From an optimization exercise on the open Yosys and OpenROAD flow, aimed at small area, a short achievable clock period and few clock cycles per item; shortcuts taken in it are not production practice. In this exercise RTL edits were held to simulation tests only and were not proved equivalent to the original. Not every run is shown, and edits may drop behaviour that the tests do not exercise.

**Run 1: wires after detailed routing**

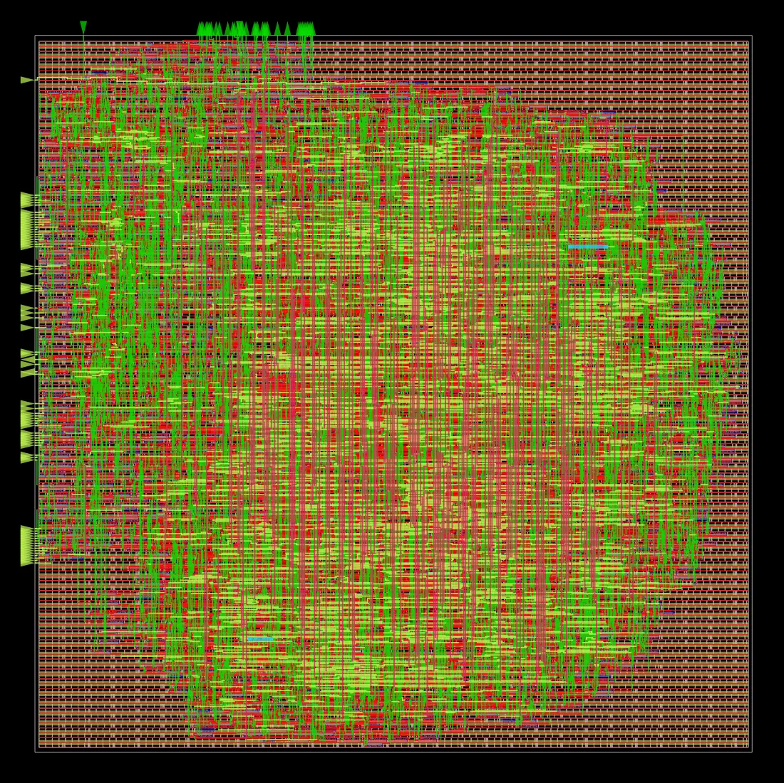
**Run 1: cell area per tile**

40 x 40 tiles, from dark blue (low) to red (high), 0 to 100% covered.
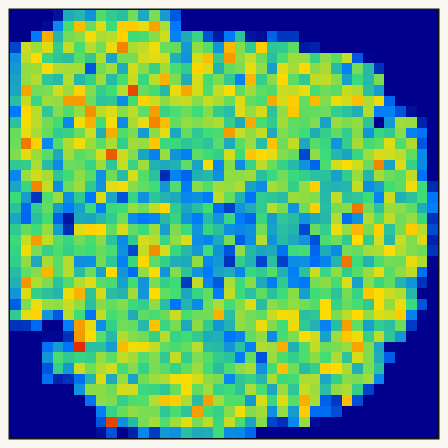
**Run 1: wiring by layer**

Only two layers are drawn.
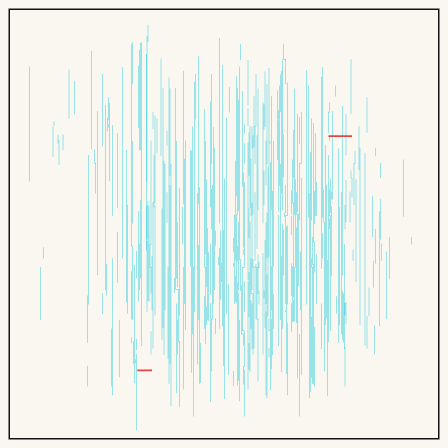
==> config.mk <==
export PLATFORM = sky130hd
export DESIGN_NAME = lwc
export DESIGN_NICKNAME = lwc
export VERILOG_FILES = /design/flow/design.v
export SDC_FILE = /design/flow/constraint.sdc
export NUM_CORES = 4
export LEC_CHECK = 0
export CAP_MARGIN = 20
export CORE_MARGIN = 2
export CORE_UTILIZATION = 40
export PLACE_DENSITY = 0.6
export SLEW_MARGIN = 20
==> constraint.sdc <==
create_clock -name core_clock -period 6.0 [get_ports {clk}]
set_input_delay 1.2000 -clock core_clock [delete_from_list [all_inputs] [get_ports {clk}]]
set_output_delay 1.2000 -clock core_clock [all_outputs]
set_load 0.01 [all_outputs]
==> design.v <==
module FIFOL1(CLK,
              RST,
              D_IN,
              ENQ,
              FULL_N,
              D_OUT,
              DEQ,
              EMPTY_N,
              CLR);
   parameter             width = 1;
   input                 CLK;
   input                 RST;
   input [width - 1 : 0] D_IN;
   input                 ENQ;
   input                 DEQ;
   input                 CLR ;
   output                FULL_N;
   output                 EMPTY_N;
   output [width - 1 : 0] D_OUT;
   reg                    empty_reg ;
   reg [width - 1 : 0]    D_OUT;
   assign FULL_N = !empty_reg || DEQ;
   assign EMPTY_N = empty_reg ;
   always@(posedge CLK )
     begin
        if (RST == 1'b1)
           begin
             empty_reg <=  1'b0;
           end
        else
           begin
              if (CLR)
                begin
                   empty_reg <=  1'b0;
                end
              else if (ENQ)
                begin
                   empty_reg <=  1'b1;
                end
              else if (DEQ)
                begin
                   empty_reg <=  1'b0;
                end  
           end  
     end  
   always@(posedge CLK )
     begin
          begin
              if (ENQ)
                D_OUT     <=  D_IN;
           end  
     end  
   always@(posedge CLK)
     begin: error_checks
        reg deqerror, enqerror ;
        deqerror =  0;
        enqerror = 0;
        if ( ! empty_reg && DEQ )
          begin
             deqerror = 1 ;
             $display( "Warning: FIFOL1: %m -- Dequeuing from empty fifo" ) ;
          end
        if ( ! FULL_N && ENQ && ! DEQ)
          begin
             enqerror =  1 ;
             $display( "Warning: FIFOL1: %m -- Enqueuing to a full fifo" ) ;
          end
     end
endmodule
module lwc(clk,
	   rst,
	   pdi_data,
	   pdi_valid,
	   pdi_ready,
	   sdi_data,
	   sdi_valid,
	   sdi_ready,
	   do_data,
	   do_last,
	   do_valid,
	   do_ready);
  input  clk;
  input  rst;
  input  [31 : 0] pdi_data;
  input  pdi_valid;
  output pdi_ready;
  input  [31 : 0] sdi_data;
  input  sdi_valid;
  output sdi_ready;
  output [31 : 0] do_data;
  output do_last;
  output do_valid;
  input  do_ready;
  wire [31 : 0] do_data;
  wire do_last, do_valid, pdi_ready, sdi_ready;
  wire [32 : 0] lwc_headersFifo_rv_port1__read,
		lwc_headersFifo_rv_port1__write_1,
		lwc_headersFifo_rv_port2__read,
		lwc_tagFifo_rv_port1__read,
		lwc_tagFifo_rv_port1__write_1,
		lwc_tagFifo_rv_port2__read;
  wire lwc_doSender_fifof_dequeueing_whas,
       lwc_doSender_fifof_enqueueing_whas,
       lwc_doSender_fifof_x_wire_whas,
       lwc_headersFifo_rv_EN_port1__write,
       lwc_pdiReceiver_deq_pw_whas,
       lwc_sdiReceiver_deq_pw_whas;
  reg [319 : 0] ascon_asconState;
  wire [319 : 0] ascon_asconState_D_IN;
  wire ascon_asconState_EN;
  reg [2 : 0] ascon_bdiValidBytes;
  wire [2 : 0] ascon_bdiValidBytes_D_IN;
  wire ascon_bdiValidBytes_EN;
  reg ascon_emitTag;
  wire ascon_emitTag_D_IN, ascon_emitTag_EN;
  reg ascon_finalADStep;
  wire ascon_finalADStep_D_IN, ascon_finalADStep_EN;
  reg ascon_inEmptyType;
  wire ascon_inEmptyType_D_IN, ascon_inEmptyType_EN;
  reg ascon_inLastBlockPadded;
  wire ascon_inLastBlockPadded_D_IN, ascon_inLastBlockPadded_EN;
  reg ascon_inLastOfType;
  wire ascon_inLastOfType_D_IN, ascon_inLastOfType_EN;
  reg [1 : 0] ascon_inPadarg;
  wire [1 : 0] ascon_inPadarg_D_IN;
  wire ascon_inPadarg_EN;
  reg ascon_inPaddedBlockZero;
  wire ascon_inPaddedBlockZero_D_IN, ascon_inPaddedBlockZero_EN;
  reg [3 : 0] ascon_inRecvType;
  wire [3 : 0] ascon_inRecvType_D_IN;
  wire ascon_inRecvType_EN;
  reg [1 : 0] ascon_inState;
  reg [1 : 0] ascon_inState_D_IN;
  wire ascon_inState_EN;
  reg ascon_initStep;
  wire ascon_initStep_D_IN, ascon_initStep_EN;
  reg [127 : 0] ascon_keyR;
  wire [127 : 0] ascon_keyR_D_IN;
  wire ascon_keyR_EN;
  reg ascon_outLastOfType;
  wire ascon_outLastOfType_D_IN, ascon_outLastOfType_EN;
  reg [1 : 0] ascon_outPadarg;
  wire [1 : 0] ascon_outPadarg_D_IN;
  wire ascon_outPadarg_EN;
  reg [2 : 0] ascon_piso_countReg;
  reg [2 : 0] ascon_piso_countReg_D_IN;
  wire ascon_piso_countReg_EN;
  reg [127 : 0] ascon_piso_vec;
  reg [127 : 0] ascon_piso_vec_D_IN;
  wire ascon_piso_vec_EN;
  reg [3 : 0] ascon_roundCounter;
  wire [3 : 0] ascon_roundCounter_D_IN;
  wire ascon_roundCounter_EN;
  reg [2 : 0] ascon_sipo_count_reg;
  wire [2 : 0] ascon_sipo_count_reg_D_IN;
  wire ascon_sipo_count_reg_EN;
  reg [127 : 0] ascon_sipo_vec;
  reg [127 : 0] ascon_sipo_vec_D_IN;
  wire ascon_sipo_vec_EN;
  reg [1 : 0] ascon_xState;
  reg [1 : 0] ascon_xState_D_IN;
  wire ascon_xState_EN;
  reg [1 : 0] lwc_doSender_fifof_cntr_r;
  wire [1 : 0] lwc_doSender_fifof_cntr_r_D_IN;
  wire lwc_doSender_fifof_cntr_r_EN;
  reg [32 : 0] lwc_doSender_fifof_q_0;
  reg [32 : 0] lwc_doSender_fifof_q_0_D_IN;
  wire lwc_doSender_fifof_q_0_EN;
  reg [32 : 0] lwc_doSender_fifof_q_1;
  reg [32 : 0] lwc_doSender_fifof_q_1_D_IN;
  wire lwc_doSender_fifof_q_1_EN;
  reg [1 : 0] lwc_finalRemainBytes;
  wire [1 : 0] lwc_finalRemainBytes_D_IN;
  wire lwc_finalRemainBytes_EN;
  reg [32 : 0] lwc_headersFifo_rv;
  wire [32 : 0] lwc_headersFifo_rv_D_IN;
  wire lwc_headersFifo_rv_EN;
  reg lwc_inSegEoT;
  wire lwc_inSegEoT_D_IN, lwc_inSegEoT_EN;
  reg lwc_inSegLast;
  wire lwc_inSegLast_D_IN, lwc_inSegLast_EN;
  reg [3 : 0] lwc_inSegType;
  wire [3 : 0] lwc_inSegType_D_IN;
  wire lwc_inSegType_EN;
  reg [3 : 0] lwc_inState;
  reg [3 : 0] lwc_inState_D_IN;
  wire lwc_inState_EN;
  reg [13 : 0] lwc_inWordCounter;
  reg [13 : 0] lwc_inWordCounter_D_IN;
  wire lwc_inWordCounter_EN;
  reg [13 : 0] lwc_outCounter;
  reg [13 : 0] lwc_outCounter_D_IN;
  wire lwc_outCounter_EN;
  reg [1 : 0] lwc_outRemainder;
  wire [1 : 0] lwc_outRemainder_D_IN;
  wire lwc_outRemainder_EN;
  reg lwc_outSegLast;
  wire lwc_outSegLast_D_IN, lwc_outSegLast_EN;
  reg [3 : 0] lwc_outSegType;
  wire [3 : 0] lwc_outSegType_D_IN;
  wire lwc_outSegType_EN;
  reg [1 : 0] lwc_outState;
  reg [1 : 0] lwc_outState_D_IN;
  wire lwc_outState_EN;
  reg lwc_statFailure;
  wire lwc_statFailure_D_IN, lwc_statFailure_EN;
  reg [32 : 0] lwc_tagFifo_rv;
  wire [32 : 0] lwc_tagFifo_rv_D_IN;
  wire lwc_tagFifo_rv_EN;
  wire [31 : 0] lwc_pdiReceiver_fifof_D_IN, lwc_pdiReceiver_fifof_D_OUT;
  wire lwc_pdiReceiver_fifof_CLR,
       lwc_pdiReceiver_fifof_DEQ,
       lwc_pdiReceiver_fifof_EMPTY_N,
       lwc_pdiReceiver_fifof_ENQ,
       lwc_pdiReceiver_fifof_FULL_N;
  wire [31 : 0] lwc_sdiReceiver_fifof_D_IN, lwc_sdiReceiver_fifof_D_OUT;
  wire lwc_sdiReceiver_fifof_CLR,
       lwc_sdiReceiver_fifof_DEQ,
       lwc_sdiReceiver_fifof_EMPTY_N,
       lwc_sdiReceiver_fifof_ENQ,
       lwc_sdiReceiver_fifof_FULL_N;
  wire WILL_FIRE_RL_ascon_rl_absorb_squeeze,
       WILL_FIRE_RL_ascon_rl_fill_zero,
       WILL_FIRE_RL_ascon_rl_output_tag,
       WILL_FIRE_RL_lwc_doSender_fifof_both,
       WILL_FIRE_RL_lwc_doSender_fifof_decCtr,
       WILL_FIRE_RL_lwc_doSender_fifof_incCtr,
       WILL_FIRE_RL_lwc_rl_enq_tag,
       WILL_FIRE_RL_lwc_rl_feed_core_pdi,
       WILL_FIRE_RL_lwc_rl_feed_core_sdi,
       WILL_FIRE_RL_lwc_rl_get_pdi_hdr,
       WILL_FIRE_RL_lwc_rl_get_sdi_hdr,
       WILL_FIRE_RL_lwc_rl_get_sdi_inst,
       WILL_FIRE_RL_lwc_rl_get_tag_data,
       WILL_FIRE_RL_lwc_rl_get_tag_hdr,
       WILL_FIRE_RL_lwc_rl_out_header,
       WILL_FIRE_RL_lwc_rl_out_status,
       WILL_FIRE_RL_lwc_rl_pdi_instruction,
       WILL_FIRE_RL_lwc_rl_sendout_data,
       WILL_FIRE_RL_lwc_rl_verify_tag;
  reg [127 : 0] MUX_ascon_piso_vec_write_1__VAL_2;
  reg [32 : 0] MUX_lwc_doSender_fifof_q_0_write_1__VAL_1,
	       MUX_lwc_headersFifo_rv_port1__write_1__VAL_1;
  reg [3 : 0] MUX_ascon_roundCounter_write_1__VAL_1;
  reg [1 : 0] MUX_ascon_inState_write_1__VAL_3;
  wire [319 : 0] MUX_ascon_asconState_write_1__VAL_1,
		 MUX_ascon_asconState_write_1__VAL_2;
  wire [127 : 0] MUX_ascon_piso_vec_write_1__VAL_1,
		 MUX_ascon_sipo_vec_write_1__VAL_1,
		 MUX_ascon_sipo_vec_write_1__VAL_2,
		 MUX_ascon_sipo_vec_write_1__VAL_3;
  wire [32 : 0] MUX_lwc_doSender_fifof_q_0_write_1__VAL_2,
		MUX_lwc_doSender_fifof_q_1_write_1__VAL_2,
		MUX_lwc_doSender_fifof_q_1_write_1__VAL_3,
		MUX_lwc_doSender_fifof_x_wire_wset_1__VAL_1,
		MUX_lwc_doSender_fifof_x_wire_wset_1__VAL_2,
		MUX_lwc_doSender_fifof_x_wire_wset_1__VAL_3;
  wire [13 : 0] MUX_lwc_inWordCounter_write_1__VAL_1,
		MUX_lwc_outCounter_write_1__VAL_1,
		MUX_lwc_outCounter_write_1__VAL_2;
  wire [3 : 0] MUX_lwc_inState_write_1__VAL_2,
	       MUX_lwc_inState_write_1__VAL_3,
	       MUX_lwc_inState_write_1__VAL_5;
  wire [2 : 0] MUX_ascon_piso_countReg_write_1__VAL_2,
	       MUX_ascon_sipo_count_reg_write_1__VAL_1;
  wire [1 : 0] MUX_ascon_inState_write_1__VAL_2,
	       MUX_ascon_inState_write_1__VAL_4,
	       MUX_ascon_inState_write_1__VAL_5,
	       MUX_ascon_xState_write_1__VAL_1,
	       MUX_lwc_doSender_fifof_cntr_r_write_1__VAL_2,
	       MUX_lwc_outState_write_1__VAL_2,
	       MUX_lwc_outState_write_1__VAL_3;
  wire MUX_ascon_emitTag_write_1__SEL_1,
       MUX_ascon_emitTag_write_1__VAL_1,
       MUX_ascon_finalADStep_write_1__SEL_1,
       MUX_ascon_inLastBlockPadded_write_1__SEL_1,
       MUX_ascon_inLastBlockPadded_write_1__VAL_2,
       MUX_ascon_inPaddedBlockZero_write_1__VAL_1,
       MUX_ascon_inState_write_1__PSEL_2,
       MUX_ascon_inState_write_1__SEL_1,
       MUX_ascon_inState_write_1__SEL_2,
       MUX_ascon_initStep_write_1__SEL_1,
       MUX_ascon_outLastOfType_write_1__SEL_1,
       MUX_ascon_piso_countReg_write_1__SEL_2,
       MUX_ascon_roundCounter_write_1__SEL_1,
       MUX_ascon_sipo_count_reg_write_1__SEL_1,
       MUX_ascon_xState_write_1__SEL_1,
       MUX_lwc_doSender_fifof_q_0_write_1__SEL_1,
       MUX_lwc_doSender_fifof_q_0_write_1__SEL_2,
       MUX_lwc_doSender_fifof_q_1_write_1__SEL_1,
       MUX_lwc_doSender_fifof_q_1_write_1__SEL_2,
       MUX_lwc_headersFifo_rv_port1__write_1__SEL_1,
       MUX_lwc_inState_write_1__SEL_1,
       MUX_lwc_inState_write_1__SEL_2,
       MUX_lwc_inState_write_1__SEL_3,
       MUX_lwc_inState_write_1__SEL_4,
       MUX_lwc_inWordCounter_write_1__SEL_1,
       MUX_lwc_inWordCounter_write_1__SEL_3,
       MUX_lwc_outCounter_write_1__SEL_1,
       MUX_lwc_outCounter_write_1__SEL_2,
       MUX_lwc_outState_write_1__SEL_1,
       MUX_lwc_outState_write_1__SEL_2,
       MUX_lwc_outState_write_1__SEL_3,
       MUX_lwc_statFailure_write_1__SEL_1;
  reg [191 : 0] IF_ascon_inRecvType_2_EQ_12_4_THEN_ascon_ascon_ETC___d194;
  reg [63 : 0] CASE_ascon_inRecvType_4_x1_avValue_fst_x2895_5_ETC__q2,
	       CASE_ascon_inRecvType_4_x1_avValue_fst_x3896_5_ETC__q3,
	       IF_IF_ascon_inRecvType_2_EQ_13_3_OR_ascon_inRe_ETC___d126,
	       IF_IF_ascon_inRecvType_2_EQ_13_3_OR_ascon_inRe_ETC___d166,
	       IF_ascon_inRecvType_2_EQ_13_3_THEN_ascon_keyR__ETC___d132,
	       x1_avValue_fst_x0__h2901,
	       x1_avValue_fst_x1__h2902,
	       x__h3347,
	       x__h3901;
  reg [31 : 0] IF_ascon_inPadarg_4_EQ_0_3_THEN_ascon_sipo_vec_ETC___d103,
	       IF_ascon_inPadarg_4_EQ_0_3_THEN_ascon_sipo_vec_ETC___d119,
	       IF_ascon_inPadarg_4_EQ_0_3_THEN_ascon_sipo_vec_ETC___d146,
	       IF_ascon_inPadarg_4_EQ_0_3_THEN_ascon_sipo_vec_ETC___d161,
	       IF_ascon_outPadarg_50_EQ_0_51_THEN_ascon_piso__ETC___d562,
	       IF_lwc_finalRemainBytes_29_EQ_0_37_THEN_lwc_pd_ETC___d479,
	       IF_lwc_finalRemainBytes_29_EQ_0_37_THEN_lwc_sd_ETC___d451;
  reg [7 : 0] CASE_x561_0_0x4B_1_0x5A_2_0x69_3_0x78_4_0x87_5_ETC__q1;
  reg [2 : 0] IF_ascon_inRecvType_2_EQ_13_3_OR_ascon_inRecvT_ETC___d81;
  reg CASE_lwc_pdiReceiver_fifofD_OUT_BITS_31_TO_28_ETC__q5;
  wire [191 : 0] IF_ascon_inRecvType_2_EQ_5_6_OR_ascon_inRecvTy_ETC___d191;
  wire [127 : 0] IF_ascon_finalADStep_04_THEN_ascon_asconState__ETC___d292,
		 IF_ascon_inEmptyType_1_THEN_ascon_asconState_5_ETC___d67,
		 IF_ascon_initStep_05_THEN_ascon_asconState_5_B_ETC___d293,
		 IF_ascon_roundCounter_00_EQ_1_01_AND_NOT_ascon_ETC___d295,
		 IF_ascon_roundCounter_00_EQ_1_01_THEN_IF_ascon_ETC___d294;
  wire [63 : 0] newState___1_x2__h2873,
		newState___1_x3__h2874,
		newState___2_x0__h3403,
		newState___2_x0__h3614,
		newState_x0__h1855,
		newState_x1__h1856,
		newState_x4__h1601,
		state_x0__h9031,
		state_x1__h9042,
		state_x2__h9028,
		state_x2__h9086,
		state_x3__h5417,
		state_x3__h8972,
		state_x4__h5339,
		state_x4__h5413,
		t0__h5389,
		x1_avValue_fst_x2__h2885,
		x1_avValue_fst_x2__h2890,
		x1_avValue_fst_x2__h2895,
		x1_avValue_fst_x3__h2886,
		x1_avValue_fst_x3__h2891,
		x1_avValue_fst_x3__h2896,
		x1_avValue_x0__h1868,
		x1_avValue_x1__h1869,
		x1_avValue_x4__h1872,
		x__h5477,
		x__h5733,
		x__h5735,
		x__h5965,
		x__h6081,
		x__h6190,
		x__h6204,
		x__h8758,
		x__h8948,
		x__h9005,
		x__h9225,
		x__h9311,
		x__h9323,
		x__h9338,
		x__h9341,
		x__h9427,
		x__h9439,
		x__h9457,
		x__h9543,
		x__h9555,
		x__h9572,
		y__h5734,
		y__h5964,
		y__h6080,
		y__h6203,
		y__h6205,
		y__h9006,
		y__h9078,
		y__h9100,
		y__h9226,
		y__h9324,
		y__h9337,
		y__h9342,
		y__h9440,
		y__h9458,
		y__h9556,
		y__h9573;
  wire [31 : 0] b__h15315,
		b__h15322,
		b__h15325,
		b__h16271,
		b__h16278,
		b__h16281,
		b__h18425,
		b__h18432,
		b__h18435,
		lwc_headersFifo_rv_BITS_31_TO_0__q4,
		x__h18399;
  wire [13 : 0] x__h18558;
  wire [7 : 0] spliced_bits__h9104;
  wire [3 : 0] IF_ascon_inEmptyType_1_THEN_12_ELSE_IF_ascon_i_ETC___d37,
	       IF_lwc_inSegType_82_EQ_5_85_AND_lwc_inSegEoT_3_ETC___d489,
	       x__h5561;
  wire [2 : 0] IF_ascon_inEmptyType_1_THEN_0_ELSE_IF_ascon_in_ETC___d79,
	       IF_ascon_inLastBlockPadded_3_THEN_IF_ascon_inP_ETC___d77;
  wire [1 : 0] IF_ascon_inEmptyType_1_THEN_0_ELSE_IF_ascon_in_ETC___d26,
	       lwc_doSender_fifof_cntr_r_41_MINUS_1___d350;
  wire NOT_IF_lwc_tagFifo_rv_port0__read__27_BIT_32_2_ETC___d541,
       NOT_ascon_roundCounter_00_EQ_1_01_98_OR_NOT_as_ETC___d299,
       NOT_lwc_outCounter_36_BITS_13_TO_1_42_EQ_0_43__ETC___d576,
       _dand2ascon_inState_EN_write,
       _dfoo1,
       _dfoo3,
       ascon_inRecvType_2_EQ_1_8_AND_NOT_ascon_inEmpt_ETC___d44,
       ascon_inRecvType_2_EQ_1_8_AND_ascon_inEmptyTyp_ETC___d49,
       ascon_inRecvType_2_EQ_4_7_AND_NOT_ascon_inEmpt_ETC___d43,
       ascon_inRecvType_2_EQ_5_6_AND_NOT_ascon_inEmpt_ETC___d42,
       ascon_roundCounter_00_EQ_1_01_AND_ascon_emitTa_ETC___d304,
       lwc_inWordCounter_27_BITS_13_TO_1_30_EQ_0_31_A_ETC___d440;
  assign pdi_ready =
	     lwc_pdiReceiver_fifof_FULL_N || lwc_pdiReceiver_deq_pw_whas ;
  assign sdi_ready =
	     lwc_sdiReceiver_fifof_FULL_N || lwc_sdiReceiver_deq_pw_whas ;
  assign do_data = lwc_doSender_fifof_q_0[31:0] ;
  assign do_last = lwc_doSender_fifof_q_0[32] ;
  assign do_valid = lwc_doSender_fifof_cntr_r != 2'd0 ;
  FIFOL1 #(.width(32'd32)) lwc_pdiReceiver_fifof(.RST(rst),
						 .CLK(clk),
						 .D_IN(lwc_pdiReceiver_fifof_D_IN),
						 .ENQ(lwc_pdiReceiver_fifof_ENQ),
						 .DEQ(lwc_pdiReceiver_fifof_DEQ),
						 .CLR(lwc_pdiReceiver_fifof_CLR),
						 .D_OUT(lwc_pdiReceiver_fifof_D_OUT),
						 .FULL_N(lwc_pdiReceiver_fifof_FULL_N),
						 .EMPTY_N(lwc_pdiReceiver_fifof_EMPTY_N));
  FIFOL1 #(.width(32'd32)) lwc_sdiReceiver_fifof(.RST(rst),
						 .CLK(clk),
						 .D_IN(lwc_sdiReceiver_fifof_D_IN),
						 .ENQ(lwc_sdiReceiver_fifof_ENQ),
						 .DEQ(lwc_sdiReceiver_fifof_DEQ),
						 .CLR(lwc_sdiReceiver_fifof_CLR),
						 .D_OUT(lwc_sdiReceiver_fifof_D_OUT),
						 .FULL_N(lwc_sdiReceiver_fifof_FULL_N),
						 .EMPTY_N(lwc_sdiReceiver_fifof_EMPTY_N));
  assign WILL_FIRE_RL_ascon_rl_absorb_squeeze =
	     ascon_sipo_count_reg == 3'd4 && ascon_piso_countReg == 3'd0 &&
	     ascon_inState == 2'd3 &&
	     ascon_xState == 2'd0 ;
  assign WILL_FIRE_RL_ascon_rl_output_tag =
	     ascon_piso_countReg == 3'd0 && ascon_xState == 2'd2 ;
  assign WILL_FIRE_RL_ascon_rl_fill_zero =
	     ascon_sipo_count_reg != 3'd4 && ascon_inState == 2'd2 ;
  assign WILL_FIRE_RL_lwc_rl_pdi_instruction =
	     lwc_inState == 4'd0 && lwc_pdiReceiver_fifof_EMPTY_N ;
  assign WILL_FIRE_RL_lwc_rl_get_sdi_inst =
	     lwc_inState == 4'd1 && lwc_sdiReceiver_fifof_EMPTY_N ;
  assign WILL_FIRE_RL_lwc_rl_get_sdi_hdr =
	     ascon_inState == 2'd0 && lwc_inState == 4'd3 &&
	     lwc_sdiReceiver_fifof_EMPTY_N ;
  assign WILL_FIRE_RL_lwc_rl_feed_core_sdi =
	     ascon_sipo_count_reg != 3'd4 && ascon_inState == 2'd1 &&
	     lwc_inState == 4'd8 &&
	     lwc_sdiReceiver_fifof_EMPTY_N ;
  assign WILL_FIRE_RL_lwc_rl_feed_core_pdi =
	     ascon_sipo_count_reg != 3'd4 && ascon_inState == 2'd1 &&
	     lwc_inState == 4'd4 &&
	     lwc_pdiReceiver_fifof_EMPTY_N ;
  assign WILL_FIRE_RL_lwc_rl_get_tag_hdr =
	     lwc_inState == 4'd5 && lwc_pdiReceiver_fifof_EMPTY_N ;
  assign WILL_FIRE_RL_lwc_rl_out_header =
	     lwc_doSender_fifof_cntr_r != 2'd2 && lwc_outState == 2'd0 &&
	     lwc_headersFifo_rv[32] ;
  assign WILL_FIRE_RL_lwc_rl_get_pdi_hdr =
	     ascon_inState == 2'd0 && lwc_inState == 4'd2 &&
	     lwc_pdiReceiver_fifof_EMPTY_N &&
	     CASE_lwc_pdiReceiver_fifofD_OUT_BITS_31_TO_28_ETC__q5 ;
  assign WILL_FIRE_RL_lwc_rl_enq_tag =
	     lwc_inState == 4'd7 && !lwc_headersFifo_rv_port1__read[32] ;
  assign WILL_FIRE_RL_lwc_rl_verify_tag =
	     ascon_piso_countReg != 3'd0 && lwc_outState == 2'd2 &&
	     lwc_tagFifo_rv[32] ;
  assign WILL_FIRE_RL_lwc_rl_get_tag_data =
	     lwc_inState == 4'd6 && !lwc_tagFifo_rv_port1__read[32] &&
	     lwc_pdiReceiver_fifof_EMPTY_N ;
  assign WILL_FIRE_RL_lwc_rl_sendout_data =
	     lwc_doSender_fifof_cntr_r != 2'd2 &&
	     ascon_piso_countReg != 3'd0 &&
	     lwc_outState == 2'd1 ;
  assign WILL_FIRE_RL_lwc_rl_out_status =
	     lwc_doSender_fifof_cntr_r != 2'd2 && lwc_outState == 2'd3 ;
  assign WILL_FIRE_RL_lwc_doSender_fifof_incCtr =
	     lwc_doSender_fifof_enqueueing_whas &&
	     !lwc_doSender_fifof_dequeueing_whas &&
	     lwc_doSender_fifof_x_wire_whas ;
  assign WILL_FIRE_RL_lwc_doSender_fifof_decCtr =
	     !lwc_doSender_fifof_enqueueing_whas &&
	     lwc_doSender_fifof_dequeueing_whas ;
  assign WILL_FIRE_RL_lwc_doSender_fifof_both =
	     lwc_doSender_fifof_enqueueing_whas &&
	     lwc_doSender_fifof_dequeueing_whas &&
	     lwc_doSender_fifof_x_wire_whas ;
  assign MUX_ascon_emitTag_write_1__SEL_1 =
	     WILL_FIRE_RL_ascon_rl_absorb_squeeze &&
	     (ascon_inRecvType == 4'd5 || ascon_inRecvType == 4'd4) ;
  assign MUX_ascon_finalADStep_write_1__SEL_1 =
	     WILL_FIRE_RL_ascon_rl_absorb_squeeze &&
	     ascon_inRecvType_2_EQ_1_8_AND_ascon_inEmptyTyp_ETC___d49 ;
  assign MUX_ascon_inLastBlockPadded_write_1__SEL_1 =
	     WILL_FIRE_RL_ascon_rl_fill_zero &&
	     (ascon_sipo_count_reg == 3'd0 ||
	      !ascon_inLastBlockPadded && ascon_inLastOfType) ;
  assign MUX_ascon_inState_write_1__SEL_1 =
	     WILL_FIRE_RL_ascon_rl_fill_zero && ascon_sipo_count_reg[1] &&
	     ascon_sipo_count_reg[0] ;
  assign MUX_ascon_inState_write_1__PSEL_2 =
	     WILL_FIRE_RL_lwc_rl_feed_core_pdi ||
	     WILL_FIRE_RL_lwc_rl_feed_core_sdi ;
  assign MUX_ascon_inState_write_1__SEL_2 =
	     MUX_ascon_inState_write_1__PSEL_2 &&
	     (ascon_sipo_count_reg[1] && ascon_sipo_count_reg[0] ||
	      lwc_inWordCounter_27_BITS_13_TO_1_30_EQ_0_31_A_ETC___d440) ;
  assign MUX_ascon_initStep_write_1__SEL_1 =
	     WILL_FIRE_RL_ascon_rl_absorb_squeeze &&
	     ascon_inRecvType == 4'd13 ;
  assign MUX_ascon_outLastOfType_write_1__SEL_1 =
	     WILL_FIRE_RL_ascon_rl_absorb_squeeze &&
	     (ascon_inRecvType_2_EQ_5_6_AND_NOT_ascon_inEmpt_ETC___d42 ||
	      ascon_inRecvType_2_EQ_4_7_AND_NOT_ascon_inEmpt_ETC___d43) ;
  assign MUX_ascon_piso_countReg_write_1__SEL_2 =
	     WILL_FIRE_RL_lwc_rl_sendout_data ||
	     WILL_FIRE_RL_lwc_rl_verify_tag ;
  assign MUX_ascon_roundCounter_write_1__SEL_1 =
	     WILL_FIRE_RL_ascon_rl_absorb_squeeze &&
	     (ascon_inRecvType == 4'd13 || ascon_inRecvType == 4'd5 ||
	      ascon_inRecvType == 4'd4 ||
	      ascon_inRecvType == 4'd1 && !ascon_inEmptyType) ;
  assign MUX_ascon_sipo_count_reg_write_1__SEL_1 =
	     WILL_FIRE_RL_lwc_rl_feed_core_pdi ||
	     WILL_FIRE_RL_lwc_rl_feed_core_sdi ||
	     WILL_FIRE_RL_ascon_rl_fill_zero ;
  assign MUX_ascon_xState_write_1__SEL_1 =
	     ascon_xState == 2'd1 && ascon_roundCounter == 4'd1 ;
  assign MUX_lwc_doSender_fifof_q_0_write_1__SEL_1 =
	     WILL_FIRE_RL_lwc_doSender_fifof_incCtr &&
	     lwc_doSender_fifof_cntr_r == 2'd0 ;
  assign MUX_lwc_doSender_fifof_q_0_write_1__SEL_2 =
	     WILL_FIRE_RL_lwc_doSender_fifof_both && _dfoo3 ;
  assign MUX_lwc_doSender_fifof_q_1_write_1__SEL_1 =
	     WILL_FIRE_RL_lwc_doSender_fifof_incCtr &&
	     lwc_doSender_fifof_cntr_r == 2'd1 ;
  assign MUX_lwc_doSender_fifof_q_1_write_1__SEL_2 =
	     WILL_FIRE_RL_lwc_doSender_fifof_both && _dfoo1 ;
  assign MUX_lwc_headersFifo_rv_port1__write_1__SEL_1 =
	     WILL_FIRE_RL_lwc_rl_get_pdi_hdr &&
	     (lwc_pdiReceiver_fifof_D_OUT[31:28] == 4'd5 ||
	      lwc_pdiReceiver_fifof_D_OUT[31:28] == 4'd4 ||
	      lwc_pdiReceiver_fifof_D_OUT[31:28] == 4'd7 &&
	      lwc_pdiReceiver_fifof_D_OUT[24]) ;
  assign MUX_lwc_inState_write_1__SEL_1 =
	     WILL_FIRE_RL_lwc_rl_get_tag_data &&
	     lwc_inWordCounter[13:1] == 13'd0 ;
  assign MUX_lwc_inState_write_1__SEL_2 =
	     WILL_FIRE_RL_lwc_rl_get_pdi_hdr &&
	     (lwc_pdiReceiver_fifof_D_OUT[15:0] != 16'd0 ||
	      lwc_pdiReceiver_fifof_D_OUT[24] ||
	      lwc_pdiReceiver_fifof_D_OUT[31:28] == 4'd5 &&
	      lwc_pdiReceiver_fifof_D_OUT[25]) ;
  assign MUX_lwc_inState_write_1__SEL_3 =
	     WILL_FIRE_RL_lwc_rl_feed_core_pdi &&
	     (lwc_inWordCounter[13:1] == 13'd0 && !lwc_inWordCounter[0] ||
	      lwc_finalRemainBytes == 2'd0 &&
	      lwc_inWordCounter[13:1] == 13'd0) ;
  assign MUX_lwc_inState_write_1__SEL_4 =
	     WILL_FIRE_RL_lwc_rl_feed_core_sdi &&
	     (lwc_inWordCounter[13:1] == 13'd0 && !lwc_inWordCounter[0] ||
	      lwc_finalRemainBytes == 2'd0 &&
	      lwc_inWordCounter[13:1] == 13'd0) ;
  assign MUX_lwc_inWordCounter_write_1__SEL_1 =
	     WILL_FIRE_RL_lwc_rl_get_tag_data ||
	     WILL_FIRE_RL_lwc_rl_feed_core_pdi ||
	     WILL_FIRE_RL_lwc_rl_feed_core_sdi ;
  assign MUX_lwc_inWordCounter_write_1__SEL_3 =
	     WILL_FIRE_RL_lwc_rl_get_tag_hdr ||
	     WILL_FIRE_RL_lwc_rl_get_pdi_hdr ;
  assign MUX_lwc_outCounter_write_1__SEL_1 =
	     WILL_FIRE_RL_lwc_rl_out_header &&
	     (lwc_headersFifo_rv_BITS_31_TO_0__q4[15:0] != 16'd0 ||
	      lwc_headersFifo_rv_BITS_31_TO_0__q4[31:28] == 4'd4) ;
  assign MUX_lwc_outCounter_write_1__SEL_2 =
	     WILL_FIRE_RL_lwc_rl_sendout_data &&
	     NOT_lwc_outCounter_36_BITS_13_TO_1_42_EQ_0_43__ETC___d576 ;
  assign MUX_lwc_outState_write_1__SEL_1 =
	     WILL_FIRE_RL_lwc_rl_verify_tag && lwc_outCounter[13:1] == 13'd0 ;
  assign MUX_lwc_outState_write_1__SEL_2 =
	     WILL_FIRE_RL_lwc_rl_sendout_data &&
	     (lwc_outCounter[13:1] == 13'd0 && !lwc_outCounter[0] ||
	      lwc_outRemainder == 2'd0 && lwc_outCounter[13:1] == 13'd0) ;
  assign MUX_lwc_outState_write_1__SEL_3 =
	     WILL_FIRE_RL_lwc_rl_out_header &&
	     (lwc_headersFifo_rv_BITS_31_TO_0__q4[15:0] != 16'd0 ||
	      lwc_headersFifo_rv_BITS_31_TO_0__q4[24] ||
	      lwc_headersFifo_rv_BITS_31_TO_0__q4[31:28] == 4'd4) ;
  assign MUX_lwc_statFailure_write_1__SEL_1 =
	     WILL_FIRE_RL_lwc_rl_verify_tag &&
	     NOT_IF_lwc_tagFifo_rv_port0__read__27_BIT_32_2_ETC___d541 ;
  assign MUX_ascon_asconState_write_1__VAL_1 =
	     { x__h3347,
	       x__h3901,
	       IF_ascon_inRecvType_2_EQ_12_4_THEN_ascon_ascon_ETC___d194 } ;
  assign MUX_ascon_asconState_write_1__VAL_2 =
	     { x__h8948,
	       x__h9311,
	       x__h9427,
	       IF_ascon_roundCounter_00_EQ_1_01_AND_NOT_ascon_ETC___d295 } ;
  assign MUX_ascon_emitTag_write_1__VAL_1 =
	     ascon_inEmptyType ||
	     ascon_inLastOfType && ascon_inLastBlockPadded ;
  assign MUX_ascon_inLastBlockPadded_write_1__VAL_2 =
	     lwc_finalRemainBytes != 2'd0 &&
	     lwc_inWordCounter[13:1] == 13'd0 &&
	     !lwc_inWordCounter[0] &&
	     lwc_inSegEoT ;
  assign MUX_ascon_inPaddedBlockZero_write_1__VAL_1 =
	     !ascon_inEmptyType && ascon_sipo_count_reg == 3'd0 ;
  assign MUX_ascon_inState_write_1__VAL_2 =
	     (ascon_sipo_count_reg[1] && ascon_sipo_count_reg[0]) ?
	       2'd3 :
	       2'd2 ;
  always @*
	 begin
	   case (ascon_inRecvType)
	     4'd1, 4'd4, 4'd5:
		 MUX_ascon_inState_write_1__VAL_3 =
		     IF_ascon_inEmptyType_1_THEN_0_ELSE_IF_ascon_in_ETC___d26;
	     4'd12, 4'd13: MUX_ascon_inState_write_1__VAL_3 = 2'd0;
	     default: MUX_ascon_inState_write_1__VAL_3 = 2'd0;
	   endcase
	 end
  assign MUX_ascon_inState_write_1__VAL_4 =
	     (lwc_sdiReceiver_fifof_D_OUT[15:0] == 16'd0) ? 2'd2 : 2'd1 ;
  assign MUX_ascon_inState_write_1__VAL_5 =
	     (lwc_pdiReceiver_fifof_D_OUT[15:0] == 16'd0) ? 2'd2 : 2'd1 ;
  assign MUX_ascon_piso_countReg_write_1__VAL_2 = ascon_piso_countReg - 3'd1 ;
  assign MUX_ascon_piso_vec_write_1__VAL_1 =
	     { ascon_piso_vec[95:0], ascon_piso_vec[127:96] } ;
  always @*
	 begin
	   case (ascon_inRecvType)
	     4'd1:
		 MUX_ascon_piso_vec_write_1__VAL_2 =
		     IF_ascon_inEmptyType_1_THEN_ascon_asconState_5_ETC___d67;
	     4'd4, 4'd5:
		 MUX_ascon_piso_vec_write_1__VAL_2 =
		     { newState_x0__h1855, newState_x1__h1856 };
	     4'd12:
		 MUX_ascon_piso_vec_write_1__VAL_2 =
		     ascon_asconState[319:192];
	     4'd13:
		 MUX_ascon_piso_vec_write_1__VAL_2 =
		     { 64'h80800C0800000000, ascon_keyR[127:64] };
	     default: MUX_ascon_piso_vec_write_1__VAL_2 =
			  ascon_asconState[319:192];
	   endcase
	 end
  always @*
	 begin
	   case (ascon_inRecvType)
	     4'd1: MUX_ascon_roundCounter_write_1__VAL_1 = 4'd8;
	     4'd13: MUX_ascon_roundCounter_write_1__VAL_1 = 4'd12;
	     default: MUX_ascon_roundCounter_write_1__VAL_1 =
			  IF_ascon_inEmptyType_1_THEN_12_ELSE_IF_ascon_i_ETC___d37;
	   endcase
	 end
  assign MUX_ascon_sipo_count_reg_write_1__VAL_1 =
	     ascon_sipo_count_reg + 3'd1 ;
  assign MUX_ascon_sipo_vec_write_1__VAL_1 =
	     (ascon_sipo_count_reg == 3'd0 ||
	      !ascon_inLastBlockPadded && ascon_inLastOfType) ?
	       { ascon_sipo_vec[95:0], 32'h80000000 } :
	       { ascon_sipo_vec[95:0], 32'd0 } ;
  assign MUX_ascon_sipo_vec_write_1__VAL_2 =
	     { ascon_sipo_vec[95:0],
	       lwc_inWordCounter_27_BITS_13_TO_1_30_EQ_0_31_A_ETC___d440 ?
		 IF_lwc_finalRemainBytes_29_EQ_0_37_THEN_lwc_sd_ETC___d451 :
		 lwc_sdiReceiver_fifof_D_OUT } ;
  assign MUX_ascon_sipo_vec_write_1__VAL_3 =
	     { ascon_sipo_vec[95:0],
	       lwc_inWordCounter_27_BITS_13_TO_1_30_EQ_0_31_A_ETC___d440 ?
		 IF_lwc_finalRemainBytes_29_EQ_0_37_THEN_lwc_pd_ETC___d479 :
		 lwc_pdiReceiver_fifof_D_OUT } ;
  assign MUX_ascon_xState_write_1__VAL_1 =
	     (!ascon_emitTag || ascon_finalADStep || ascon_initStep) ?
	       2'd0 :
	       2'd2 ;
  assign MUX_lwc_doSender_fifof_cntr_r_write_1__VAL_2 =
	     lwc_doSender_fifof_cntr_r + 2'd1 ;
  always @*
	 begin
	   (* parallel_case *) case (1'b1)
	     WILL_FIRE_RL_lwc_rl_out_header:
		 MUX_lwc_doSender_fifof_q_0_write_1__VAL_1 =
		     MUX_lwc_doSender_fifof_x_wire_wset_1__VAL_1;
	     WILL_FIRE_RL_lwc_rl_sendout_data:
		 MUX_lwc_doSender_fifof_q_0_write_1__VAL_1 =
		     MUX_lwc_doSender_fifof_x_wire_wset_1__VAL_2;
	     WILL_FIRE_RL_lwc_rl_out_status:
		 MUX_lwc_doSender_fifof_q_0_write_1__VAL_1 =
		     MUX_lwc_doSender_fifof_x_wire_wset_1__VAL_3;
	     default: MUX_lwc_doSender_fifof_q_0_write_1__VAL_1 =
			  33'bxxxxxxxxxxxxxxxxxxxxxxxxxxxxxxxxx   ;
	   endcase
	 end
  assign MUX_lwc_doSender_fifof_q_0_write_1__VAL_2 =
	     (lwc_doSender_fifof_cntr_r == 2'd1) ?
	       MUX_lwc_doSender_fifof_q_0_write_1__VAL_1 :
	       lwc_doSender_fifof_q_1 ;
  assign MUX_lwc_doSender_fifof_q_1_write_1__VAL_2 =
	     (lwc_doSender_fifof_cntr_r == 2'd2) ?
	       MUX_lwc_doSender_fifof_q_0_write_1__VAL_1 :
	       { 1'd0,
		 32'bxxxxxxxxxxxxxxxxxxxxxxxxxxxxxxxx    } ;
  assign MUX_lwc_doSender_fifof_q_1_write_1__VAL_3 =
	     { 1'd0,
	       32'bxxxxxxxxxxxxxxxxxxxxxxxxxxxxxxxx    } ;
  assign MUX_lwc_doSender_fifof_x_wire_wset_1__VAL_1 =
	     { 1'd0, lwc_headersFifo_rv[31:0] } ;
  assign MUX_lwc_doSender_fifof_x_wire_wset_1__VAL_2 = { 1'd0, x__h18399 } ;
  assign MUX_lwc_doSender_fifof_x_wire_wset_1__VAL_3 =
	     { 4'd15, lwc_statFailure, 28'b0 } ;
  always @*
	 begin
	   case (lwc_pdiReceiver_fifof_D_OUT[31:28])
	     4'd4:
		 MUX_lwc_headersFifo_rv_port1__write_1__VAL_1 =
		     { 7'd84,
		       lwc_pdiReceiver_fifof_D_OUT[25],
		       9'd0,
		       lwc_pdiReceiver_fifof_D_OUT[15:0] };
	     4'd5:
		 MUX_lwc_headersFifo_rv_port1__write_1__VAL_1 =
		     { 7'd80,
		       lwc_pdiReceiver_fifof_D_OUT[25],
		       9'd256,
		       lwc_pdiReceiver_fifof_D_OUT[15:0] };
	     default: MUX_lwc_headersFifo_rv_port1__write_1__VAL_1 =
			  33'h193000020;
	   endcase
	 end
  assign MUX_lwc_inState_write_1__VAL_2 =
	     (lwc_pdiReceiver_fifof_D_OUT[15:0] == 16'd0) ?
	       ((lwc_pdiReceiver_fifof_D_OUT[31:28] == 4'd5 &&
		 lwc_pdiReceiver_fifof_D_OUT[25]) ?
		  4'd5 :
		  ((lwc_pdiReceiver_fifof_D_OUT[31:28] == 4'd4) ?
		     4'd7 :
		     4'd0)) :
	       4'd4 ;
  assign MUX_lwc_inState_write_1__VAL_3 =
	     (lwc_inSegType == 4'd4 && lwc_inSegEoT) ?
	       4'd7 :
	       IF_lwc_inSegType_82_EQ_5_85_AND_lwc_inSegEoT_3_ETC___d489 ;
  assign MUX_lwc_inState_write_1__VAL_5 =
	     lwc_pdiReceiver_fifof_D_OUT[30] ? 4'd1 : 4'd2 ;
  assign MUX_lwc_inWordCounter_write_1__VAL_1 = lwc_inWordCounter - 14'd1 ;
  assign MUX_lwc_outCounter_write_1__VAL_1 =
	     (lwc_headersFifo_rv_BITS_31_TO_0__q4[15:0] == 16'd0) ?
	       14'd4 :
	       lwc_headersFifo_rv_BITS_31_TO_0__q4[15:2] ;
  assign MUX_lwc_outCounter_write_1__VAL_2 =
	     (lwc_outCounter[13:1] == 13'd0 && !lwc_outCounter[0] ||
	      lwc_outRemainder == 2'd0 && lwc_outCounter[13:1] == 13'd0) ?
	       14'd4 :
	       x__h18558 ;
  assign MUX_lwc_outState_write_1__VAL_2 =
	     lwc_outSegLast ?
	       ((lwc_outSegType == 4'd4) ? 2'd2 : 2'd3) :
	       2'd0 ;
  assign MUX_lwc_outState_write_1__VAL_3 =
	     (lwc_headersFifo_rv_BITS_31_TO_0__q4[15:0] == 16'd0) ?
	       ((lwc_headersFifo_rv_BITS_31_TO_0__q4[31:28] == 4'd4) ?
		  2'd2 :
		  2'd3) :
	       2'd1 ;
  assign lwc_doSender_fifof_x_wire_whas =
	     WILL_FIRE_RL_lwc_rl_out_header ||
	     WILL_FIRE_RL_lwc_rl_sendout_data ||
	     WILL_FIRE_RL_lwc_rl_out_status ;
  assign lwc_pdiReceiver_deq_pw_whas =
	     WILL_FIRE_RL_lwc_rl_get_tag_data ||
	     WILL_FIRE_RL_lwc_rl_get_tag_hdr ||
	     WILL_FIRE_RL_lwc_rl_feed_core_pdi ||
	     WILL_FIRE_RL_lwc_rl_get_pdi_hdr ||
	     WILL_FIRE_RL_lwc_rl_pdi_instruction ;
  assign lwc_sdiReceiver_deq_pw_whas =
	     WILL_FIRE_RL_lwc_rl_feed_core_sdi ||
	     WILL_FIRE_RL_lwc_rl_get_sdi_hdr ||
	     WILL_FIRE_RL_lwc_rl_get_sdi_inst ;
  assign lwc_doSender_fifof_enqueueing_whas =
	     WILL_FIRE_RL_lwc_rl_out_status ||
	     WILL_FIRE_RL_lwc_rl_sendout_data ||
	     WILL_FIRE_RL_lwc_rl_out_header ;
  assign lwc_doSender_fifof_dequeueing_whas =
	     lwc_doSender_fifof_cntr_r != 2'd0 && do_ready ;
  assign lwc_headersFifo_rv_port1__read =
	     WILL_FIRE_RL_lwc_rl_out_header ?
	       MUX_lwc_doSender_fifof_q_1_write_1__VAL_3 :
	       lwc_headersFifo_rv ;
  assign lwc_headersFifo_rv_EN_port1__write =
	     WILL_FIRE_RL_lwc_rl_get_pdi_hdr &&
	     (lwc_pdiReceiver_fifof_D_OUT[31:28] == 4'd5 ||
	      lwc_pdiReceiver_fifof_D_OUT[31:28] == 4'd4 ||
	      lwc_pdiReceiver_fifof_D_OUT[31:28] == 4'd7 &&
	      lwc_pdiReceiver_fifof_D_OUT[24]) ||
	     WILL_FIRE_RL_lwc_rl_enq_tag ;
  assign lwc_headersFifo_rv_port1__write_1 =
	     MUX_lwc_headersFifo_rv_port1__write_1__SEL_1 ?
	       MUX_lwc_headersFifo_rv_port1__write_1__VAL_1 :
	       33'h183000010 ;
  assign lwc_headersFifo_rv_port2__read =
	     lwc_headersFifo_rv_EN_port1__write ?
	       lwc_headersFifo_rv_port1__write_1 :
	       lwc_headersFifo_rv_port1__read ;
  assign lwc_tagFifo_rv_port1__read =
	     WILL_FIRE_RL_lwc_rl_verify_tag ?
	       MUX_lwc_doSender_fifof_q_1_write_1__VAL_3 :
	       lwc_tagFifo_rv ;
  assign lwc_tagFifo_rv_port1__write_1 =
	     { 1'd1, lwc_pdiReceiver_fifof_D_OUT } ;
  assign lwc_tagFifo_rv_port2__read =
	     WILL_FIRE_RL_lwc_rl_get_tag_data ?
	       lwc_tagFifo_rv_port1__write_1 :
	       lwc_tagFifo_rv_port1__read ;
  assign ascon_asconState_D_IN =
	     WILL_FIRE_RL_ascon_rl_absorb_squeeze ?
	       MUX_ascon_asconState_write_1__VAL_1 :
	       MUX_ascon_asconState_write_1__VAL_2 ;
  assign ascon_asconState_EN =
	     WILL_FIRE_RL_ascon_rl_absorb_squeeze || ascon_xState == 2'd1 ;
  assign ascon_bdiValidBytes_D_IN = MUX_ascon_sipo_count_reg_write_1__VAL_1 ;
  assign ascon_bdiValidBytes_EN = MUX_ascon_inState_write_1__PSEL_2 ;
  assign ascon_emitTag_D_IN =
	     MUX_ascon_emitTag_write_1__SEL_1 &&
	     MUX_ascon_emitTag_write_1__VAL_1 ;
  assign ascon_emitTag_EN =
	     WILL_FIRE_RL_ascon_rl_absorb_squeeze &&
	     (ascon_inRecvType == 4'd5 || ascon_inRecvType == 4'd4) ||
	     ascon_xState == 2'd1 &&
	     ascon_roundCounter_00_EQ_1_01_AND_ascon_emitTa_ETC___d304 ;
  assign ascon_finalADStep_D_IN =
	     MUX_ascon_finalADStep_write_1__SEL_1 && !ascon_inEmptyType ;
  assign ascon_finalADStep_EN =
	     WILL_FIRE_RL_ascon_rl_absorb_squeeze &&
	     ascon_inRecvType_2_EQ_1_8_AND_ascon_inEmptyTyp_ETC___d49 ||
	     ascon_xState == 2'd1 && ascon_roundCounter == 4'd1 &&
	     !ascon_initStep &&
	     ascon_finalADStep ;
  assign ascon_inEmptyType_D_IN =
	     WILL_FIRE_RL_lwc_rl_get_sdi_hdr ?
	       lwc_sdiReceiver_fifof_D_OUT[15:0] == 16'd0 :
	       lwc_pdiReceiver_fifof_D_OUT[15:0] == 16'd0 ;
  assign ascon_inEmptyType_EN =
	     WILL_FIRE_RL_lwc_rl_get_sdi_hdr ||
	     WILL_FIRE_RL_lwc_rl_get_pdi_hdr ;
  assign ascon_inLastBlockPadded_D_IN =
	     MUX_ascon_inLastBlockPadded_write_1__SEL_1 ||
	     MUX_ascon_inLastBlockPadded_write_1__VAL_2 ;
  assign ascon_inLastBlockPadded_EN =
	     MUX_ascon_inLastBlockPadded_write_1__SEL_1 ||
	     WILL_FIRE_RL_lwc_rl_feed_core_pdi ||
	     WILL_FIRE_RL_lwc_rl_feed_core_sdi ;
  assign ascon_inLastOfType_D_IN =
	     lwc_inWordCounter[13:1] == 13'd0 &&
	     (!lwc_inWordCounter[0] || lwc_finalRemainBytes == 2'd0) &&
	     lwc_inSegEoT ;
  assign ascon_inLastOfType_EN = MUX_ascon_inState_write_1__PSEL_2 ;
  assign ascon_inPadarg_D_IN = lwc_finalRemainBytes ;
  assign ascon_inPadarg_EN = MUX_ascon_inState_write_1__PSEL_2 ;
  assign ascon_inPaddedBlockZero_D_IN =
	     MUX_ascon_inLastBlockPadded_write_1__SEL_1 &&
	     MUX_ascon_inPaddedBlockZero_write_1__VAL_1 ;
  assign ascon_inPaddedBlockZero_EN =
	     MUX_ascon_inLastBlockPadded_write_1__SEL_1 ||
	     WILL_FIRE_RL_ascon_rl_absorb_squeeze &&
	     (ascon_inRecvType_2_EQ_5_6_AND_NOT_ascon_inEmpt_ETC___d42 ||
	      ascon_inRecvType_2_EQ_4_7_AND_NOT_ascon_inEmpt_ETC___d43 ||
	      ascon_inRecvType_2_EQ_1_8_AND_NOT_ascon_inEmpt_ETC___d44) ;
  assign ascon_inRecvType_D_IN =
	     WILL_FIRE_RL_lwc_rl_get_pdi_hdr ?
	       lwc_pdiReceiver_fifof_D_OUT[31:28] :
	       lwc_sdiReceiver_fifof_D_OUT[31:28] ;
  assign ascon_inRecvType_EN =
	     WILL_FIRE_RL_lwc_rl_get_pdi_hdr ||
	     WILL_FIRE_RL_lwc_rl_get_sdi_hdr ;
  always @*
	 begin
	   (* parallel_case *) case (1'b1)
	     MUX_ascon_inState_write_1__SEL_1: ascon_inState_D_IN = 2'd3;
	     MUX_ascon_inState_write_1__SEL_2:
		 ascon_inState_D_IN = MUX_ascon_inState_write_1__VAL_2;
	     WILL_FIRE_RL_ascon_rl_absorb_squeeze:
		 ascon_inState_D_IN = MUX_ascon_inState_write_1__VAL_3;
	     WILL_FIRE_RL_lwc_rl_get_sdi_hdr:
		 ascon_inState_D_IN = MUX_ascon_inState_write_1__VAL_4;
	     WILL_FIRE_RL_lwc_rl_get_pdi_hdr:
		 ascon_inState_D_IN = MUX_ascon_inState_write_1__VAL_5;
	     default: ascon_inState_D_IN = 2'bxx   ;
	   endcase
	 end
  assign ascon_inState_EN =
	     WILL_FIRE_RL_ascon_rl_fill_zero && ascon_sipo_count_reg[1] &&
	     ascon_sipo_count_reg[0] ||
	     _dand2ascon_inState_EN_write ||
	     WILL_FIRE_RL_ascon_rl_absorb_squeeze ||
	     WILL_FIRE_RL_lwc_rl_get_sdi_hdr ||
	     WILL_FIRE_RL_lwc_rl_get_pdi_hdr ;
  assign ascon_initStep_D_IN = MUX_ascon_initStep_write_1__SEL_1 ;
  assign ascon_initStep_EN =
	     WILL_FIRE_RL_ascon_rl_absorb_squeeze &&
	     ascon_inRecvType == 4'd13 ||
	     ascon_xState == 2'd1 && ascon_roundCounter == 4'd1 &&
	     ascon_initStep ;
  assign ascon_keyR_D_IN = ascon_sipo_vec ;
  assign ascon_keyR_EN =
	     WILL_FIRE_RL_ascon_rl_absorb_squeeze &&
	     ascon_inRecvType == 4'd12 ;
  assign ascon_outLastOfType_D_IN =
	     !MUX_ascon_outLastOfType_write_1__SEL_1 || ascon_inLastOfType ;
  assign ascon_outLastOfType_EN =
	     WILL_FIRE_RL_ascon_rl_absorb_squeeze &&
	     (ascon_inRecvType_2_EQ_5_6_AND_NOT_ascon_inEmpt_ETC___d42 ||
	      ascon_inRecvType_2_EQ_4_7_AND_NOT_ascon_inEmpt_ETC___d43) ||
	     WILL_FIRE_RL_ascon_rl_output_tag ;
  assign ascon_outPadarg_D_IN =
	     MUX_ascon_outLastOfType_write_1__SEL_1 ? ascon_inPadarg : 2'd0 ;
  assign ascon_outPadarg_EN =
	     WILL_FIRE_RL_ascon_rl_absorb_squeeze &&
	     (ascon_inRecvType_2_EQ_5_6_AND_NOT_ascon_inEmpt_ETC___d42 ||
	      ascon_inRecvType_2_EQ_4_7_AND_NOT_ascon_inEmpt_ETC___d43) ||
	     WILL_FIRE_RL_ascon_rl_output_tag ;
  always @*
	 begin
	   (* parallel_case *) case (1'b1)
	     WILL_FIRE_RL_ascon_rl_absorb_squeeze:
		 ascon_piso_countReg_D_IN =
		     IF_ascon_inRecvType_2_EQ_13_3_OR_ascon_inRecvT_ETC___d81;
	     MUX_ascon_piso_countReg_write_1__SEL_2:
		 ascon_piso_countReg_D_IN =
		     MUX_ascon_piso_countReg_write_1__VAL_2;
	     WILL_FIRE_RL_ascon_rl_output_tag:
		 ascon_piso_countReg_D_IN = 3'd4;
	     default: ascon_piso_countReg_D_IN =
			  3'bxxx   ;
	   endcase
	 end
  assign ascon_piso_countReg_EN =
	     WILL_FIRE_RL_ascon_rl_absorb_squeeze ||
	     WILL_FIRE_RL_lwc_rl_sendout_data ||
	     WILL_FIRE_RL_lwc_rl_verify_tag ||
	     WILL_FIRE_RL_ascon_rl_output_tag ;
  always @*
	 begin
	   (* parallel_case *) case (1'b1)
	     MUX_ascon_piso_countReg_write_1__SEL_2:
		 ascon_piso_vec_D_IN = MUX_ascon_piso_vec_write_1__VAL_1;
	     WILL_FIRE_RL_ascon_rl_absorb_squeeze:
		 ascon_piso_vec_D_IN = MUX_ascon_piso_vec_write_1__VAL_2;
	     WILL_FIRE_RL_ascon_rl_output_tag:
		 ascon_piso_vec_D_IN = ascon_asconState[127:0];
	     default: ascon_piso_vec_D_IN =
			  128'bxxxxxxxxxxxxxxxxxxxxxxxxxxxxxxxxxxxxxxxxxxxxxxxxxxxxxxxxxxxxxxxxxxxxxxxxxxxxxxxxxxxxxxxxxxxxxxxxxxxxxxxxxxxxxxxxxxxxxxxxxxxxxxxx   ;
	   endcase
	 end
  assign ascon_piso_vec_EN =
	     WILL_FIRE_RL_lwc_rl_sendout_data ||
	     WILL_FIRE_RL_lwc_rl_verify_tag ||
	     WILL_FIRE_RL_ascon_rl_absorb_squeeze ||
	     WILL_FIRE_RL_ascon_rl_output_tag ;
  assign ascon_roundCounter_D_IN =
	     MUX_ascon_roundCounter_write_1__SEL_1 ?
	       MUX_ascon_roundCounter_write_1__VAL_1 :
	       x__h5561 ;
  assign ascon_roundCounter_EN =
	     WILL_FIRE_RL_ascon_rl_absorb_squeeze &&
	     (ascon_inRecvType == 4'd13 || ascon_inRecvType == 4'd5 ||
	      ascon_inRecvType == 4'd4 ||
	      ascon_inRecvType == 4'd1 && !ascon_inEmptyType) ||
	     ascon_xState == 2'd1 &&
	     NOT_ascon_roundCounter_00_EQ_1_01_98_OR_NOT_as_ETC___d299 ;
  assign ascon_sipo_count_reg_D_IN =
	     MUX_ascon_sipo_count_reg_write_1__SEL_1 ?
	       MUX_ascon_sipo_count_reg_write_1__VAL_1 :
	       3'd0 ;
  assign ascon_sipo_count_reg_EN =
	     WILL_FIRE_RL_lwc_rl_feed_core_pdi ||
	     WILL_FIRE_RL_lwc_rl_feed_core_sdi ||
	     WILL_FIRE_RL_ascon_rl_fill_zero ||
	     WILL_FIRE_RL_ascon_rl_absorb_squeeze ;
  always @*
	 begin
	   (* parallel_case *) case (1'b1)
	     WILL_FIRE_RL_ascon_rl_fill_zero:
		 ascon_sipo_vec_D_IN = MUX_ascon_sipo_vec_write_1__VAL_1;
	     WILL_FIRE_RL_lwc_rl_feed_core_sdi:
		 ascon_sipo_vec_D_IN = MUX_ascon_sipo_vec_write_1__VAL_2;
	     WILL_FIRE_RL_lwc_rl_feed_core_pdi:
		 ascon_sipo_vec_D_IN = MUX_ascon_sipo_vec_write_1__VAL_3;
	     default: ascon_sipo_vec_D_IN =
			  128'bxxxxxxxxxxxxxxxxxxxxxxxxxxxxxxxxxxxxxxxxxxxxxxxxxxxxxxxxxxxxxxxxxxxxxxxxxxxxxxxxxxxxxxxxxxxxxxxxxxxxxxxxxxxxxxxxxxxxxxxxxxxxxxxx   ;
	   endcase
	 end
  assign ascon_sipo_vec_EN =
	     WILL_FIRE_RL_ascon_rl_fill_zero ||
	     WILL_FIRE_RL_lwc_rl_feed_core_sdi ||
	     WILL_FIRE_RL_lwc_rl_feed_core_pdi ;
  always @*
	 begin
	   (* parallel_case *) case (1'b1)
	     MUX_ascon_xState_write_1__SEL_1:
		 ascon_xState_D_IN = MUX_ascon_xState_write_1__VAL_1;
	     MUX_ascon_roundCounter_write_1__SEL_1: ascon_xState_D_IN = 2'd1;
	     WILL_FIRE_RL_ascon_rl_output_tag: ascon_xState_D_IN = 2'd0;
	     default: ascon_xState_D_IN = 2'bxx   ;
	   endcase
	 end
  assign ascon_xState_EN =
	     ascon_xState == 2'd1 && ascon_roundCounter == 4'd1 ||
	     WILL_FIRE_RL_ascon_rl_absorb_squeeze &&
	     (ascon_inRecvType == 4'd13 || ascon_inRecvType == 4'd5 ||
	      ascon_inRecvType == 4'd4 ||
	      ascon_inRecvType == 4'd1 && !ascon_inEmptyType) ||
	     WILL_FIRE_RL_ascon_rl_output_tag ;
  assign lwc_doSender_fifof_cntr_r_D_IN =
	     WILL_FIRE_RL_lwc_doSender_fifof_decCtr ?
	       lwc_doSender_fifof_cntr_r_41_MINUS_1___d350 :
	       MUX_lwc_doSender_fifof_cntr_r_write_1__VAL_2 ;
  assign lwc_doSender_fifof_cntr_r_EN =
	     WILL_FIRE_RL_lwc_doSender_fifof_decCtr ||
	     WILL_FIRE_RL_lwc_doSender_fifof_incCtr ;
  always @*
	 begin
	   (* parallel_case *) case (1'b1)
	     MUX_lwc_doSender_fifof_q_0_write_1__SEL_1:
		 lwc_doSender_fifof_q_0_D_IN =
		     MUX_lwc_doSender_fifof_q_0_write_1__VAL_1;
	     MUX_lwc_doSender_fifof_q_0_write_1__SEL_2:
		 lwc_doSender_fifof_q_0_D_IN =
		     MUX_lwc_doSender_fifof_q_0_write_1__VAL_2;
	     WILL_FIRE_RL_lwc_doSender_fifof_decCtr:
		 lwc_doSender_fifof_q_0_D_IN = lwc_doSender_fifof_q_1;
	     default: lwc_doSender_fifof_q_0_D_IN =
			  33'bxxxxxxxxxxxxxxxxxxxxxxxxxxxxxxxxx   ;
	   endcase
	 end
  assign lwc_doSender_fifof_q_0_EN =
	     WILL_FIRE_RL_lwc_doSender_fifof_incCtr &&
	     lwc_doSender_fifof_cntr_r == 2'd0 ||
	     WILL_FIRE_RL_lwc_doSender_fifof_both && _dfoo3 ||
	     WILL_FIRE_RL_lwc_doSender_fifof_decCtr ;
  always @*
	 begin
	   (* parallel_case *) case (1'b1)
	     MUX_lwc_doSender_fifof_q_1_write_1__SEL_1:
		 lwc_doSender_fifof_q_1_D_IN =
		     MUX_lwc_doSender_fifof_q_0_write_1__VAL_1;
	     MUX_lwc_doSender_fifof_q_1_write_1__SEL_2:
		 lwc_doSender_fifof_q_1_D_IN =
		     MUX_lwc_doSender_fifof_q_1_write_1__VAL_2;
	     WILL_FIRE_RL_lwc_doSender_fifof_decCtr:
		 lwc_doSender_fifof_q_1_D_IN =
		     MUX_lwc_doSender_fifof_q_1_write_1__VAL_3;
	     default: lwc_doSender_fifof_q_1_D_IN =
			  33'bxxxxxxxxxxxxxxxxxxxxxxxxxxxxxxxxx   ;
	   endcase
	 end
  assign lwc_doSender_fifof_q_1_EN =
	     WILL_FIRE_RL_lwc_doSender_fifof_incCtr &&
	     lwc_doSender_fifof_cntr_r == 2'd1 ||
	     WILL_FIRE_RL_lwc_doSender_fifof_both && _dfoo1 ||
	     WILL_FIRE_RL_lwc_doSender_fifof_decCtr ;
  assign lwc_finalRemainBytes_D_IN =
	     WILL_FIRE_RL_lwc_rl_get_sdi_hdr ?
	       lwc_sdiReceiver_fifof_D_OUT[1:0] :
	       lwc_pdiReceiver_fifof_D_OUT[1:0] ;
  assign lwc_finalRemainBytes_EN =
	     WILL_FIRE_RL_lwc_rl_get_sdi_hdr ||
	     WILL_FIRE_RL_lwc_rl_get_pdi_hdr ;
  assign lwc_headersFifo_rv_D_IN = lwc_headersFifo_rv_port2__read ;
  assign lwc_headersFifo_rv_EN = 1'b1 ;
  assign lwc_inSegEoT_D_IN =
	     !WILL_FIRE_RL_lwc_rl_get_pdi_hdr ||
	     lwc_pdiReceiver_fifof_D_OUT[25] ;
  assign lwc_inSegEoT_EN =
	     WILL_FIRE_RL_lwc_rl_get_pdi_hdr ||
	     WILL_FIRE_RL_lwc_rl_get_sdi_hdr ;
  assign lwc_inSegLast_D_IN =
	     !WILL_FIRE_RL_lwc_rl_get_pdi_hdr ||
	     lwc_pdiReceiver_fifof_D_OUT[24] ;
  assign lwc_inSegLast_EN =
	     WILL_FIRE_RL_lwc_rl_get_pdi_hdr ||
	     WILL_FIRE_RL_lwc_rl_get_sdi_hdr ;
  assign lwc_inSegType_D_IN = lwc_pdiReceiver_fifof_D_OUT[31:28] ;
  assign lwc_inSegType_EN = WILL_FIRE_RL_lwc_rl_get_pdi_hdr ;
  always @*
	 begin
	   (* parallel_case *) case (1'b1)
	     MUX_lwc_inState_write_1__SEL_2:
		 lwc_inState_D_IN = MUX_lwc_inState_write_1__VAL_2;
	     MUX_lwc_inState_write_1__SEL_3:
		 lwc_inState_D_IN = MUX_lwc_inState_write_1__VAL_3;
	     WILL_FIRE_RL_lwc_rl_pdi_instruction:
		 lwc_inState_D_IN = MUX_lwc_inState_write_1__VAL_5;
	     MUX_lwc_inState_write_1__SEL_1 ||
	     MUX_lwc_inState_write_1__SEL_4 ||
	     WILL_FIRE_RL_lwc_rl_enq_tag:
		 lwc_inState_D_IN = 4'd0;
	     WILL_FIRE_RL_lwc_rl_get_sdi_inst: lwc_inState_D_IN = 4'd3;
	     WILL_FIRE_RL_lwc_rl_get_tag_hdr: lwc_inState_D_IN = 4'd6;
	     WILL_FIRE_RL_lwc_rl_get_sdi_hdr: lwc_inState_D_IN = 4'd8;
	     default: lwc_inState_D_IN = 4'bxxxx   ;
	   endcase
	 end
  assign lwc_inState_EN =
	     WILL_FIRE_RL_lwc_rl_get_tag_data &&
	     lwc_inWordCounter[13:1] == 13'd0 ||
	     WILL_FIRE_RL_lwc_rl_get_pdi_hdr &&
	     (lwc_pdiReceiver_fifof_D_OUT[15:0] != 16'd0 ||
	      lwc_pdiReceiver_fifof_D_OUT[24] ||
	      lwc_pdiReceiver_fifof_D_OUT[31:28] == 4'd5 &&
	      lwc_pdiReceiver_fifof_D_OUT[25]) ||
	     WILL_FIRE_RL_lwc_rl_feed_core_pdi &&
	     (lwc_inWordCounter[13:1] == 13'd0 && !lwc_inWordCounter[0] ||
	      lwc_finalRemainBytes == 2'd0 &&
	      lwc_inWordCounter[13:1] == 13'd0) ||
	     WILL_FIRE_RL_lwc_rl_feed_core_sdi &&
	     (lwc_inWordCounter[13:1] == 13'd0 && !lwc_inWordCounter[0] ||
	      lwc_finalRemainBytes == 2'd0 &&
	      lwc_inWordCounter[13:1] == 13'd0) ||
	     WILL_FIRE_RL_lwc_rl_pdi_instruction ||
	     WILL_FIRE_RL_lwc_rl_enq_tag ||
	     WILL_FIRE_RL_lwc_rl_get_sdi_inst ||
	     WILL_FIRE_RL_lwc_rl_get_tag_hdr ||
	     WILL_FIRE_RL_lwc_rl_get_sdi_hdr ;
  always @*
	 begin
	   (* parallel_case *) case (1'b1)
	     MUX_lwc_inWordCounter_write_1__SEL_1:
		 lwc_inWordCounter_D_IN =
		     MUX_lwc_inWordCounter_write_1__VAL_1;
	     WILL_FIRE_RL_lwc_rl_get_sdi_hdr:
		 lwc_inWordCounter_D_IN = lwc_sdiReceiver_fifof_D_OUT[15:2];
	     MUX_lwc_inWordCounter_write_1__SEL_3:
		 lwc_inWordCounter_D_IN = lwc_pdiReceiver_fifof_D_OUT[15:2];
	     default: lwc_inWordCounter_D_IN =
			  14'bxxxxxxxxxxxxxx   ;
	   endcase
	 end
  assign lwc_inWordCounter_EN =
	     WILL_FIRE_RL_lwc_rl_get_tag_data ||
	     WILL_FIRE_RL_lwc_rl_feed_core_pdi ||
	     WILL_FIRE_RL_lwc_rl_feed_core_sdi ||
	     WILL_FIRE_RL_lwc_rl_get_sdi_hdr ||
	     WILL_FIRE_RL_lwc_rl_get_tag_hdr ||
	     WILL_FIRE_RL_lwc_rl_get_pdi_hdr ;
  always @*
	 begin
	   (* parallel_case *) case (1'b1)
	     MUX_lwc_outCounter_write_1__SEL_1:
		 lwc_outCounter_D_IN = MUX_lwc_outCounter_write_1__VAL_1;
	     MUX_lwc_outCounter_write_1__SEL_2:
		 lwc_outCounter_D_IN = MUX_lwc_outCounter_write_1__VAL_2;
	     WILL_FIRE_RL_lwc_rl_verify_tag: lwc_outCounter_D_IN = x__h18558;
	     default: lwc_outCounter_D_IN =
			  14'bxxxxxxxxxxxxxx   ;
	   endcase
	 end
  assign lwc_outCounter_EN =
	     WILL_FIRE_RL_lwc_rl_out_header &&
	     (lwc_headersFifo_rv_BITS_31_TO_0__q4[15:0] != 16'd0 ||
	      lwc_headersFifo_rv_BITS_31_TO_0__q4[31:28] == 4'd4) ||
	     WILL_FIRE_RL_lwc_rl_sendout_data &&
	     NOT_lwc_outCounter_36_BITS_13_TO_1_42_EQ_0_43__ETC___d576 ||
	     WILL_FIRE_RL_lwc_rl_verify_tag ;
  assign lwc_outRemainder_D_IN = lwc_headersFifo_rv_BITS_31_TO_0__q4[1:0] ;
  assign lwc_outRemainder_EN = WILL_FIRE_RL_lwc_rl_out_header ;
  assign lwc_outSegLast_D_IN = lwc_headersFifo_rv_BITS_31_TO_0__q4[24] ;
  assign lwc_outSegLast_EN = WILL_FIRE_RL_lwc_rl_out_header ;
  assign lwc_outSegType_D_IN = lwc_headersFifo_rv_BITS_31_TO_0__q4[31:28] ;
  assign lwc_outSegType_EN = WILL_FIRE_RL_lwc_rl_out_header ;
  always @*
	 begin
	   (* parallel_case *) case (1'b1)
	     MUX_lwc_outState_write_1__SEL_1: lwc_outState_D_IN = 2'd3;
	     MUX_lwc_outState_write_1__SEL_2:
		 lwc_outState_D_IN = MUX_lwc_outState_write_1__VAL_2;
	     MUX_lwc_outState_write_1__SEL_3:
		 lwc_outState_D_IN = MUX_lwc_outState_write_1__VAL_3;
	     WILL_FIRE_RL_lwc_rl_out_status: lwc_outState_D_IN = 2'd0;
	     default: lwc_outState_D_IN = 2'bxx   ;
	   endcase
	 end
  assign lwc_outState_EN =
	     WILL_FIRE_RL_lwc_rl_verify_tag &&
	     lwc_outCounter[13:1] == 13'd0 ||
	     WILL_FIRE_RL_lwc_rl_sendout_data &&
	     (lwc_outCounter[13:1] == 13'd0 && !lwc_outCounter[0] ||
	      lwc_outRemainder == 2'd0 && lwc_outCounter[13:1] == 13'd0) ||
	     WILL_FIRE_RL_lwc_rl_out_header &&
	     (lwc_headersFifo_rv_BITS_31_TO_0__q4[15:0] != 16'd0 ||
	      lwc_headersFifo_rv_BITS_31_TO_0__q4[24] ||
	      lwc_headersFifo_rv_BITS_31_TO_0__q4[31:28] == 4'd4) ||
	     WILL_FIRE_RL_lwc_rl_out_status ;
  assign lwc_statFailure_D_IN = MUX_lwc_statFailure_write_1__SEL_1 ;
  assign lwc_statFailure_EN =
	     WILL_FIRE_RL_lwc_rl_verify_tag &&
	     NOT_IF_lwc_tagFifo_rv_port0__read__27_BIT_32_2_ETC___d541 ||
	     WILL_FIRE_RL_lwc_rl_out_status ;
  assign lwc_tagFifo_rv_D_IN = lwc_tagFifo_rv_port2__read ;
  assign lwc_tagFifo_rv_EN = 1'b1 ;
  assign lwc_pdiReceiver_fifof_D_IN = pdi_data ;
  assign lwc_pdiReceiver_fifof_ENQ =
	     lwc_pdiReceiver_fifof_FULL_N && pdi_valid ;
  assign lwc_pdiReceiver_fifof_DEQ = lwc_pdiReceiver_deq_pw_whas ;
  assign lwc_pdiReceiver_fifof_CLR = 1'b0 ;
  assign lwc_sdiReceiver_fifof_D_IN = sdi_data ;
  assign lwc_sdiReceiver_fifof_ENQ =
	     lwc_sdiReceiver_fifof_FULL_N && sdi_valid ;
  assign lwc_sdiReceiver_fifof_DEQ = lwc_sdiReceiver_deq_pw_whas ;
  assign lwc_sdiReceiver_fifof_CLR = 1'b0 ;
  assign IF_ascon_finalADStep_04_THEN_ascon_asconState__ETC___d292 =
	     ascon_finalADStep ?
	       { state_x3__h8972, x__h8758 } :
	       { x__h9543, x__h6190 } ;
  assign IF_ascon_inEmptyType_1_THEN_0_ELSE_IF_ascon_in_ETC___d26 =
	     ascon_inEmptyType ?
	       2'd0 :
	       (ascon_inLastOfType ?
		  (ascon_inLastBlockPadded ? 2'd0 : 2'd2) :
		  2'd1) ;
  assign IF_ascon_inEmptyType_1_THEN_0_ELSE_IF_ascon_in_ETC___d79 =
	     ascon_inEmptyType ?
	       3'd0 :
	       (ascon_inLastOfType ?
		  IF_ascon_inLastBlockPadded_3_THEN_IF_ascon_inP_ETC___d77 :
		  3'd4) ;
  assign IF_ascon_inEmptyType_1_THEN_12_ELSE_IF_ascon_i_ETC___d37 =
	     ascon_inEmptyType ?
	       4'd12 :
	       (ascon_inLastOfType ?
		  (ascon_inLastBlockPadded ? 4'd12 : 4'd8) :
		  4'd8) ;
  assign IF_ascon_inEmptyType_1_THEN_ascon_asconState_5_ETC___d67 =
	     ascon_inEmptyType ?
	       ascon_asconState[319:192] :
	       { newState_x0__h1855, newState_x1__h1856 } ;
  assign IF_ascon_inLastBlockPadded_3_THEN_IF_ascon_inP_ETC___d77 =
	     ascon_inLastBlockPadded ?
	       (ascon_inPaddedBlockZero ? 3'd0 : ascon_bdiValidBytes) :
	       3'd4 ;
  assign IF_ascon_inRecvType_2_EQ_5_6_OR_ascon_inRecvTy_ETC___d191 =
	     { CASE_ascon_inRecvType_4_x1_avValue_fst_x2895_5_ETC__q2,
	       CASE_ascon_inRecvType_4_x1_avValue_fst_x3896_5_ETC__q3,
	       ascon_asconState[63:0] } ;
  assign IF_ascon_initStep_05_THEN_ascon_asconState_5_B_ETC___d293 =
	     ascon_initStep ?
	       { x__h9543, x__h6190 } :
	       IF_ascon_finalADStep_04_THEN_ascon_asconState__ETC___d292 ;
  assign IF_ascon_roundCounter_00_EQ_1_01_AND_NOT_ascon_ETC___d295 =
	     (ascon_roundCounter == 4'd1 && !ascon_emitTag &&
	      !ascon_initStep &&
	      !ascon_finalADStep) ?
	       { state_x3__h8972, state_x4__h5339 } :
	       IF_ascon_roundCounter_00_EQ_1_01_THEN_IF_ascon_ETC___d294 ;
  assign IF_ascon_roundCounter_00_EQ_1_01_THEN_IF_ascon_ETC___d294 =
	     (ascon_roundCounter == 4'd1) ?
	       IF_ascon_initStep_05_THEN_ascon_asconState_5_B_ETC___d293 :
	       { state_x3__h8972, state_x4__h5339 } ;
  assign IF_lwc_inSegType_82_EQ_5_85_AND_lwc_inSegEoT_3_ETC___d489 =
	     (lwc_inSegType == 4'd5 && lwc_inSegEoT) ?
	       4'd5 :
	       (lwc_inSegLast ? 4'd0 : 4'd2) ;
  assign NOT_IF_lwc_tagFifo_rv_port0__read__27_BIT_32_2_ETC___d541 =
	     lwc_tagFifo_rv[31:0] != ascon_piso_vec[127:96] ;
  assign NOT_ascon_roundCounter_00_EQ_1_01_98_OR_NOT_as_ETC___d299 =
	     ascon_roundCounter != 4'd1 ||
	     !ascon_emitTag && !ascon_initStep && !ascon_finalADStep ;
  assign NOT_lwc_outCounter_36_BITS_13_TO_1_42_EQ_0_43__ETC___d576 =
	     lwc_outCounter[13:1] != 13'd0 ||
	     lwc_outRemainder != 2'd0 && lwc_outCounter[0] ||
	     lwc_outSegType == 4'd4 && lwc_outSegLast ;
  assign _dand2ascon_inState_EN_write =
	     (WILL_FIRE_RL_lwc_rl_feed_core_pdi ||
	      WILL_FIRE_RL_lwc_rl_feed_core_sdi) &&
	     (ascon_sipo_count_reg[1] && ascon_sipo_count_reg[0] ||
	      lwc_inWordCounter_27_BITS_13_TO_1_30_EQ_0_31_A_ETC___d440) ;
  assign _dfoo1 =
	     lwc_doSender_fifof_cntr_r != 2'd2 ||
	     lwc_doSender_fifof_cntr_r_41_MINUS_1___d350 == 2'd1 ;
  assign _dfoo3 =
	     lwc_doSender_fifof_cntr_r != 2'd1 ||
	     lwc_doSender_fifof_cntr_r_41_MINUS_1___d350 == 2'd0 ;
  assign ascon_inRecvType_2_EQ_1_8_AND_NOT_ascon_inEmpt_ETC___d44 =
	     ascon_inRecvType == 4'd1 && !ascon_inEmptyType &&
	     ascon_inLastBlockPadded &&
	     ascon_inLastOfType ;
  assign ascon_inRecvType_2_EQ_1_8_AND_ascon_inEmptyTyp_ETC___d49 =
	     ascon_inRecvType == 4'd1 &&
	     (ascon_inEmptyType ||
	      ascon_inLastBlockPadded && ascon_inLastOfType) ;
  assign ascon_inRecvType_2_EQ_4_7_AND_NOT_ascon_inEmpt_ETC___d43 =
	     ascon_inRecvType == 4'd4 && !ascon_inEmptyType &&
	     ascon_inLastBlockPadded &&
	     ascon_inLastOfType ;
  assign ascon_inRecvType_2_EQ_5_6_AND_NOT_ascon_inEmpt_ETC___d42 =
	     ascon_inRecvType == 4'd5 && !ascon_inEmptyType &&
	     ascon_inLastBlockPadded &&
	     ascon_inLastOfType ;
  assign ascon_roundCounter_00_EQ_1_01_AND_ascon_emitTa_ETC___d304 =
	     ascon_roundCounter == 4'd1 && ascon_emitTag && !ascon_initStep &&
	     !ascon_finalADStep ;
  assign b__h15315 = { lwc_sdiReceiver_fifof_D_OUT[31:24], 24'd8388608 } ;
  assign b__h15322 = { lwc_sdiReceiver_fifof_D_OUT[31:16], 16'd32768 } ;
  assign b__h15325 = { lwc_sdiReceiver_fifof_D_OUT[31:8], 8'd128 } ;
  assign b__h16271 = { lwc_pdiReceiver_fifof_D_OUT[31:24], 24'd8388608 } ;
  assign b__h16278 = { lwc_pdiReceiver_fifof_D_OUT[31:16], 16'd32768 } ;
  assign b__h16281 = { lwc_pdiReceiver_fifof_D_OUT[31:8], 8'd128 } ;
  assign b__h18425 = { ascon_piso_vec[127:120], 24'd0 } ;
  assign b__h18432 = { ascon_piso_vec[127:112], 16'd0 } ;
  assign b__h18435 = { ascon_piso_vec[127:104], 8'd0 } ;
  assign lwc_doSender_fifof_cntr_r_41_MINUS_1___d350 =
	     lwc_doSender_fifof_cntr_r - 2'd1 ;
  assign lwc_headersFifo_rv_BITS_31_TO_0__q4 = lwc_headersFifo_rv[31:0] ;
  assign lwc_inWordCounter_27_BITS_13_TO_1_30_EQ_0_31_A_ETC___d440 =
	     lwc_inWordCounter[13:1] == 13'd0 && lwc_inSegEoT &&
	     !lwc_inWordCounter[0] ||
	     lwc_finalRemainBytes == 2'd0 &&
	     lwc_inWordCounter[13:1] == 13'd0 &&
	     lwc_inSegEoT ;
  assign newState___1_x2__h2873 =
	     ascon_asconState[191:128] ^ ascon_keyR[127:64] ;
  assign newState___1_x3__h2874 =
	     ascon_asconState[127:64] ^ ascon_keyR[63:0] ;
  assign newState___2_x0__h3403 =
	     { IF_ascon_inPadarg_4_EQ_0_3_THEN_ascon_sipo_vec_ETC___d103,
	       x1_avValue_fst_x0__h2901[31:0] } ;
  assign newState___2_x0__h3614 =
	     { ascon_sipo_vec[127:96],
	       IF_ascon_inPadarg_4_EQ_0_3_THEN_ascon_sipo_vec_ETC___d119 } ;
  assign newState_x0__h1855 =
	     ascon_asconState[319:256] ^ ascon_sipo_vec[127:64] ;
  assign newState_x1__h1856 =
	     ascon_asconState[255:192] ^ ascon_sipo_vec[63:0] ;
  assign newState_x4__h1601 =
	     { ascon_asconState[63:1], ~ascon_asconState[0] } ;
  assign spliced_bits__h9104 =
	     ascon_asconState[135:128] ^
	     CASE_x561_0_0x4B_1_0x5A_2_0x69_3_0x78_4_0x87_5_ETC__q1 ;
  assign state_x0__h9031 = t0__h5389 ^ y__h9078 ;
  assign state_x1__h9042 = ascon_asconState[255:192] ^ y__h9337 ;
  assign state_x2__h9028 = y__h9100 ^ y__h5964 ;
  assign state_x2__h9086 =
	     { ascon_asconState[191:136], spliced_bits__h9104 } ;
  assign state_x3__h5417 = ascon_asconState[127:64] ^ y__h6080 ;
  assign state_x3__h8972 = x__h9555 ^ y__h9556 ;
  assign state_x4__h5339 = state_x4__h5413 ^ y__h6203 ;
  assign state_x4__h5413 = x__h5733 ^ y__h5734 ;
  assign t0__h5389 = ascon_asconState[319:256] ^ ascon_asconState[63:0] ;
  assign x1_avValue_fst_x2__h2885 =
	     ascon_inLastBlockPadded ?
	       newState___1_x2__h2873 :
	       ascon_asconState[191:128] ;
  assign x1_avValue_fst_x2__h2890 =
	     ascon_inLastOfType ?
	       x1_avValue_fst_x2__h2885 :
	       ascon_asconState[191:128] ;
  assign x1_avValue_fst_x2__h2895 =
	     ascon_inEmptyType ?
	       newState___1_x2__h2873 :
	       x1_avValue_fst_x2__h2890 ;
  assign x1_avValue_fst_x3__h2886 =
	     ascon_inLastBlockPadded ?
	       newState___1_x3__h2874 :
	       ascon_asconState[127:64] ;
  assign x1_avValue_fst_x3__h2891 =
	     ascon_inLastOfType ?
	       x1_avValue_fst_x3__h2886 :
	       ascon_asconState[127:64] ;
  assign x1_avValue_fst_x3__h2896 =
	     ascon_inEmptyType ?
	       newState___1_x3__h2874 :
	       x1_avValue_fst_x3__h2891 ;
  assign x1_avValue_x0__h1868 =
	     ascon_inEmptyType ?
	       ascon_asconState[319:256] :
	       newState_x0__h1855 ;
  assign x1_avValue_x1__h1869 =
	     ascon_inEmptyType ?
	       ascon_asconState[255:192] :
	       newState_x1__h1856 ;
  assign x1_avValue_x4__h1872 =
	     ascon_inEmptyType ? newState_x4__h1601 : ascon_asconState[63:0] ;
  assign x__h18399 =
	     (ascon_piso_countReg == 3'd1 && ascon_outLastOfType) ?
	       IF_ascon_outPadarg_50_EQ_0_51_THEN_ascon_piso__ETC___d562 :
	       ascon_piso_vec[127:96] ;
  assign x__h18558 = lwc_outCounter - 14'd1 ;
  assign x__h5477 = ~ascon_asconState[255:192] ;
  assign x__h5561 = ascon_roundCounter - 4'd1 ;
  assign x__h5733 = ascon_asconState[63:0] ^ ascon_asconState[127:64] ;
  assign x__h5735 = ~t0__h5389 ;
  assign x__h5965 = ~ascon_asconState[127:64] ;
  assign x__h6081 = ~x__h5733 ;
  assign x__h6190 = state_x4__h5339 ^ ascon_keyR[63:0] ;
  assign x__h6204 = { state_x4__h5413[6:0], state_x4__h5413[63:7] } ;
  assign x__h8758 = { state_x4__h5339[63:1], ~state_x4__h5339[0] } ;
  assign x__h8948 = x__h9005 ^ y__h9006 ;
  assign x__h9005 = state_x0__h9031 ^ state_x4__h5413 ;
  assign x__h9225 = { x__h9005[18:0], x__h9005[63:19] } ;
  assign x__h9311 = x__h9323 ^ y__h9324 ;
  assign x__h9323 = state_x1__h9042 ^ state_x0__h9031 ;
  assign x__h9338 = ~y__h9100 ;
  assign x__h9341 = { x__h9323[60:0], x__h9323[63:61] } ;
  assign x__h9427 = x__h9439 ^ y__h9440 ;
  assign x__h9439 = ~state_x2__h9028 ;
  assign x__h9457 = { x__h9439[0], x__h9439[63:1] } ;
  assign x__h9543 = state_x3__h8972 ^ ascon_keyR[127:64] ;
  assign x__h9555 = state_x3__h5417 ^ state_x2__h9028 ;
  assign x__h9572 = { x__h9555[9:0], x__h9555[63:10] } ;
  assign y__h5734 = x__h5735 & ascon_asconState[255:192] ;
  assign y__h5964 = x__h5965 & x__h5733 ;
  assign y__h6080 = x__h6081 & t0__h5389 ;
  assign y__h6203 = x__h6204 ^ y__h6205 ;
  assign y__h6205 = { state_x4__h5413[40:0], state_x4__h5413[63:41] } ;
  assign y__h9006 = x__h9225 ^ y__h9226 ;
  assign y__h9078 = x__h5477 & y__h9100 ;
  assign y__h9100 = state_x2__h9086 ^ ascon_asconState[255:192] ;
  assign y__h9226 = { x__h9005[27:0], x__h9005[63:28] } ;
  assign y__h9324 = x__h9341 ^ y__h9342 ;
  assign y__h9337 = x__h9338 & ascon_asconState[127:64] ;
  assign y__h9342 = { x__h9323[38:0], x__h9323[63:39] } ;
  assign y__h9440 = x__h9457 ^ y__h9458 ;
  assign y__h9458 = { x__h9439[5:0], x__h9439[63:6] } ;
  assign y__h9556 = x__h9572 ^ y__h9573 ;
  assign y__h9573 = { x__h9555[16:0], x__h9555[63:17] } ;
  always @*
	 begin
	   case (ascon_inRecvType)
	     4'd1: x1_avValue_fst_x0__h2901 = x1_avValue_x0__h1868;
	     4'd4, 4'd5: x1_avValue_fst_x0__h2901 = newState_x0__h1855;
	     4'd12: x1_avValue_fst_x0__h2901 = ascon_asconState[319:256];
	     4'd13: x1_avValue_fst_x0__h2901 = 64'h80800C0800000000;
	     default: x1_avValue_fst_x0__h2901 = ascon_asconState[319:256];
	   endcase
	 end
  always @*
	 begin
	   case (ascon_inRecvType)
	     4'd1: x1_avValue_fst_x1__h2902 = x1_avValue_x1__h1869;
	     4'd4, 4'd5: x1_avValue_fst_x1__h2902 = newState_x1__h1856;
	     4'd12: x1_avValue_fst_x1__h2902 = ascon_asconState[255:192];
	     4'd13: x1_avValue_fst_x1__h2902 = ascon_keyR[127:64];
	     default: x1_avValue_fst_x1__h2902 = ascon_asconState[255:192];
	   endcase
	 end
  always @*
	 begin
	   case (x__h5561)
	     4'd0:
		 CASE_x561_0_0x4B_1_0x5A_2_0x69_3_0x78_4_0x87_5_ETC__q1 =
		     8'h4B;
	     4'd1:
		 CASE_x561_0_0x4B_1_0x5A_2_0x69_3_0x78_4_0x87_5_ETC__q1 =
		     8'h5A;
	     4'd2:
		 CASE_x561_0_0x4B_1_0x5A_2_0x69_3_0x78_4_0x87_5_ETC__q1 =
		     8'h69;
	     4'd3:
		 CASE_x561_0_0x4B_1_0x5A_2_0x69_3_0x78_4_0x87_5_ETC__q1 =
		     8'h78;
	     4'd4:
		 CASE_x561_0_0x4B_1_0x5A_2_0x69_3_0x78_4_0x87_5_ETC__q1 =
		     8'h87;
	     4'd5:
		 CASE_x561_0_0x4B_1_0x5A_2_0x69_3_0x78_4_0x87_5_ETC__q1 =
		     8'h96;
	     4'd6:
		 CASE_x561_0_0x4B_1_0x5A_2_0x69_3_0x78_4_0x87_5_ETC__q1 =
		     8'hA5;
	     4'd7:
		 CASE_x561_0_0x4B_1_0x5A_2_0x69_3_0x78_4_0x87_5_ETC__q1 =
		     8'hB4;
	     4'd8:
		 CASE_x561_0_0x4B_1_0x5A_2_0x69_3_0x78_4_0x87_5_ETC__q1 =
		     8'hC3;
	     4'd9:
		 CASE_x561_0_0x4B_1_0x5A_2_0x69_3_0x78_4_0x87_5_ETC__q1 =
		     8'hD2;
	     4'd10:
		 CASE_x561_0_0x4B_1_0x5A_2_0x69_3_0x78_4_0x87_5_ETC__q1 =
		     8'hE1;
	     4'd11:
		 CASE_x561_0_0x4B_1_0x5A_2_0x69_3_0x78_4_0x87_5_ETC__q1 =
		     8'hF0;
	     default: CASE_x561_0_0x4B_1_0x5A_2_0x69_3_0x78_4_0x87_5_ETC__q1 =
			  8'bxxxxxxxx   ;
	   endcase
	 end
  always @*
	 begin
	   case (ascon_inRecvType)
	     4'd1, 4'd12, 4'd13:
		 IF_ascon_inRecvType_2_EQ_13_3_OR_ascon_inRecvT_ETC___d81 =
		     3'd0;
	     4'd4, 4'd5:
		 IF_ascon_inRecvType_2_EQ_13_3_OR_ascon_inRecvT_ETC___d81 =
		     IF_ascon_inEmptyType_1_THEN_0_ELSE_IF_ascon_in_ETC___d79;
	     default: IF_ascon_inRecvType_2_EQ_13_3_OR_ascon_inRecvT_ETC___d81 =
			  3'd0;
	   endcase
	 end
  always @*
	 begin
	   case (ascon_inPadarg)
	     2'd0:
		 IF_ascon_inPadarg_4_EQ_0_3_THEN_ascon_sipo_vec_ETC___d103 =
		     ascon_sipo_vec[127:96];
	     2'd1:
		 IF_ascon_inPadarg_4_EQ_0_3_THEN_ascon_sipo_vec_ETC___d103 =
		     { ascon_sipo_vec[127:120],
		       x1_avValue_fst_x0__h2901[55:32] };
	     2'd2:
		 IF_ascon_inPadarg_4_EQ_0_3_THEN_ascon_sipo_vec_ETC___d103 =
		     { ascon_sipo_vec[127:112],
		       x1_avValue_fst_x0__h2901[47:32] };
	     2'd3:
		 IF_ascon_inPadarg_4_EQ_0_3_THEN_ascon_sipo_vec_ETC___d103 =
		     { ascon_sipo_vec[127:104],
		       x1_avValue_fst_x0__h2901[39:32] };
	   endcase
	 end
  always @*
	 begin
	   case (ascon_inRecvType)
	     4'd1:
		 IF_ascon_inRecvType_2_EQ_13_3_THEN_ascon_keyR__ETC___d132 =
		     x1_avValue_x1__h1869;
	     4'd4, 4'd5:
		 IF_ascon_inRecvType_2_EQ_13_3_THEN_ascon_keyR__ETC___d132 =
		     newState_x1__h1856;
	     4'd13:
		 IF_ascon_inRecvType_2_EQ_13_3_THEN_ascon_keyR__ETC___d132 =
		     ascon_keyR[127:64];
	     default: IF_ascon_inRecvType_2_EQ_13_3_THEN_ascon_keyR__ETC___d132 =
			  ascon_asconState[255:192];
	   endcase
	 end
  always @*
	 begin
	   case (ascon_inPadarg)
	     2'd0:
		 IF_ascon_inPadarg_4_EQ_0_3_THEN_ascon_sipo_vec_ETC___d146 =
		     ascon_sipo_vec[63:32];
	     2'd1:
		 IF_ascon_inPadarg_4_EQ_0_3_THEN_ascon_sipo_vec_ETC___d146 =
		     { ascon_sipo_vec[63:56],
		       x1_avValue_fst_x1__h2902[55:32] };
	     2'd2:
		 IF_ascon_inPadarg_4_EQ_0_3_THEN_ascon_sipo_vec_ETC___d146 =
		     { ascon_sipo_vec[63:48],
		       x1_avValue_fst_x1__h2902[47:32] };
	     2'd3:
		 IF_ascon_inPadarg_4_EQ_0_3_THEN_ascon_sipo_vec_ETC___d146 =
		     { ascon_sipo_vec[63:40],
		       x1_avValue_fst_x1__h2902[39:32] };
	   endcase
	 end
  always @*
	 begin
	   case (ascon_inPadarg)
	     2'd0:
		 IF_ascon_inPadarg_4_EQ_0_3_THEN_ascon_sipo_vec_ETC___d161 =
		     ascon_sipo_vec[31:0];
	     2'd1:
		 IF_ascon_inPadarg_4_EQ_0_3_THEN_ascon_sipo_vec_ETC___d161 =
		     { ascon_sipo_vec[31:24],
		       x1_avValue_fst_x1__h2902[23:0] };
	     2'd2:
		 IF_ascon_inPadarg_4_EQ_0_3_THEN_ascon_sipo_vec_ETC___d161 =
		     { ascon_sipo_vec[31:16],
		       x1_avValue_fst_x1__h2902[15:0] };
	     2'd3:
		 IF_ascon_inPadarg_4_EQ_0_3_THEN_ascon_sipo_vec_ETC___d161 =
		     { ascon_sipo_vec[31:8], x1_avValue_fst_x1__h2902[7:0] };
	   endcase
	 end
  always @*
	 begin
	   case (IF_ascon_inRecvType_2_EQ_13_3_OR_ascon_inRecvT_ETC___d81)
	     3'd1, 3'd2:
		 IF_IF_ascon_inRecvType_2_EQ_13_3_OR_ascon_inRe_ETC___d166 =
		     x1_avValue_fst_x1__h2902;
	     3'd3:
		 IF_IF_ascon_inRecvType_2_EQ_13_3_OR_ascon_inRe_ETC___d166 =
		     { IF_ascon_inPadarg_4_EQ_0_3_THEN_ascon_sipo_vec_ETC___d146,
		       IF_ascon_inRecvType_2_EQ_13_3_THEN_ascon_keyR__ETC___d132[31:0] };
	     3'd4:
		 IF_IF_ascon_inRecvType_2_EQ_13_3_OR_ascon_inRe_ETC___d166 =
		     ascon_inLastBlockPadded ?
		       { ascon_sipo_vec[63:32],
			 IF_ascon_inPadarg_4_EQ_0_3_THEN_ascon_sipo_vec_ETC___d161 } :
		       ascon_sipo_vec[63:0];
	     default: IF_IF_ascon_inRecvType_2_EQ_13_3_OR_ascon_inRe_ETC___d166 =
			  x1_avValue_fst_x1__h2902;
	   endcase
	 end
  always @*
	 begin
	   case (ascon_inRecvType)
	     4'd1: x__h3901 = x1_avValue_x1__h1869;
	     4'd4: x__h3901 = newState_x1__h1856;
	     4'd5:
		 x__h3901 =
		     IF_IF_ascon_inRecvType_2_EQ_13_3_OR_ascon_inRe_ETC___d166;
	     4'd12: x__h3901 = ascon_asconState[255:192];
	     4'd13: x__h3901 = ascon_keyR[127:64];
	     default: x__h3901 = ascon_asconState[255:192];
	   endcase
	 end
  always @*
	 begin
	   case (ascon_inPadarg)
	     2'd0:
		 IF_ascon_inPadarg_4_EQ_0_3_THEN_ascon_sipo_vec_ETC___d119 =
		     ascon_sipo_vec[95:64];
	     2'd1:
		 IF_ascon_inPadarg_4_EQ_0_3_THEN_ascon_sipo_vec_ETC___d119 =
		     { ascon_sipo_vec[95:88],
		       x1_avValue_fst_x0__h2901[23:0] };
	     2'd2:
		 IF_ascon_inPadarg_4_EQ_0_3_THEN_ascon_sipo_vec_ETC___d119 =
		     { ascon_sipo_vec[95:80],
		       x1_avValue_fst_x0__h2901[15:0] };
	     2'd3:
		 IF_ascon_inPadarg_4_EQ_0_3_THEN_ascon_sipo_vec_ETC___d119 =
		     { ascon_sipo_vec[95:72], x1_avValue_fst_x0__h2901[7:0] };
	   endcase
	 end
  always @*
	 begin
	   case (IF_ascon_inRecvType_2_EQ_13_3_OR_ascon_inRecvT_ETC___d81)
	     3'd1:
		 IF_IF_ascon_inRecvType_2_EQ_13_3_OR_ascon_inRe_ETC___d126 =
		     newState___2_x0__h3403;
	     3'd2:
		 IF_IF_ascon_inRecvType_2_EQ_13_3_OR_ascon_inRe_ETC___d126 =
		     newState___2_x0__h3614;
	     3'd3, 3'd4:
		 IF_IF_ascon_inRecvType_2_EQ_13_3_OR_ascon_inRe_ETC___d126 =
		     ascon_sipo_vec[127:64];
	     default: IF_IF_ascon_inRecvType_2_EQ_13_3_OR_ascon_inRe_ETC___d126 =
			  x1_avValue_fst_x0__h2901;
	   endcase
	 end
  always @*
	 begin
	   case (ascon_inRecvType)
	     4'd1: x__h3347 = x1_avValue_x0__h1868;
	     4'd4: x__h3347 = newState_x0__h1855;
	     4'd5:
		 x__h3347 =
		     IF_IF_ascon_inRecvType_2_EQ_13_3_OR_ascon_inRe_ETC___d126;
	     4'd12: x__h3347 = ascon_asconState[319:256];
	     4'd13: x__h3347 = 64'h80800C0800000000;
	     default: x__h3347 = ascon_asconState[319:256];
	   endcase
	 end
  always @*
	 begin
	   case (ascon_outPadarg)
	     2'd0:
		 IF_ascon_outPadarg_50_EQ_0_51_THEN_ascon_piso__ETC___d562 =
		     ascon_piso_vec[127:96];
	     2'd1:
		 IF_ascon_outPadarg_50_EQ_0_51_THEN_ascon_piso__ETC___d562 =
		     b__h18425;
	     2'd2:
		 IF_ascon_outPadarg_50_EQ_0_51_THEN_ascon_piso__ETC___d562 =
		     b__h18432;
	     2'd3:
		 IF_ascon_outPadarg_50_EQ_0_51_THEN_ascon_piso__ETC___d562 =
		     b__h18435;
	   endcase
	 end
  always @*
	 begin
	   case (lwc_finalRemainBytes)
	     2'd0:
		 IF_lwc_finalRemainBytes_29_EQ_0_37_THEN_lwc_pd_ETC___d479 =
		     lwc_pdiReceiver_fifof_D_OUT;
	     2'd1:
		 IF_lwc_finalRemainBytes_29_EQ_0_37_THEN_lwc_pd_ETC___d479 =
		     b__h16271;
	     2'd2:
		 IF_lwc_finalRemainBytes_29_EQ_0_37_THEN_lwc_pd_ETC___d479 =
		     b__h16278;
	     2'd3:
		 IF_lwc_finalRemainBytes_29_EQ_0_37_THEN_lwc_pd_ETC___d479 =
		     b__h16281;
	   endcase
	 end
  always @*
	 begin
	   case (lwc_finalRemainBytes)
	     2'd0:
		 IF_lwc_finalRemainBytes_29_EQ_0_37_THEN_lwc_sd_ETC___d451 =
		     lwc_sdiReceiver_fifof_D_OUT;
	     2'd1:
		 IF_lwc_finalRemainBytes_29_EQ_0_37_THEN_lwc_sd_ETC___d451 =
		     b__h15315;
	     2'd2:
		 IF_lwc_finalRemainBytes_29_EQ_0_37_THEN_lwc_sd_ETC___d451 =
		     b__h15322;
	     2'd3:
		 IF_lwc_finalRemainBytes_29_EQ_0_37_THEN_lwc_sd_ETC___d451 =
		     b__h15325;
	   endcase
	 end
  always @*
	 begin
	   case (ascon_inRecvType)
	     4'd4, 4'd5:
		 CASE_ascon_inRecvType_4_x1_avValue_fst_x2895_5_ETC__q2 =
		     x1_avValue_fst_x2__h2895;
	     default: CASE_ascon_inRecvType_4_x1_avValue_fst_x2895_5_ETC__q2 =
			  ascon_asconState[191:128];
	   endcase
	 end
  always @*
	 begin
	   case (ascon_inRecvType)
	     4'd4, 4'd5:
		 CASE_ascon_inRecvType_4_x1_avValue_fst_x3896_5_ETC__q3 =
		     x1_avValue_fst_x3__h2896;
	     default: CASE_ascon_inRecvType_4_x1_avValue_fst_x3896_5_ETC__q3 =
			  ascon_asconState[127:64];
	   endcase
	 end
  always @*
	 begin
	   case (ascon_inRecvType)
	     4'd1:
		 IF_ascon_inRecvType_2_EQ_12_4_THEN_ascon_ascon_ETC___d194 =
		     { ascon_asconState[191:64], x1_avValue_x4__h1872 };
	     4'd12:
		 IF_ascon_inRecvType_2_EQ_12_4_THEN_ascon_ascon_ETC___d194 =
		     ascon_asconState[191:0];
	     4'd13:
		 IF_ascon_inRecvType_2_EQ_12_4_THEN_ascon_ascon_ETC___d194 =
		     { ascon_keyR[63:0], ascon_sipo_vec };
	     default: IF_ascon_inRecvType_2_EQ_12_4_THEN_ascon_ascon_ETC___d194 =
			  IF_ascon_inRecvType_2_EQ_5_6_OR_ascon_inRecvTy_ETC___d191;
	   endcase
	 end
  always @*
	 begin
	   case (lwc_pdiReceiver_fifof_D_OUT[31:28])
	     4'd4, 4'd5:
		 CASE_lwc_pdiReceiver_fifofD_OUT_BITS_31_TO_28_ETC__q5 =
		     !lwc_headersFifo_rv_port1__read[32];
	     default: CASE_lwc_pdiReceiver_fifofD_OUT_BITS_31_TO_28_ETC__q5 =
			  lwc_pdiReceiver_fifof_D_OUT[31:28] != 4'd7 ||
			  !lwc_pdiReceiver_fifof_D_OUT[24] ||
			  !lwc_headersFifo_rv_port1__read[32];
	   endcase
	 end
  always @(posedge clk)
	 begin
	   if (rst == 1'b1)
	     begin
	       ascon_inState <=  2'd0;
	       ascon_piso_countReg <=  3'd0;
	       ascon_sipo_count_reg <=  3'd0;
	       ascon_xState <=  2'd0;
	       lwc_doSender_fifof_cntr_r <=  2'd0;
	       lwc_doSender_fifof_q_0 <= 
		   { 1'd0,
		     32'bxxxxxxxxxxxxxxxxxxxxxxxxxxxxxxxx    };
	       lwc_doSender_fifof_q_1 <= 
		   { 1'd0,
		     32'bxxxxxxxxxxxxxxxxxxxxxxxxxxxxxxxx    };
	       lwc_headersFifo_rv <= 
		   { 1'd0,
		     32'bxxxxxxxxxxxxxxxxxxxxxxxxxxxxxxxx    };
	       lwc_inState <=  4'd0;
	       lwc_outState <=  2'd0;
	       lwc_statFailure <=  1'd0;
	       lwc_tagFifo_rv <= 
		   { 1'd0,
		     32'bxxxxxxxxxxxxxxxxxxxxxxxxxxxxxxxx    };
	     end
	   else
	     begin
	       if (ascon_inState_EN)
		 ascon_inState <=  ascon_inState_D_IN;
	       if (ascon_piso_countReg_EN)
		 ascon_piso_countReg <= 
		     ascon_piso_countReg_D_IN;
	       if (ascon_sipo_count_reg_EN)
		 ascon_sipo_count_reg <= 
		     ascon_sipo_count_reg_D_IN;
	       if (ascon_xState_EN)
		 ascon_xState <=  ascon_xState_D_IN;
	       if (lwc_doSender_fifof_cntr_r_EN)
		 lwc_doSender_fifof_cntr_r <= 
		     lwc_doSender_fifof_cntr_r_D_IN;
	       if (lwc_doSender_fifof_q_0_EN)
		 lwc_doSender_fifof_q_0 <= 
		     lwc_doSender_fifof_q_0_D_IN;
	       if (lwc_doSender_fifof_q_1_EN)
		 lwc_doSender_fifof_q_1 <= 
		     lwc_doSender_fifof_q_1_D_IN;
	       if (lwc_headersFifo_rv_EN)
		 lwc_headersFifo_rv <= 
		     lwc_headersFifo_rv_D_IN;
	       if (lwc_inState_EN)
		 lwc_inState <=  lwc_inState_D_IN;
	       if (lwc_outState_EN)
		 lwc_outState <=  lwc_outState_D_IN;
	       if (lwc_statFailure_EN)
		 lwc_statFailure <= 
		     lwc_statFailure_D_IN;
	       if (lwc_tagFifo_rv_EN)
		 lwc_tagFifo_rv <=  lwc_tagFifo_rv_D_IN;
	     end
	   if (ascon_asconState_EN)
	     ascon_asconState <=  ascon_asconState_D_IN;
	   if (rst == 1'b1)
	     ascon_bdiValidBytes <=  0;
	   else if (ascon_bdiValidBytes_EN)
	     ascon_bdiValidBytes <= 
		 ascon_bdiValidBytes_D_IN;
	   if (rst == 1'b1)
	     ascon_emitTag <=  1'd0;
	   else if (ascon_emitTag_EN)
	     ascon_emitTag <=  ascon_emitTag_D_IN;
	   if (rst == 1'b1)
	     ascon_finalADStep <=  1'd0;
	   else if (ascon_finalADStep_EN)
	     ascon_finalADStep <= 
		 ascon_finalADStep_D_IN;
	   if (rst == 1'b1)
	     ascon_inEmptyType <=  0;
	   else if (ascon_inEmptyType_EN)
	     ascon_inEmptyType <= 
		 ascon_inEmptyType_D_IN;
	   if (rst == 1'b1)
	     ascon_inLastBlockPadded <=  0;
	   else if (ascon_inLastBlockPadded_EN)
	     ascon_inLastBlockPadded <= 
		 ascon_inLastBlockPadded_D_IN;
	   if (rst == 1'b1)
	     ascon_inLastOfType <=  0;
	   else if (ascon_inLastOfType_EN)
	     ascon_inLastOfType <= 
		 ascon_inLastOfType_D_IN;
	   if (rst == 1'b1)
	     ascon_inPadarg <=  0;
	   else if (ascon_inPadarg_EN)
	     ascon_inPadarg <=  ascon_inPadarg_D_IN;
	   if (rst == 1'b1)
	     ascon_inPaddedBlockZero <=  1'd0;
	   else if (ascon_inPaddedBlockZero_EN)
	     ascon_inPaddedBlockZero <= 
		 ascon_inPaddedBlockZero_D_IN;
	   if (rst == 1'b1)
	     ascon_inRecvType <=  0;
	   else if (ascon_inRecvType_EN)
	     ascon_inRecvType <=  ascon_inRecvType_D_IN;
	   if (rst == 1'b1)
	     ascon_initStep <=  1'd0;
	   else if (ascon_initStep_EN)
	     ascon_initStep <=  ascon_initStep_D_IN;
	   if (ascon_keyR_EN)
	     ascon_keyR <=  ascon_keyR_D_IN;
	   if (rst == 1'b1)
	     ascon_outLastOfType <=  0;
	   else if (ascon_outLastOfType_EN)
	     ascon_outLastOfType <= 
		 ascon_outLastOfType_D_IN;
	   if (rst == 1'b1)
	     ascon_outPadarg <=  0;
	   else if (ascon_outPadarg_EN)
	     ascon_outPadarg <=  ascon_outPadarg_D_IN;
	   if (ascon_piso_vec_EN)
	     ascon_piso_vec <=  ascon_piso_vec_D_IN;
	   if (rst == 1'b1)
	     ascon_roundCounter <=  0;
	   else if (ascon_roundCounter_EN)
	     ascon_roundCounter <= 
		 ascon_roundCounter_D_IN;
	   if (ascon_sipo_vec_EN)
	     ascon_sipo_vec <=  ascon_sipo_vec_D_IN;
	   if (rst == 1'b1)
	     lwc_finalRemainBytes <=  0;
	   else if (lwc_finalRemainBytes_EN)
	     lwc_finalRemainBytes <= 
		 lwc_finalRemainBytes_D_IN;
	   if (rst == 1'b1)
	     lwc_inSegEoT <=  0;
	   else if (lwc_inSegEoT_EN)
	     lwc_inSegEoT <=  lwc_inSegEoT_D_IN;
	   if (rst == 1'b1)
	     lwc_inSegLast <=  0;
	   else if (lwc_inSegLast_EN)
	     lwc_inSegLast <=  lwc_inSegLast_D_IN;
	   if (rst == 1'b1)
	     lwc_inSegType <=  0;
	   else if (lwc_inSegType_EN)
	     lwc_inSegType <=  lwc_inSegType_D_IN;
	   if (rst == 1'b1)
	     lwc_inWordCounter <=  0;
	   else if (lwc_inWordCounter_EN)
	     lwc_inWordCounter <= 
		 lwc_inWordCounter_D_IN;
	   if (rst == 1'b1)
	     lwc_outCounter <=  0;
	   else if (lwc_outCounter_EN)
	     lwc_outCounter <=  lwc_outCounter_D_IN;
	   if (rst == 1'b1)
	     lwc_outRemainder <=  0;
	   else if (lwc_outRemainder_EN)
	     lwc_outRemainder <=  lwc_outRemainder_D_IN;
	   if (rst == 1'b1)
	     lwc_outSegLast <=  0;
	   else if (lwc_outSegLast_EN)
	     lwc_outSegLast <=  lwc_outSegLast_D_IN;
	   if (rst == 1'b1)
	     lwc_outSegType <=  0;
	   else if (lwc_outSegType_EN)
	     lwc_outSegType <=  lwc_outSegType_D_IN;
	 end
endmodule   
==> run.sh <==
#!/bin/bash
# synth_recipe.tcl (not shown) runs the flow's synth.tcl, then flattens the netlist and writes it again
# the make line also repeats each setting of config.mk as NAME=value (left out here)
make -C /OpenROAD-flow-scripts/flow DESIGN_CONFIG=/design/flow/config.mk WORK_HOME=/design/flow/orfs CLKGATE_MAP_FILE= SYNTH_SCRIPT=/design/flow/synth_recipe.tcl finish
==> key figures, run 1 <==
Placement
  • Post-DP Area: 66,400 um2
  • Post-Place Setup Slack: approximately 1.9 ns
  • Post-Place Cells: between 8,000 and 9,000

Worst setup path
  • R2r worst-path depth: 8
  • CP required: 4.80 ns

Synth
  • Yosys top cell area share: 42.9%
  • Yosys top cell by area: edfxtp_1
  • Most common flop cell mapped by yosys: edfxtp_1
  • Mapped Area: about 62,000 um2

Timing
  • TNS Setup: 0 ns
  • Worst clock skew: between 0.06 and 0.07 ns
  • Final Max Tran Viols: 0
  • Worst hold slack: 0.453 ns
  • Final Hold Violating Endpoints: 0

Clock network
  • Number of setup buffers added after CTS: 0
  • CTS Buf Count: 113

Layout
  • Commonest cells after routing, fill and taps aside: 885 x edfxtp_1, 876 x xnor2_1, 556 x xor2_1, 540 x nand2_1, 534 x o21ai_0
  • Largest register by flop count: ascon_asconState
  • FF+latch area: approximately 28,000 um2
  • Seq area share: 40.4%
  • Clock Network Area Fraction: between 5 and 6%
  • Most common cell after layout, fill and taps aside: edfxtp_1

Routing
  • DRC viols: 0

Outcome
  • Outcome: finished clean

Run
  • Max cap viols: 0

Die
  • Core Rows: between 100 and 150
Testbench counts for the RTL of run 1, summed over its fixed seeds: cycles 22,988, bytes 20,910.
## Picture notes: 'wires after detailed routing'
Total GRT Usage: 35.3%
Max Used Layer: met5
metal3 WL: 36.5 mm
WL met1: 107 mm

## Picture notes: 'cell area per tile'
- fullest tile: 95%
- mean over tiles: 43%
- emptiest ninth of the die: north-east

## Picture notes: 'wiring by layer'
- metal 4: cyan (wire length 25.4 mm)
- metal 5: red (wire length 32.2 um)
final WL: 287 mm
routed len/inst: 34.1 um
Vias: 52,300

==> run 1: routing by layer <==
metal	up-vias	GRT usage (%)	part of all wire, %
met5	-	0	0.011
met4	4	25.4	8.9
met3	744	9.83	13
met2	3731	50.1	41
met1	25500	46.1	37
li1	22300	-	-
==> run 1: worst max-delay path, cell delays in order (launching register included) <==
cell and delay (ns):
dfxtp_1 0.32, inv_1 0.13, ha_1 0.26, o31ai_2 0.08, buf_4 0.18, a211oi_1 0.27, o21ai_1 0.12, buf_4 0.22
or4_1 0.60, clkdlybuf4s50_1 0.51
**Run 1: port wiring**

The bar under the picture is 100 um long.
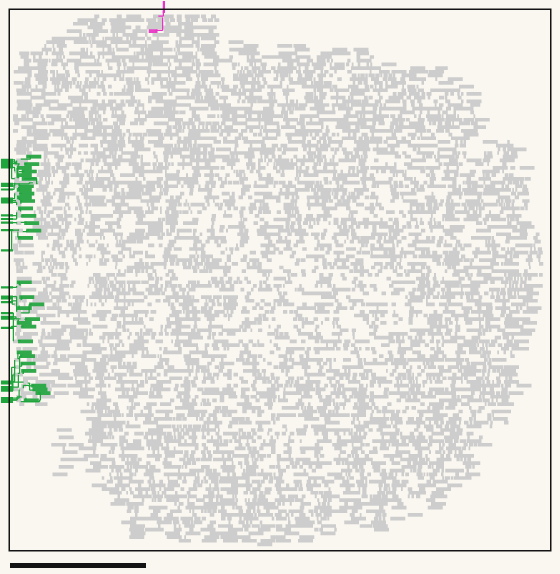

==> run 2: a larger rewrite; changed files in full <==
==> design.v <==
module lwc (
  input  wire        clk,
  input  wire        rst,
  input  wire [31:0] pdi_data,
  input  wire        pdi_valid,
  output wire        pdi_ready,
  input  wire [31:0] sdi_data,
  input  wire        sdi_valid,
  output wire        sdi_ready,
  output wire [31:0] do_data,
  output wire        do_last,
  output wire        do_valid,
  input  wire        do_ready
);
  reg [319:0] st;           
  reg [127:0] key;
  reg [127:0] blk;          
  localparam BT_NONCE = 2'd0, BT_AD = 2'd1, BT_MSG = 2'd2, BT_TAG = 2'd3;
  localparam P_INSTR = 4'd0, P_KEY = 4'd1, P_NHDR = 4'd2, P_NONCE = 4'd3,
             P_AHDR = 4'd4, P_AD = 4'd5, P_APAD = 4'd6, P_MHDR = 4'd7,
             P_MSG = 4'd8, P_MPAD = 4'd9, P_THDR = 4'd10, P_TAG = 4'd11;
  localparam C_IDLE = 2'd0, C_PERM = 2'd1, C_TAG = 2'd2;
  localparam O_IDLE = 3'd0, O_DATA = 3'd1, O_THDR = 3'd2, O_TAG = 3'd3, O_STAT = 3'd4;
  reg        b_rdy;
  reg [1:0]  b_type;
  reg [4:0]  b_n;           
  reg        b_last;        
  reg [1:0]  wc;            
  reg [3:0]  ps;
  reg        p_dec;
  reg [15:0] rem;           
  reg [2:0]  kcnt;
  reg [1:0]  cs;
  reg [3:0]  rnd;
  reg        c_init;        
  reg        c_final;       
  reg        dpend;         
  reg [2:0]  os;
  reg        o_dec;
  reg        hdr_pend;
  reg        o_final;
  reg        tag_rdy;
  reg        fail;
  reg [1:0]  o_idx;
  reg [3:0]  obusy;         
  reg [31:0] od;
  reg        ol, ov;
  reg        pr, sr;
  assign do_data   = od;
  assign do_last   = ol;
  assign do_valid  = ov;
  assign pdi_ready = pr;
  assign sdi_ready = sr;
  wire [63:0] x0 = st[319:256], x1 = st[255:192], x2 = st[191:128],
              x3 = st[127:64],  x4 = st[63:0];
  wire [7:0]  rc = {~rnd, rnd};
  wire [63:0] a0 = x0 ^ x4;
  wire [63:0] a2 = x2 ^ x1 ^ {56'd0, rc};
  wire [63:0] a4 = x4 ^ x3;
  wire [63:0] b0 = a0 ^ (~x1 & a2);
  wire [63:0] b1 = x1 ^ (~a2 & x3);
  wire [63:0] b2 = a2 ^ (~x3 & a4);
  wire [63:0] b3 = x3 ^ (~a4 & a0);
  wire [63:0] b4 = a4 ^ (~a0 & x1);
  wire [63:0] c0 = b0 ^ b4;
  wire [63:0] c1 = b1 ^ b0;
  wire [63:0] c2 = ~b2;
  wire [63:0] c3 = b3 ^ b2;
  wire [63:0] c4 = b4;
  wire [63:0] r0 = c0 ^ {c0[18:0], c0[63:19]} ^ {c0[27:0], c0[63:28]};
  wire [63:0] r1 = c1 ^ {c1[60:0], c1[63:61]} ^ {c1[38:0], c1[63:39]};
  wire [63:0] r2 = c2 ^ {c2[0],    c2[63:1]}  ^ {c2[5:0],  c2[63:6]};
  wire [63:0] r3 = c3 ^ {c3[9:0],  c3[63:10]} ^ {c3[16:0], c3[63:17]};
  wire [63:0] r4 = c4 ^ {c4[6:0],  c4[63:7]}  ^ {c4[40:0], c4[63:41]};
  wire last_rnd = (rnd == 4'd11);
  wire is_msg   = (b_type == BT_MSG);
  wire fin_blk  = is_msg && b_last;
  wire blk_ok   = b_rdy && (b_type == BT_AD || (is_msg && obusy == 4'd0));
  wire perm     = (cs == C_PERM);
  wire absorb   = perm && last_rnd && !c_final && blk_ok;
  wire st_step  = perm && (!last_rnd || c_final || blk_ok);
  wire etag     = (cs == C_TAG) && !o_dec && (os == O_THDR || os == O_TAG) &&
                  (b_rdy ? b_type == BT_NONCE : wc == 2'd0);
  wire dtag     = (cs == C_TAG) && o_dec && b_rdy && b_type == BT_TAG;
  wire init     = b_rdy && b_type == BT_NONCE && (cs == C_IDLE || etag);
  reg [15:0] bm, bp;        
  integer j;
  always @* begin
    for (j = 0; j < 16; j = j + 1) begin
      bm[15-j] = absorb && (j < b_n);
      bp[15-j] = absorb && b_last && (j == b_n);
    end
  end
  wire        rdec   = is_msg && o_dec;
  wire        k34    = last_rnd && (c_init || c_final);
  wire        k23    = absorb && fin_blk;
  wire        dsep   = absorb && dpend && is_msg;
  wire [127:0] rrate = {r0, r1};
  reg  [127:0] rate_n, obk;
  always @* begin
    for (j = 0; j < 16; j = j + 1) begin
      obk[8*j +: 8] = rrate[8*j +: 8] ^ blk[8*j +: 8];
      if (bm[j])
        rate_n[8*j +: 8] = rdec ? blk[8*j +: 8] : obk[8*j +: 8];
      else
        rate_n[8*j +: 8] = rrate[8*j +: 8] ^ {bp[j], 7'd0};
    end
  end
  wire [63:0] x2_n = r2 ^ (k23 ? key[127:64] : 64'd0);
  wire [63:0] x3_n = r3 ^ (k23 ? key[63:0] : 64'd0) ^ (k34 ? key[127:64] : 64'd0);
  wire [63:0] x4_n = r4 ^ (k34 ? key[63:0] : 64'd0) ^ {63'd0, dsep};
  reg [127:0] obm;
  always @* begin
    for (j = 0; j < 16; j = j + 1)
      obm[8*j +: 8] = bm[j] ? obk[8*j +: 8] : 8'd0;
  end
  wire p_fire = pdi_valid && pr;
  wire s_fire = sdi_valid && sr;
  wire o_free = !ov || do_ready;
  wire        seg_end = (rem <= 16'd4);
  wire [4:0]  nbytes  = {wc, 2'b00} + (seg_end ? rem[2:0] : 3'd4);
  wire        blk_end = (wc == 2'd3) || seg_end;
  wire [3:0]  wmask   = (b_n == 5'd0) ? 4'b0000 : (b_n <= 5'd4) ? 4'b1000 :
                        (b_n <= 5'd8) ? 4'b1100 : (b_n <= 5'd12) ? 4'b1110 : 4'b1111;
  reg [3:0]  ps_n;  reg p_dec_n; reg [15:0] rem_n; reg [2:0] kcnt_n;
  reg        b_rdy_n; reg [1:0] b_type_n; reg [4:0] b_n_n; reg b_last_n; reg [1:0] wc_n;
  reg [1:0]  cs_n;  reg [3:0] rnd_n; reg c_init_n, c_final_n, dpend_n;
  reg [2:0]  os_n;  reg o_dec_n, hdr_pend_n, o_final_n, tag_rdy_n, fail_n;
  reg [1:0]  o_idx_n; reg [3:0] obusy_n;
  reg [31:0] od_n;  reg ol_n, ov_n;
  reg        pr_n, sr_n;
  reg        emit;
  always @* begin
    ps_n = ps; p_dec_n = p_dec; rem_n = rem; kcnt_n = kcnt;
    b_rdy_n = b_rdy; b_type_n = b_type; b_n_n = b_n; b_last_n = b_last; wc_n = wc;
    cs_n = cs; rnd_n = rnd; c_init_n = c_init; c_final_n = c_final; dpend_n = dpend;
    os_n = os; o_dec_n = o_dec; hdr_pend_n = hdr_pend; o_final_n = o_final;
    tag_rdy_n = tag_rdy; fail_n = fail; o_idx_n = o_idx; obusy_n = obusy;
    od_n = od; ol_n = ol; ov_n = ov;
    case (ps)
      P_INSTR: if (p_fire) begin
        if (pdi_data[31:28] == 4'h7) begin
          ps_n = P_KEY; kcnt_n = 3'd0;
        end else begin
          ps_n = P_NHDR; p_dec_n = pdi_data[28];
        end
      end
      P_KEY: if (s_fire) begin
        kcnt_n = kcnt + 3'd1;
        if (kcnt == 3'd5) ps_n = P_INSTR;
      end
      P_NHDR: if (p_fire) ps_n = P_NONCE;
      P_NONCE, P_TAG: if (p_fire) begin
        wc_n = wc + 2'd1;
        if (wc == 2'd3) begin
          b_rdy_n = 1'b1;
          b_type_n = (ps == P_NONCE) ? BT_NONCE : BT_TAG;
          ps_n = (ps == P_NONCE) ? P_AHDR : P_INSTR;
        end
      end
      P_AHDR: if (p_fire) begin
        rem_n = pdi_data[15:0];
        ps_n = (pdi_data[15:0] == 16'd0) ? P_MHDR : P_AD;
      end
      P_AD, P_MSG: if (p_fire) begin
        wc_n = wc + 2'd1;
        rem_n = seg_end ? 16'd0 : rem - 16'd4;
        if (blk_end) begin
          wc_n = 2'd0;
          b_rdy_n = 1'b1;
          b_type_n = (ps == P_AD) ? BT_AD : BT_MSG;
          b_n_n = nbytes;
          b_last_n = seg_end && nbytes != 5'd16;
          if (seg_end)
            ps_n = (nbytes == 5'd16) ? ((ps == P_AD) ? P_APAD : P_MPAD)
                 : (ps == P_AD) ? P_MHDR : (p_dec ? P_THDR : P_INSTR);
        end
      end
      P_APAD, P_MPAD: if (!b_rdy) begin
        b_rdy_n = 1'b1;
        b_type_n = (ps == P_APAD) ? BT_AD : BT_MSG;
        b_n_n = 5'd0;
        b_last_n = 1'b1;
        ps_n = (ps == P_APAD) ? P_MHDR : (p_dec ? P_THDR : P_INSTR);
      end
      P_MHDR: if (p_fire) begin
        rem_n = pdi_data[15:0];
        hdr_pend_n = 1'b1;
        o_dec_n = p_dec;
        ps_n = (pdi_data[15:0] == 16'd0) ? P_MPAD : P_MSG;
      end
      P_THDR: if (p_fire) ps_n = P_TAG;
      default: ps_n = P_INSTR;
    endcase
    if (perm) begin
      if (!last_rnd) rnd_n = rnd + 4'd1;
      else if (c_final) cs_n = C_TAG;
      else if (blk_ok) begin
        rnd_n = fin_blk ? 4'd0 : 4'd4;
        c_init_n = 1'b0;
        c_final_n = fin_blk;
        if (is_msg) begin
          dpend_n = 1'b0;
          obusy_n = wmask;
          o_idx_n = 2'd0;
          if (b_last) o_final_n = 1'b1;
        end
        b_rdy_n = 1'b0;
      end
    end
    if (dtag) begin
      cs_n = C_IDLE; b_rdy_n = 1'b0; tag_rdy_n = 1'b1;
      fail_n = (blk != st[127:0]);
    end
    if (etag) begin
      cs_n = C_IDLE; tag_rdy_n = 1'b1; fail_n = 1'b0;
      obusy_n = 4'b1111; o_idx_n = 2'd0;
    end
    if (init) begin
      cs_n = C_PERM; rnd_n = 4'd0; c_init_n = 1'b1; c_final_n = 1'b0; dpend_n = 1'b1;
      b_rdy_n = 1'b0;
    end
    emit = 1'b0;
    if (o_free) begin
      case (os)
        O_IDLE: if (hdr_pend) begin
          emit = 1'b1; hdr_pend_n = 1'b0; os_n = O_DATA;
          od_n = {o_dec ? 8'h43 : 8'h52, 8'h00, rem}; ol_n = 1'b0;
        end
        O_DATA, O_TAG: if (obusy[~o_idx] && (os == O_DATA || tag_rdy)) begin
          emit = 1'b1;
          obusy_n[~o_idx] = 1'b0;
          o_idx_n = o_idx + 2'd1;
          case (o_idx)
            2'd0: od_n = blk[127:96];
            2'd1: od_n = blk[95:64];
            2'd2: od_n = blk[63:32];
            default: od_n = blk[31:0];
          endcase
          ol_n = 1'b0;
          if (os == O_TAG && o_idx == 2'd3) os_n = O_STAT;
        end
        O_THDR: begin
          emit = 1'b1; os_n = O_TAG;
          od_n = 32'h83000010; ol_n = 1'b0;
        end
        default: if (tag_rdy) begin
          emit = 1'b1; os_n = O_IDLE; tag_rdy_n = 1'b0;
          od_n = {fail ? 4'hF : 4'hE, 28'd0}; ol_n = 1'b1;
        end
      endcase
    end
    if (os == O_DATA && o_final && obusy == 4'd0) begin
      o_final_n = 1'b0;
      os_n = o_dec ? O_STAT : O_THDR;
    end
    ov_n = emit || (ov && !do_ready);
    case (ps_n)
      P_INSTR, P_NHDR, P_THDR: pr_n = 1'b1;
      P_AHDR:                  pr_n = !hdr_pend_n;
      P_NONCE, P_AD, P_TAG:    pr_n = !b_rdy_n && !obusy_n[~wc_n] &&
                                      !(cs_n == C_TAG && !o_dec_n && wc_n == 2'd0);
      P_MSG:                   pr_n = !b_rdy_n && !obusy_n[~wc_n] && !hdr_pend_n;
      P_MHDR:                  pr_n = (os_n == O_IDLE) && !hdr_pend_n;
      default:                 pr_n = 1'b0;
    endcase
    sr_n = (ps_n == P_KEY) && (cs_n != C_PERM);
  end
  always @(posedge clk) begin
    if (rst) begin
      ps <= P_INSTR; p_dec <= 1'b0; rem <= 16'd0; kcnt <= 3'd0;
      b_rdy <= 1'b0; b_type <= BT_NONCE; b_n <= 5'd0; b_last <= 1'b0; wc <= 2'd0;
      cs <= C_IDLE; rnd <= 4'd0; c_init <= 1'b0; c_final <= 1'b0; dpend <= 1'b0;
      os <= O_IDLE; o_dec <= 1'b0; hdr_pend <= 1'b0; o_final <= 1'b0;
      tag_rdy <= 1'b0; fail <= 1'b0; o_idx <= 2'd0; obusy <= 4'd0;
      ol <= 1'b0; ov <= 1'b0; pr <= 1'b1; sr <= 1'b0;
    end else begin
      ps <= ps_n; p_dec <= p_dec_n; rem <= rem_n; kcnt <= kcnt_n;
      b_rdy <= b_rdy_n; b_type <= b_type_n; b_n <= b_n_n; b_last <= b_last_n; wc <= wc_n;
      cs <= cs_n; rnd <= rnd_n; c_init <= c_init_n; c_final <= c_final_n; dpend <= dpend_n;
      os <= os_n; o_dec <= o_dec_n; hdr_pend <= hdr_pend_n; o_final <= o_final_n;
      tag_rdy <= tag_rdy_n; fail <= fail_n; o_idx <= o_idx_n; obusy <= obusy_n;
      ol <= ol_n; ov <= ov_n; pr <= pr_n; sr <= sr_n;
    end
  end
  always @(posedge clk) begin
    if (emit) od <= od_n;
    if (s_fire && kcnt >= 3'd2) key <= {key[95:0], sdi_data};
    if (init)
      st <= {64'h80800c0800000000, key, blk};
    else if (st_step)
      st <= {rate_n, x2_n, x3_n, x4_n};
    if (etag)
      blk <= st[127:0];
    else if (absorb && is_msg)
      blk <= obm;
    else if (p_fire && (ps == P_NONCE || ps == P_AD || ps == P_MSG || ps == P_TAG))
      case (wc)
        2'd0: blk[127:96] <= pdi_data;
        2'd1: blk[95:64]  <= pdi_data;
        2'd2: blk[63:32]  <= pdi_data;
        default: blk[31:0] <= pdi_data;
      endcase
  end
endmodule
**Run 2: port wiring**

The bar under the picture is 100 um long.
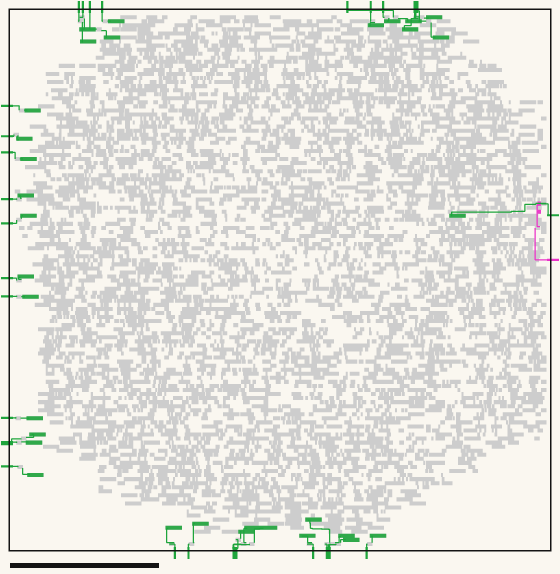
- sdi_data: green (bits 32; direction input; end cells 32; buffers 32; wire 590 um)
- do_ready: magenta (bits 1; direction input; end cells 2; buffers 1; wire 49.7 um)
total I/O pin count: 105
Port Buffers: 104

**Run 2: cell area per tile**

36 x 36 tiles, from dark blue (low) to red (high), 0 to 100% covered.
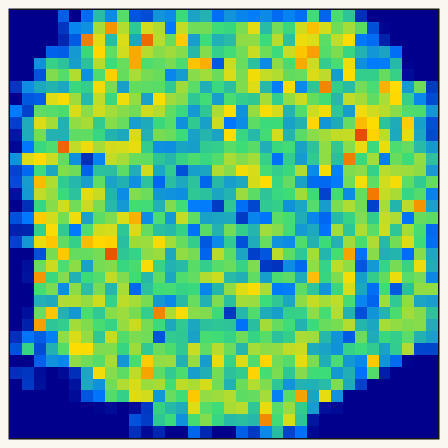
- nearly empty tiles: 12%
- tiles over 75% full: 3.9%
- fullest tile: 91%
- mean over tiles: 43%

==> run 2 against run 1 <==
- synthesized area is 17% lower
- largest cell class unchanged
- via count decreased by 12%
- synthesized cell count decreased by 10%
==> key figures, run 2 <==
Outcome
  • Outcome: finished clean

Placement
  • Post-Place Setup Slack: 2.10 ns (+0.190 ns)
  • Placer Congestion: about 1.1
  • Post-DP HPWL: 203 mm
  • Post-Place Cells: 7,208 (-12%)
  • Post-DP Area: 55,200 um2 (-17%)

Timing
  • TNS Setup: 0 ns (unchanged)
  • Final Hold Violating Endpoints: 0 (unchanged)
  • Final Max Tran Viols: 0 (unchanged)
  • Worst clock skew: 0.0453 ns (-0.0232 ns)
  • Maximum operating frequency: 242 MHz

Die
  • Core Rows: 131 (-9.0%)
  • Starting density of the core: approximately 40%
  • Die area: 131,000 um2

Worst setup path
  • Most frequent CP cell: xnor2_1
  • R2r worst-path depth: 8 (unchanged)
  • Critical path's largest stage delay: 0.83 ns (+0.23 ns)
  • CP required: 6.43 ns (+1.63 ns)
  • Crit path depth: 8 (-1)
  • Cell family with most CP delay: simple AND/OR/NAND/NOR gates
  • Setup crit start: cs[0]
  • Worst path slowest cell: and4_1
  • Worst path bufs/invs: 1 (-3)
  • FF-to-FF End: st[118]
  • CP Cell Sequence: nor2b_1 > and4_1 > and2_4 > buf_4 > nand2_1 > xnor2_1 > xnor2_1 > o21ai_1

Routing
  • DRC viols: 0 (unchanged)
  • Final WL: 267 mm (-7.0%)
  • Max Used Layer: met5

Clock network
  • Number of setup buffers added after CTS: 0 (unchanged)
  • CTS H-tree lvls: 3

Synth
  • Most common flop cell mapped by yosys: edfxtp_1
  • Mapped Area: 51,400 um2 (-17%)
  • Yosys top cell area share: 31.8% (-11 points)
  • Post-Synth XOR/XNOR Area: 30.2%
  • Async SR Flop Fraction: 0%
  • Yosys top cell by area: edfxtp_1
  • Leading cell types by count after synthesis: 1,092 x xnor2_1, 698 x nand2_1, 544 x edfxtp_1, 478 x a21oi_1, 451 x xor2_1

Layout
  • Commonest cells after routing, fill and taps aside: 1,052 x xnor2_1, 697 x nand2_1, 544 x edfxtp_1, 474 x a21oi_1, 443 x xor2_1
  • Fin util: a little under half
  • Largest register by flop count: st
  • Fillers: approximately 12,000
  • Most common cell after layout, fill and taps aside: xnor2_1

GRT
  • Met2 GRT Util: 54.3% (+4.1 points)
  • GRT busiest layer: met2
  • Total GRT Usage: 39.8% (+4.5 points)
  • Met3 Usage GRT: 14.7% (+4.9 points)

Run
  • Max cap viols: 0 (unchanged)

Hold path
  • Hold Path Class: register to register
Testbench counts for the RTL of run 2, summed over its fixed seeds: cycles 19,789, bytes 20,910.
**Run 2: wires after detailed routing**

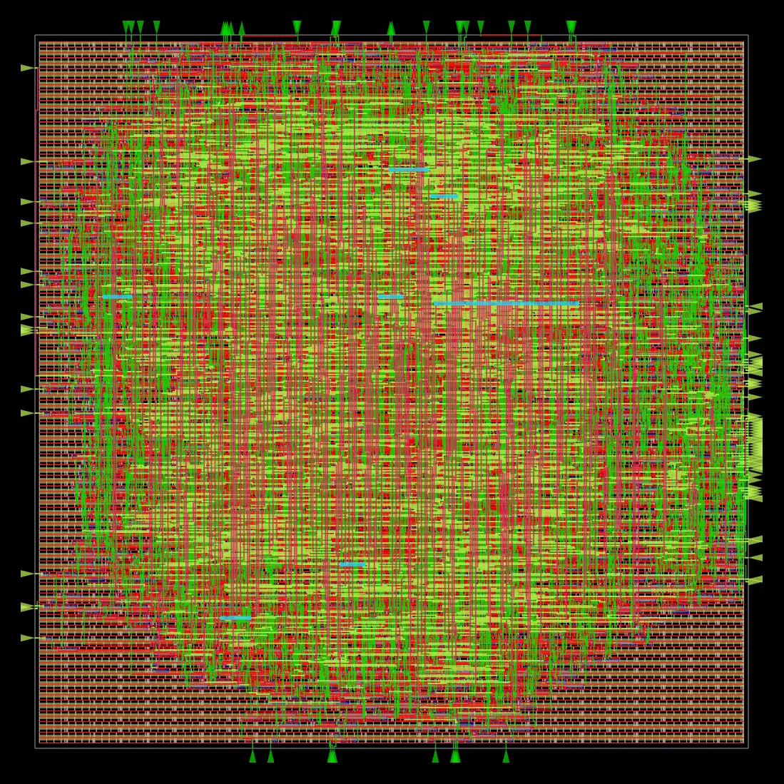
WL met2: 104 mm
metal3 WL: 38.3 mm
routed len/inst: 36.1 um
Vias: 45,800
WL met1: 96.8 mm

**Run 2: clock tree branches**

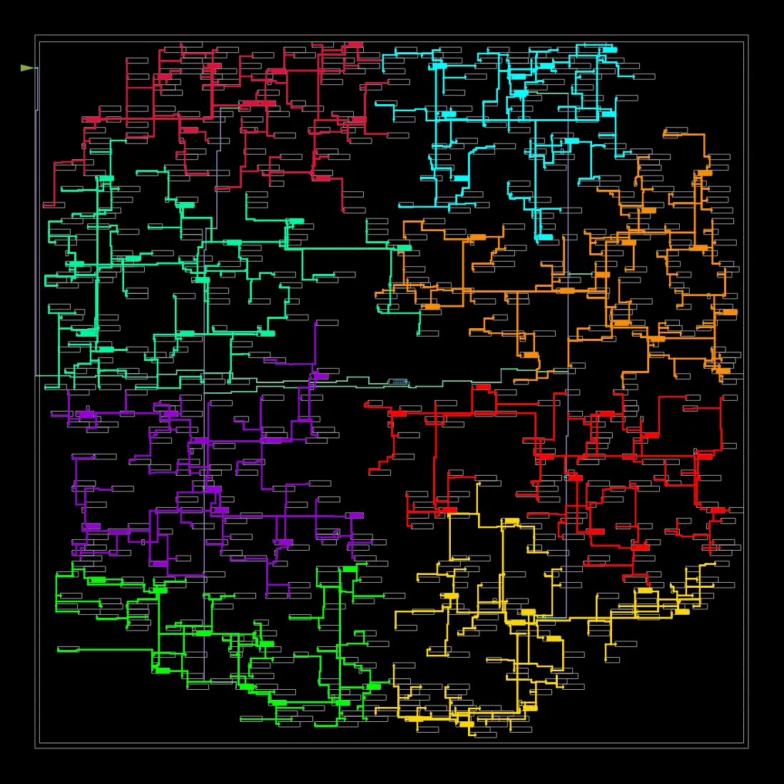
CTS Buf Count: 88
FF+latch count: 670
Root Buffer: clkbuf_16
Clock Sinks: 670

[run 2: layout make-up]
type	count	area [um2]	area share [%]
tap	1662	2080	3.57
clock buffer	127	2520	4.33
sequential	670	18900	32.4
inverter	211	796	1.37
timing repair buffer	268	2380	4.08
multi-input combinational	4399	31300	53.7
antenna	6	15.0	0.0258
clock inverter	39	343	0.588
[run 2: cell families after synthesis]
family,Yosys count
AND/OR/NAND/NOR,1406
multiplexers,38
buffers and inverters,464
flip-flops,670
AO/OA/AOI/OAI,1155
XOR/XNOR,1661
adder cells (fa/ha/maj),139
[run 2: worst min path at each step]
stage	startpoint	to	slack, ns	cells after the start
6_report	st[265]	st[265]	0.50	2
5_1_grt	st[269]	st[269]	0.52	2
4_1_cts	st[265]	st[265]	0.49	2
3_5_place_dp	st[265]	st[265]	0.49	2
3_3_place_gp	c_init	c_init	0.47	2
2_1_floorplan	dpend	dpend	0.46	2
**Run 2: wiring by layer**

Only two layers are drawn.
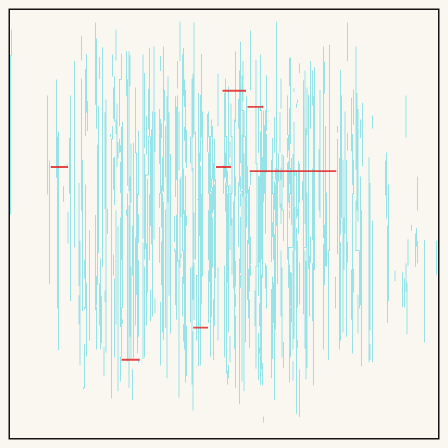

## Run 3: what changed since run 2
--- a/design.v
+++ b/design.v
@@ -29,9 +29,12 @@
   reg [3:0]  ps;
   reg        p_dec;
   reg [15:0] rem;           
+  reg        rle4, req4;    
   reg [2:0]  kcnt;
+  reg [1:0]  kq;            
   reg [1:0]  cs;
   reg [3:0]  rnd;
+  reg        lrnd;          
   reg        c_init;        
   reg        c_final;       
   reg        dpend;         
@@ -72,7 +75,7 @@
   wire [63:0] r2 = c2 ^ {c2[0],    c2[63:1]}  ^ {c2[5:0],  c2[63:6]};
   wire [63:0] r3 = c3 ^ {c3[9:0],  c3[63:10]} ^ {c3[16:0], c3[63:17]};
   wire [63:0] r4 = c4 ^ {c4[6:0],  c4[63:7]}  ^ {c4[40:0], c4[63:41]};
-  wire last_rnd = (rnd == 4'd11);
+  wire last_rnd = lrnd;
   wire is_msg   = (b_type == BT_MSG);
   wire fin_blk  = is_msg && b_last;
   wire blk_ok   = b_rdy && (b_type == BT_AD || (is_msg && obusy == 4'd0));
@@ -80,9 +83,9 @@
   wire absorb   = perm && last_rnd && !c_final && blk_ok;
   wire st_step  = perm && (!last_rnd || c_final || blk_ok);
   wire etag     = (cs == C_TAG) && !o_dec && (os == O_THDR || os == O_TAG) &&
-                  (b_rdy ? b_type == BT_NONCE : wc == 2'd0);
+                  (b_rdy ? (b_type == BT_NONCE && kq == 2'd0) : wc == 2'd0);
   wire dtag     = (cs == C_TAG) && o_dec && b_rdy && b_type == BT_TAG;
-  wire init     = b_rdy && b_type == BT_NONCE && (cs == C_IDLE || etag);
+  wire init     = b_rdy && b_type == BT_NONCE && kq == 2'd0 && (cs == C_IDLE || etag);
   reg [15:0] bm, bp;        
   integer j;
   always @* begin
@@ -117,12 +120,13 @@
   wire p_fire = pdi_valid && pr;
   wire s_fire = sdi_valid && sr;
   wire o_free = !ov || do_ready;
-  wire        seg_end = (rem <= 16'd4);
+  wire        seg_end = rle4;
   wire [4:0]  nbytes  = {wc, 2'b00} + (seg_end ? rem[2:0] : 3'd4);
   wire        blk_end = (wc == 2'd3) || seg_end;
+  wire        full16  = (wc == 2'd3) && req4;
   wire [3:0]  wmask   = (b_n == 5'd0) ? 4'b0000 : (b_n <= 5'd4) ? 4'b1000 :
                         (b_n <= 5'd8) ? 4'b1100 : (b_n <= 5'd12) ? 4'b1110 : 4'b1111;
-  reg [3:0]  ps_n;  reg p_dec_n; reg [15:0] rem_n; reg [2:0] kcnt_n;
+  reg [3:0]  ps_n;  reg p_dec_n; reg [15:0] rem_n; reg [2:0] kcnt_n; reg [1:0] kq_n;
   reg        b_rdy_n; reg [1:0] b_type_n; reg [4:0] b_n_n; reg b_last_n; reg [1:0] wc_n;
   reg [1:0]  cs_n;  reg [3:0] rnd_n; reg c_init_n, c_final_n, dpend_n;
   reg [2:0]  os_n;  reg o_dec_n, hdr_pend_n, o_final_n, tag_rdy_n, fail_n;
@@ -131,7 +135,7 @@
   reg        pr_n, sr_n;
   reg        emit;
   always @* begin
-    ps_n = ps; p_dec_n = p_dec; rem_n = rem; kcnt_n = kcnt;
+    ps_n = ps; p_dec_n = p_dec; rem_n = rem; kcnt_n = kcnt; kq_n = kq;
     b_rdy_n = b_rdy; b_type_n = b_type; b_n_n = b_n; b_last_n = b_last; wc_n = wc;
     cs_n = cs; rnd_n = rnd; c_init_n = c_init; c_final_n = c_final; dpend_n = dpend;
     os_n = os; o_dec_n = o_dec; hdr_pend_n = hdr_pend; o_final_n = o_final;
@@ -140,15 +144,11 @@
     case (ps)
       P_INSTR: if (p_fire) begin
         if (pdi_data[31:28] == 4'h7) begin
-          ps_n = P_KEY; kcnt_n = 3'd0;
+          kq_n = kq + 2'd1;
         end else begin
           ps_n = P_NHDR; p_dec_n = pdi_data[28];
         end
       end
-      P_KEY: if (s_fire) begin
-        kcnt_n = kcnt + 3'd1;
-        if (kcnt == 3'd5) ps_n = P_INSTR;
-      end
       P_NHDR: if (p_fire) ps_n = P_NONCE;
       P_NONCE, P_TAG: if (p_fire) begin
         wc_n = wc + 2'd1;
@@ -170,9 +170,9 @@
           b_rdy_n = 1'b1;
           b_type_n = (ps == P_AD) ? BT_AD : BT_MSG;
           b_n_n = nbytes;
-          b_last_n = seg_end && nbytes != 5'd16;
+          b_last_n = seg_end && !full16;
           if (seg_end)
-            ps_n = (nbytes == 5'd16) ? ((ps == P_AD) ? P_APAD : P_MPAD)
+            ps_n = full16 ? ((ps == P_AD) ? P_APAD : P_MPAD)
                  : (ps == P_AD) ? P_MHDR : (p_dec ? P_THDR : P_INSTR);
         end
       end
@@ -192,6 +192,13 @@
       P_THDR: if (p_fire) ps_n = P_TAG;
       default: ps_n = P_INSTR;
     endcase
+    if (s_fire) begin
+      kcnt_n = kcnt + 3'd1;
+      if (kcnt == 3'd5) begin
+        kcnt_n = 3'd0;
+        kq_n = kq_n - 2'd1;
+      end
+    end
     if (perm) begin
       if (!last_rnd) rnd_n = rnd + 4'd1;
       else if (c_final) cs_n = C_TAG;
@@ -256,7 +263,8 @@
     end
     ov_n = emit || (ov && !do_ready);
     case (ps_n)
-      P_INSTR, P_NHDR, P_THDR: pr_n = 1'b1;
+      P_INSTR:                 pr_n = (kq_n != 2'd3);
+      P_NHDR, P_THDR:          pr_n = 1'b1;
       P_AHDR:                  pr_n = !hdr_pend_n;
       P_NONCE, P_AD, P_TAG:    pr_n = !b_rdy_n && !obusy_n[~wc_n] &&
                                       !(cs_n == C_TAG && !o_dec_n && wc_n == 2'd0);
@@ -264,18 +272,20 @@
       P_MHDR:                  pr_n = (os_n == O_IDLE) && !hdr_pend_n;
       default:                 pr_n = 1'b0;
     endcase
-    sr_n = (ps_n == P_KEY) && (cs_n != C_PERM);
+    sr_n = (kq_n != 2'd0) && (cs_n != C_PERM);
   end
   always @(posedge clk) begin
     if (rst) begin
-      ps <= P_INSTR; p_dec <= 1'b0; rem <= 16'd0; kcnt <= 3'd0;
+      ps <= P_INSTR; p_dec <= 1'b0; rem <= 16'd0; kcnt <= 3'd0; kq <= 2'd0;
+      rle4 <= 1'b1; req4 <= 1'b0; lrnd <= 1'b0;
       b_rdy <= 1'b0; b_type <= BT_NONCE; b_n <= 5'd0; b_last <= 1'b0; wc <= 2'd0;
       cs <= C_IDLE; rnd <= 4'd0; c_init <= 1'b0; c_final <= 1'b0; dpend <= 1'b0;
       os <= O_IDLE; o_dec <= 1'b0; hdr_pend <= 1'b0; o_final <= 1'b0;
       tag_rdy <= 1'b0; fail <= 1'b0; o_idx <= 2'd0; obusy <= 4'd0;
       ol <= 1'b0; ov <= 1'b0; pr <= 1'b1; sr <= 1'b0;
     end else begin
-      ps <= ps_n; p_dec <= p_dec_n; rem <= rem_n; kcnt <= kcnt_n;
+      ps <= ps_n; p_dec <= p_dec_n; rem <= rem_n; kcnt <= kcnt_n; kq <= kq_n;
+      rle4 <= (rem_n <= 16'd4); req4 <= (rem_n == 16'd4); lrnd <= (rnd_n == 4'd11);
       b_rdy <= b_rdy_n; b_type <= b_type_n; b_n <= b_n_n; b_last <= b_last_n; wc <= wc_n;
       cs <= cs_n; rnd <= rnd_n; c_init <= c_init_n; c_final <= c_final_n; dpend <= dpend_n;
       os <= os_n; o_dec <= o_dec_n; hdr_pend <= hdr_pend_n; o_final <= o_final_n;
--- a/config.mk
+++ b/config.mk
@@ -9,4 +9,5 @@
 export CORE_MARGIN = 2
 export CORE_UTILIZATION = 40
 export PLACE_DENSITY = 0.6
+export SETUP_SLACK_MARGIN = 3.0
 export SLEW_MARGIN = 20
**Run 3: wiring by layer**

Only two layers are drawn.
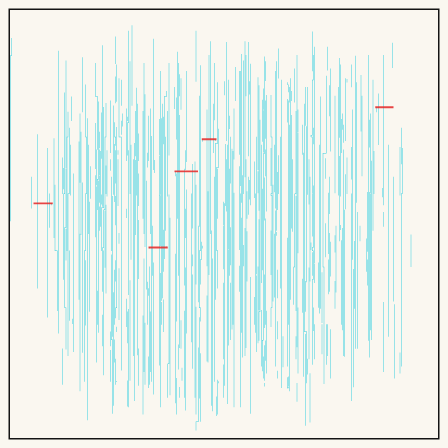
- metal 5: red (wire length 72.7 um)
- metal 4: cyan (wire length 31.3 mm)
routed len/inst: 39.4 um
Vias: 47,800
final WL: 297 mm
Total GRT Usage: 44.0%

**Run 3: clock tree branches**

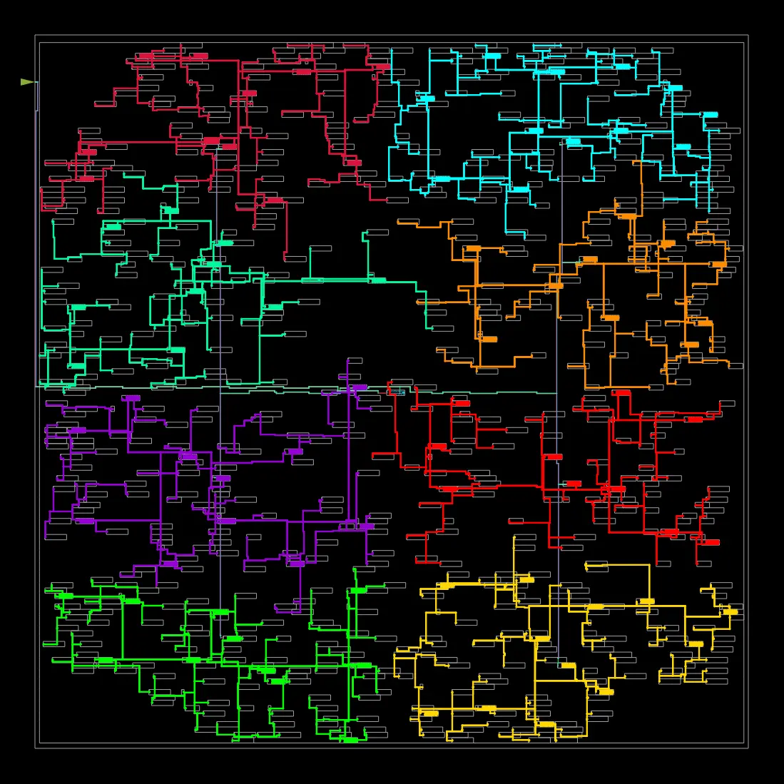
FF+latch count: 675
CTS H-tree lvls: 3
Clock Sinks: 675

==> run 3 against run 2 <==
- still clean on timing, DRC and antenna
- synthesized cell count increased by 0.18%
- via count increased by 4.4%
- synthesized area increased by 0.20%
- count of clock-buffer cells in the layout decreased by 9
==> key figures, run 3 <==
Worst setup path
  • Crit path depth: 6 (-2)
  • CP Cell Sequence: o21a_4 > buf_16 > nand2_1 > xor2_2 > xnor2_2 > a21oi_1
  • FF-to-FF End: st[15]
  • Setup crit start: c_final
  • Cell family with most CP delay: XOR/XNOR gates
  • Worst path slowest cell: o21a_4
  • Worst path bufs/invs: 1 (unchanged)

Die
  • Core Rows: 131 (unchanged)
  • Starting density of the core: 40.4% (about the same)

Synth
  • Yosys top cell by area: edfxtp_1
  • Leading cell types by count after synthesis: 967 x xnor2_1, 744 x nand2_1, 544 x edfxtp_1, 528 x xor2_1, 451 x a21oi_1
  • Post-Synth XOR/XNOR Area: 29.4% (-0.71 points)
  • Async SR Flop Fraction: 0% (unchanged)

Layout
  • Multi-input combinational area share: 54.1% (+0.42 points)
  • Ant diodes: 6 (unchanged)
  • Non-CTS buffers: 409 (+53%)
  • Fin util: 49.4% (+3.7 points)
  • Top cell category: multi-input combinational cells
  • Multi-input gates: 4,394 (-0.11%)
  • Non-clk invs: 215 (+1.9%)

Timing
  • Final Hold Violating Endpoints: 0 (unchanged)
  • TNS Setup: 0 ns (unchanged)

Hold path
  • Min-Delay Path Depth: 2 (unchanged)

Placement
  • Post-Place Cells: 7,227 (+0.26%)
  • Port Buffers: 104 (unchanged)

Outcome
  • Outcome: finished clean

Clock network
  • Root Buffer: clkbuf_16
Testbench counts for the RTL of run 3, summed over its fixed seeds: cycles 19,597, bytes 20,910.
**Run 3: cell area per tile**

36 x 36 tiles, from dark blue (low) to red (high), 0 to 100% covered.
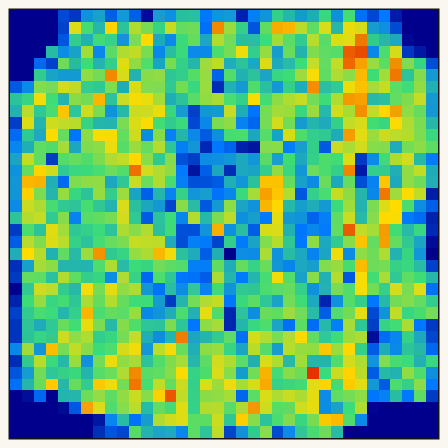
- mean over tiles: 46%
- fullest tile: 94%
- nearly empty tiles: 5.6%

**Run 3: port wiring**

The bar under the picture is 100 um long.
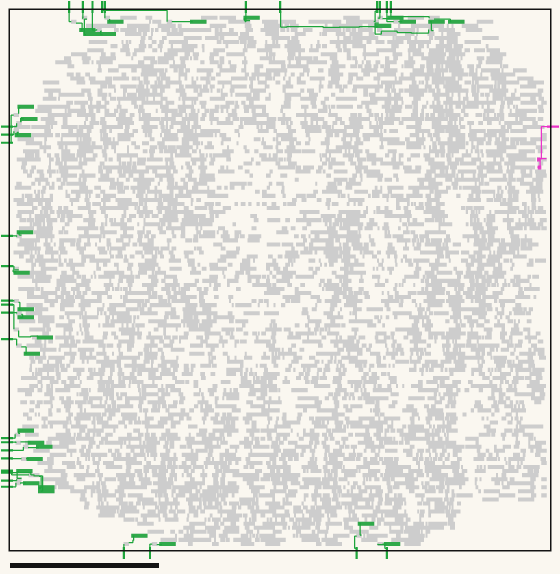
- do_ready: magenta (bits 1; direction input; end cells 2; buffers 1; wire 39.8 um)
- sdi_data: green (bits 32; direction input; end cells 32; buffers 32; wire 679 um)

-- run 3: cell count changes after synthesis, sizes merged, moves of 28 or more --
cell	previous run	this run
a21oi	481	453
and3	49	20
nand2	698	747
nor2	383	343
o21a	88	48
o21ai	314	346
xnor2	1189	972
xnor3	1	41
xor2	471	547
xor3	0	31
-- run 3: kinds of logic (layout without fill, tap and decap cells) --
family | after synthesis | count (layout)
xor gates and xnor gates | 1591 | 1591
and+or+nand+nor | 1434 | 1436
AOI/OAI and AO/OA | 1183 | 1189
DFF | 675 | 675
buffers and inverters | 482 | 789
adders and majority gates | 138 | 138
muxes | 40 | 40
other | 0 | 6
-- run 3: layer usage --
| layer | track usage [%] | share of wire (%) | vias to the layer above |
|---|---|---|---|
| met3 | 14.4 | 14 | 918 |
| li1 | - | - | 19600 |
| met1 | 55.7 | 36 | 23600 |
| met5 | 0 | 0.024 | - |
| met2 | 60.3 | 39 | 3745 |
| met4 | 37.1 | 11 | 10 |
**Run 3: wires after detailed routing**

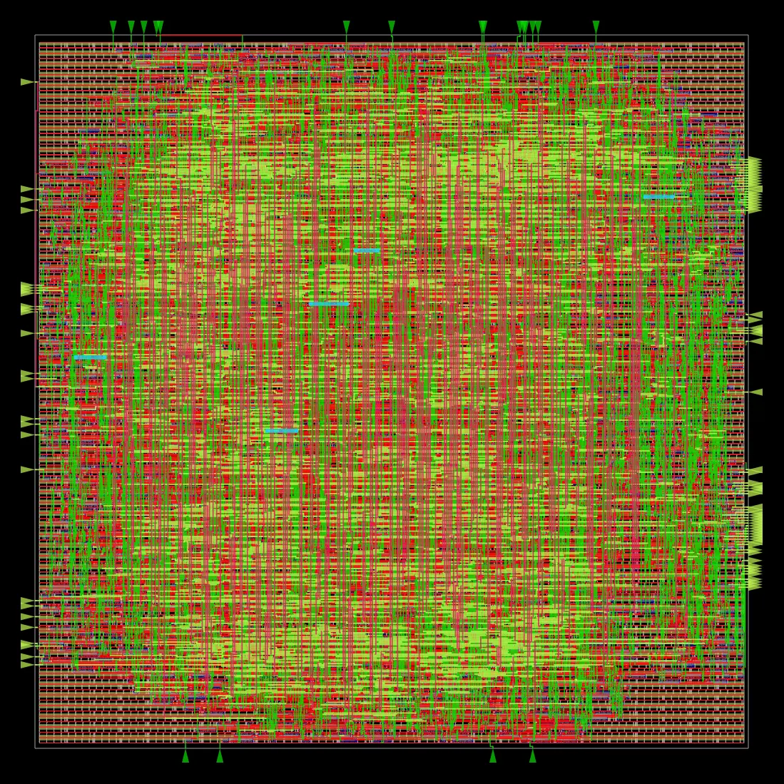

==> run 4: a larger rewrite; changed files in full <==
==> design.v <==
module lwc (
  input  wire        clk,
  input  wire        rst,
  input  wire [31:0] pdi_data,
  input  wire        pdi_valid,
  output wire        pdi_ready,
  input  wire [31:0] sdi_data,
  input  wire        sdi_valid,
  output wire        sdi_ready,
  output wire [31:0] do_data,
  output wire        do_last,
  output wire        do_valid,
  input  wire        do_ready
);
  reg [319:0] st;           
  reg [127:0] key;
  reg [127:0] blk;          
  localparam BT_NONCE = 2'd0, BT_AD = 2'd1, BT_MSG = 2'd2, BT_TAG = 2'd3;
  localparam P_INSTR = 4'd0, P_KEY = 4'd1, P_NHDR = 4'd2, P_NONCE = 4'd3,
             P_AHDR = 4'd4, P_AD = 4'd5, P_APAD = 4'd6, P_MHDR = 4'd7,
             P_MSG = 4'd8, P_MPAD = 4'd9, P_THDR = 4'd10, P_TAG = 4'd11;
  localparam C_IDLE = 2'd0, C_PERM = 2'd1, C_TAG = 2'd2;
  localparam O_IDLE = 3'd0, O_DATA = 3'd1, O_THDR = 3'd2, O_TAG = 3'd3, O_STAT = 3'd4;
  reg        b_rdy;
  reg [1:0]  b_type;
  reg [4:0]  b_n;           
  reg        b_last;        
  reg [1:0]  wc;            
  reg [3:0]  ps;
  reg        p_dec;
  reg [15:0] rem;           
  reg        rle4, req4;    
  reg [2:0]  kcnt;
  reg [1:0]  kq;            
  reg [1:0]  cs;
  reg [3:0]  rnd;
  reg        lrnd;          
  reg        c_init;        
  reg        c_final;       
  reg        dpend;         
  reg [2:0]  os;
  reg        o_dec;
  reg        hdr_pend;
  reg        o_final;
  reg        tag_rdy;
  reg        fail;
  reg [1:0]  o_idx;
  reg [3:0]  obusy;         
  reg [31:0] od;
  reg        ol, ov;
  reg        pr, sr;
  reg [3:0]  wsel;          
  assign do_data   = od;
  assign do_last   = ol;
  assign do_valid  = ov;
  assign pdi_ready = pr;
  assign sdi_ready = sr;
  wire [63:0] x0 = st[319:256], x1 = st[255:192], x2 = st[191:128],
              x3 = st[127:64],  x4 = st[63:0];
  wire [7:0]  rc = {~rnd, rnd};
  wire [63:0] a0 = x0 ^ x4;
  wire [63:0] a2 = x2 ^ x1 ^ {56'd0, rc};
  wire [63:0] a4 = x4 ^ x3;
  wire [63:0] b0 = a0 ^ (~x1 & a2);
  wire [63:0] b1 = x1 ^ (~a2 & x3);
  wire [63:0] b2 = a2 ^ (~x3 & a4);
  wire [63:0] b3 = x3 ^ (~a4 & a0);
  wire [63:0] b4 = a4 ^ (~a0 & x1);
  wire [63:0] c0 = b0 ^ b4;
  wire [63:0] c1 = b1 ^ b0;
  wire [63:0] c2 = ~b2;
  wire [63:0] c3 = b3 ^ b2;
  wire [63:0] c4 = b4;
  wire [63:0] r0 = c0 ^ {c0[18:0], c0[63:19]} ^ {c0[27:0], c0[63:28]};
  wire [63:0] r1 = c1 ^ {c1[60:0], c1[63:61]} ^ {c1[38:0], c1[63:39]};
  wire [63:0] r2 = c2 ^ {c2[0],    c2[63:1]}  ^ {c2[5:0],  c2[63:6]};
  wire [63:0] r3 = c3 ^ {c3[9:0],  c3[63:10]} ^ {c3[16:0], c3[63:17]};
  wire [63:0] r4 = c4 ^ {c4[6:0],  c4[63:7]}  ^ {c4[40:0], c4[63:41]};
  wire last_rnd = lrnd;
  wire is_msg   = (b_type == BT_MSG);
  wire fin_blk  = is_msg && b_last;
  wire blk_ok   = b_rdy && (b_type == BT_AD || (is_msg && obusy == 4'd0));
  wire perm     = (cs == C_PERM);
  wire absorb   = perm && last_rnd && !c_final && blk_ok;
  wire st_step  = perm && (!last_rnd || c_final || blk_ok);
  wire etag     = (cs == C_TAG) && !o_dec && (os == O_THDR || os == O_TAG) &&
                  (b_rdy ? (b_type == BT_NONCE && kq == 2'd0) : wc == 2'd0);
  wire dtag     = (cs == C_TAG) && o_dec && b_rdy && b_type == BT_TAG;
  wire init     = b_rdy && b_type == BT_NONCE && kq == 2'd0 && (cs == C_IDLE || etag);
  wire dinit_ok = (cs == C_IDLE) && (kq == 2'd0);
  wire init_d   = pdi_valid && pr && ps == P_NONCE && wc == 2'd3 && dinit_ok;
  reg [15:0] bm, bp;        
  reg        rdec, k34, k23, dsep;
  integer j;
  wire [127:0] rrate = {r0, r1};
  reg  [127:0] rate_n, obk;
  always @* begin
    for (j = 0; j < 16; j = j + 1) begin
      obk[8*j +: 8] = rrate[8*j +: 8] ^ blk[8*j +: 8];
      if (bm[j])
        rate_n[8*j +: 8] = rdec ? blk[8*j +: 8] : obk[8*j +: 8];
      else
        rate_n[8*j +: 8] = rrate[8*j +: 8] ^ {bp[j], 7'd0};
    end
  end
  wire [63:0] x2_n = r2 ^ (k23 ? key[127:64] : 64'd0);
  wire [63:0] x3_n = r3 ^ (k23 ? key[63:0] : 64'd0) ^ (k34 ? key[127:64] : 64'd0);
  wire [63:0] x4_n = r4 ^ (k34 ? key[63:0] : 64'd0) ^ {63'd0, dsep};
  reg [127:0] obm;
  always @* begin
    for (j = 0; j < 16; j = j + 1)
      obm[8*j +: 8] = bm[j] ? obk[8*j +: 8] : 8'd0;
  end
  wire p_fire = pdi_valid && pr;
  wire s_fire = sdi_valid && sr;
  wire o_free = !ov || do_ready;
  wire [3:0] wmask = (b_n == 5'd0) ? 4'b0000 : (b_n <= 5'd4) ? 4'b1000 :
                     (b_n <= 5'd8) ? 4'b1100 : (b_n <= 5'd12) ? 4'b1110 : 4'b1111;
  reg [2:0]  kcnt_n; reg [1:0] kq_dec;
  reg [1:0]  cs_n;  reg [3:0] rnd_n; reg c_init_n, c_final_n, dpend_n;
  reg [2:0]  os_n;  reg o_final_n, tag_rdy_n, fail_n;
  reg [1:0]  o_idx_n; reg [3:0] obusy_n;
  reg [31:0] od_n;  reg ol_n, ov_n;
  reg        emit, hdr_clr, b_clr;
  always @* begin
    kcnt_n = kcnt; kq_dec = 2'd0;
    cs_n = cs; rnd_n = rnd; c_init_n = c_init; c_final_n = c_final; dpend_n = dpend;
    os_n = os; o_final_n = o_final;
    tag_rdy_n = tag_rdy; fail_n = fail; o_idx_n = o_idx; obusy_n = obusy;
    od_n = od; ol_n = ol; ov_n = ov;
    b_clr = 1'b0; hdr_clr = 1'b0;
    if (s_fire) begin
      kcnt_n = kcnt + 3'd1;
      if (kcnt == 3'd5) begin
        kcnt_n = 3'd0;
        kq_dec = 2'd1;
      end
    end
    if (perm) begin
      if (!last_rnd) rnd_n = rnd + 4'd1;
      else if (c_final) cs_n = C_TAG;
      else if (blk_ok) begin
        rnd_n = fin_blk ? 4'd0 : 4'd4;
        c_init_n = 1'b0;
        c_final_n = fin_blk;
        if (is_msg) begin
          dpend_n = 1'b0;
          obusy_n = wmask;
          o_idx_n = 2'd0;
          if (b_last) o_final_n = 1'b1;
        end
        b_clr = 1'b1;
      end
    end
    if (dtag) begin
      cs_n = C_IDLE; b_clr = 1'b1; tag_rdy_n = 1'b1;
      fail_n = (blk != st[127:0]);
    end
    if (etag) begin
      cs_n = C_IDLE; tag_rdy_n = 1'b1; fail_n = 1'b0;
      obusy_n = 4'b1111; o_idx_n = 2'd0;
    end
    if (init) begin
      cs_n = C_PERM; rnd_n = 4'd0; c_init_n = 1'b1; c_final_n = 1'b0; dpend_n = 1'b1;
      b_clr = 1'b1;
    end
    emit = 1'b0;
    if (o_free) begin
      case (os)
        O_IDLE: if (hdr_pend) begin
          emit = 1'b1; hdr_clr = 1'b1; os_n = O_DATA;
          od_n = {o_dec ? 8'h43 : 8'h52, 8'h00, rem}; ol_n = 1'b0;
        end
        O_DATA, O_TAG: if (obusy[~o_idx] && (os == O_DATA || tag_rdy)) begin
          emit = 1'b1;
          obusy_n[~o_idx] = 1'b0;
          o_idx_n = o_idx + 2'd1;
          case (o_idx)
            2'd0: od_n = blk[127:96];
            2'd1: od_n = blk[95:64];
            2'd2: od_n = blk[63:32];
            default: od_n = blk[31:0];
          endcase
          ol_n = 1'b0;
          if (os == O_TAG && o_idx == 2'd3) os_n = O_STAT;
        end
        O_THDR: begin
          emit = 1'b1; os_n = O_TAG;
          od_n = 32'h83000010; ol_n = 1'b0;
        end
        default: if (tag_rdy) begin
          emit = 1'b1; os_n = O_IDLE; tag_rdy_n = 1'b0;
          od_n = {fail ? 4'hF : 4'hE, 28'd0}; ol_n = 1'b1;
        end
      endcase
    end
    if (os == O_DATA && o_final && obusy == 4'd0) begin
      o_final_n = 1'b0;
      os_n = o_dec ? O_STAT : O_THDR;
    end
    ov_n = emit || (ov && !do_ready);
  end
  wire [3:0]  ps_a[0:1];  wire p_dec_a[0:1]; wire [15:0] rem_a[0:1];
  wire        rle4_a[0:1], req4_a[0:1]; wire [1:0] kq_a[0:1];
  wire        b_rdy_a[0:1]; wire [1:0] b_type_a[0:1]; wire [4:0] b_n_a[0:1];
  wire        b_last_a[0:1]; wire [1:0] wc_a[0:1]; wire hdr_pend_a[0:1];
  wire        o_dec_a[0:1], pr_a[0:1];
  wire [3:0]  wsel_a[0:1];
  wire        tag_blk = (cs_n == C_TAG) && !o_dec;
  wire        dtag_ok = (cs_n == C_TAG) && o_dec;
  genvar g;
  generate
    for (g = 0; g < 2; g = g + 1) begin : prs
      lwc_prs u (
        .pf(g == 1), .pdi_data(pdi_data),
        .ps(ps), .p_dec(p_dec), .rem(rem), .rle4(rle4), .req4(req4), .kq(kq),
        .b_rdy(b_rdy), .b_type(b_type), .b_n(b_n), .b_last(b_last), .wc(wc),
        .hdr_pend(hdr_pend), .o_dec(o_dec),
        .b_clr(b_clr), .hdr_clr(hdr_clr), .kq_dec(kq_dec),
        .obusy_n(obusy_n), .tag_blk(tag_blk), .os_idle_n(os_n == O_IDLE),
        .dtag_ok(dtag_ok), .dinit_ok(dinit_ok),
        .ps_n(ps_a[g]), .p_dec_n(p_dec_a[g]), .rem_n(rem_a[g]), .rle4_n(rle4_a[g]),
        .req4_n(req4_a[g]), .kq_n(kq_a[g]), .b_rdy_n(b_rdy_a[g]), .b_type_n(b_type_a[g]),
        .b_n_n(b_n_a[g]), .b_last_n(b_last_a[g]), .wc_n(wc_a[g]),
        .hdr_pend_n(hdr_pend_a[g]), .o_dec_n(o_dec_a[g]), .pr_n(pr_a[g]),
        .wsel_n(wsel_a[g]));
    end
  endgenerate
  wire pfi = p_fire;
  wire [1:0] kq_n = pfi ? kq_a[1] : kq_a[0];
  wire sr_n = (kq_n != 2'd0) && (cs_n != C_PERM) && !init_d;
  wire [3:0] rnd_x     = init_d ? 4'd0 : rnd_n;
  wire       c_init_x  = init_d ? 1'b1 : c_init_n;
  wire       c_final_x = init_d ? 1'b0 : c_final_n;
  wire       dpend_x   = init_d ? 1'b1 : dpend_n;
  wire [1:0] b_type_x  = pfi ? b_type_a[1] : b_type_a[0];
  wire       b_last_x  = pfi ? b_last_a[1] : b_last_a[0];
  wire [4:0] b_n_x     = pfi ? b_n_a[1] : b_n_a[0];
  wire       o_dec_x   = pfi ? o_dec_a[1] : o_dec_a[0];
  wire       lab_x     = (rnd_x == 4'd11) && !c_final_x;
  always @(posedge clk) begin
    rdec <= (b_type_x == BT_MSG) && o_dec_x;
    k34  <= (rnd_x == 4'd11) && (c_init_x || c_final_x);
    k23  <= lab_x && (b_type_x == BT_MSG) && b_last_x;
    dsep <= lab_x && dpend_x && (b_type_x == BT_MSG);
    for (j = 0; j < 16; j = j + 1) begin
      bm[15-j] <= lab_x && (j < b_n_x);
      bp[15-j] <= lab_x && b_last_x && (j == b_n_x);
    end
  end
  always @(posedge clk) begin
    if (rst) begin
      ps <= P_INSTR; p_dec <= 1'b0; rem <= 16'd0; kcnt <= 3'd0; kq <= 2'd0;
      rle4 <= 1'b1; req4 <= 1'b0; lrnd <= 1'b0;
      b_rdy <= 1'b0; b_type <= BT_NONCE; b_n <= 5'd0; b_last <= 1'b0; wc <= 2'd0;
      cs <= C_IDLE; rnd <= 4'd0; c_init <= 1'b0; c_final <= 1'b0; dpend <= 1'b0;
      os <= O_IDLE; o_dec <= 1'b0; hdr_pend <= 1'b0; o_final <= 1'b0;
      tag_rdy <= 1'b0; fail <= 1'b0; o_idx <= 2'd0; obusy <= 4'd0;
      ol <= 1'b0; ov <= 1'b0; pr <= 1'b1; sr <= 1'b0; wsel <= 4'd0;
    end else begin
      ps <= pfi ? ps_a[1] : ps_a[0];
      p_dec <= pfi ? p_dec_a[1] : p_dec_a[0];
      rem <= pfi ? rem_a[1] : rem_a[0];
      rle4 <= pfi ? rle4_a[1] : rle4_a[0];
      req4 <= pfi ? req4_a[1] : req4_a[0];
      kq <= kq_n;
      b_rdy <= pfi ? b_rdy_a[1] : b_rdy_a[0];
      b_type <= pfi ? b_type_a[1] : b_type_a[0];
      b_n <= pfi ? b_n_a[1] : b_n_a[0];
      b_last <= pfi ? b_last_a[1] : b_last_a[0];
      wc <= pfi ? wc_a[1] : wc_a[0];
      hdr_pend <= pfi ? hdr_pend_a[1] : hdr_pend_a[0];
      o_dec <= pfi ? o_dec_a[1] : o_dec_a[0];
      pr <= pfi ? pr_a[1] : pr_a[0];
      wsel <= pfi ? wsel_a[1] : wsel_a[0];
      kcnt <= kcnt_n; lrnd <= !init_d && (rnd_n == 4'd11);
      if (init_d) begin
        cs <= C_PERM; rnd <= 4'd0; c_init <= 1'b1; c_final <= 1'b0; dpend <= 1'b1;
      end else begin
        cs <= cs_n; rnd <= rnd_n; c_init <= c_init_n; c_final <= c_final_n; dpend <= dpend_n;
      end
      os <= os_n; o_final <= o_final_n;
      tag_rdy <= tag_rdy_n; fail <= fail_n; o_idx <= o_idx_n; obusy <= obusy_n;
      ol <= ol_n; ov <= ov_n; sr <= sr_n;
    end
  end
  always @(posedge clk) begin
    if (emit) od <= od_n;
    if (s_fire && kcnt >= 3'd2) key <= {key[95:0], sdi_data};
    if (init)
      st <= {64'h80800c0800000000, key, blk};
    else if (init_d)
      st <= {64'h80800c0800000000, key, blk[127:32], pdi_data};
    else if (st_step)
      st <= {rate_n, x2_n, x3_n, x4_n};
    if (etag)
      blk <= st[127:0];
    else if (absorb && is_msg)
      blk <= obm;
    else begin
      if (p_fire && wsel[3]) blk[127:96] <= pdi_data;
      if (p_fire && wsel[2]) blk[95:64]  <= pdi_data;
      if (p_fire && wsel[1]) blk[63:32]  <= pdi_data;
      if (p_fire && wsel[0]) blk[31:0]   <= pdi_data;
    end
  end
endmodule
module lwc_prs (
  input  wire        pf,
  input  wire [31:0] pdi_data,
  input  wire [3:0]  ps,
  input  wire        p_dec,
  input  wire [15:0] rem,
  input  wire        rle4, req4,
  input  wire [1:0]  kq,
  input  wire        b_rdy,
  input  wire [1:0]  b_type,
  input  wire [4:0]  b_n,
  input  wire        b_last,
  input  wire [1:0]  wc,
  input  wire        hdr_pend, o_dec,
  input  wire        b_clr, hdr_clr,
  input  wire [1:0]  kq_dec,
  input  wire [3:0]  obusy_n,
  input  wire        tag_blk, os_idle_n,
  input  wire        dtag_ok, dinit_ok,
  output reg  [3:0]  ps_n,
  output reg         p_dec_n,
  output reg  [15:0] rem_n,
  output wire        rle4_n, req4_n,
  output reg  [1:0]  kq_n,
  output reg         b_rdy_n,
  output reg  [1:0]  b_type_n,
  output reg  [4:0]  b_n_n,
  output reg         b_last_n,
  output reg  [1:0]  wc_n,
  output reg         hdr_pend_n, o_dec_n,
  output reg         pr_n,
  output reg  [3:0]  wsel_n
);
  localparam BT_NONCE = 2'd0, BT_AD = 2'd1, BT_MSG = 2'd2, BT_TAG = 2'd3;
  localparam P_INSTR = 4'd0, P_NHDR = 4'd2, P_NONCE = 4'd3,
             P_AHDR = 4'd4, P_AD = 4'd5, P_APAD = 4'd6, P_MHDR = 4'd7,
             P_MSG = 4'd8, P_MPAD = 4'd9, P_THDR = 4'd10, P_TAG = 4'd11;
  wire        seg_end = rle4;
  wire [4:0]  nbytes  = {wc, 2'b00} + (seg_end ? rem[2:0] : 3'd4);
  wire        blk_end = (wc == 2'd3) || seg_end;
  wire        full16  = (wc == 2'd3) && req4;
  wire        lz      = (pdi_data[15:0] == 16'd0);
  wire        hdr_in  = pf && (ps == P_AHDR || ps == P_MHDR);
  wire        dat_in  = pf && (ps == P_AD || ps == P_MSG);
  reg         tfree;
  assign rle4_n = hdr_in ? (pdi_data[15:0] <= 16'd4) : dat_in ? (seg_end || rem <= 16'd8) : rle4;
  assign req4_n = hdr_in ? (pdi_data[15:0] == 16'd4) : dat_in ? (rem == 16'd8) : req4;
  always @* begin
    ps_n = ps; p_dec_n = p_dec; rem_n = rem; kq_n = kq - kq_dec;
    b_rdy_n = b_rdy && !b_clr; b_type_n = b_type; b_n_n = b_n; b_last_n = b_last; wc_n = wc;
    hdr_pend_n = hdr_pend && !hdr_clr; o_dec_n = o_dec;
    case (ps)
      P_INSTR: if (pf) begin
        if (pdi_data[31:28] == 4'h7) begin
          kq_n = kq - kq_dec + 2'd1;
        end else begin
          ps_n = P_NHDR; p_dec_n = pdi_data[28];
        end
      end
      P_NHDR: if (pf) ps_n = P_NONCE;
      P_NONCE, P_TAG: if (pf) begin
        wc_n = wc + 2'd1;
        if (wc == 2'd3) begin
          b_rdy_n = !(ps == P_NONCE && dinit_ok);
          b_type_n = (ps == P_NONCE) ? BT_NONCE : BT_TAG;
          ps_n = (ps == P_NONCE) ? P_AHDR : P_INSTR;
        end
      end
      P_AHDR: if (pf) begin
        rem_n = pdi_data[15:0];
        ps_n = lz ? P_MHDR : P_AD;
      end
      P_AD, P_MSG: if (pf) begin
        wc_n = wc + 2'd1;
        rem_n = seg_end ? 16'd0 : rem - 16'd4;
        if (blk_end) begin
          wc_n = 2'd0;
          b_rdy_n = 1'b1;
          b_type_n = (ps == P_AD) ? BT_AD : BT_MSG;
          b_n_n = nbytes;
          b_last_n = seg_end && !full16;
          if (seg_end)
            ps_n = full16 ? ((ps == P_AD) ? P_APAD : P_MPAD)
                 : (ps == P_AD) ? P_MHDR : (p_dec ? P_THDR : P_INSTR);
        end
      end
      P_APAD, P_MPAD: if (!b_rdy) begin
        b_rdy_n = 1'b1;
        b_type_n = (ps == P_APAD) ? BT_AD : BT_MSG;
        b_n_n = 5'd0;
        b_last_n = 1'b1;
        ps_n = (ps == P_APAD) ? P_MHDR : (p_dec ? P_THDR : P_INSTR);
      end
      P_MHDR: if (pf) begin
        rem_n = pdi_data[15:0];
        hdr_pend_n = 1'b1;
        o_dec_n = p_dec;
        ps_n = lz ? P_MPAD : P_MSG;
      end
      P_THDR: if (pf) ps_n = P_TAG;
      default: ps_n = P_INSTR;
    endcase
    tfree = b_rdy_n && b_type_n == BT_TAG && dtag_ok;
    case (ps_n)
      P_INSTR:                 pr_n = !kq[1];
      P_NHDR, P_THDR:          pr_n = 1'b1;
      P_AHDR:                  pr_n = !hdr_pend_n;
      P_NONCE:                 pr_n = (!b_rdy_n || tfree) && !obusy_n[~wc_n] &&
                                      !(tag_blk && wc_n == 2'd0);
      P_TAG:                   pr_n = !b_rdy_n && !obusy_n[~wc_n] &&
                                      !(tag_blk && wc_n == 2'd0);
      P_AD:                    pr_n = !b_rdy_n && !obusy_n[~wc_n] &&
                                      !(tag_blk && wc_n == 2'd0);
      P_MSG:                   pr_n = !b_rdy_n && !obusy_n[~wc_n] && !hdr_pend_n;
      P_MHDR:                  pr_n = os_idle_n && !hdr_pend_n;
      default:                 pr_n = 1'b0;
    endcase
    if (pf && ps == P_AHDR)
      pr_n = !b_rdy_n && !obusy_n[~wc] && !(tag_blk && wc == 2'd0) &&
             os_idle_n && !hdr_pend_n;
    wsel_n = 4'd0;
    if (ps_n == P_NONCE || ps_n == P_AD || ps_n == P_MSG || ps_n == P_TAG)
      wsel_n[~wc_n] = 1'b1;
  end
endmodule
==> config.mk <==
export PLATFORM = sky130hd
export DESIGN_NAME = lwc
export DESIGN_NICKNAME = lwc
export VERILOG_FILES = /design/flow/design.v
export SDC_FILE = /design/flow/constraint.sdc
export NUM_CORES = 4
export LEC_CHECK = 0
export CAP_MARGIN = 20
export CORE_MARGIN = 2
export CORE_UTILIZATION = 50
export PLACE_DENSITY = 0.7
export SETUP_SLACK_MARGIN = 3.0
export SLEW_MARGIN = 20
**Run 4: wires after detailed routing**

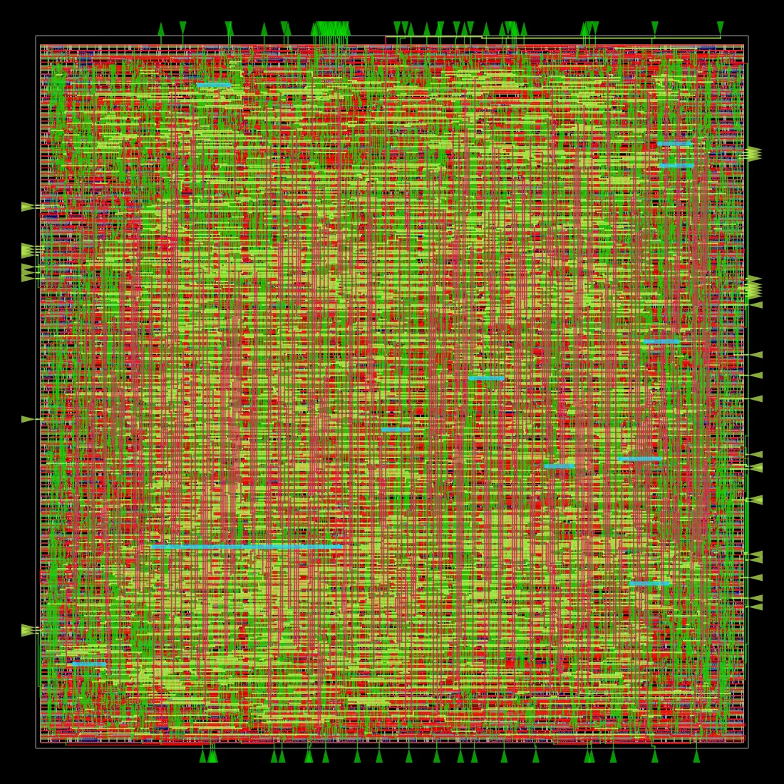
WL met2: 110 mm
WL met1: 100 mm

**Run 4: port wiring**

The bar under the picture is 100 um long.
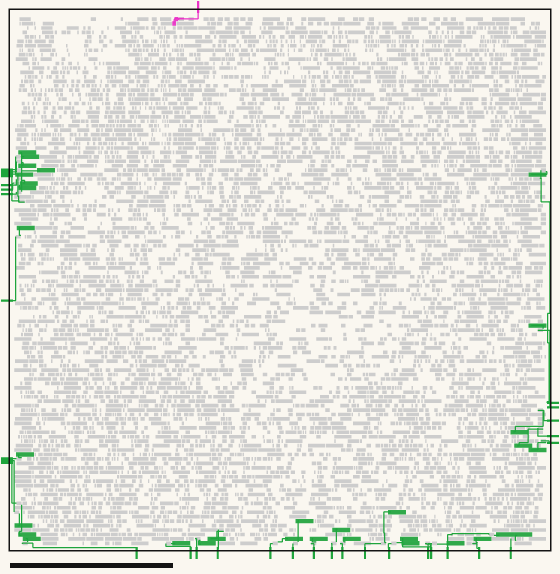
- sdi_data: green (bits 32; direction input; end cells 32; buffers 32; wire 963 um)
- do_ready: magenta (bits 1; direction input; end cells 2; buffers 1; wire 26.3 um)

==> run 4 against run 3 <==
- largest cell class unchanged
- critical endpoint is now blk[53]
- setup slack improved by 0.075 ns
==> key figures, run 4 <==
Layout
  • Multi-input combinational area share: 54.5% (+0.36 points)
  • Ant diodes: 7 (+1)
  • Non-CTS buffers: 338 (-17%)
  • CLK BUF: 119
  • Non-clk invs: 218 (+1.4%)
  • Multi-input gates: 4,571 (+4.0%)
  • Top cell category: multi-input combinational cells

Worst setup path
  • CP Cell Sequence: or4_4 > or4_4 > buf_4 > a21oi_2 > o21a_1 > a21oi_1
  • Critical path's largest stage delay: 0.79 ns
  • Worst path bufs/invs: 1 (unchanged)
  • Worst path slowest cell: or4_4
  • Cell family with most CP delay: simple AND/OR/NAND/NOR gates

Synth
  • Leading cell types by count after synthesis: 1,084 x xnor2_1, 823 x nand2_1, 544 x edfxtp_1, 539 x o21ai_0, 446 x xor2_1
  • Async SR Flop Fraction: 0% (unchanged)
  • Synth Warn #: 2
  • Yosys top cell by area: edfxtp_1

Die
  • Starting density of the core: 50.5% (+10 points)
  • Core Rows: 119 (-9.2%)

GRT
  • GR Layer Usage met1: 64.7% (+8.9 points)
  • Met2 GRT Util: 68.9% (+8.6 points)
  • GRT busiest layer: met2

Clock network
  • Root Buffer: clkbuf_16

Timing
  • TNS Setup: 0 ns (unchanged)
  • Final Hold Violating Endpoints: 0 (unchanged)

Placement
  • Post-Place Cells: 7,163 (-0.89%)

Outcome
  • Outcome: finished clean
Testbench counts for the RTL of run 4, summed over its fixed seeds: cycles 19,275, bytes 20,910.
**Run 4: clock tree branches**

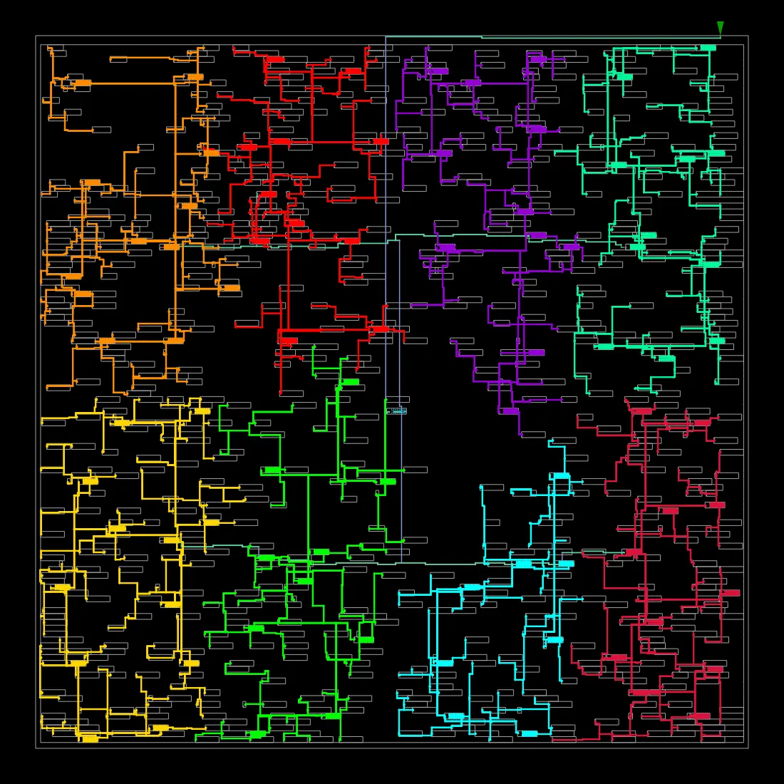
FF+latch count: 715
CTS Buf Count: 87
Clock Sinks: 715

**Run 4: wiring by layer**

Only two layers are drawn.
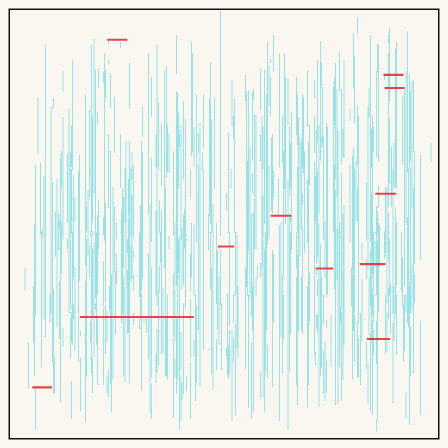
- metal 4: cyan (wire length 29.0 mm)
- metal 5: red (wire length 229 um)
routed len/inst: 38.1 um
Vias: 49,500
final WL: 282 mm
Total GRT Usage: 50.6%

[run 4: cells by family (layout without fill, tap and decap cells)]
group,after synthesis,count (layout),share of synthesized area [%]
other cells,0,7,0
simple gates,1454,1461,12.0
compound gates,1338,1339,15.2
fa+ha+maj,139,139,3.26
buf+inv,535,717,3.86
mux,34,34,0.711
flops,715,715,37.0
xor+xnor,1598,1598,28.0
[run 4: layer usage]
layer	vias to the layer above	wire length, um	part of all wire, %
met2	4154	110000	39
met1	24100	100000	35
met5	-	228	0.081
met4	22	29000	10
met3	1004	42700	15
li1	20300	-	-
[run 4: timing repair]
item                                    4_1_cts  5_1_grt
setup buffers                                17       37
pin swaps                                    19       29
endpoints found under the setup margin      842      619
cloned                                       12        3
resized for setup                           237      159
[run 4: worst min-delay path, stage by stage (launching register included)]
cell and delay [ns]:
dfxtp_1 0.30, a21oi_1 0.07, nor2_1 0.08
[run 4: worst paths after layout]
kind / cells past startpoint / slack [ns] / to / startpoint
worst min register to register: 2 / 0.49 / c_init / c_init
worst max register to register: 6 / 2.84 / blk[53] / obusy[0]
worst max-delay path: 6 / 2.84 / blk[53] / obusy[0]
worst min-delay path: 2 / 0.49 / c_init / c_init
**Run 4: cell area per tile**

33 x 33 tiles, from dark blue (low) to red (high), 0 to 100% covered.
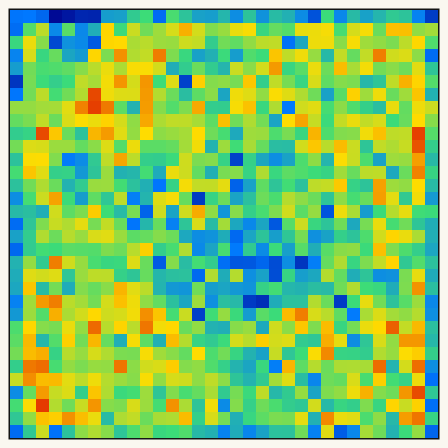

## Run 5: what changed since run 4
--- a/config.mk
+++ b/config.mk
@@ -8,6 +8,7 @@
 export CAP_MARGIN = 20
 export CORE_MARGIN = 2
 export CORE_UTILIZATION = 50
+export CTS_BUF_LIST = sky130_fd_sc_hd__clkbuf_4 sky130_fd_sc_hd__clkbuf_8
 export PLACE_DENSITY = 0.7
 export SETUP_SLACK_MARGIN = 3.0
 export SLEW_MARGIN = 20
**Run 5: cell area per tile**

33 x 33 tiles, from dark blue (low) to red (high), 0 to 100% covered.
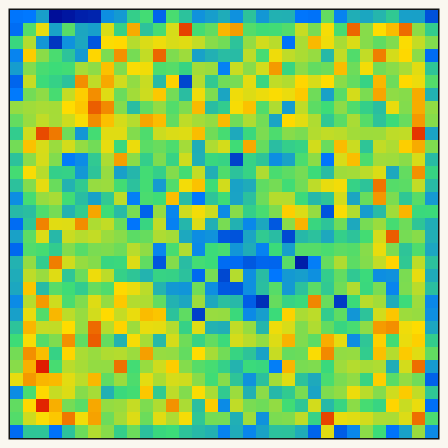
- emptiest ninth of the die: center
- mean over tiles: 56%
- fullest tile: 97%
- tiles over 75% full: 12%

**Run 5: wires after detailed routing**

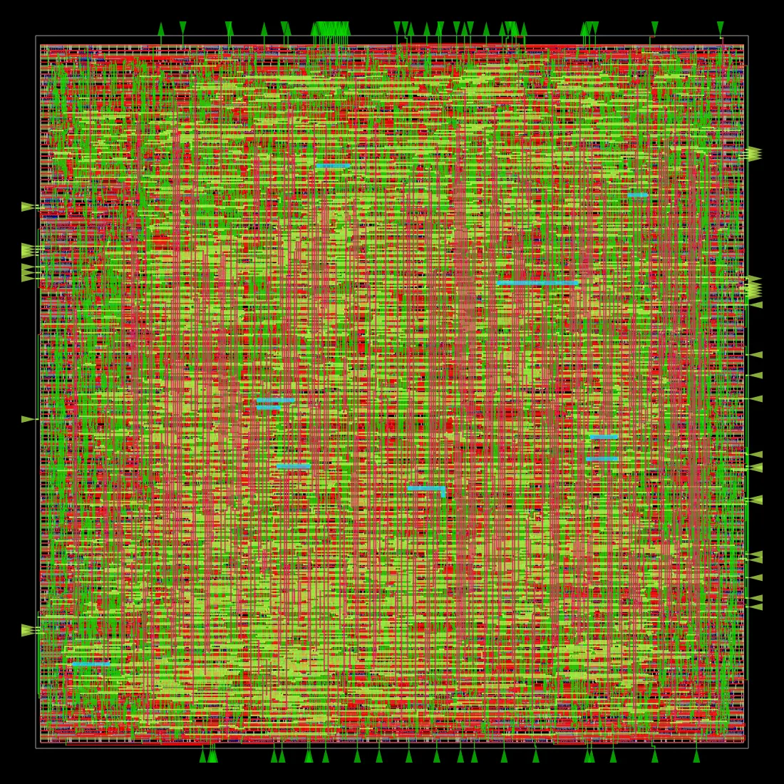
WL met2: 110 mm
final WL: 283 mm
WL met1: 100 mm
metal3 WL: 43.7 mm
Total GRT Usage: 51.0%

==> run 5 against run 4 <==
- still clean on timing, DRC and antenna
- via count grew 1.0%
- synthesized cell count stayed put
- hold slack gained 0.0033 ns
- first-iteration DRC count rose by 1.5%
- critical path type unchanged
- largest cell class unchanged
- highest routed layer unchanged
==> key figures, run 5 <==
Synth
  • Multiplexer area fraction after synthesis: 0.711% (unchanged)
  • Synth Warn #: 2 (unchanged)
  • Leading cell types by count after synthesis: 1,084 x xnor2_1, 823 x nand2_1, 544 x edfxtp_1, 539 x o21ai_0, 446 x xor2_1
  • Number of flops mapped to enable cells by yosys: around 540
  • Compound-Gate Fraction of Synth Area: 15.2% (unchanged)
  • Main combinational cell family by area after synthesis: XOR/XNOR gates
  • Yosys top cell by area: edfxtp_1
  • Post-Synth Adder-Cell Area: 3.26% (unchanged)
  • Async SR Flop Fraction: 0% (unchanged)
  • Post-Synth XOR/XNOR Area: 28.0% (unchanged)
  • Simple-gate share of the synthesized area: 12.0% (unchanged)
  • Most common flop cell mapped by yosys: edfxtp_1

Outcome
  • Outcome: finished clean

Routing
  • DRT iter0 DRCs: between 9,000 and 10,000

Timing
  • Final Max Tran Viols: 0
  • Final Hold Violating Endpoints: 0 (unchanged)
  • Final setup violation count: 0
  • Worst clock skew: 0.0529 ns

Run
  • Max cap viols: 0

Worst setup path
  • Worst path slowest cell: nor4_4
  • Cell family with most CP delay: simple AND/OR/NAND/NOR gates
  • Worst path bufs/invs: 0 (-1)
  • Reg2reg start: blk[103]
  • Setup crit start: blk[103]
  • CP Cell Sequence: xnor2_1 > nand4_1 > nor4_1 > nand4_1 > nor4_4 > a2111oi_0
  • Critical path's largest stage delay: 0.64 ns (-0.15 ns)

GRT
  • First-pass GRT wire length: about 380 mm

Layout
  • FF+latch count: 715 (unchanged)
  • Non-CTS buffers: 348 (+3.0%)
  • Multi-input combinational area share: 54.5% (+0.082 points)
  • Ant diodes: 14 (+7)
  • Non-clk invs: 218 (unchanged)
  • Top cell category: multi-input combinational cells
  • Commonest cells after routing, fill and taps aside: 946 x xnor2_1, 810 x nand2_1, 544 x edfxtp_1, 533 x o21ai_0, 388 x xor2_1
  • Total Nets Final: ~6,200
  • Multi-input gates: 4,571 (unchanged)
  • Clock Network Area Fraction: about 4.5%

Clock network
  • Clock Sinks: 715 (unchanged)
  • Register clock-pin slew on the reported worst setup and hold paths: approximately 0.06 ns
  • Post-cts resize count: 227 (-4.2%)
  • CTS Buf Count: 140 (+61%)
  • Number of setup buffers added after CTS: 19 (+2)
  • Root Buffer: clkbuf_8

Die
  • Starting density of the core: 50.5% (unchanged)
  • Die height: ~330 um
  • Die area: 109,000 um2
  • Core Rows: 119 (unchanged)

Placement
  • Post-Place Cells: 7,163 (unchanged)

Hold path
  • HP Start: c_init
**Run 5: port wiring**

The bar under the picture is 100 um long.
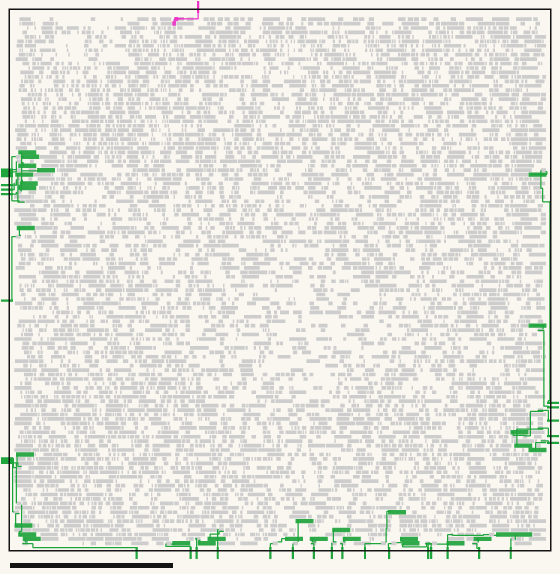
- do_ready: magenta (bits 1; direction input; end cells 2; buffers 1; wire 26.3 um)
- sdi_data: green (bits 32; direction input; end cells 32; buffers 32; wire 976 um)

**Run 5: wiring by layer**

Only two layers are drawn.
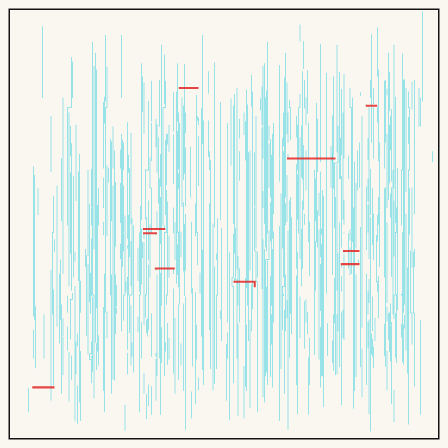
- metal 5: red (wire length 154 um)
- metal 4: cyan (wire length 28.9 mm)
Vias: 50,000
routed len/inst: 37.7 um

run 5: path summary, 6_finish.rpt:
| path | end | slack, ns | cells past startpoint |
|---|---|---|---|
| setup / recovery | fail | 2.76 | 6 |
| hold / removal | c_init | 0.49 | 2 |
| setup reg to reg | fail | 2.76 | 6 |
| hold reg to reg | c_init | 0.49 | 2 |
run 5: routing by layer:
metal	vias to the layer above	track usage, %	part of all wire, %
li1	20400	-	-
met2	4195	68.7	39
met3	1058	19.3	15
met4	20	42.3	10
met1	24300	64.3	35
met5	-	0	0.054
run 5: metrics by stage:
step | TNS [ns] | hold WS (ns) | worst slack (ns) | cell area, um2
global route | 0 | 0.514 | 2.89 | 62600
floorplan | -48.64 | 0.450 | -0.190 | 53400
global placement | 0 | 0.467 | 1.55 | 56600
finish | 0 | 0.490 | 2.76 | 62600
detailed placement | 0 | 0.476 | 1.53 | 56700
CTS | 0 | 0.489 | 2.87 | 61300
**Run 5: clock tree branches**

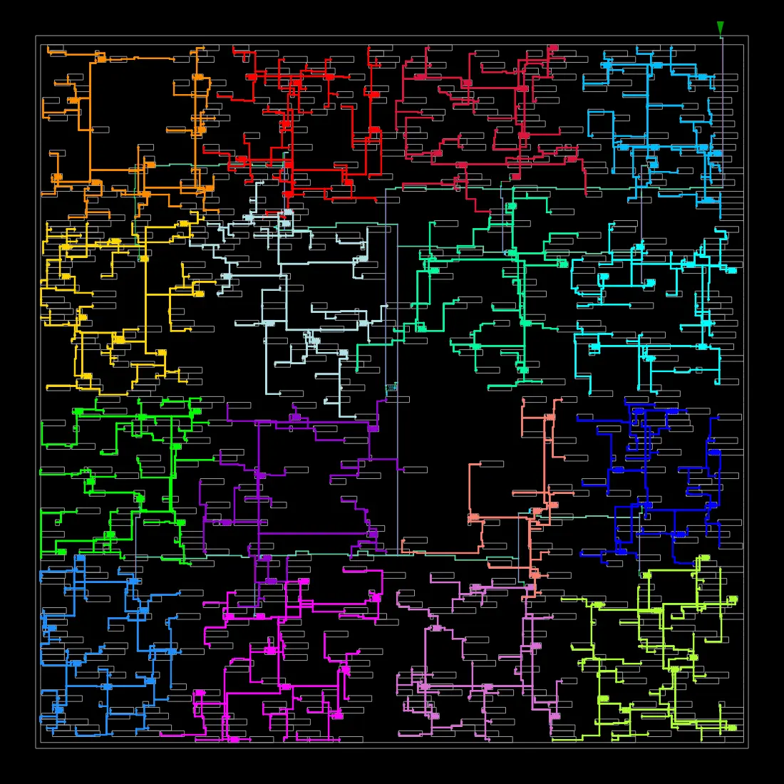

## Run 6: what changed since run 5
--- a/config.mk
+++ b/config.mk
@@ -8,7 +8,6 @@
 export CAP_MARGIN = 20
 export CORE_MARGIN = 2
 export CORE_UTILIZATION = 50
-export CTS_BUF_LIST = sky130_fd_sc_hd__clkbuf_4 sky130_fd_sc_hd__clkbuf_8
 export PLACE_DENSITY = 0.7
 export SETUP_SLACK_MARGIN = 3.0
-export SLEW_MARGIN = 20
+export SLEW_MARGIN = 60
**Run 6: clock tree branches**

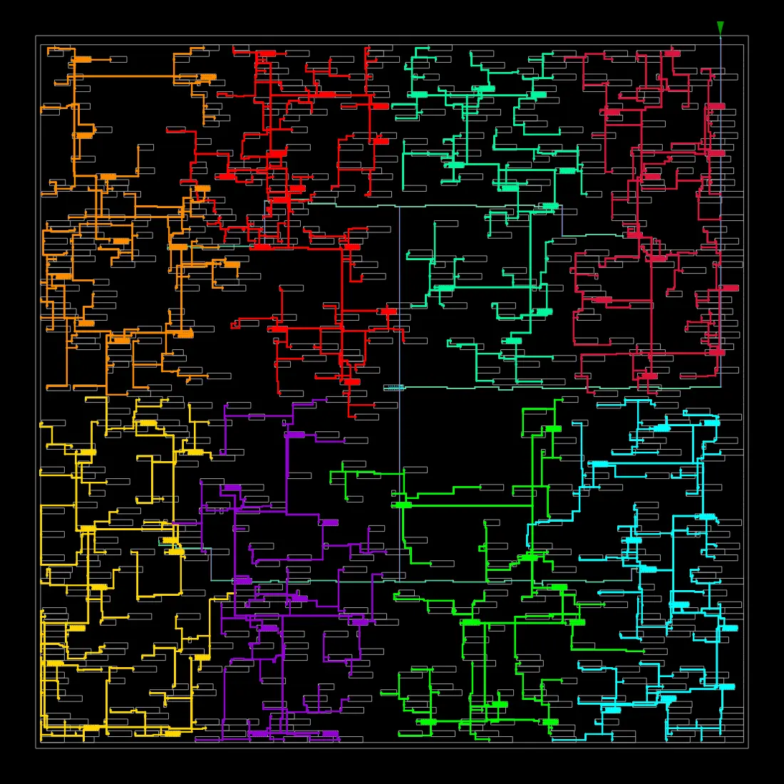
CTS Buf Count: 88

**Run 6: port wiring**

The bar under the picture is 100 um long.
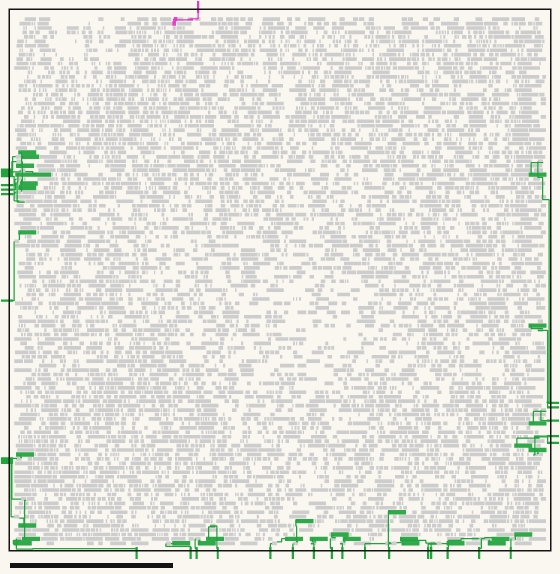
- sdi_data: green (bits 32; direction input; end cells 32; buffers 32; wire 976 um)
- do_ready: magenta (bits 1; direction input; end cells 2; buffers 1; wire 26.9 um)

==> run 6 against run 5 <==
- still clean on timing, DRC and antenna
- hold slack got worse by 0.0018 ns
- flip-flop and latch count did not move
- maximum frequency is 3.6% higher
- wire length hardly changed
- highest routed layer unchanged
==> key figures, run 6 <==
Outcome
  • Outcome: finished clean

Synth
  • Yosys top cell by area: edfxtp_1
  • Leading cell types by count after synthesis: 1,084 x xnor2_1, 823 x nand2_1, 544 x edfxtp_1, 539 x o21ai_0, 446 x xor2_1
  • Post-Synth XOR/XNOR Area: 28.0% (unchanged)
  • Most common flop cell mapped by yosys: edfxtp_1
  • Async SR Flop Fraction: 0% (unchanged)
  • Multiplexer area fraction after synthesis: 0.711% (unchanged)
  • Synth Warn #: 2 (unchanged)
  • Simple-gate share of the synthesized area: 12.0% (unchanged)
  • Number of flops mapped to enable cells by yosys: 544 (unchanged)

Timing
  • Final WS setup: 2.88 ns (+0.114 ns)
  • Final setup violation count: 0 (unchanged)
  • Worst hold slack: 0.488 ns (-0.00184 ns)
  • Final Max Tran Viols: 0 (unchanged)
  • Worst clock skew: 0.0242 ns (-0.0287 ns)
  • Final Hold Violating Endpoints: 0 (unchanged)

Worst setup path
  • Setup crit start: blk[77]
  • Crit path to: fail
  • Reg2reg start: blk[77]
  • CP Cell Sequence: xnor2_1 > nand4_1 > nor4_1 > nand4_1 > nor4_4 > buf_4 > a2111oi_0
  • R2r worst-path depth: 7 (+1)
  • FF-to-FF End: fail

Routing
  • Metal3 WL: 43.6 mm (-0.34%)
  • WL met2: 111 mm (+0.49%)
  • Max Used Layer: met5
  • Routed len/inst: 37.7 um (+0.12%)
  • DRT iter0 DRCs: 9,081 (-1.6%)
  • WL met1: 100 mm (about the same)

Layout
  • Commonest cells after routing, fill and taps aside: 888 x xnor2_1, 809 x nand2_1, 544 x edfxtp_1, 522 x o21ai_0, 365 x xor2_1
  • Final Cell Area: 65,100 um2 (+4.0%)

Clock network
  • Register clock-pin slew on the reported worst setup and hold paths: 0.06 ns (about the same)
  • Root Buffer: clkbuf_16
  • Number of setup buffers added after CTS: 18 (-1)

GRT
  • Met2 GRT Util: 69.7% (+1.0 points)
  • GR Layer Usage met1: 64.6% (+0.31 points)
  • First-pass GRT wire length: 375 mm (-0.66%)

Die
  • Die height: 331 um (unchanged)
  • Core Rows: 119 (unchanged)
  • Die area: 109,000 um2 (unchanged)

Placement
  • Post-DP Area: 60,100 um2 (+6.1%)
  • Post-Place Setup Slack: 1.33 ns (-0.191 ns)
**Run 6: wiring by layer**

Only two layers are drawn.
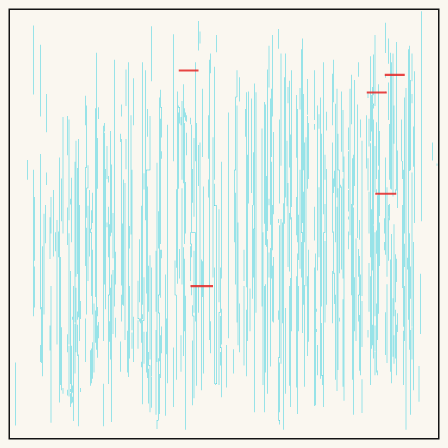
- metal 5: red (wire length 71.8 um)
- metal 4: cyan (wire length 28.6 mm)
Total GRT Usage: 50.5%
final WL: 283 mm
Vias: 50,100

**Run 6: cell area per tile**

33 x 33 tiles, from dark blue (low) to red (high), 0 to 100% covered.
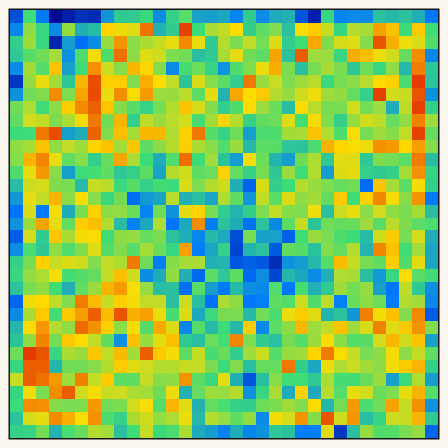
- nearly empty tiles: 0.10%
- tiles over 75% full: 16%
- fullest tile: 93%
- densest ninth of the die: south-west
- emptiest ninth of the die: center
- mean over tiles: 58%

[run 6: cell types whose count changed in the layout (fill, tap and decap cells not counted), moves of 23 or more]
cell and change:
clkbuf_16 +97, xor2_1 -23, clkbuf_4 -47, buf_2 +23, clkbuf_8 -143, xnor2_2 +61, xor2_4 +30, xnor2_1 -58
[run 6: critical path: cells and delay by family, from the launching register on]
kind / cells / cell delay (ns)
DFF: 1 / 0.53
buffers and inverters: 1 / 0.23
AOI/OAI and AO/OA: 1 / 0.08
and+or+nand+nor: 4 / 1.67
xor gates and xnor gates: 1 / 0.49
[run 6: worst min-delay path by stage]
stage | slack [ns] | from | endpoint | cells past startpoint
after global routing | 0.52 | st[267] | st[267] | 2
after detailed placement | 0.47 | c_init | c_init | 2
after global placement | 0.47 | c_init | c_init | 2
after floorplan | 0.45 | dpend | dpend | 2
final | 0.49 | c_init | c_init | 2
after CTS | 0.49 | c_init | c_init | 2
[run 6: final cells by class]
type / count / area (um2)
well taps: 1391 / 1740
clock buffers: 123 / 2600
multi-input cells: 4568 / 35200
flip-flops and latches: 715 / 19800
clock inverters: 42 / 437
diodes: 7 / 17.5
inverters: 218 / 826
fillers: 9042 / 40500
repair buffers: 441 / 4520
**Run 6: wires after detailed routing**

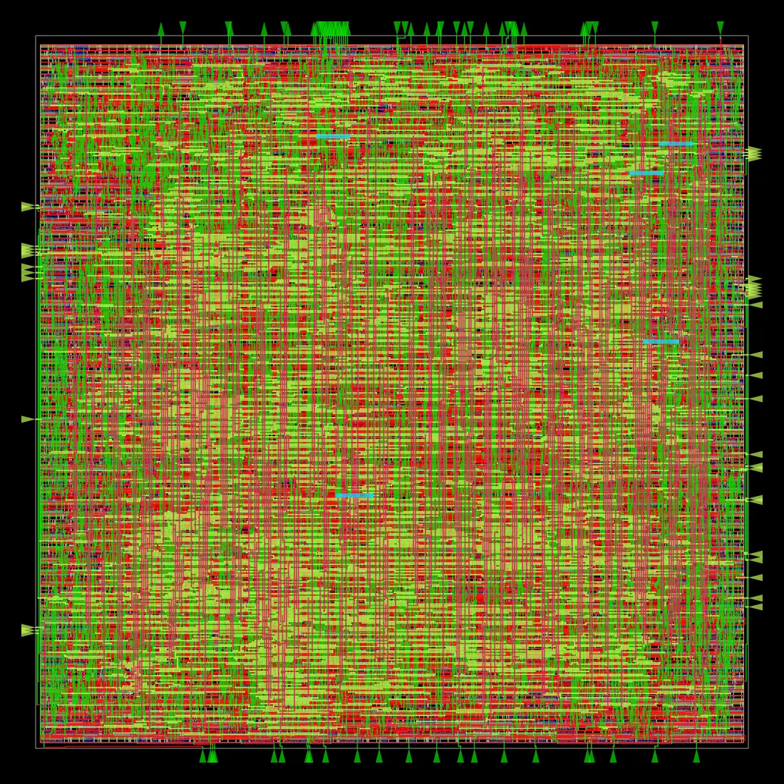

## Run 7: what changed since run 6
--- a/config.mk
+++ b/config.mk
@@ -8,6 +8,8 @@
 export CAP_MARGIN = 20
 export CORE_MARGIN = 2
 export CORE_UTILIZATION = 50
+export CTS_CLUSTER_DIAMETER = 90
+export CTS_CLUSTER_SIZE = 20
 export PLACE_DENSITY = 0.7
 export SETUP_SLACK_MARGIN = 3.0
 export SLEW_MARGIN = 60
**Run 7: wires after detailed routing**

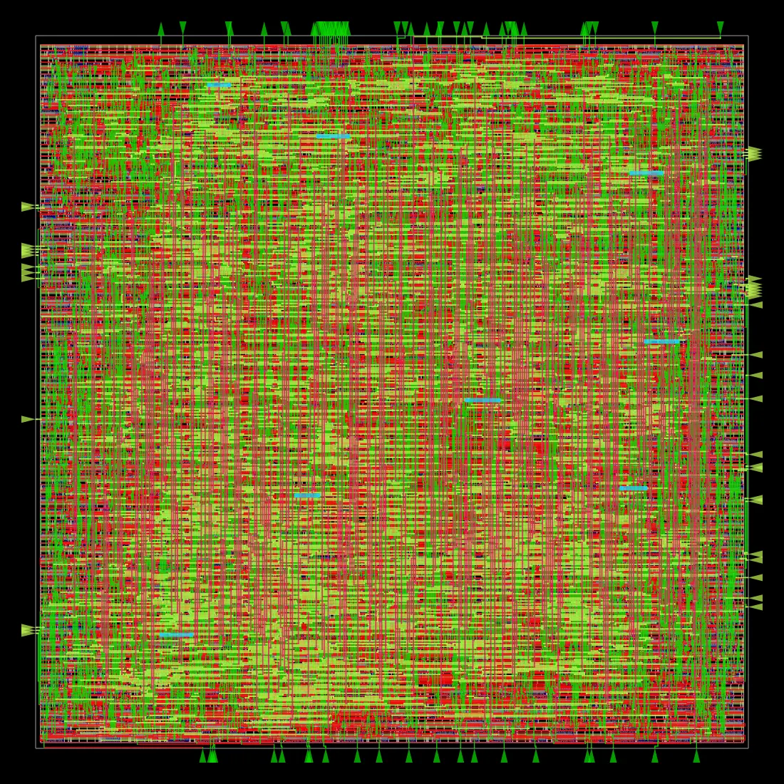
WL met2: 110 mm
final WL: 281 mm
Total GRT Usage: 50.1%

**Run 7: clock tree branches**

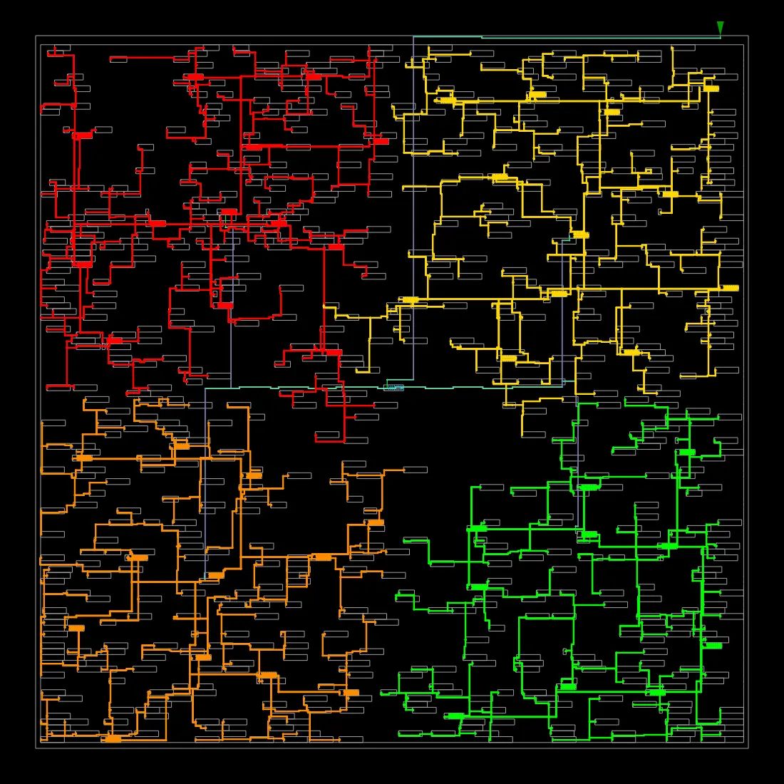
CTS Buf Count: 48
CTS H-tree lvls: 2

**Run 7: wiring by layer**

Only two layers are drawn.
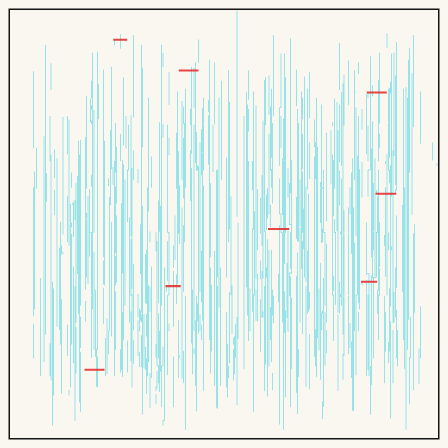
- metal 4: cyan (wire length 28.7 mm)
- metal 5: red (wire length 101 um)
Vias: 49,600
routed len/inst: 37.7 um

**Run 7: port wiring**

The bar under the picture is 100 um long.
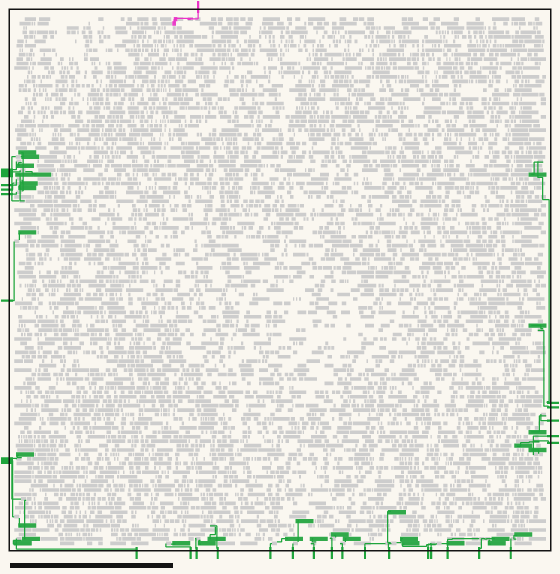
- sdi_data: green (bits 32; direction input; end cells 32; buffers 32; wire 958 um)
- do_ready: magenta (bits 1; direction input; end cells 2; buffers 1; wire 26.3 um)

==> run 7 against run 6 <==
- still clean on timing, DRC and antenna
- sequential share of layout area grew 0.64 points
- register-to-register slack is essentially flat
- flip-flop and latch count stayed put
- synthesized area unchanged
- utilization fell by 1.3 points
- cell count shrank 0.88%
- die area unchanged
- setup slack about the same
- largest cell class unchanged
==> key figures, run 7 <==
Outcome
  • Outcome: finished clean

Clock network
  • Number of setup buffers added after CTS: 19 (+1)
  • Root Buffer: clkbuf_16
  • Register clock-pin slew on the reported worst setup and hold paths: 0.09 ns (+0.03 ns)
  • Clock Latency Late Sink: ~0.72 ns

Die
  • Die height: 331 um (unchanged)
  • Die area: 109,000 um2 (unchanged)
  • # Taps: 1,391 (unchanged)
  • Core Rows: 119 (unchanged)

Layout
  • Non-clk invs: 218 (unchanged)
  • CLK BUF: 71 (-42%)
  • Ant diodes: 8 (+1)
  • Multi-input logic area: 35,200 um2 (+0.11%)
  • Multi-input combinational area share: 55.2% (+1.2 points)
  • FF+latch count: 715 (unchanged)
  • FF+latch area: 19,800 um2 (unchanged)
  • Multi-input gates: 4,568 (unchanged)
  • Final Cell Area: 63,800 um2 (-2.1%)
  • Seq area share: 31.1% (+0.64 points)
  • Fillers: 9,178 (+1.5%)
  • Commonest cells after routing, fill and taps aside: 886 x xnor2_1, 811 x nand2_1, 544 x edfxtp_1, 521 x o21ai_0, 364 x xor2_1
  • Non-CTS buffers: 450 (+2.0%)
  • Data buffer area share: 7.13% (+0.19 points)

Synth
  • Yosys top cell by area: edfxtp_1
  • Most common flop cell mapped by yosys: edfxtp_1
  • Async SR Flop Fraction: 0% (unchanged)
  • Number of flops mapped to enable cells by yosys: 544 (unchanged)
  • #FFs+latches synth: 715
  • Leading cell types by count after synthesis: 1,084 x xnor2_1, 823 x nand2_1, 544 x edfxtp_1, 539 x o21ai_0, 446 x xor2_1
  • Synth Warn #: 2 (unchanged)
  • Post-synth cell types: between 80 and 90

Worst setup path
  • Worst path bufs/invs: 1 (unchanged)
  • Cell family with most CP delay: XOR/XNOR gates
  • CP max FO: 5
  • CP Cell Sequence: xnor2_1 > nand2_1 > xor2_4 > xnor2_2 > buf_2 > xnor3_1 > xnor2_1 > nand2_1 > a22oi_1
  • CP required: around 6.5 ns

Routing
  • WL met1: 99.6 mm (-0.50%)
  • Max Used Layer: met5
  • Metal3 WL: 42.5 mm (-2.4%)
  • DRT iter0 DRCs: 9,049 (-0.35%)

GRT
  • Met2 GRT Util: 68.7% (-0.96 points)
  • First-pass GRT wire length: 373 mm (-0.68%)

Timing
  • Final WS setup: 2.88 ns (-0.000480 ns)
  • Final setup violation count: 0 (unchanged)
  • Worst clock skew: 0.0434 ns (+0.0192 ns)
  • Final Max Tran Viols: 0 (unchanged)
  • Final Hold Violating Endpoints: 0 (unchanged)

Placement
  • Post-Place Cells: roughly 7,200
  • Post-DP Area: 60,100 um2 (unchanged)
  • Post-Place Setup Slack: 1.33 ns (unchanged)

Run
  • Max cap viols: 0
-- run 7: path summary, 6_finish.rpt --
| path | from | endpoint | slack, ns | depth (start not counted) |
|---|---|---|---|---|
| worst max-delay path | st[12] | blk[121] | 2.88 | 9 |
| worst min-delay path | c_init | c_init | 0.50 | 2 |
| worst max register to register | st[12] | blk[121] | 2.88 | 9 |
| worst min register to register | c_init | c_init | 0.50 | 2 |
-- run 7: cell families (layout without fill, tap and decap cells) --
family	Yosys count	count (layout)	synth area share (%)
flops	715	715	37.0
fa+ha+maj	139	139	3.26
simple gates	1454	1459	12.0
xor+xnor	1598	1598	28.0
compound gates	1338	1338	15.2
other cells	0	8	0
buf+inv	535	757	3.86
mux	34	34	0.711
-- run 7: through the flow --
stage / TNS [ns] / hold WS (ns)
floorplan: -48.64 / 0.450
global placement: 0 / 0.467
detailed placement: 0 / 0.473
CTS: 0 / 0.496
global route: 0 / 0.526
finish: 0 / 0.495
**Run 7: cell area per tile**

33 x 33 tiles, from dark blue (low) to red (high), 0 to 100% covered.
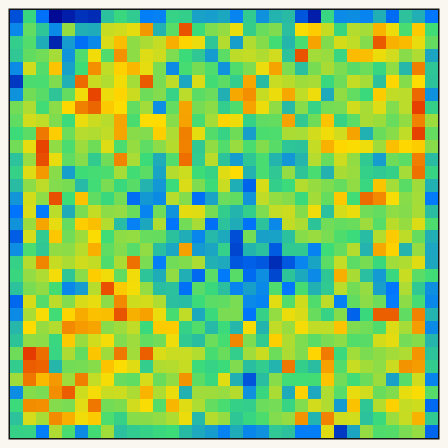

## Run 8: what changed since run 7
--- a/config.mk
+++ b/config.mk
@@ -12,4 +12,4 @@
 export CTS_CLUSTER_SIZE = 20
 export PLACE_DENSITY = 0.7
 export SETUP_SLACK_MARGIN = 3.0
-export SLEW_MARGIN = 60
+export SLEW_MARGIN = 20
**Run 8: cell area per tile**

33 x 33 tiles, from dark blue (low) to red (high), 0 to 100% covered.
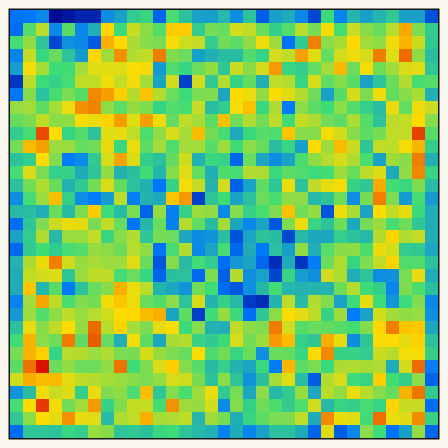
- mean over tiles: 55%
- tiles over 75% full: 9.3%
- nearly empty tiles: 0.10%
- emptiest ninth of the die: center
- fullest tile: 98%
fin util: 58.3%
core box area: 106,000 um2
starting density of the core: 50.5%

**Run 8: wiring by layer**

Only two layers are drawn.
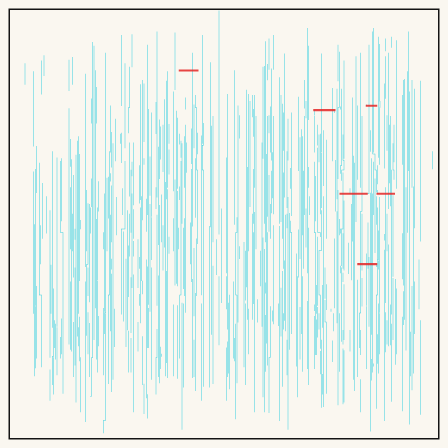
- metal 5: red (wire length 83.7 um)
- metal 4: cyan (wire length 29.4 mm)
Vias: 49,100
final WL: 281 mm
Total GRT Usage: 50.2%

==> run 8 against run 7 <==
- register-to-register slack got worse by 0.06 ns
- synthesized area unchanged
- via count decreased by 0.88%
- cell area decreased by 3.4%
- wire length increased by 0.14%
- die area unchanged
- critical endpoint is now fail
==> key figures, run 8 <==
Clock network
  • Register clock-pin slew on the reported worst setup and hold paths: 0.10 ns (about the same)
  • CTS H-tree lvls: 2 (unchanged)
  • Root Buffer: clkbuf_16
  • Clock Latency Late Sink: 0.72 ns (about the same)

Layout
  • Non-clk invs: 218 (unchanged)
  • CLK BUF: 70 (-1.4%)
  • FF+latch area: 19,800 um2 (about the same)

Outcome
  • Outcome: finished clean

Worst setup path
  • Reg2reg start: st[28]
  • CP max FO: 4 (-1)
  • Crit path depth: 7 (-2)
  • FF-to-FF End: fail

Hold path
  • HP Start: st[267]

Routing
  • WL met2: 110 mm (+0.19%)
  • DRT iter0 DRCs: 8,941 (-1.2%)

Timing
  • Final setup violation count: 0 (unchanged)

Die
  • # Taps: 1,391 (unchanged)
  • Die height: 331 um (unchanged)

Synth
  • Multiplexer area fraction after synthesis: 0.711% (unchanged)
  • Async SR Flop Fraction: 0% (unchanged)
  • Yosys top cell by area: edfxtp_1
  • Post-Synth XOR/XNOR Area: 28.0% (unchanged)
**Run 8: clock tree branches**

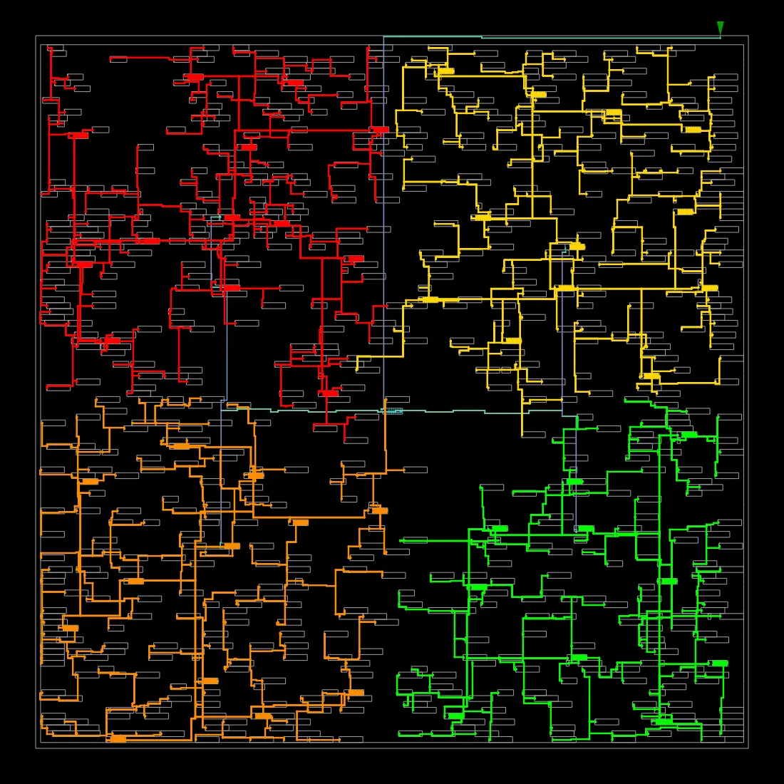

**Run 8: wires after detailed routing**

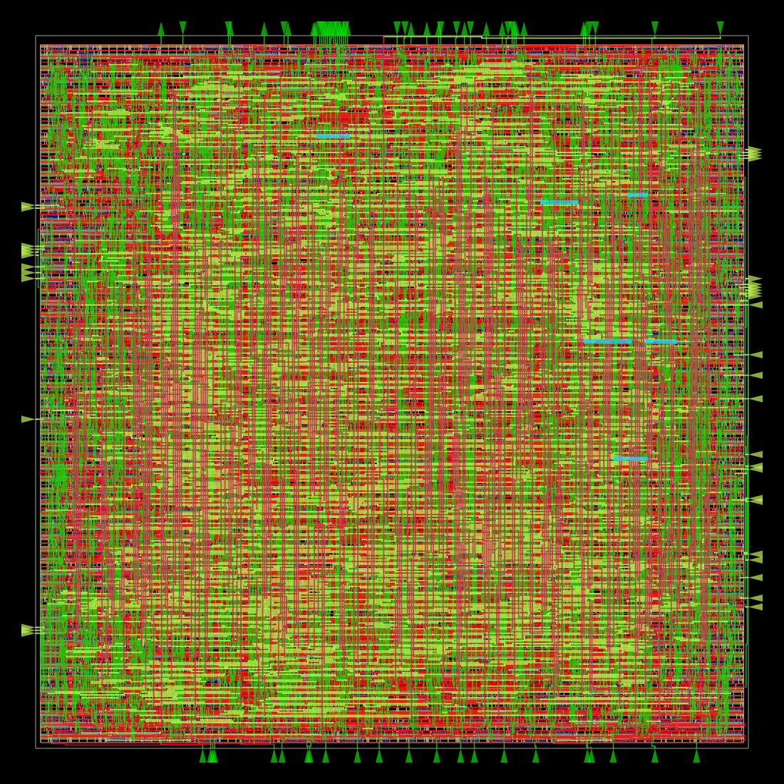
WL met1: 99.2 mm
routed len/inst: 38.3 um

## run 8: cell counts after synthesis
No cell type changed its count.
## run 8: stage by stage
step	cells	hold WS, ns	cell area (um2)	setup WS (ns)
CTS	7284	0.498	60100	2.87
finish	7341	0.500	61600	2.82
floorplan	5813	0.450	53400	-0.190
global route	7337	0.524	61600	2.88
detailed placement	7163	0.476	56700	1.53
global placement	7162	0.467	56600	1.55
## run 8: kinds of logic (layout without fill, tap and decap cells)
| logic type | count (synthesis) | after routing |
|---|---|---|
| xor gates and xnor gates | 1598 | 1598 |
| and+or+nand+nor | 1454 | 1462 |
| AOI/OAI and AO/OA | 1338 | 1339 |
| DFF | 715 | 715 |
| buffers and inverters | 535 | 659 |
| adders and majority gates | 139 | 139 |
| muxes | 34 | 34 |
| other | 0 | 4 |
## run 8: tightest hold or removal path: stages (launching register included)
cell,delay [ns]
dfxtp_1,0.34
nand2_1,0.05
o21ai_0,0.06
## run 8: how the worst max path moves through the flow
stage	end	slack, ns
2_1_floorplan	st[0]	-0.19
3_3_place_gp	st[149]	1.55
3_5_place_dp	st[53]	1.53
4_1_cts	st[213]	2.87
5_1_grt	pr	2.88
6_report	fail	2.82
**Run 8: port wiring**

The bar under the picture is 100 um long.
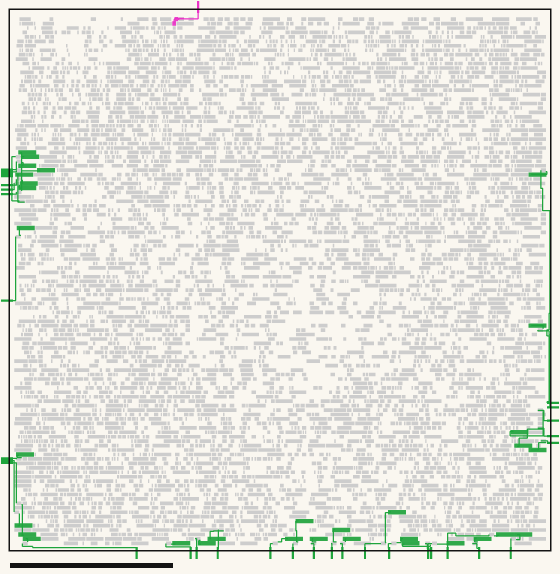

## Run 9: what changed since run 8
--- a/design.v
+++ b/design.v
@@ -43,7 +43,8 @@
   reg        hdr_pend;
   reg        o_final;
   reg        tag_rdy;
-  reg        fail;
+  reg [3:0]  fpart;         
+  wire       fail = |fpart;
   reg [1:0]  o_idx;
   reg [3:0]  obusy;         
   reg [31:0] od;
@@ -79,14 +80,12 @@
   wire last_rnd = lrnd;
   wire is_msg   = (b_type == BT_MSG);
   wire fin_blk  = is_msg && b_last;
-  wire blk_ok   = b_rdy && (b_type == BT_AD || (is_msg && obusy == 4'd0));
   wire perm     = (cs == C_PERM);
-  wire absorb   = perm && last_rnd && !c_final && blk_ok;
-  wire st_step  = perm && (!last_rnd || c_final || blk_ok);
-  wire etag     = (cs == C_TAG) && !o_dec && (os == O_THDR || os == O_TAG) &&
-                  (b_rdy ? (b_type == BT_NONCE && kq == 2'd0) : wc == 2'd0);
-  wire dtag     = (cs == C_TAG) && o_dec && b_rdy && b_type == BT_TAG;
-  wire init     = b_rdy && b_type == BT_NONCE && kq == 2'd0 && (cs == C_IDLE || etag);
+  reg  absorb;    
+  reg  st_step;   
+  reg  etag;      
+  reg  dtag;      
+  reg  init;      
   wire dinit_ok = (cs == C_IDLE) && (kq == 2'd0);
   wire init_d   = pdi_valid && pr && ps == P_NONCE && wc == 2'd3 && dinit_ok;
   reg [15:0] bm, bp;        
@@ -118,7 +117,7 @@
                      (b_n <= 5'd8) ? 4'b1100 : (b_n <= 5'd12) ? 4'b1110 : 4'b1111;
   reg [2:0]  kcnt_n; reg [1:0] kq_dec;
   reg [1:0]  cs_n;  reg [3:0] rnd_n; reg c_init_n, c_final_n, dpend_n;
-  reg [2:0]  os_n;  reg o_final_n, tag_rdy_n, fail_n;
+  reg [2:0]  os_n;  reg o_final_n, tag_rdy_n; reg [3:0] fpart_n;
   reg [1:0]  o_idx_n; reg [3:0] obusy_n;
   reg [31:0] od_n;  reg ol_n, ov_n;
   reg        emit, hdr_clr, b_clr;
@@ -126,7 +125,7 @@
     kcnt_n = kcnt; kq_dec = 2'd0;
     cs_n = cs; rnd_n = rnd; c_init_n = c_init; c_final_n = c_final; dpend_n = dpend;
     os_n = os; o_final_n = o_final;
-    tag_rdy_n = tag_rdy; fail_n = fail; o_idx_n = o_idx; obusy_n = obusy;
+    tag_rdy_n = tag_rdy; fpart_n = fpart; o_idx_n = o_idx; obusy_n = obusy;
     od_n = od; ol_n = ol; ov_n = ov;
     b_clr = 1'b0; hdr_clr = 1'b0;
     if (s_fire) begin
@@ -139,7 +138,7 @@
     if (perm) begin
       if (!last_rnd) rnd_n = rnd + 4'd1;
       else if (c_final) cs_n = C_TAG;
-      else if (blk_ok) begin
+      else if (absorb) begin
         rnd_n = fin_blk ? 4'd0 : 4'd4;
         c_init_n = 1'b0;
         c_final_n = fin_blk;
@@ -154,10 +153,11 @@
     end
     if (dtag) begin
       cs_n = C_IDLE; b_clr = 1'b1; tag_rdy_n = 1'b1;
-      fail_n = (blk != st[127:0]);
+      fpart_n = {blk[127:96] != st[127:96], blk[95:64] != st[95:64],
+                 blk[63:32] != st[63:32], blk[31:0] != st[31:0]};
     end
     if (etag) begin
-      cs_n = C_IDLE; tag_rdy_n = 1'b1; fail_n = 1'b0;
+      cs_n = C_IDLE; tag_rdy_n = 1'b1; fpart_n = 4'd0;
       obusy_n = 4'b1111; o_idx_n = 2'd0;
     end
     if (init) begin
@@ -238,6 +238,26 @@
   wire [4:0] b_n_x     = pfi ? b_n_a[1] : b_n_a[0];
   wire       o_dec_x   = pfi ? o_dec_a[1] : o_dec_a[0];
   wire       lab_x     = (rnd_x == 4'd11) && !c_final_x;
+  wire [1:0] cs_x      = init_d ? C_PERM : cs_n;
+  wire       b_rdy_x   = pfi ? b_rdy_a[1] : b_rdy_a[0];
+  wire [1:0] wc_x      = pfi ? wc_a[1] : wc_a[0];
+  wire       perm_x    = (cs_x == C_PERM);
+  wire       lrnd_x    = (rnd_x == 4'd11);
+  wire       blk_ok_x  = b_rdy_x && (b_type_x == BT_AD || (b_type_x == BT_MSG && obusy_n == 4'd0));
+  wire       etag_x    = (cs_x == C_TAG) && !o_dec_x && (os_n == O_THDR || os_n == O_TAG) &&
+                         (b_rdy_x ? (b_type_x == BT_NONCE && kq_n == 2'd0) : wc_x == 2'd0);
+  always @(posedge clk) begin
+    if (rst) begin
+      absorb <= 1'b0; st_step <= 1'b0; etag <= 1'b0; dtag <= 1'b0; init <= 1'b0;
+    end else begin
+      absorb  <= perm_x && lrnd_x && !c_final_x && blk_ok_x;
+      st_step <= perm_x && (!lrnd_x || c_final_x || blk_ok_x);
+      etag    <= etag_x;
+      dtag    <= (cs_x == C_TAG) && o_dec_x && b_rdy_x && b_type_x == BT_TAG;
+      init    <= b_rdy_x && b_type_x == BT_NONCE && kq_n == 2'd0 &&
+                 (cs_x == C_IDLE || etag_x);
+    end
+  end
   always @(posedge clk) begin
     rdec <= (b_type_x == BT_MSG) && o_dec_x;
     k34  <= (rnd_x == 4'd11) && (c_init_x || c_final_x);
@@ -255,7 +275,7 @@
       b_rdy <= 1'b0; b_type <= BT_NONCE; b_n <= 5'd0; b_last <= 1'b0; wc <= 2'd0;
       cs <= C_IDLE; rnd <= 4'd0; c_init <= 1'b0; c_final <= 1'b0; dpend <= 1'b0;
       os <= O_IDLE; o_dec <= 1'b0; hdr_pend <= 1'b0; o_final <= 1'b0;
-      tag_rdy <= 1'b0; fail <= 1'b0; o_idx <= 2'd0; obusy <= 4'd0;
+      tag_rdy <= 1'b0; fpart <= 4'd0; o_idx <= 2'd0; obusy <= 4'd0;
       ol <= 1'b0; ov <= 1'b0; pr <= 1'b1; sr <= 1'b0; wsel <= 4'd0;
     end else begin
       ps <= pfi ? ps_a[1] : ps_a[0];
@@ -280,7 +300,7 @@
         cs <= cs_n; rnd <= rnd_n; c_init <= c_init_n; c_final <= c_final_n; dpend <= dpend_n;
       end
       os <= os_n; o_final <= o_final_n;
-      tag_rdy <= tag_rdy_n; fail <= fail_n; o_idx <= o_idx_n; obusy <= obusy_n;
+      tag_rdy <= tag_rdy_n; fpart <= fpart_n; o_idx <= o_idx_n; obusy <= obusy_n;
       ol <= ol_n; ov <= ov_n; sr <= sr_n;
     end
   end
--- a/config.mk
+++ b/config.mk
@@ -8,8 +8,6 @@
 export CAP_MARGIN = 20
 export CORE_MARGIN = 2
 export CORE_UTILIZATION = 50
-export CTS_CLUSTER_DIAMETER = 90
-export CTS_CLUSTER_SIZE = 20
 export PLACE_DENSITY = 0.7
 export SETUP_SLACK_MARGIN = 3.0
 export SLEW_MARGIN = 20
**Run 9: port wiring**

The bar under the picture is 100 um long.
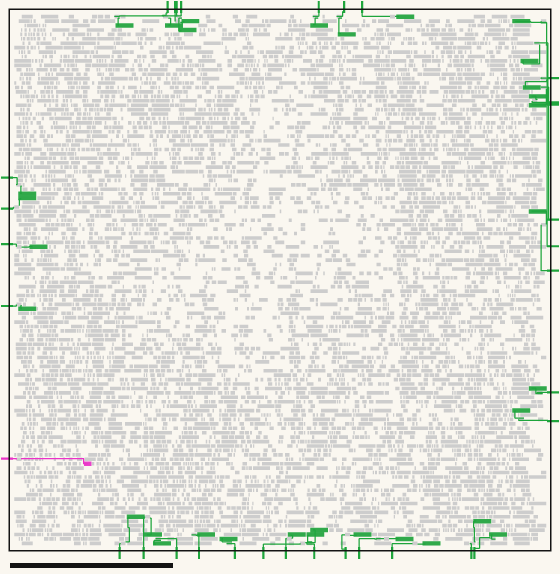
- do_ready: magenta (bits 1; direction input; end cells 2; buffers 1; wire 48.0 um)
- sdi_data: green (bits 32; direction input; end cells 32; buffers 32; wire 960 um)

**Run 9: cell area per tile**

33 x 33 tiles, from dark blue (low) to red (high), 0 to 100% covered.
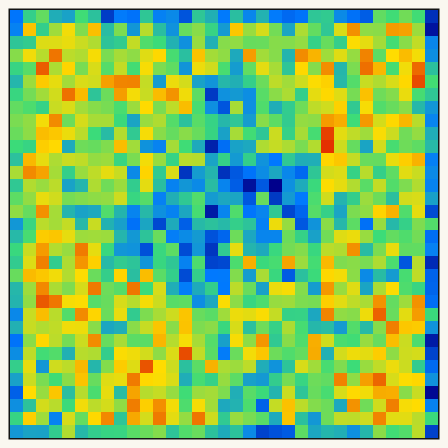
- mean over tiles: 55%
- fullest tile: 95%
- nearly empty tiles: 0.20%
- emptiest ninth of the die: center
core box area: 107,000 um2
fin util: 58.6%
starting density of the core: 50.3%

**Run 9: clock tree branches**

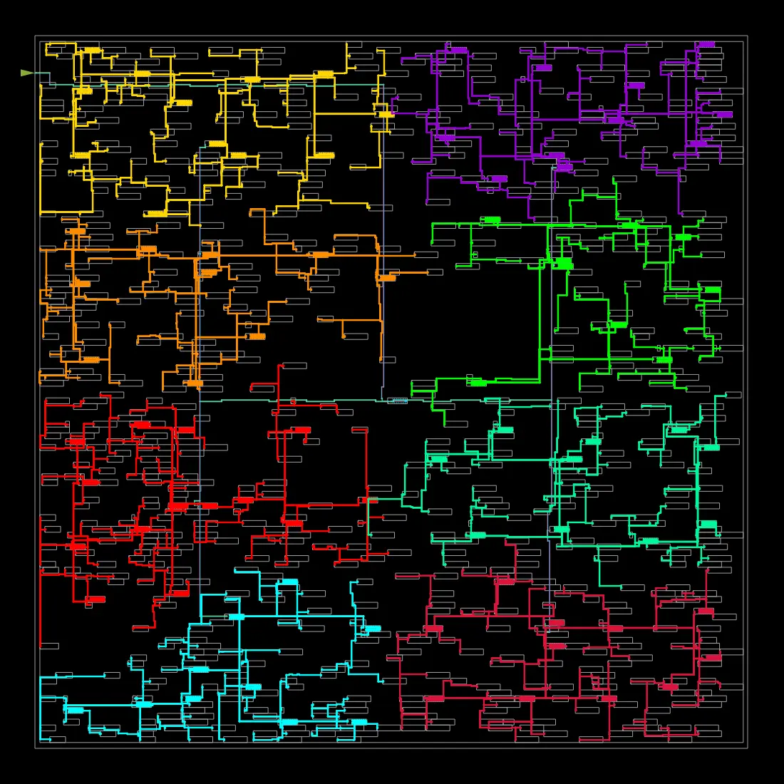
Clock Sinks: 723
CTS H-tree lvls: 3

**Run 9: wiring by layer**

Only two layers are drawn.
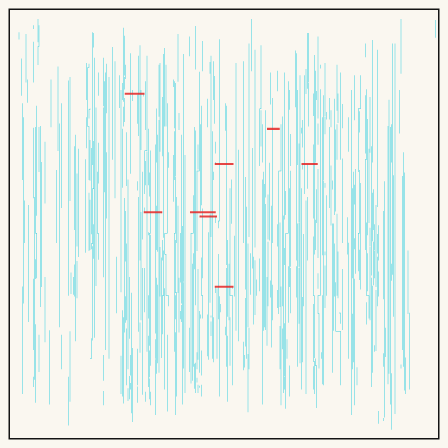
- metal 5: red (wire length 102 um)
- metal 4: cyan (wire length 27.0 mm)
Vias: 49,100
Total GRT Usage: 49.1%
final WL: 279 mm
routed len/inst: 37.0 um

==> run 9 against run 8 <==
- setup slack lost 0.10 ns
- maximum frequency shrank 3.1%
- still clean
- flip-flop and latch count grew 8
- critical path depth grew 1
- wire length shrank 0.68%
- register-to-register slack lost 0.10 ns
- critical endpoint is now st[14]
==> key figures, run 9 <==
Synth
  • Post-synth cell types: 87
  • Yosys top cell by area: edfxtp_1
  • Async SR Flop Fraction: 0% (unchanged)
  • Post-Synth XOR/XNOR Area: 28.0% (about the same)
  • Avg Cell Area, Syn: between 8 and 9 um2
  • Synth Warn #: 2
  • Simple-gate share of the synthesized area: 12.9%
  • Number of flops mapped to enable cells by yosys: ~540
  • Multiplexer area fraction after synthesis: 0.934% (+0.22 points)
  • Leading cell types by count after synthesis: 1,180 x xnor2_1, 985 x nand2_1, 544 x edfxtp_1, 524 x o21ai_0, 483 x xor2_1

Routing
  • Metal3 WL: between 40 and 50 mm
  • DRT iter0 DRCs: 8,858 (-0.93%)
  • WL met1: 99.0 mm (-0.16%)
  • WL met2: 111 mm (+0.94%)

Clock network
  • Clock Latency Late Sink: 0.72 ns (about the same)
  • Largest buffer count on any clock path: 3
  • Register clock-pin slew on the reported worst setup and hold paths: 0.07 ns (-0.03 ns)
  • Root Buffer: clkbuf_16
  • CTS Buf Count: 88
  • # hold bufs at CTS: 0

Layout
  • Largest register by flop count: st
  • Biggest regs: st: 320 flops, blk: 128 flops, key: 128 flops
  • Final Cell Area: 62,700 um2 (+1.8%)
  • Area Overhead vs Synth: 16.6%
  • Layout cells sized above 1: a little under an eighth
  • Non-Filler Instances: 7,547 (+2.8%)

Timing
  • Crit share post-route: between 50% and 60%
  • Maximum operating frequency: slightly above 300 MHz
  • Slew margin rel.: 7.13%
  • Final setup violation count: 0 (unchanged)
  • Final WS setup: 2.72 ns (-0.102 ns)
  • Worst hold slack: 0.483 ns (-0.0165 ns)

Placement
  • Post-Place Setup Slack: 1.72 ns (+0.194 ns)
  • Post-DP Area: 57,100 um2 (+0.71%)
  • Post-Place Cells: 7,320 (+2.2%)

GRT
  • GRT busiest layer: met2
  • Met3 Usage GRT: between 10% and 20%

Worst setup path
  • CP max FO: 5 (+1)
  • Reg2reg start: st[55]
  • Worst path bufs/invs: 0
  • Worst path slowest cell: o21ai_1

Die
  • Total I/O pin count: between 100 and 150
  • Die area: between 100,000 and 150,000 um2
  • Core Rows: 120
  • Die height: 332 um (+0.38%)

Outcome
  • Outcome: finished clean

Hold path
  • HP Start: dpend

Run
  • Max cap viols: 0
Testbench counts for the RTL of run 9, summed over its fixed seeds: cycles 19,275, bytes 20,910.
-- run 9: changes by cell type in the layout (fill, tap and decap cells not counted), sizes merged, moves of 30 or more --
cell,previous run,this run
nand2,827,985
a21oi,335,258
a22oi,42,83
o21a,93,63
clkbuf,72,109
xnor3,63,15
xor2,447,486
xnor2,1084,1181
-- run 9: what timing repair did --
action                     CTS  global route
buffers inserted            16            30
setup endpoints to repair  803           497
gates resized for setup    185           118
pin swaps                   18            33
gates cloned                 6             1
-- run 9: final timing paths --
kind	end	slack, ns	depth (start not counted)
worst min register to register	dpend	0.48	2
worst min-delay path	dpend	0.48	2
worst max-delay path	st[14]	2.72	8
worst max register to register	st[14]	2.72	8
-- run 9: final cells by class --
type / instances / area, um2
Timing Repair Buffer: 344 / 3280
Inverter: 211 / 796
Sequential cell: 723 / 20000
Antenna cell: 9 / 22.5
Multi-Input combinational cell: 4692 / 33900
Clock inverter: 57 / 602
Clock buffer: 108 / 2360
Fill cell: 9358 / 44200
Tap cell: 1403 / 1760
**Run 9: wires after detailed routing**

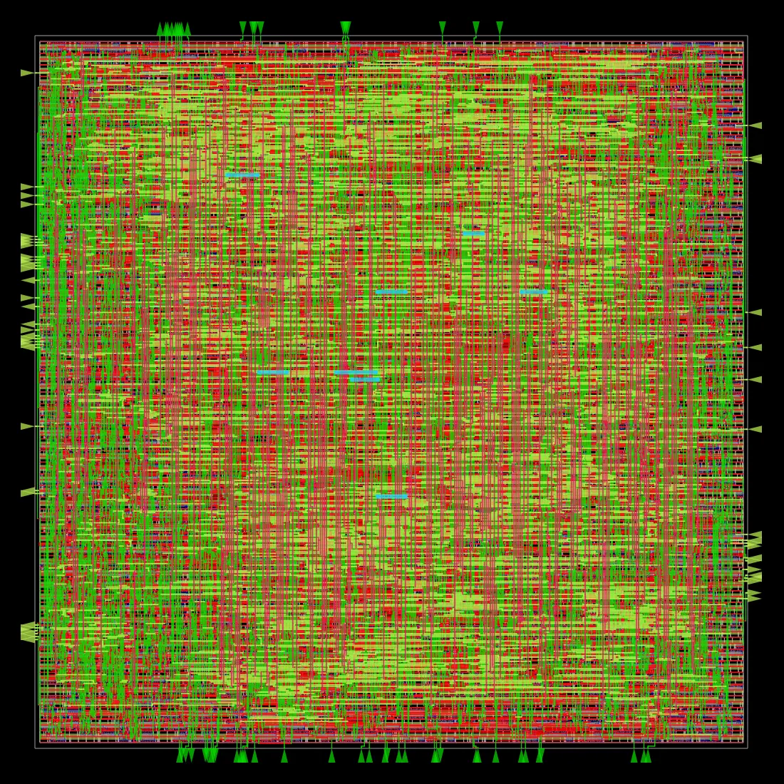

## Run 10: what changed since run 9
--- a/design.v
+++ b/design.v
@@ -47,6 +47,7 @@
   wire       fail = |fpart;
   reg [1:0]  o_idx;
   reg [3:0]  obusy;         
+  reg [1:0]  o_li, o_pb;    
   reg [31:0] od;
   reg        ol, ov;
   reg        pr, sr;
@@ -87,7 +88,8 @@
   reg  dtag;      
   reg  init;      
   wire dinit_ok = (cs == C_IDLE) && (kq == 2'd0);
-  wire init_d   = pdi_valid && pr && ps == P_NONCE && wc == 2'd3 && dinit_ok;
+  reg  init_dc;
+  wire init_d   = pdi_valid && init_dc;
   reg [15:0] bm, bp;        
   reg        rdec, k34, k23, dsep;
   integer j;
@@ -105,11 +107,6 @@
   wire [63:0] x2_n = r2 ^ (k23 ? key[127:64] : 64'd0);
   wire [63:0] x3_n = r3 ^ (k23 ? key[63:0] : 64'd0) ^ (k34 ? key[127:64] : 64'd0);
   wire [63:0] x4_n = r4 ^ (k34 ? key[63:0] : 64'd0) ^ {63'd0, dsep};
-  reg [127:0] obm;
-  always @* begin
-    for (j = 0; j < 16; j = j + 1)
-      obm[8*j +: 8] = bm[j] ? obk[8*j +: 8] : 8'd0;
-  end
   wire p_fire = pdi_valid && pr;
   wire s_fire = sdi_valid && sr;
   wire o_free = !ov || do_ready;
@@ -118,14 +115,15 @@
   reg [2:0]  kcnt_n; reg [1:0] kq_dec;
   reg [1:0]  cs_n;  reg [3:0] rnd_n; reg c_init_n, c_final_n, dpend_n;
   reg [2:0]  os_n;  reg o_final_n, tag_rdy_n; reg [3:0] fpart_n;
-  reg [1:0]  o_idx_n; reg [3:0] obusy_n;
+  reg [1:0]  o_idx_n; reg [3:0] obusy_n; reg [1:0] o_li_n, o_pb_n;
+  wire [4:0] b_n_m1 = b_n - 5'd1;
   reg [31:0] od_n;  reg ol_n, ov_n;
   reg        emit, hdr_clr, b_clr;
   always @* begin
     kcnt_n = kcnt; kq_dec = 2'd0;
     cs_n = cs; rnd_n = rnd; c_init_n = c_init; c_final_n = c_final; dpend_n = dpend;
     os_n = os; o_final_n = o_final;
-    tag_rdy_n = tag_rdy; fpart_n = fpart; o_idx_n = o_idx; obusy_n = obusy;
+    tag_rdy_n = tag_rdy; fpart_n = fpart; o_idx_n = o_idx; obusy_n = obusy; o_li_n = o_li; o_pb_n = o_pb;
     od_n = od; ol_n = ol; ov_n = ov;
     b_clr = 1'b0; hdr_clr = 1'b0;
     if (s_fire) begin
@@ -146,6 +144,8 @@
           dpend_n = 1'b0;
           obusy_n = wmask;
           o_idx_n = 2'd0;
+          o_li_n = b_n_m1[3:2];
+          o_pb_n = b_n[1:0];
           if (b_last) o_final_n = 1'b1;
         end
         b_clr = 1'b1;
@@ -158,7 +158,7 @@
     end
     if (etag) begin
       cs_n = C_IDLE; tag_rdy_n = 1'b1; fpart_n = 4'd0;
-      obusy_n = 4'b1111; o_idx_n = 2'd0;
+      obusy_n = 4'b1111; o_idx_n = 2'd0; o_pb_n = 2'd0;
     end
     if (init) begin
       cs_n = C_PERM; rnd_n = 4'd0; c_init_n = 1'b1; c_final_n = 1'b0; dpend_n = 1'b1;
@@ -181,6 +181,13 @@
             2'd2: od_n = blk[63:32];
             default: od_n = blk[31:0];
           endcase
+          if (o_idx == o_li)
+            case (o_pb)
+              2'd1: od_n[23:0] = 24'd0;
+              2'd2: od_n[15:0] = 16'd0;
+              2'd3: od_n[7:0]  = 8'd0;
+              default: ;
+            endcase
           ol_n = 1'b0;
           if (os == O_TAG && o_idx == 2'd3) os_n = O_STAT;
         end
@@ -241,6 +248,7 @@
   wire [1:0] cs_x      = init_d ? C_PERM : cs_n;
   wire       b_rdy_x   = pfi ? b_rdy_a[1] : b_rdy_a[0];
   wire [1:0] wc_x      = pfi ? wc_a[1] : wc_a[0];
+  wire [3:0] ps_x      = pfi ? ps_a[1] : ps_a[0];
   wire       perm_x    = (cs_x == C_PERM);
   wire       lrnd_x    = (rnd_x == 4'd11);
   wire       blk_ok_x  = b_rdy_x && (b_type_x == BT_AD || (b_type_x == BT_MSG && obusy_n == 4'd0));
@@ -249,6 +257,7 @@
   always @(posedge clk) begin
     if (rst) begin
       absorb <= 1'b0; st_step <= 1'b0; etag <= 1'b0; dtag <= 1'b0; init <= 1'b0;
+      init_dc <= 1'b0;
     end else begin
       absorb  <= perm_x && lrnd_x && !c_final_x && blk_ok_x;
       st_step <= perm_x && (!lrnd_x || c_final_x || blk_ok_x);
@@ -256,6 +265,8 @@
       dtag    <= (cs_x == C_TAG) && o_dec_x && b_rdy_x && b_type_x == BT_TAG;
       init    <= b_rdy_x && b_type_x == BT_NONCE && kq_n == 2'd0 &&
                  (cs_x == C_IDLE || etag_x);
+      init_dc <= (pfi ? pr_a[1] : pr_a[0]) && ps_x == P_NONCE && wc_x == 2'd3 &&
+                 cs_x == C_IDLE && kq_n == 2'd0;
     end
   end
   always @(posedge clk) begin
@@ -275,7 +286,7 @@
       b_rdy <= 1'b0; b_type <= BT_NONCE; b_n <= 5'd0; b_last <= 1'b0; wc <= 2'd0;
       cs <= C_IDLE; rnd <= 4'd0; c_init <= 1'b0; c_final <= 1'b0; dpend <= 1'b0;
       os <= O_IDLE; o_dec <= 1'b0; hdr_pend <= 1'b0; o_final <= 1'b0;
-      tag_rdy <= 1'b0; fpart <= 4'd0; o_idx <= 2'd0; obusy <= 4'd0;
+      tag_rdy <= 1'b0; fpart <= 4'd0; o_idx <= 2'd0; obusy <= 4'd0; o_li <= 2'd0; o_pb <= 2'd0;
       ol <= 1'b0; ov <= 1'b0; pr <= 1'b1; sr <= 1'b0; wsel <= 4'd0;
     end else begin
       ps <= pfi ? ps_a[1] : ps_a[0];
@@ -300,7 +311,7 @@
         cs <= cs_n; rnd <= rnd_n; c_init <= c_init_n; c_final <= c_final_n; dpend <= dpend_n;
       end
       os <= os_n; o_final <= o_final_n;
-      tag_rdy <= tag_rdy_n; fpart <= fpart_n; o_idx <= o_idx_n; obusy <= obusy_n;
+      tag_rdy <= tag_rdy_n; fpart <= fpart_n; o_idx <= o_idx_n; obusy <= obusy_n; o_li <= o_li_n; o_pb <= o_pb_n;
       ol <= ol_n; ov <= ov_n; sr <= sr_n;
     end
   end
@@ -309,14 +320,14 @@
     if (s_fire && kcnt >= 3'd2) key <= {key[95:0], sdi_data};
     if (init)
       st <= {64'h80800c0800000000, key, blk};
-    else if (init_d)
+    else if (init_dc)
       st <= {64'h80800c0800000000, key, blk[127:32], pdi_data};
     else if (st_step)
       st <= {rate_n, x2_n, x3_n, x4_n};
     if (etag)
       blk <= st[127:0];
     else if (absorb && is_msg)
-      blk <= obm;
+      blk <= obk;
     else begin
       if (p_fire && wsel[3]) blk[127:96] <= pdi_data;
       if (p_fire && wsel[2]) blk[95:64]  <= pdi_data;
**Run 10: wires after detailed routing**

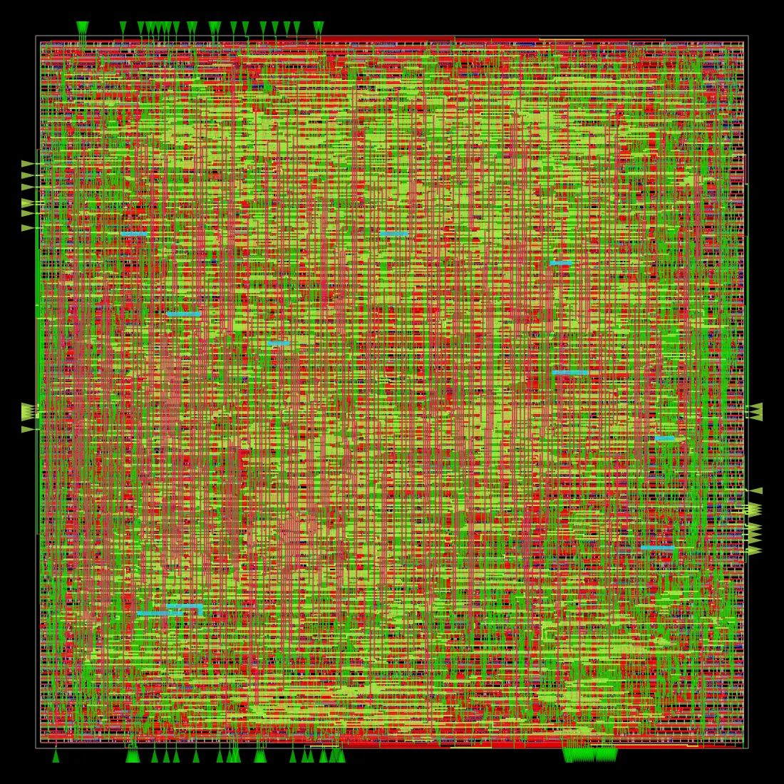
final WL: 287 mm
WL met2: 112 mm
Total GRT Usage: 50.6%
metal3 WL: 44.5 mm
Vias: 49,900

**Run 10: wiring by layer**

Only two layers are drawn.
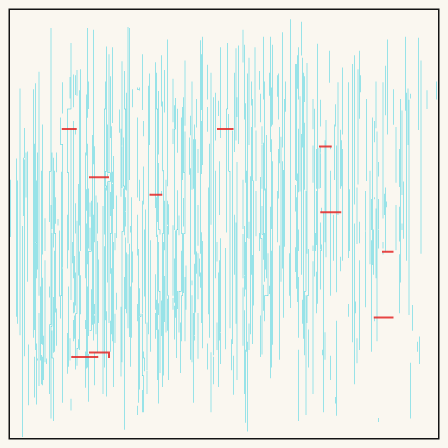
- metal 4: cyan (wire length 28.5 mm)
- metal 5: red (wire length 125 um)

**Run 10: cell area per tile**

33 x 33 tiles, from dark blue (low) to red (high), 0 to 100% covered.
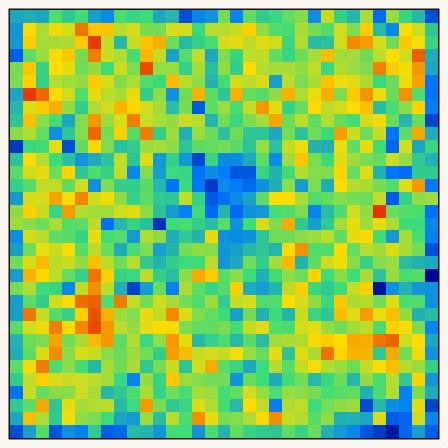
- emptiest ninth of the die: center
- tiles over 75% full: 12%
- mean over tiles: 56%
- fullest tile: 94%
- nearly empty tiles: 0.10%

**Run 10: clock tree branches**

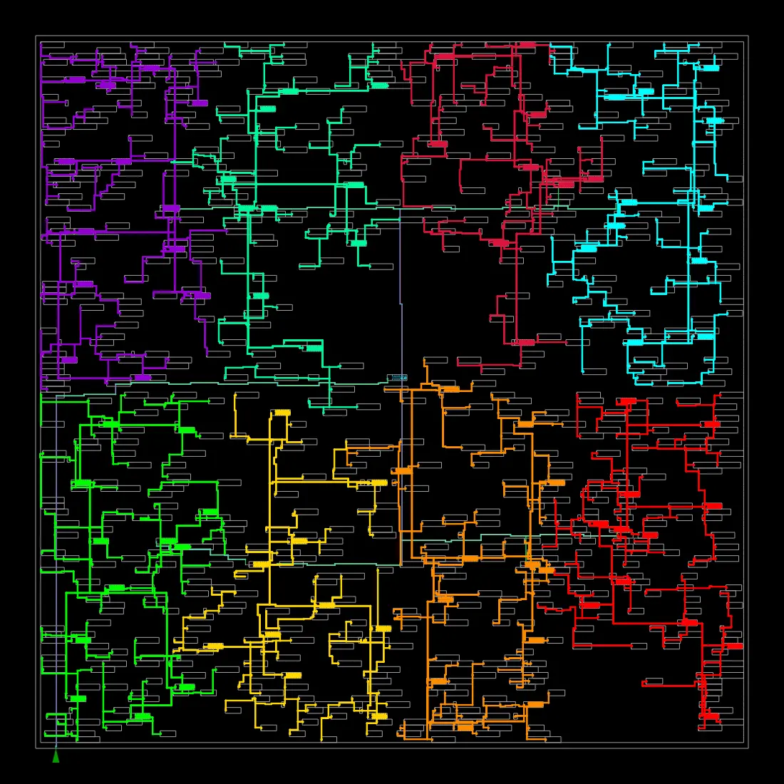
CTS Buf Count: 90
Clock Sinks: 728
FF+latch count: 728

==> run 10 against run 9 <==
- register-to-register slack improved by 0.08 ns
- synthesized area about the same
- utilization increased by 0.93 points
- wire length increased by 2.9%
- highest routed layer unchanged
==> key figures, run 10 <==
Outcome
  • Outcome: finished clean

Placement
  • Post-DP Area: 57,400 um2 (+0.53%)
  • Post-Place Setup Slack: 1.45 ns (-0.267 ns)

Clock network
  • Register clock-pin slew on the reported worst setup and hold paths: 0.07 ns (about the same)
  • Number of setup buffers added after CTS: 18 (+2)
  • Largest buffer count on any clock path: 3 (unchanged)
  • Root Buffer: clkbuf_16
  • Clock Latency Late Sink: 0.72 ns (about the same)

Routing
  • DRT iter0 DRCs: 9,229 (+4.2%)
  • WL met1: 102 mm (+3.1%)
  • Routed len/inst: 38.4 um (+3.9%)

Synth
  • Async SR Flop Fraction: 0% (unchanged)
  • Avg Cell Area, Syn: 9.25 um2 (+3.3%)

Run
  • Max cap viols: 0 (unchanged)

Timing
  • Maximum operating frequency: 313 MHz (+2.6%)
  • Crit share post-route: 53.3% (-1.4 points)
  • Slew margin rel.: 9.03% (+1.9 points)
  • Worst hold slack: 0.493 ns (+0.00970 ns)
  • Final WS setup: 2.80 ns (+0.0818 ns)

Layout
  • Fin util: 59.6% (+0.93 points)
  • Layout cells sized above 1: 13.7% (+2.4 points)
  • Multi-input logic area: 34,700 um2 (+2.3%)
  • Non-Filler Instances: 7,475 (-0.95%)
  • Area Overhead vs Synth: 18.4%
  • Biggest regs: st: 320 flops, blk: 128 flops, key: 128 flops

Die
  • Total I/O pin count: 105 (unchanged)
  • Die area: 110,000 um2 (about the same)
  • Starting density of the core: 50.3% (about the same)
  • Core Rows: 120 (unchanged)

Worst setup path
  • CP max FO: 49 (+44)
Testbench counts for the RTL of run 10, summed over its fixed seeds: cycles 19,275, bytes 20,910.
## run 10: final timing paths
kind	to	slack, ns	depth (start not counted)
worst min register to register	st[297]	0.49	2
worst min-delay path	st[297]	0.49	2
worst max register to register	st[211]	2.80	5
worst max-delay path	st[211]	2.80	5
## run 10: worst max-delay path, delay by kind of cell, from the launching register on
kind,cells,cell delay [ns]
simple gates,2,0.75
buf+inv,1,0.70
compound gates,2,0.39
flops,1,0.87
## run 10: cells by family after synthesis
family                   share of synthesized area (%)
AO/OA/AOI/OAI                                     13.3
AND/OR/NAND/NOR                                   12.7
buffers and inverters                             3.60
adder cells (fa/ha/maj)                           3.41
multiplexers                                      1.96
flip-flops                                        37.2
XOR/XNOR                                          27.8
## run 10: area by class of cell
class,count,area share [%]
flip-flops and latches,728,31.5
clock inverters,43,0.709
clock buffers,126,4.09
inverters,218,1.33
multi-input cells,4572,54.5
well taps,1403,2.76
repair buffers,368,5.08
diodes,17,0.0668
**Run 10: port wiring**

The bar under the picture is 100 um long.
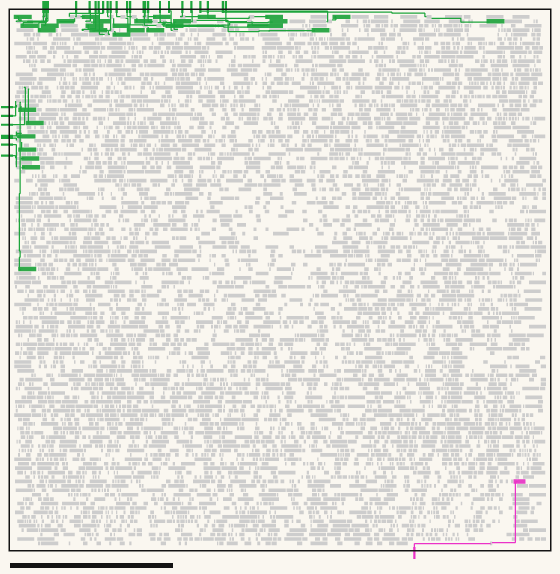

## Run 11: what changed since run 10
--- a/config.mk
+++ b/config.mk
@@ -9,5 +9,5 @@
 export CORE_MARGIN = 2
 export CORE_UTILIZATION = 50
 export PLACE_DENSITY = 0.7
-export SETUP_SLACK_MARGIN = 3.0
+export SETUP_SLACK_MARGIN = 3.3
 export SLEW_MARGIN = 20
**Run 11: port wiring**

The bar under the picture is 100 um long.
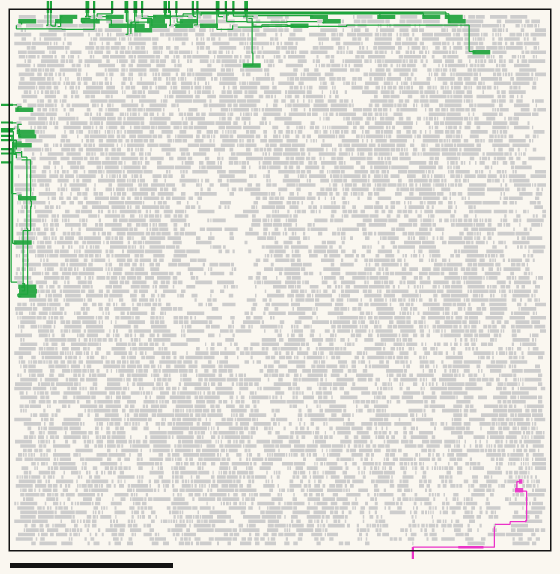
- sdi_data: green (bits 32; direction input; end cells 32; buffers 32; wire 1,730 um)
- do_ready: magenta (bits 1; direction input; end cells 2; buffers 1; wire 119 um)

**Run 11: cell area per tile**

33 x 33 tiles, from dark blue (low) to red (high), 0 to 100% covered.
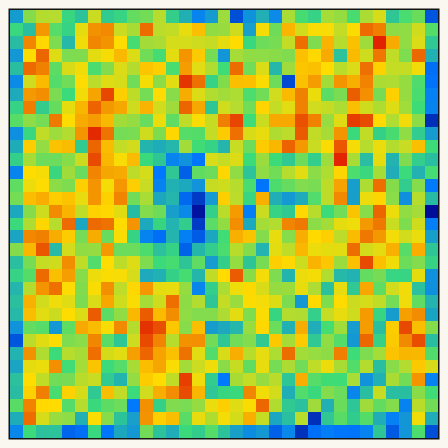
- tiles over 75% full: 25%
- mean over tiles: 62%
- fullest tile: 96%

==> run 11 against run 10 <==
- still clean
- via count is 4.1% higher
- critical path depth is 3 higher
- global-route usage increased by 1.4 points
- maximum frequency increased by 4.2%
- hold slack got worse by 0.0075 ns
- register-to-register slack gained 0.13 ns
- utilization rose by 6.0 points
- synthesized cell count unchanged
- sequential share of layout area shrank 2.8 points
- first-iteration DRC count is the same
- critical path type unchanged
- largest cell class unchanged
==> key figures, run 11 <==
Layout
  • Multi-input logic area: 38,100 um2 (+9.9%)
  • Biggest regs: st: 320 flops, blk: 128 flops, key: 128 flops
  • Top cell category: multi-input combinational cells
  • Multi-input combinational area share: 54.4% (about the same)
  • Area Overhead vs Synth: 30.3%
  • Layout cells sized above 1: 23.3% (+9.6 points)
  • Multi-input gates: 4,573 (+0.022%)
  • Non-CTS buffers: 665 (+81%)
  • Clock Network Area Fraction: 4.28% (-0.52 points)
  • FF+latch count: 728 (unchanged)
  • Seq area share: 28.7% (-2.8 points)
  • Ant diodes: 14 (-3)

Routing
  • DRT iter0 DRCs: 9,229 (unchanged)
  • WL met2: 115 mm (+2.7%)
  • WL met1: 102 mm (-0.11%)

Clock network
  • Clock Sinks: 728 (unchanged)
  • Register clock-pin slew on the reported worst setup and hold paths: 0.06 ns (about the same)
  • Largest buffer count on any clock path: 3 (unchanged)

Synth
  • Async SR Flop Fraction: 0% (unchanged)
  • Compound-Gate Fraction of Synth Area: 13.3% (unchanged)
  • Multiplexer area fraction after synthesis: 1.96% (unchanged)
  • Simple-gate share of the synthesized area: 12.7% (unchanged)
  • Post-Synth Adder-Cell Area: 3.41% (unchanged)
  • Main combinational cell family by area after synthesis: XOR/XNOR gates
  • Post-Synth XOR/XNOR Area: 27.8% (unchanged)
  • Avg Cell Area, Syn: 9.25 um2 (unchanged)

Worst setup path
  • FF-to-FF End: fpart[0]
  • Crit path to: fpart[0]
  • Crit path depth: 8 (+3)
  • R2r worst-path depth: 8 (+3)
  • CP max FO: 4 (-92%)
  • Cell family with most CP delay: simple AND/OR/NAND/NOR gates
  • R2R Setup Slk: 2.93 ns (+0.13 ns)

Hold path
  • Hold EP: c_init
  • Min-Delay Path Depth: 2 (unchanged)

Die
  • Core Rows: 120 (unchanged)
  • Die area: 110,000 um2 (unchanged)
  • Starting density of the core: 50.3% (unchanged)
  • # Taps: 1,403 (unchanged)
  • Total I/O pin count: 105 (unchanged)

Timing
  • Slew margin rel.: 14.3% (+5.3 points)
  • RSZ-0062 raised after global routing: true
  • Crit share post-route: 51.2% (-2.2 points)

Placement
  • Post-DP Area: 57,500 um2 (+0.22%)

Outcome
  • Outcome: finished clean
**Run 11: wiring by layer**

Only two layers are drawn.
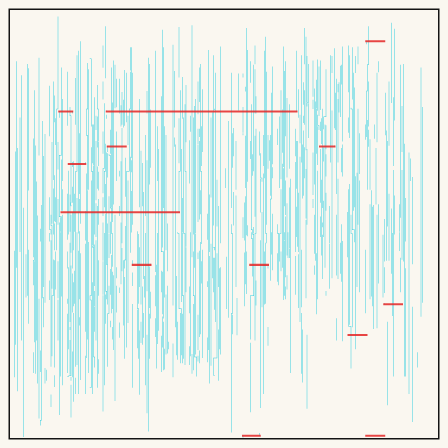
- metal 5: red (wire length 382 um)
- metal 4: cyan (wire length 32.2 mm)
final WL: 298 mm
Vias: 52,000
routed len/inst: 38.3 um
Total GRT Usage: 52.0%

**Run 11: clock tree branches**

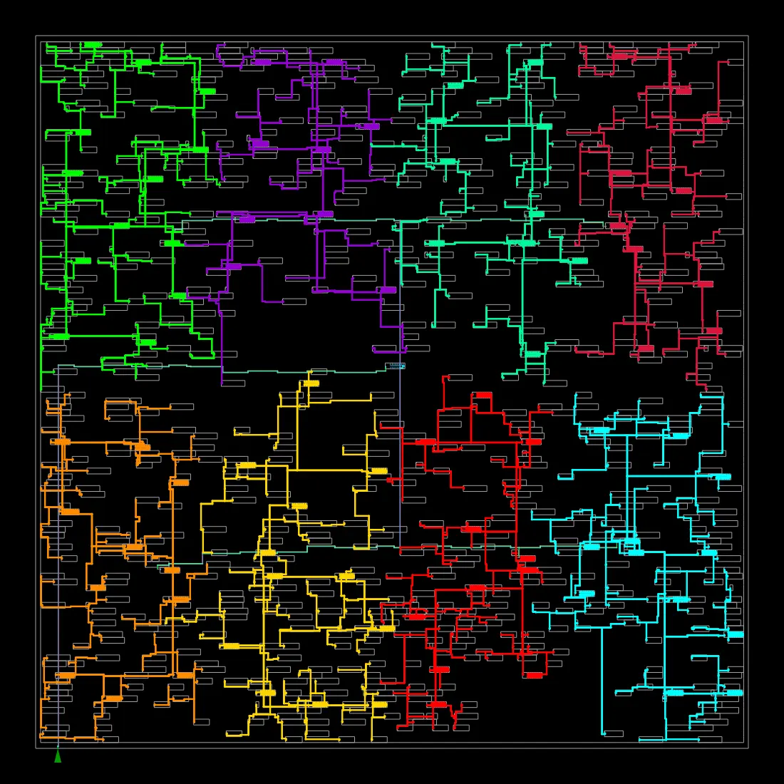
CTS Buf Count: 89

==> run 11: changes by cell type in the layout (fill, tap and decap cells not counted), sizes merged <==
| cell | delta |
|---|---|
| buf | +301 |
| clkdlybuf4s50 | -39 |
| dlygate4sd2 | +32 |
| bufinv | +3 |
| diode | -3 |
| dlymetal6s2s | -3 |
| inv | +3 |
| clkdlybuf4s15 | -2 |
| bufbuf | +1 |
| clkinv | -1 |
| clkinvlp | +1 |
| nand3 | +1 |
==> run 11: stage by stage <==
step	util [%]	hold WS (ns)	cells	setup WS (ns)
after floorplan	-	0.446	5813	2.44
after global placement	53.7	0.459	7212	1.56
after detailed placement	53.8	0.475	7215	1.51
after CTS	61.3	0.489	7534	3.06
after global routing	65.5	0.515	7755	3.04
final	65.6	0.486	7769	2.93
==> run 11: timing repair <==
action                     in CTS  in global routing
setup buffers                 149                215
gates cloned                    2                  1
resized for setup             586                452
pin swaps                     113                202
setup endpoints to repair     918                426
**Run 11: wires after detailed routing**

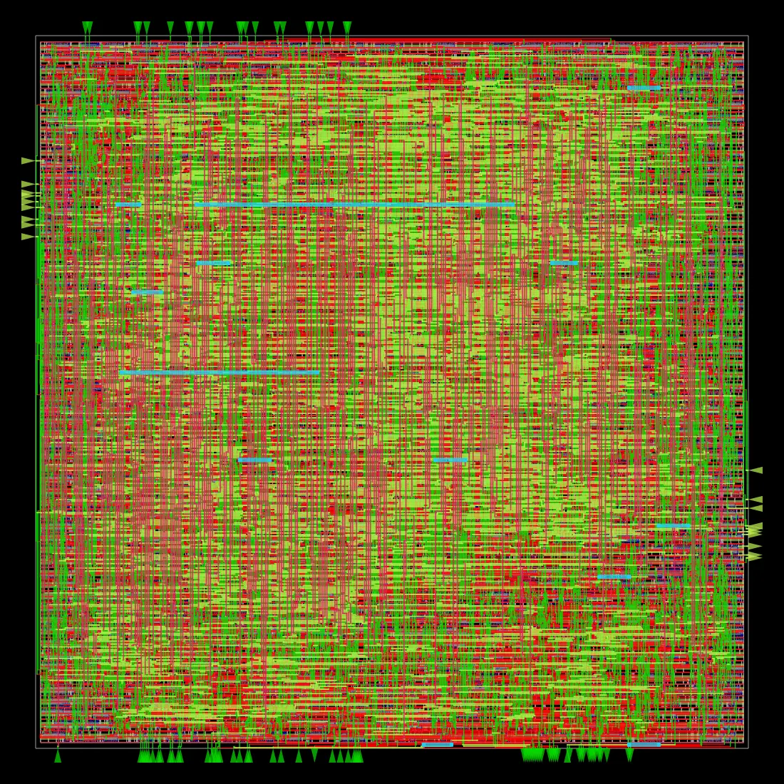

## Run 12: what changed since run 11
--- a/config.mk
+++ b/config.mk
@@ -9,5 +9,5 @@
 export CORE_MARGIN = 2
 export CORE_UTILIZATION = 50
 export PLACE_DENSITY = 0.7
-export SETUP_SLACK_MARGIN = 3.3
-export SLEW_MARGIN = 20
+export SETUP_SLACK_MARGIN = 3.0
+export SLEW_MARGIN = 60
**Run 12: wires after detailed routing**

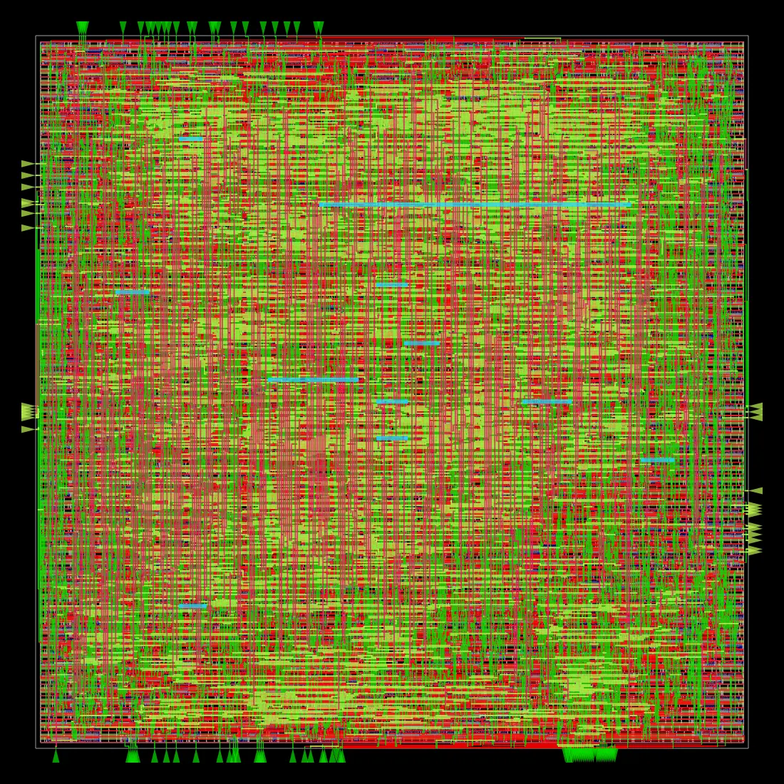
routed len/inst: 38.2 um
Total GRT Usage: 50.8%
final WL: 287 mm

**Run 12: wiring by layer**

Only two layers are drawn.
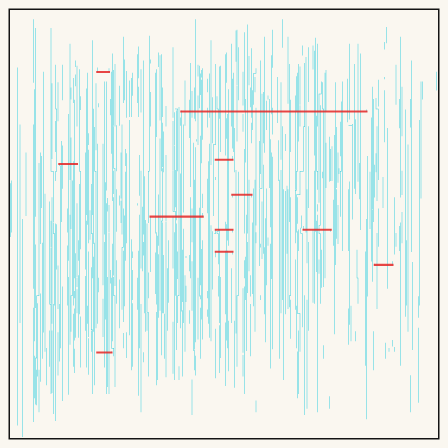
- metal 5: red (wire length 306 um)
- metal 4: cyan (wire length 29.7 mm)
Vias: 50,200

**Run 12: cell area per tile**

33 x 33 tiles, from dark blue (low) to red (high), 0 to 100% covered.
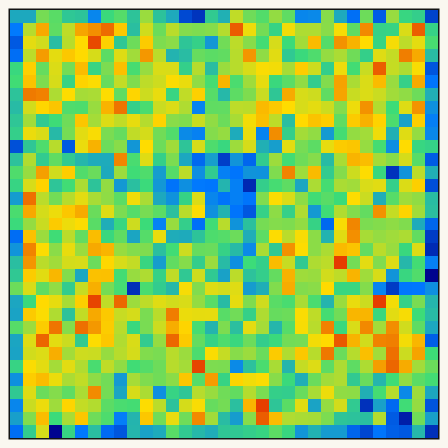
- fullest tile: 93%
- mean over tiles: 58%
- tiles over 75% full: 15%
fin util: 61.2%
starting density of the core: 50.3%

**Run 12: clock tree branches**

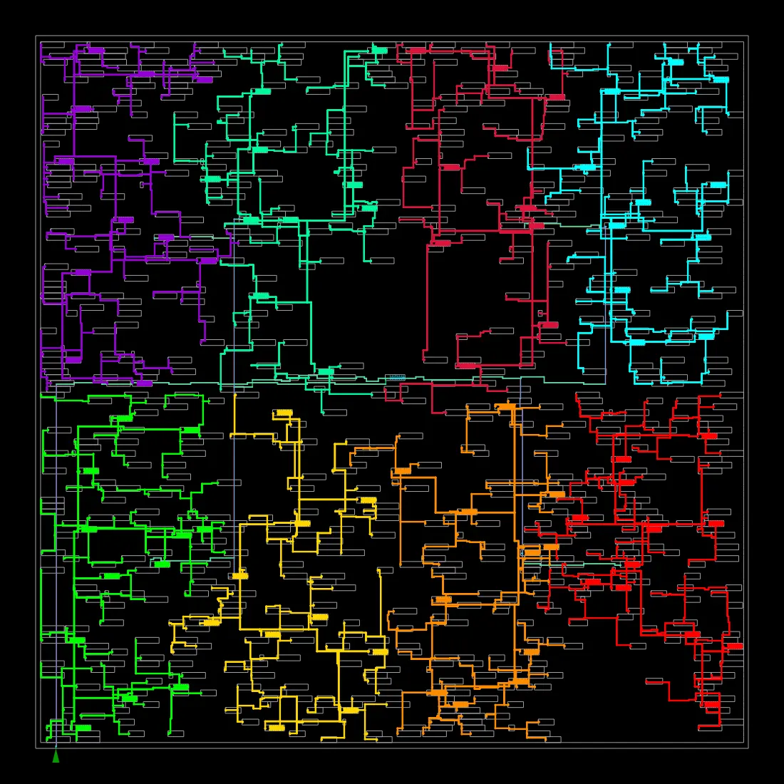
CTS Buf Count: 88

==> run 12 against run 11 <==
- synthesized cell count stayed put
- non-clock buffer count is 233 lower
- sequential share of layout area is 2.0 points higher
- critical path depth is 1 higher
- clock skew is 0.021 ns lower
- count of clock-buffer cells in the layout is 1 lower
- critical endpoint is now od[28]
- largest cell class unchanged
- highest routed layer unchanged
==> key figures, run 12 <==
Outcome
  • Outcome: finished clean

Clock network
  • Clock Sinks: 728 (unchanged)

Routing
  • DRT iter0 DRCs: 8,555 (-7.3%)
  • WL met2: 111 mm (-3.6%)

Synth
  • Multiplexer area fraction after synthesis: 1.96% (unchanged)

Placement
  • Post-Place Setup Slack: 1.60 ns (+0.0872 ns)
==> run 12: changes by cell type in the layout (fill, tap and decap cells not counted), sizes merged, moves of 4 or more <==
cell and change:
dlygate4sd2 -31, dlymetal6s2s +4, clkdlybuf4s50 +36, bufinv -6
diode -5, buf -238, clkdlybuf4s15 +4, clkbuf -8
==> run 12: final cells by class <==
type                       instances  area, um2  area share [%]
antenna                            9       22.5          0.0344
clock inverter                    40        349           0.533
inverter                         218        837            1.28
sequential                       728      20100            30.6
multi-input combinational       4572      36000            54.9
clock buffer                     118       2450            3.74
tap                             1403       1760            2.68
timing repair buffer             432       4040            6.18

==> what the ideal ports hide <==
In the flow no input, the clock included, has a driving cell. The finished layouts below were timed again as built, in two steps.
Step 1 (the two cells are an assumption about what drives the block):
set clk [get_ports {clk}]
set_driving_cell -lib_cell sky130_fd_sc_hd__clkbuf_16 $clk
set_driving_cell -lib_cell sky130_fd_sc_hd__buf_2 [delete_from_list [all_inputs] $clk]
Step 2 times the ports against the registers' clock, not the clock port: input delays grow and output delays shrink by t, the midpoint of the rising clock arrivals with the driver on.
Three values: ideal ports, drivers, drivers and shift; two values: the first two.
run	t (ns)	setup WS [ns]	worst hold slack (ns)	worst data-port slew with drivers (ns)	cell pins on the clock port's net
run 1	0.857	1.307 / 1.221 / 1.619	0.453 / 0.453 / 0.453	0.04	1
run 2	0.808	1.872 / 1.872 / 1.872	0.495 / 0.495 / 0.495	0.07	1
run 3	0.794	2.766 / 2.766 / 2.345	0.486 / 0.486 / 0.486	0.11	1
run 4	0.772	2.841 / 2.841 / 2.248	0.487 / 0.487 / 0.487	0.11	1
run 5	0.959	2.763 / 2.763 / 2.132	0.490 / 0.490 / 0.490	0.10	1
run 6	0.796	2.877 / 2.877 / 2.204	0.488 / 0.488 / 0.488	0.11	1
run 7	0.766	2.876 / 2.876 / 2.295	0.495 / 0.495 / 0.495	0.12	1
run 8	0.765	2.820 / 2.820 / 2.222	0.500 / 0.500 / 0.500	0.11	1
run 9	0.788	2.718 / 2.718 / 2.320	0.483 / 0.483 / 0.483	0.10	1
run 10	0.790	2.800 / 2.800 / 2.115	0.493 / 0.493 / 0.493	0.14	1
run 11	0.786	2.930 / 2.930 / 2.436	0.486 / 0.486 / 0.486	0.11	1
run 12	0.786	2.863 / 2.863 / 2.277	0.493 / 0.493 / 0.493	0.13	1
After both steps every run listed still meets setup and hold. For run 10, which loses most, drivers alone change the setup slack by 0.000 ns; drivers and shift together by -0.685 ns.
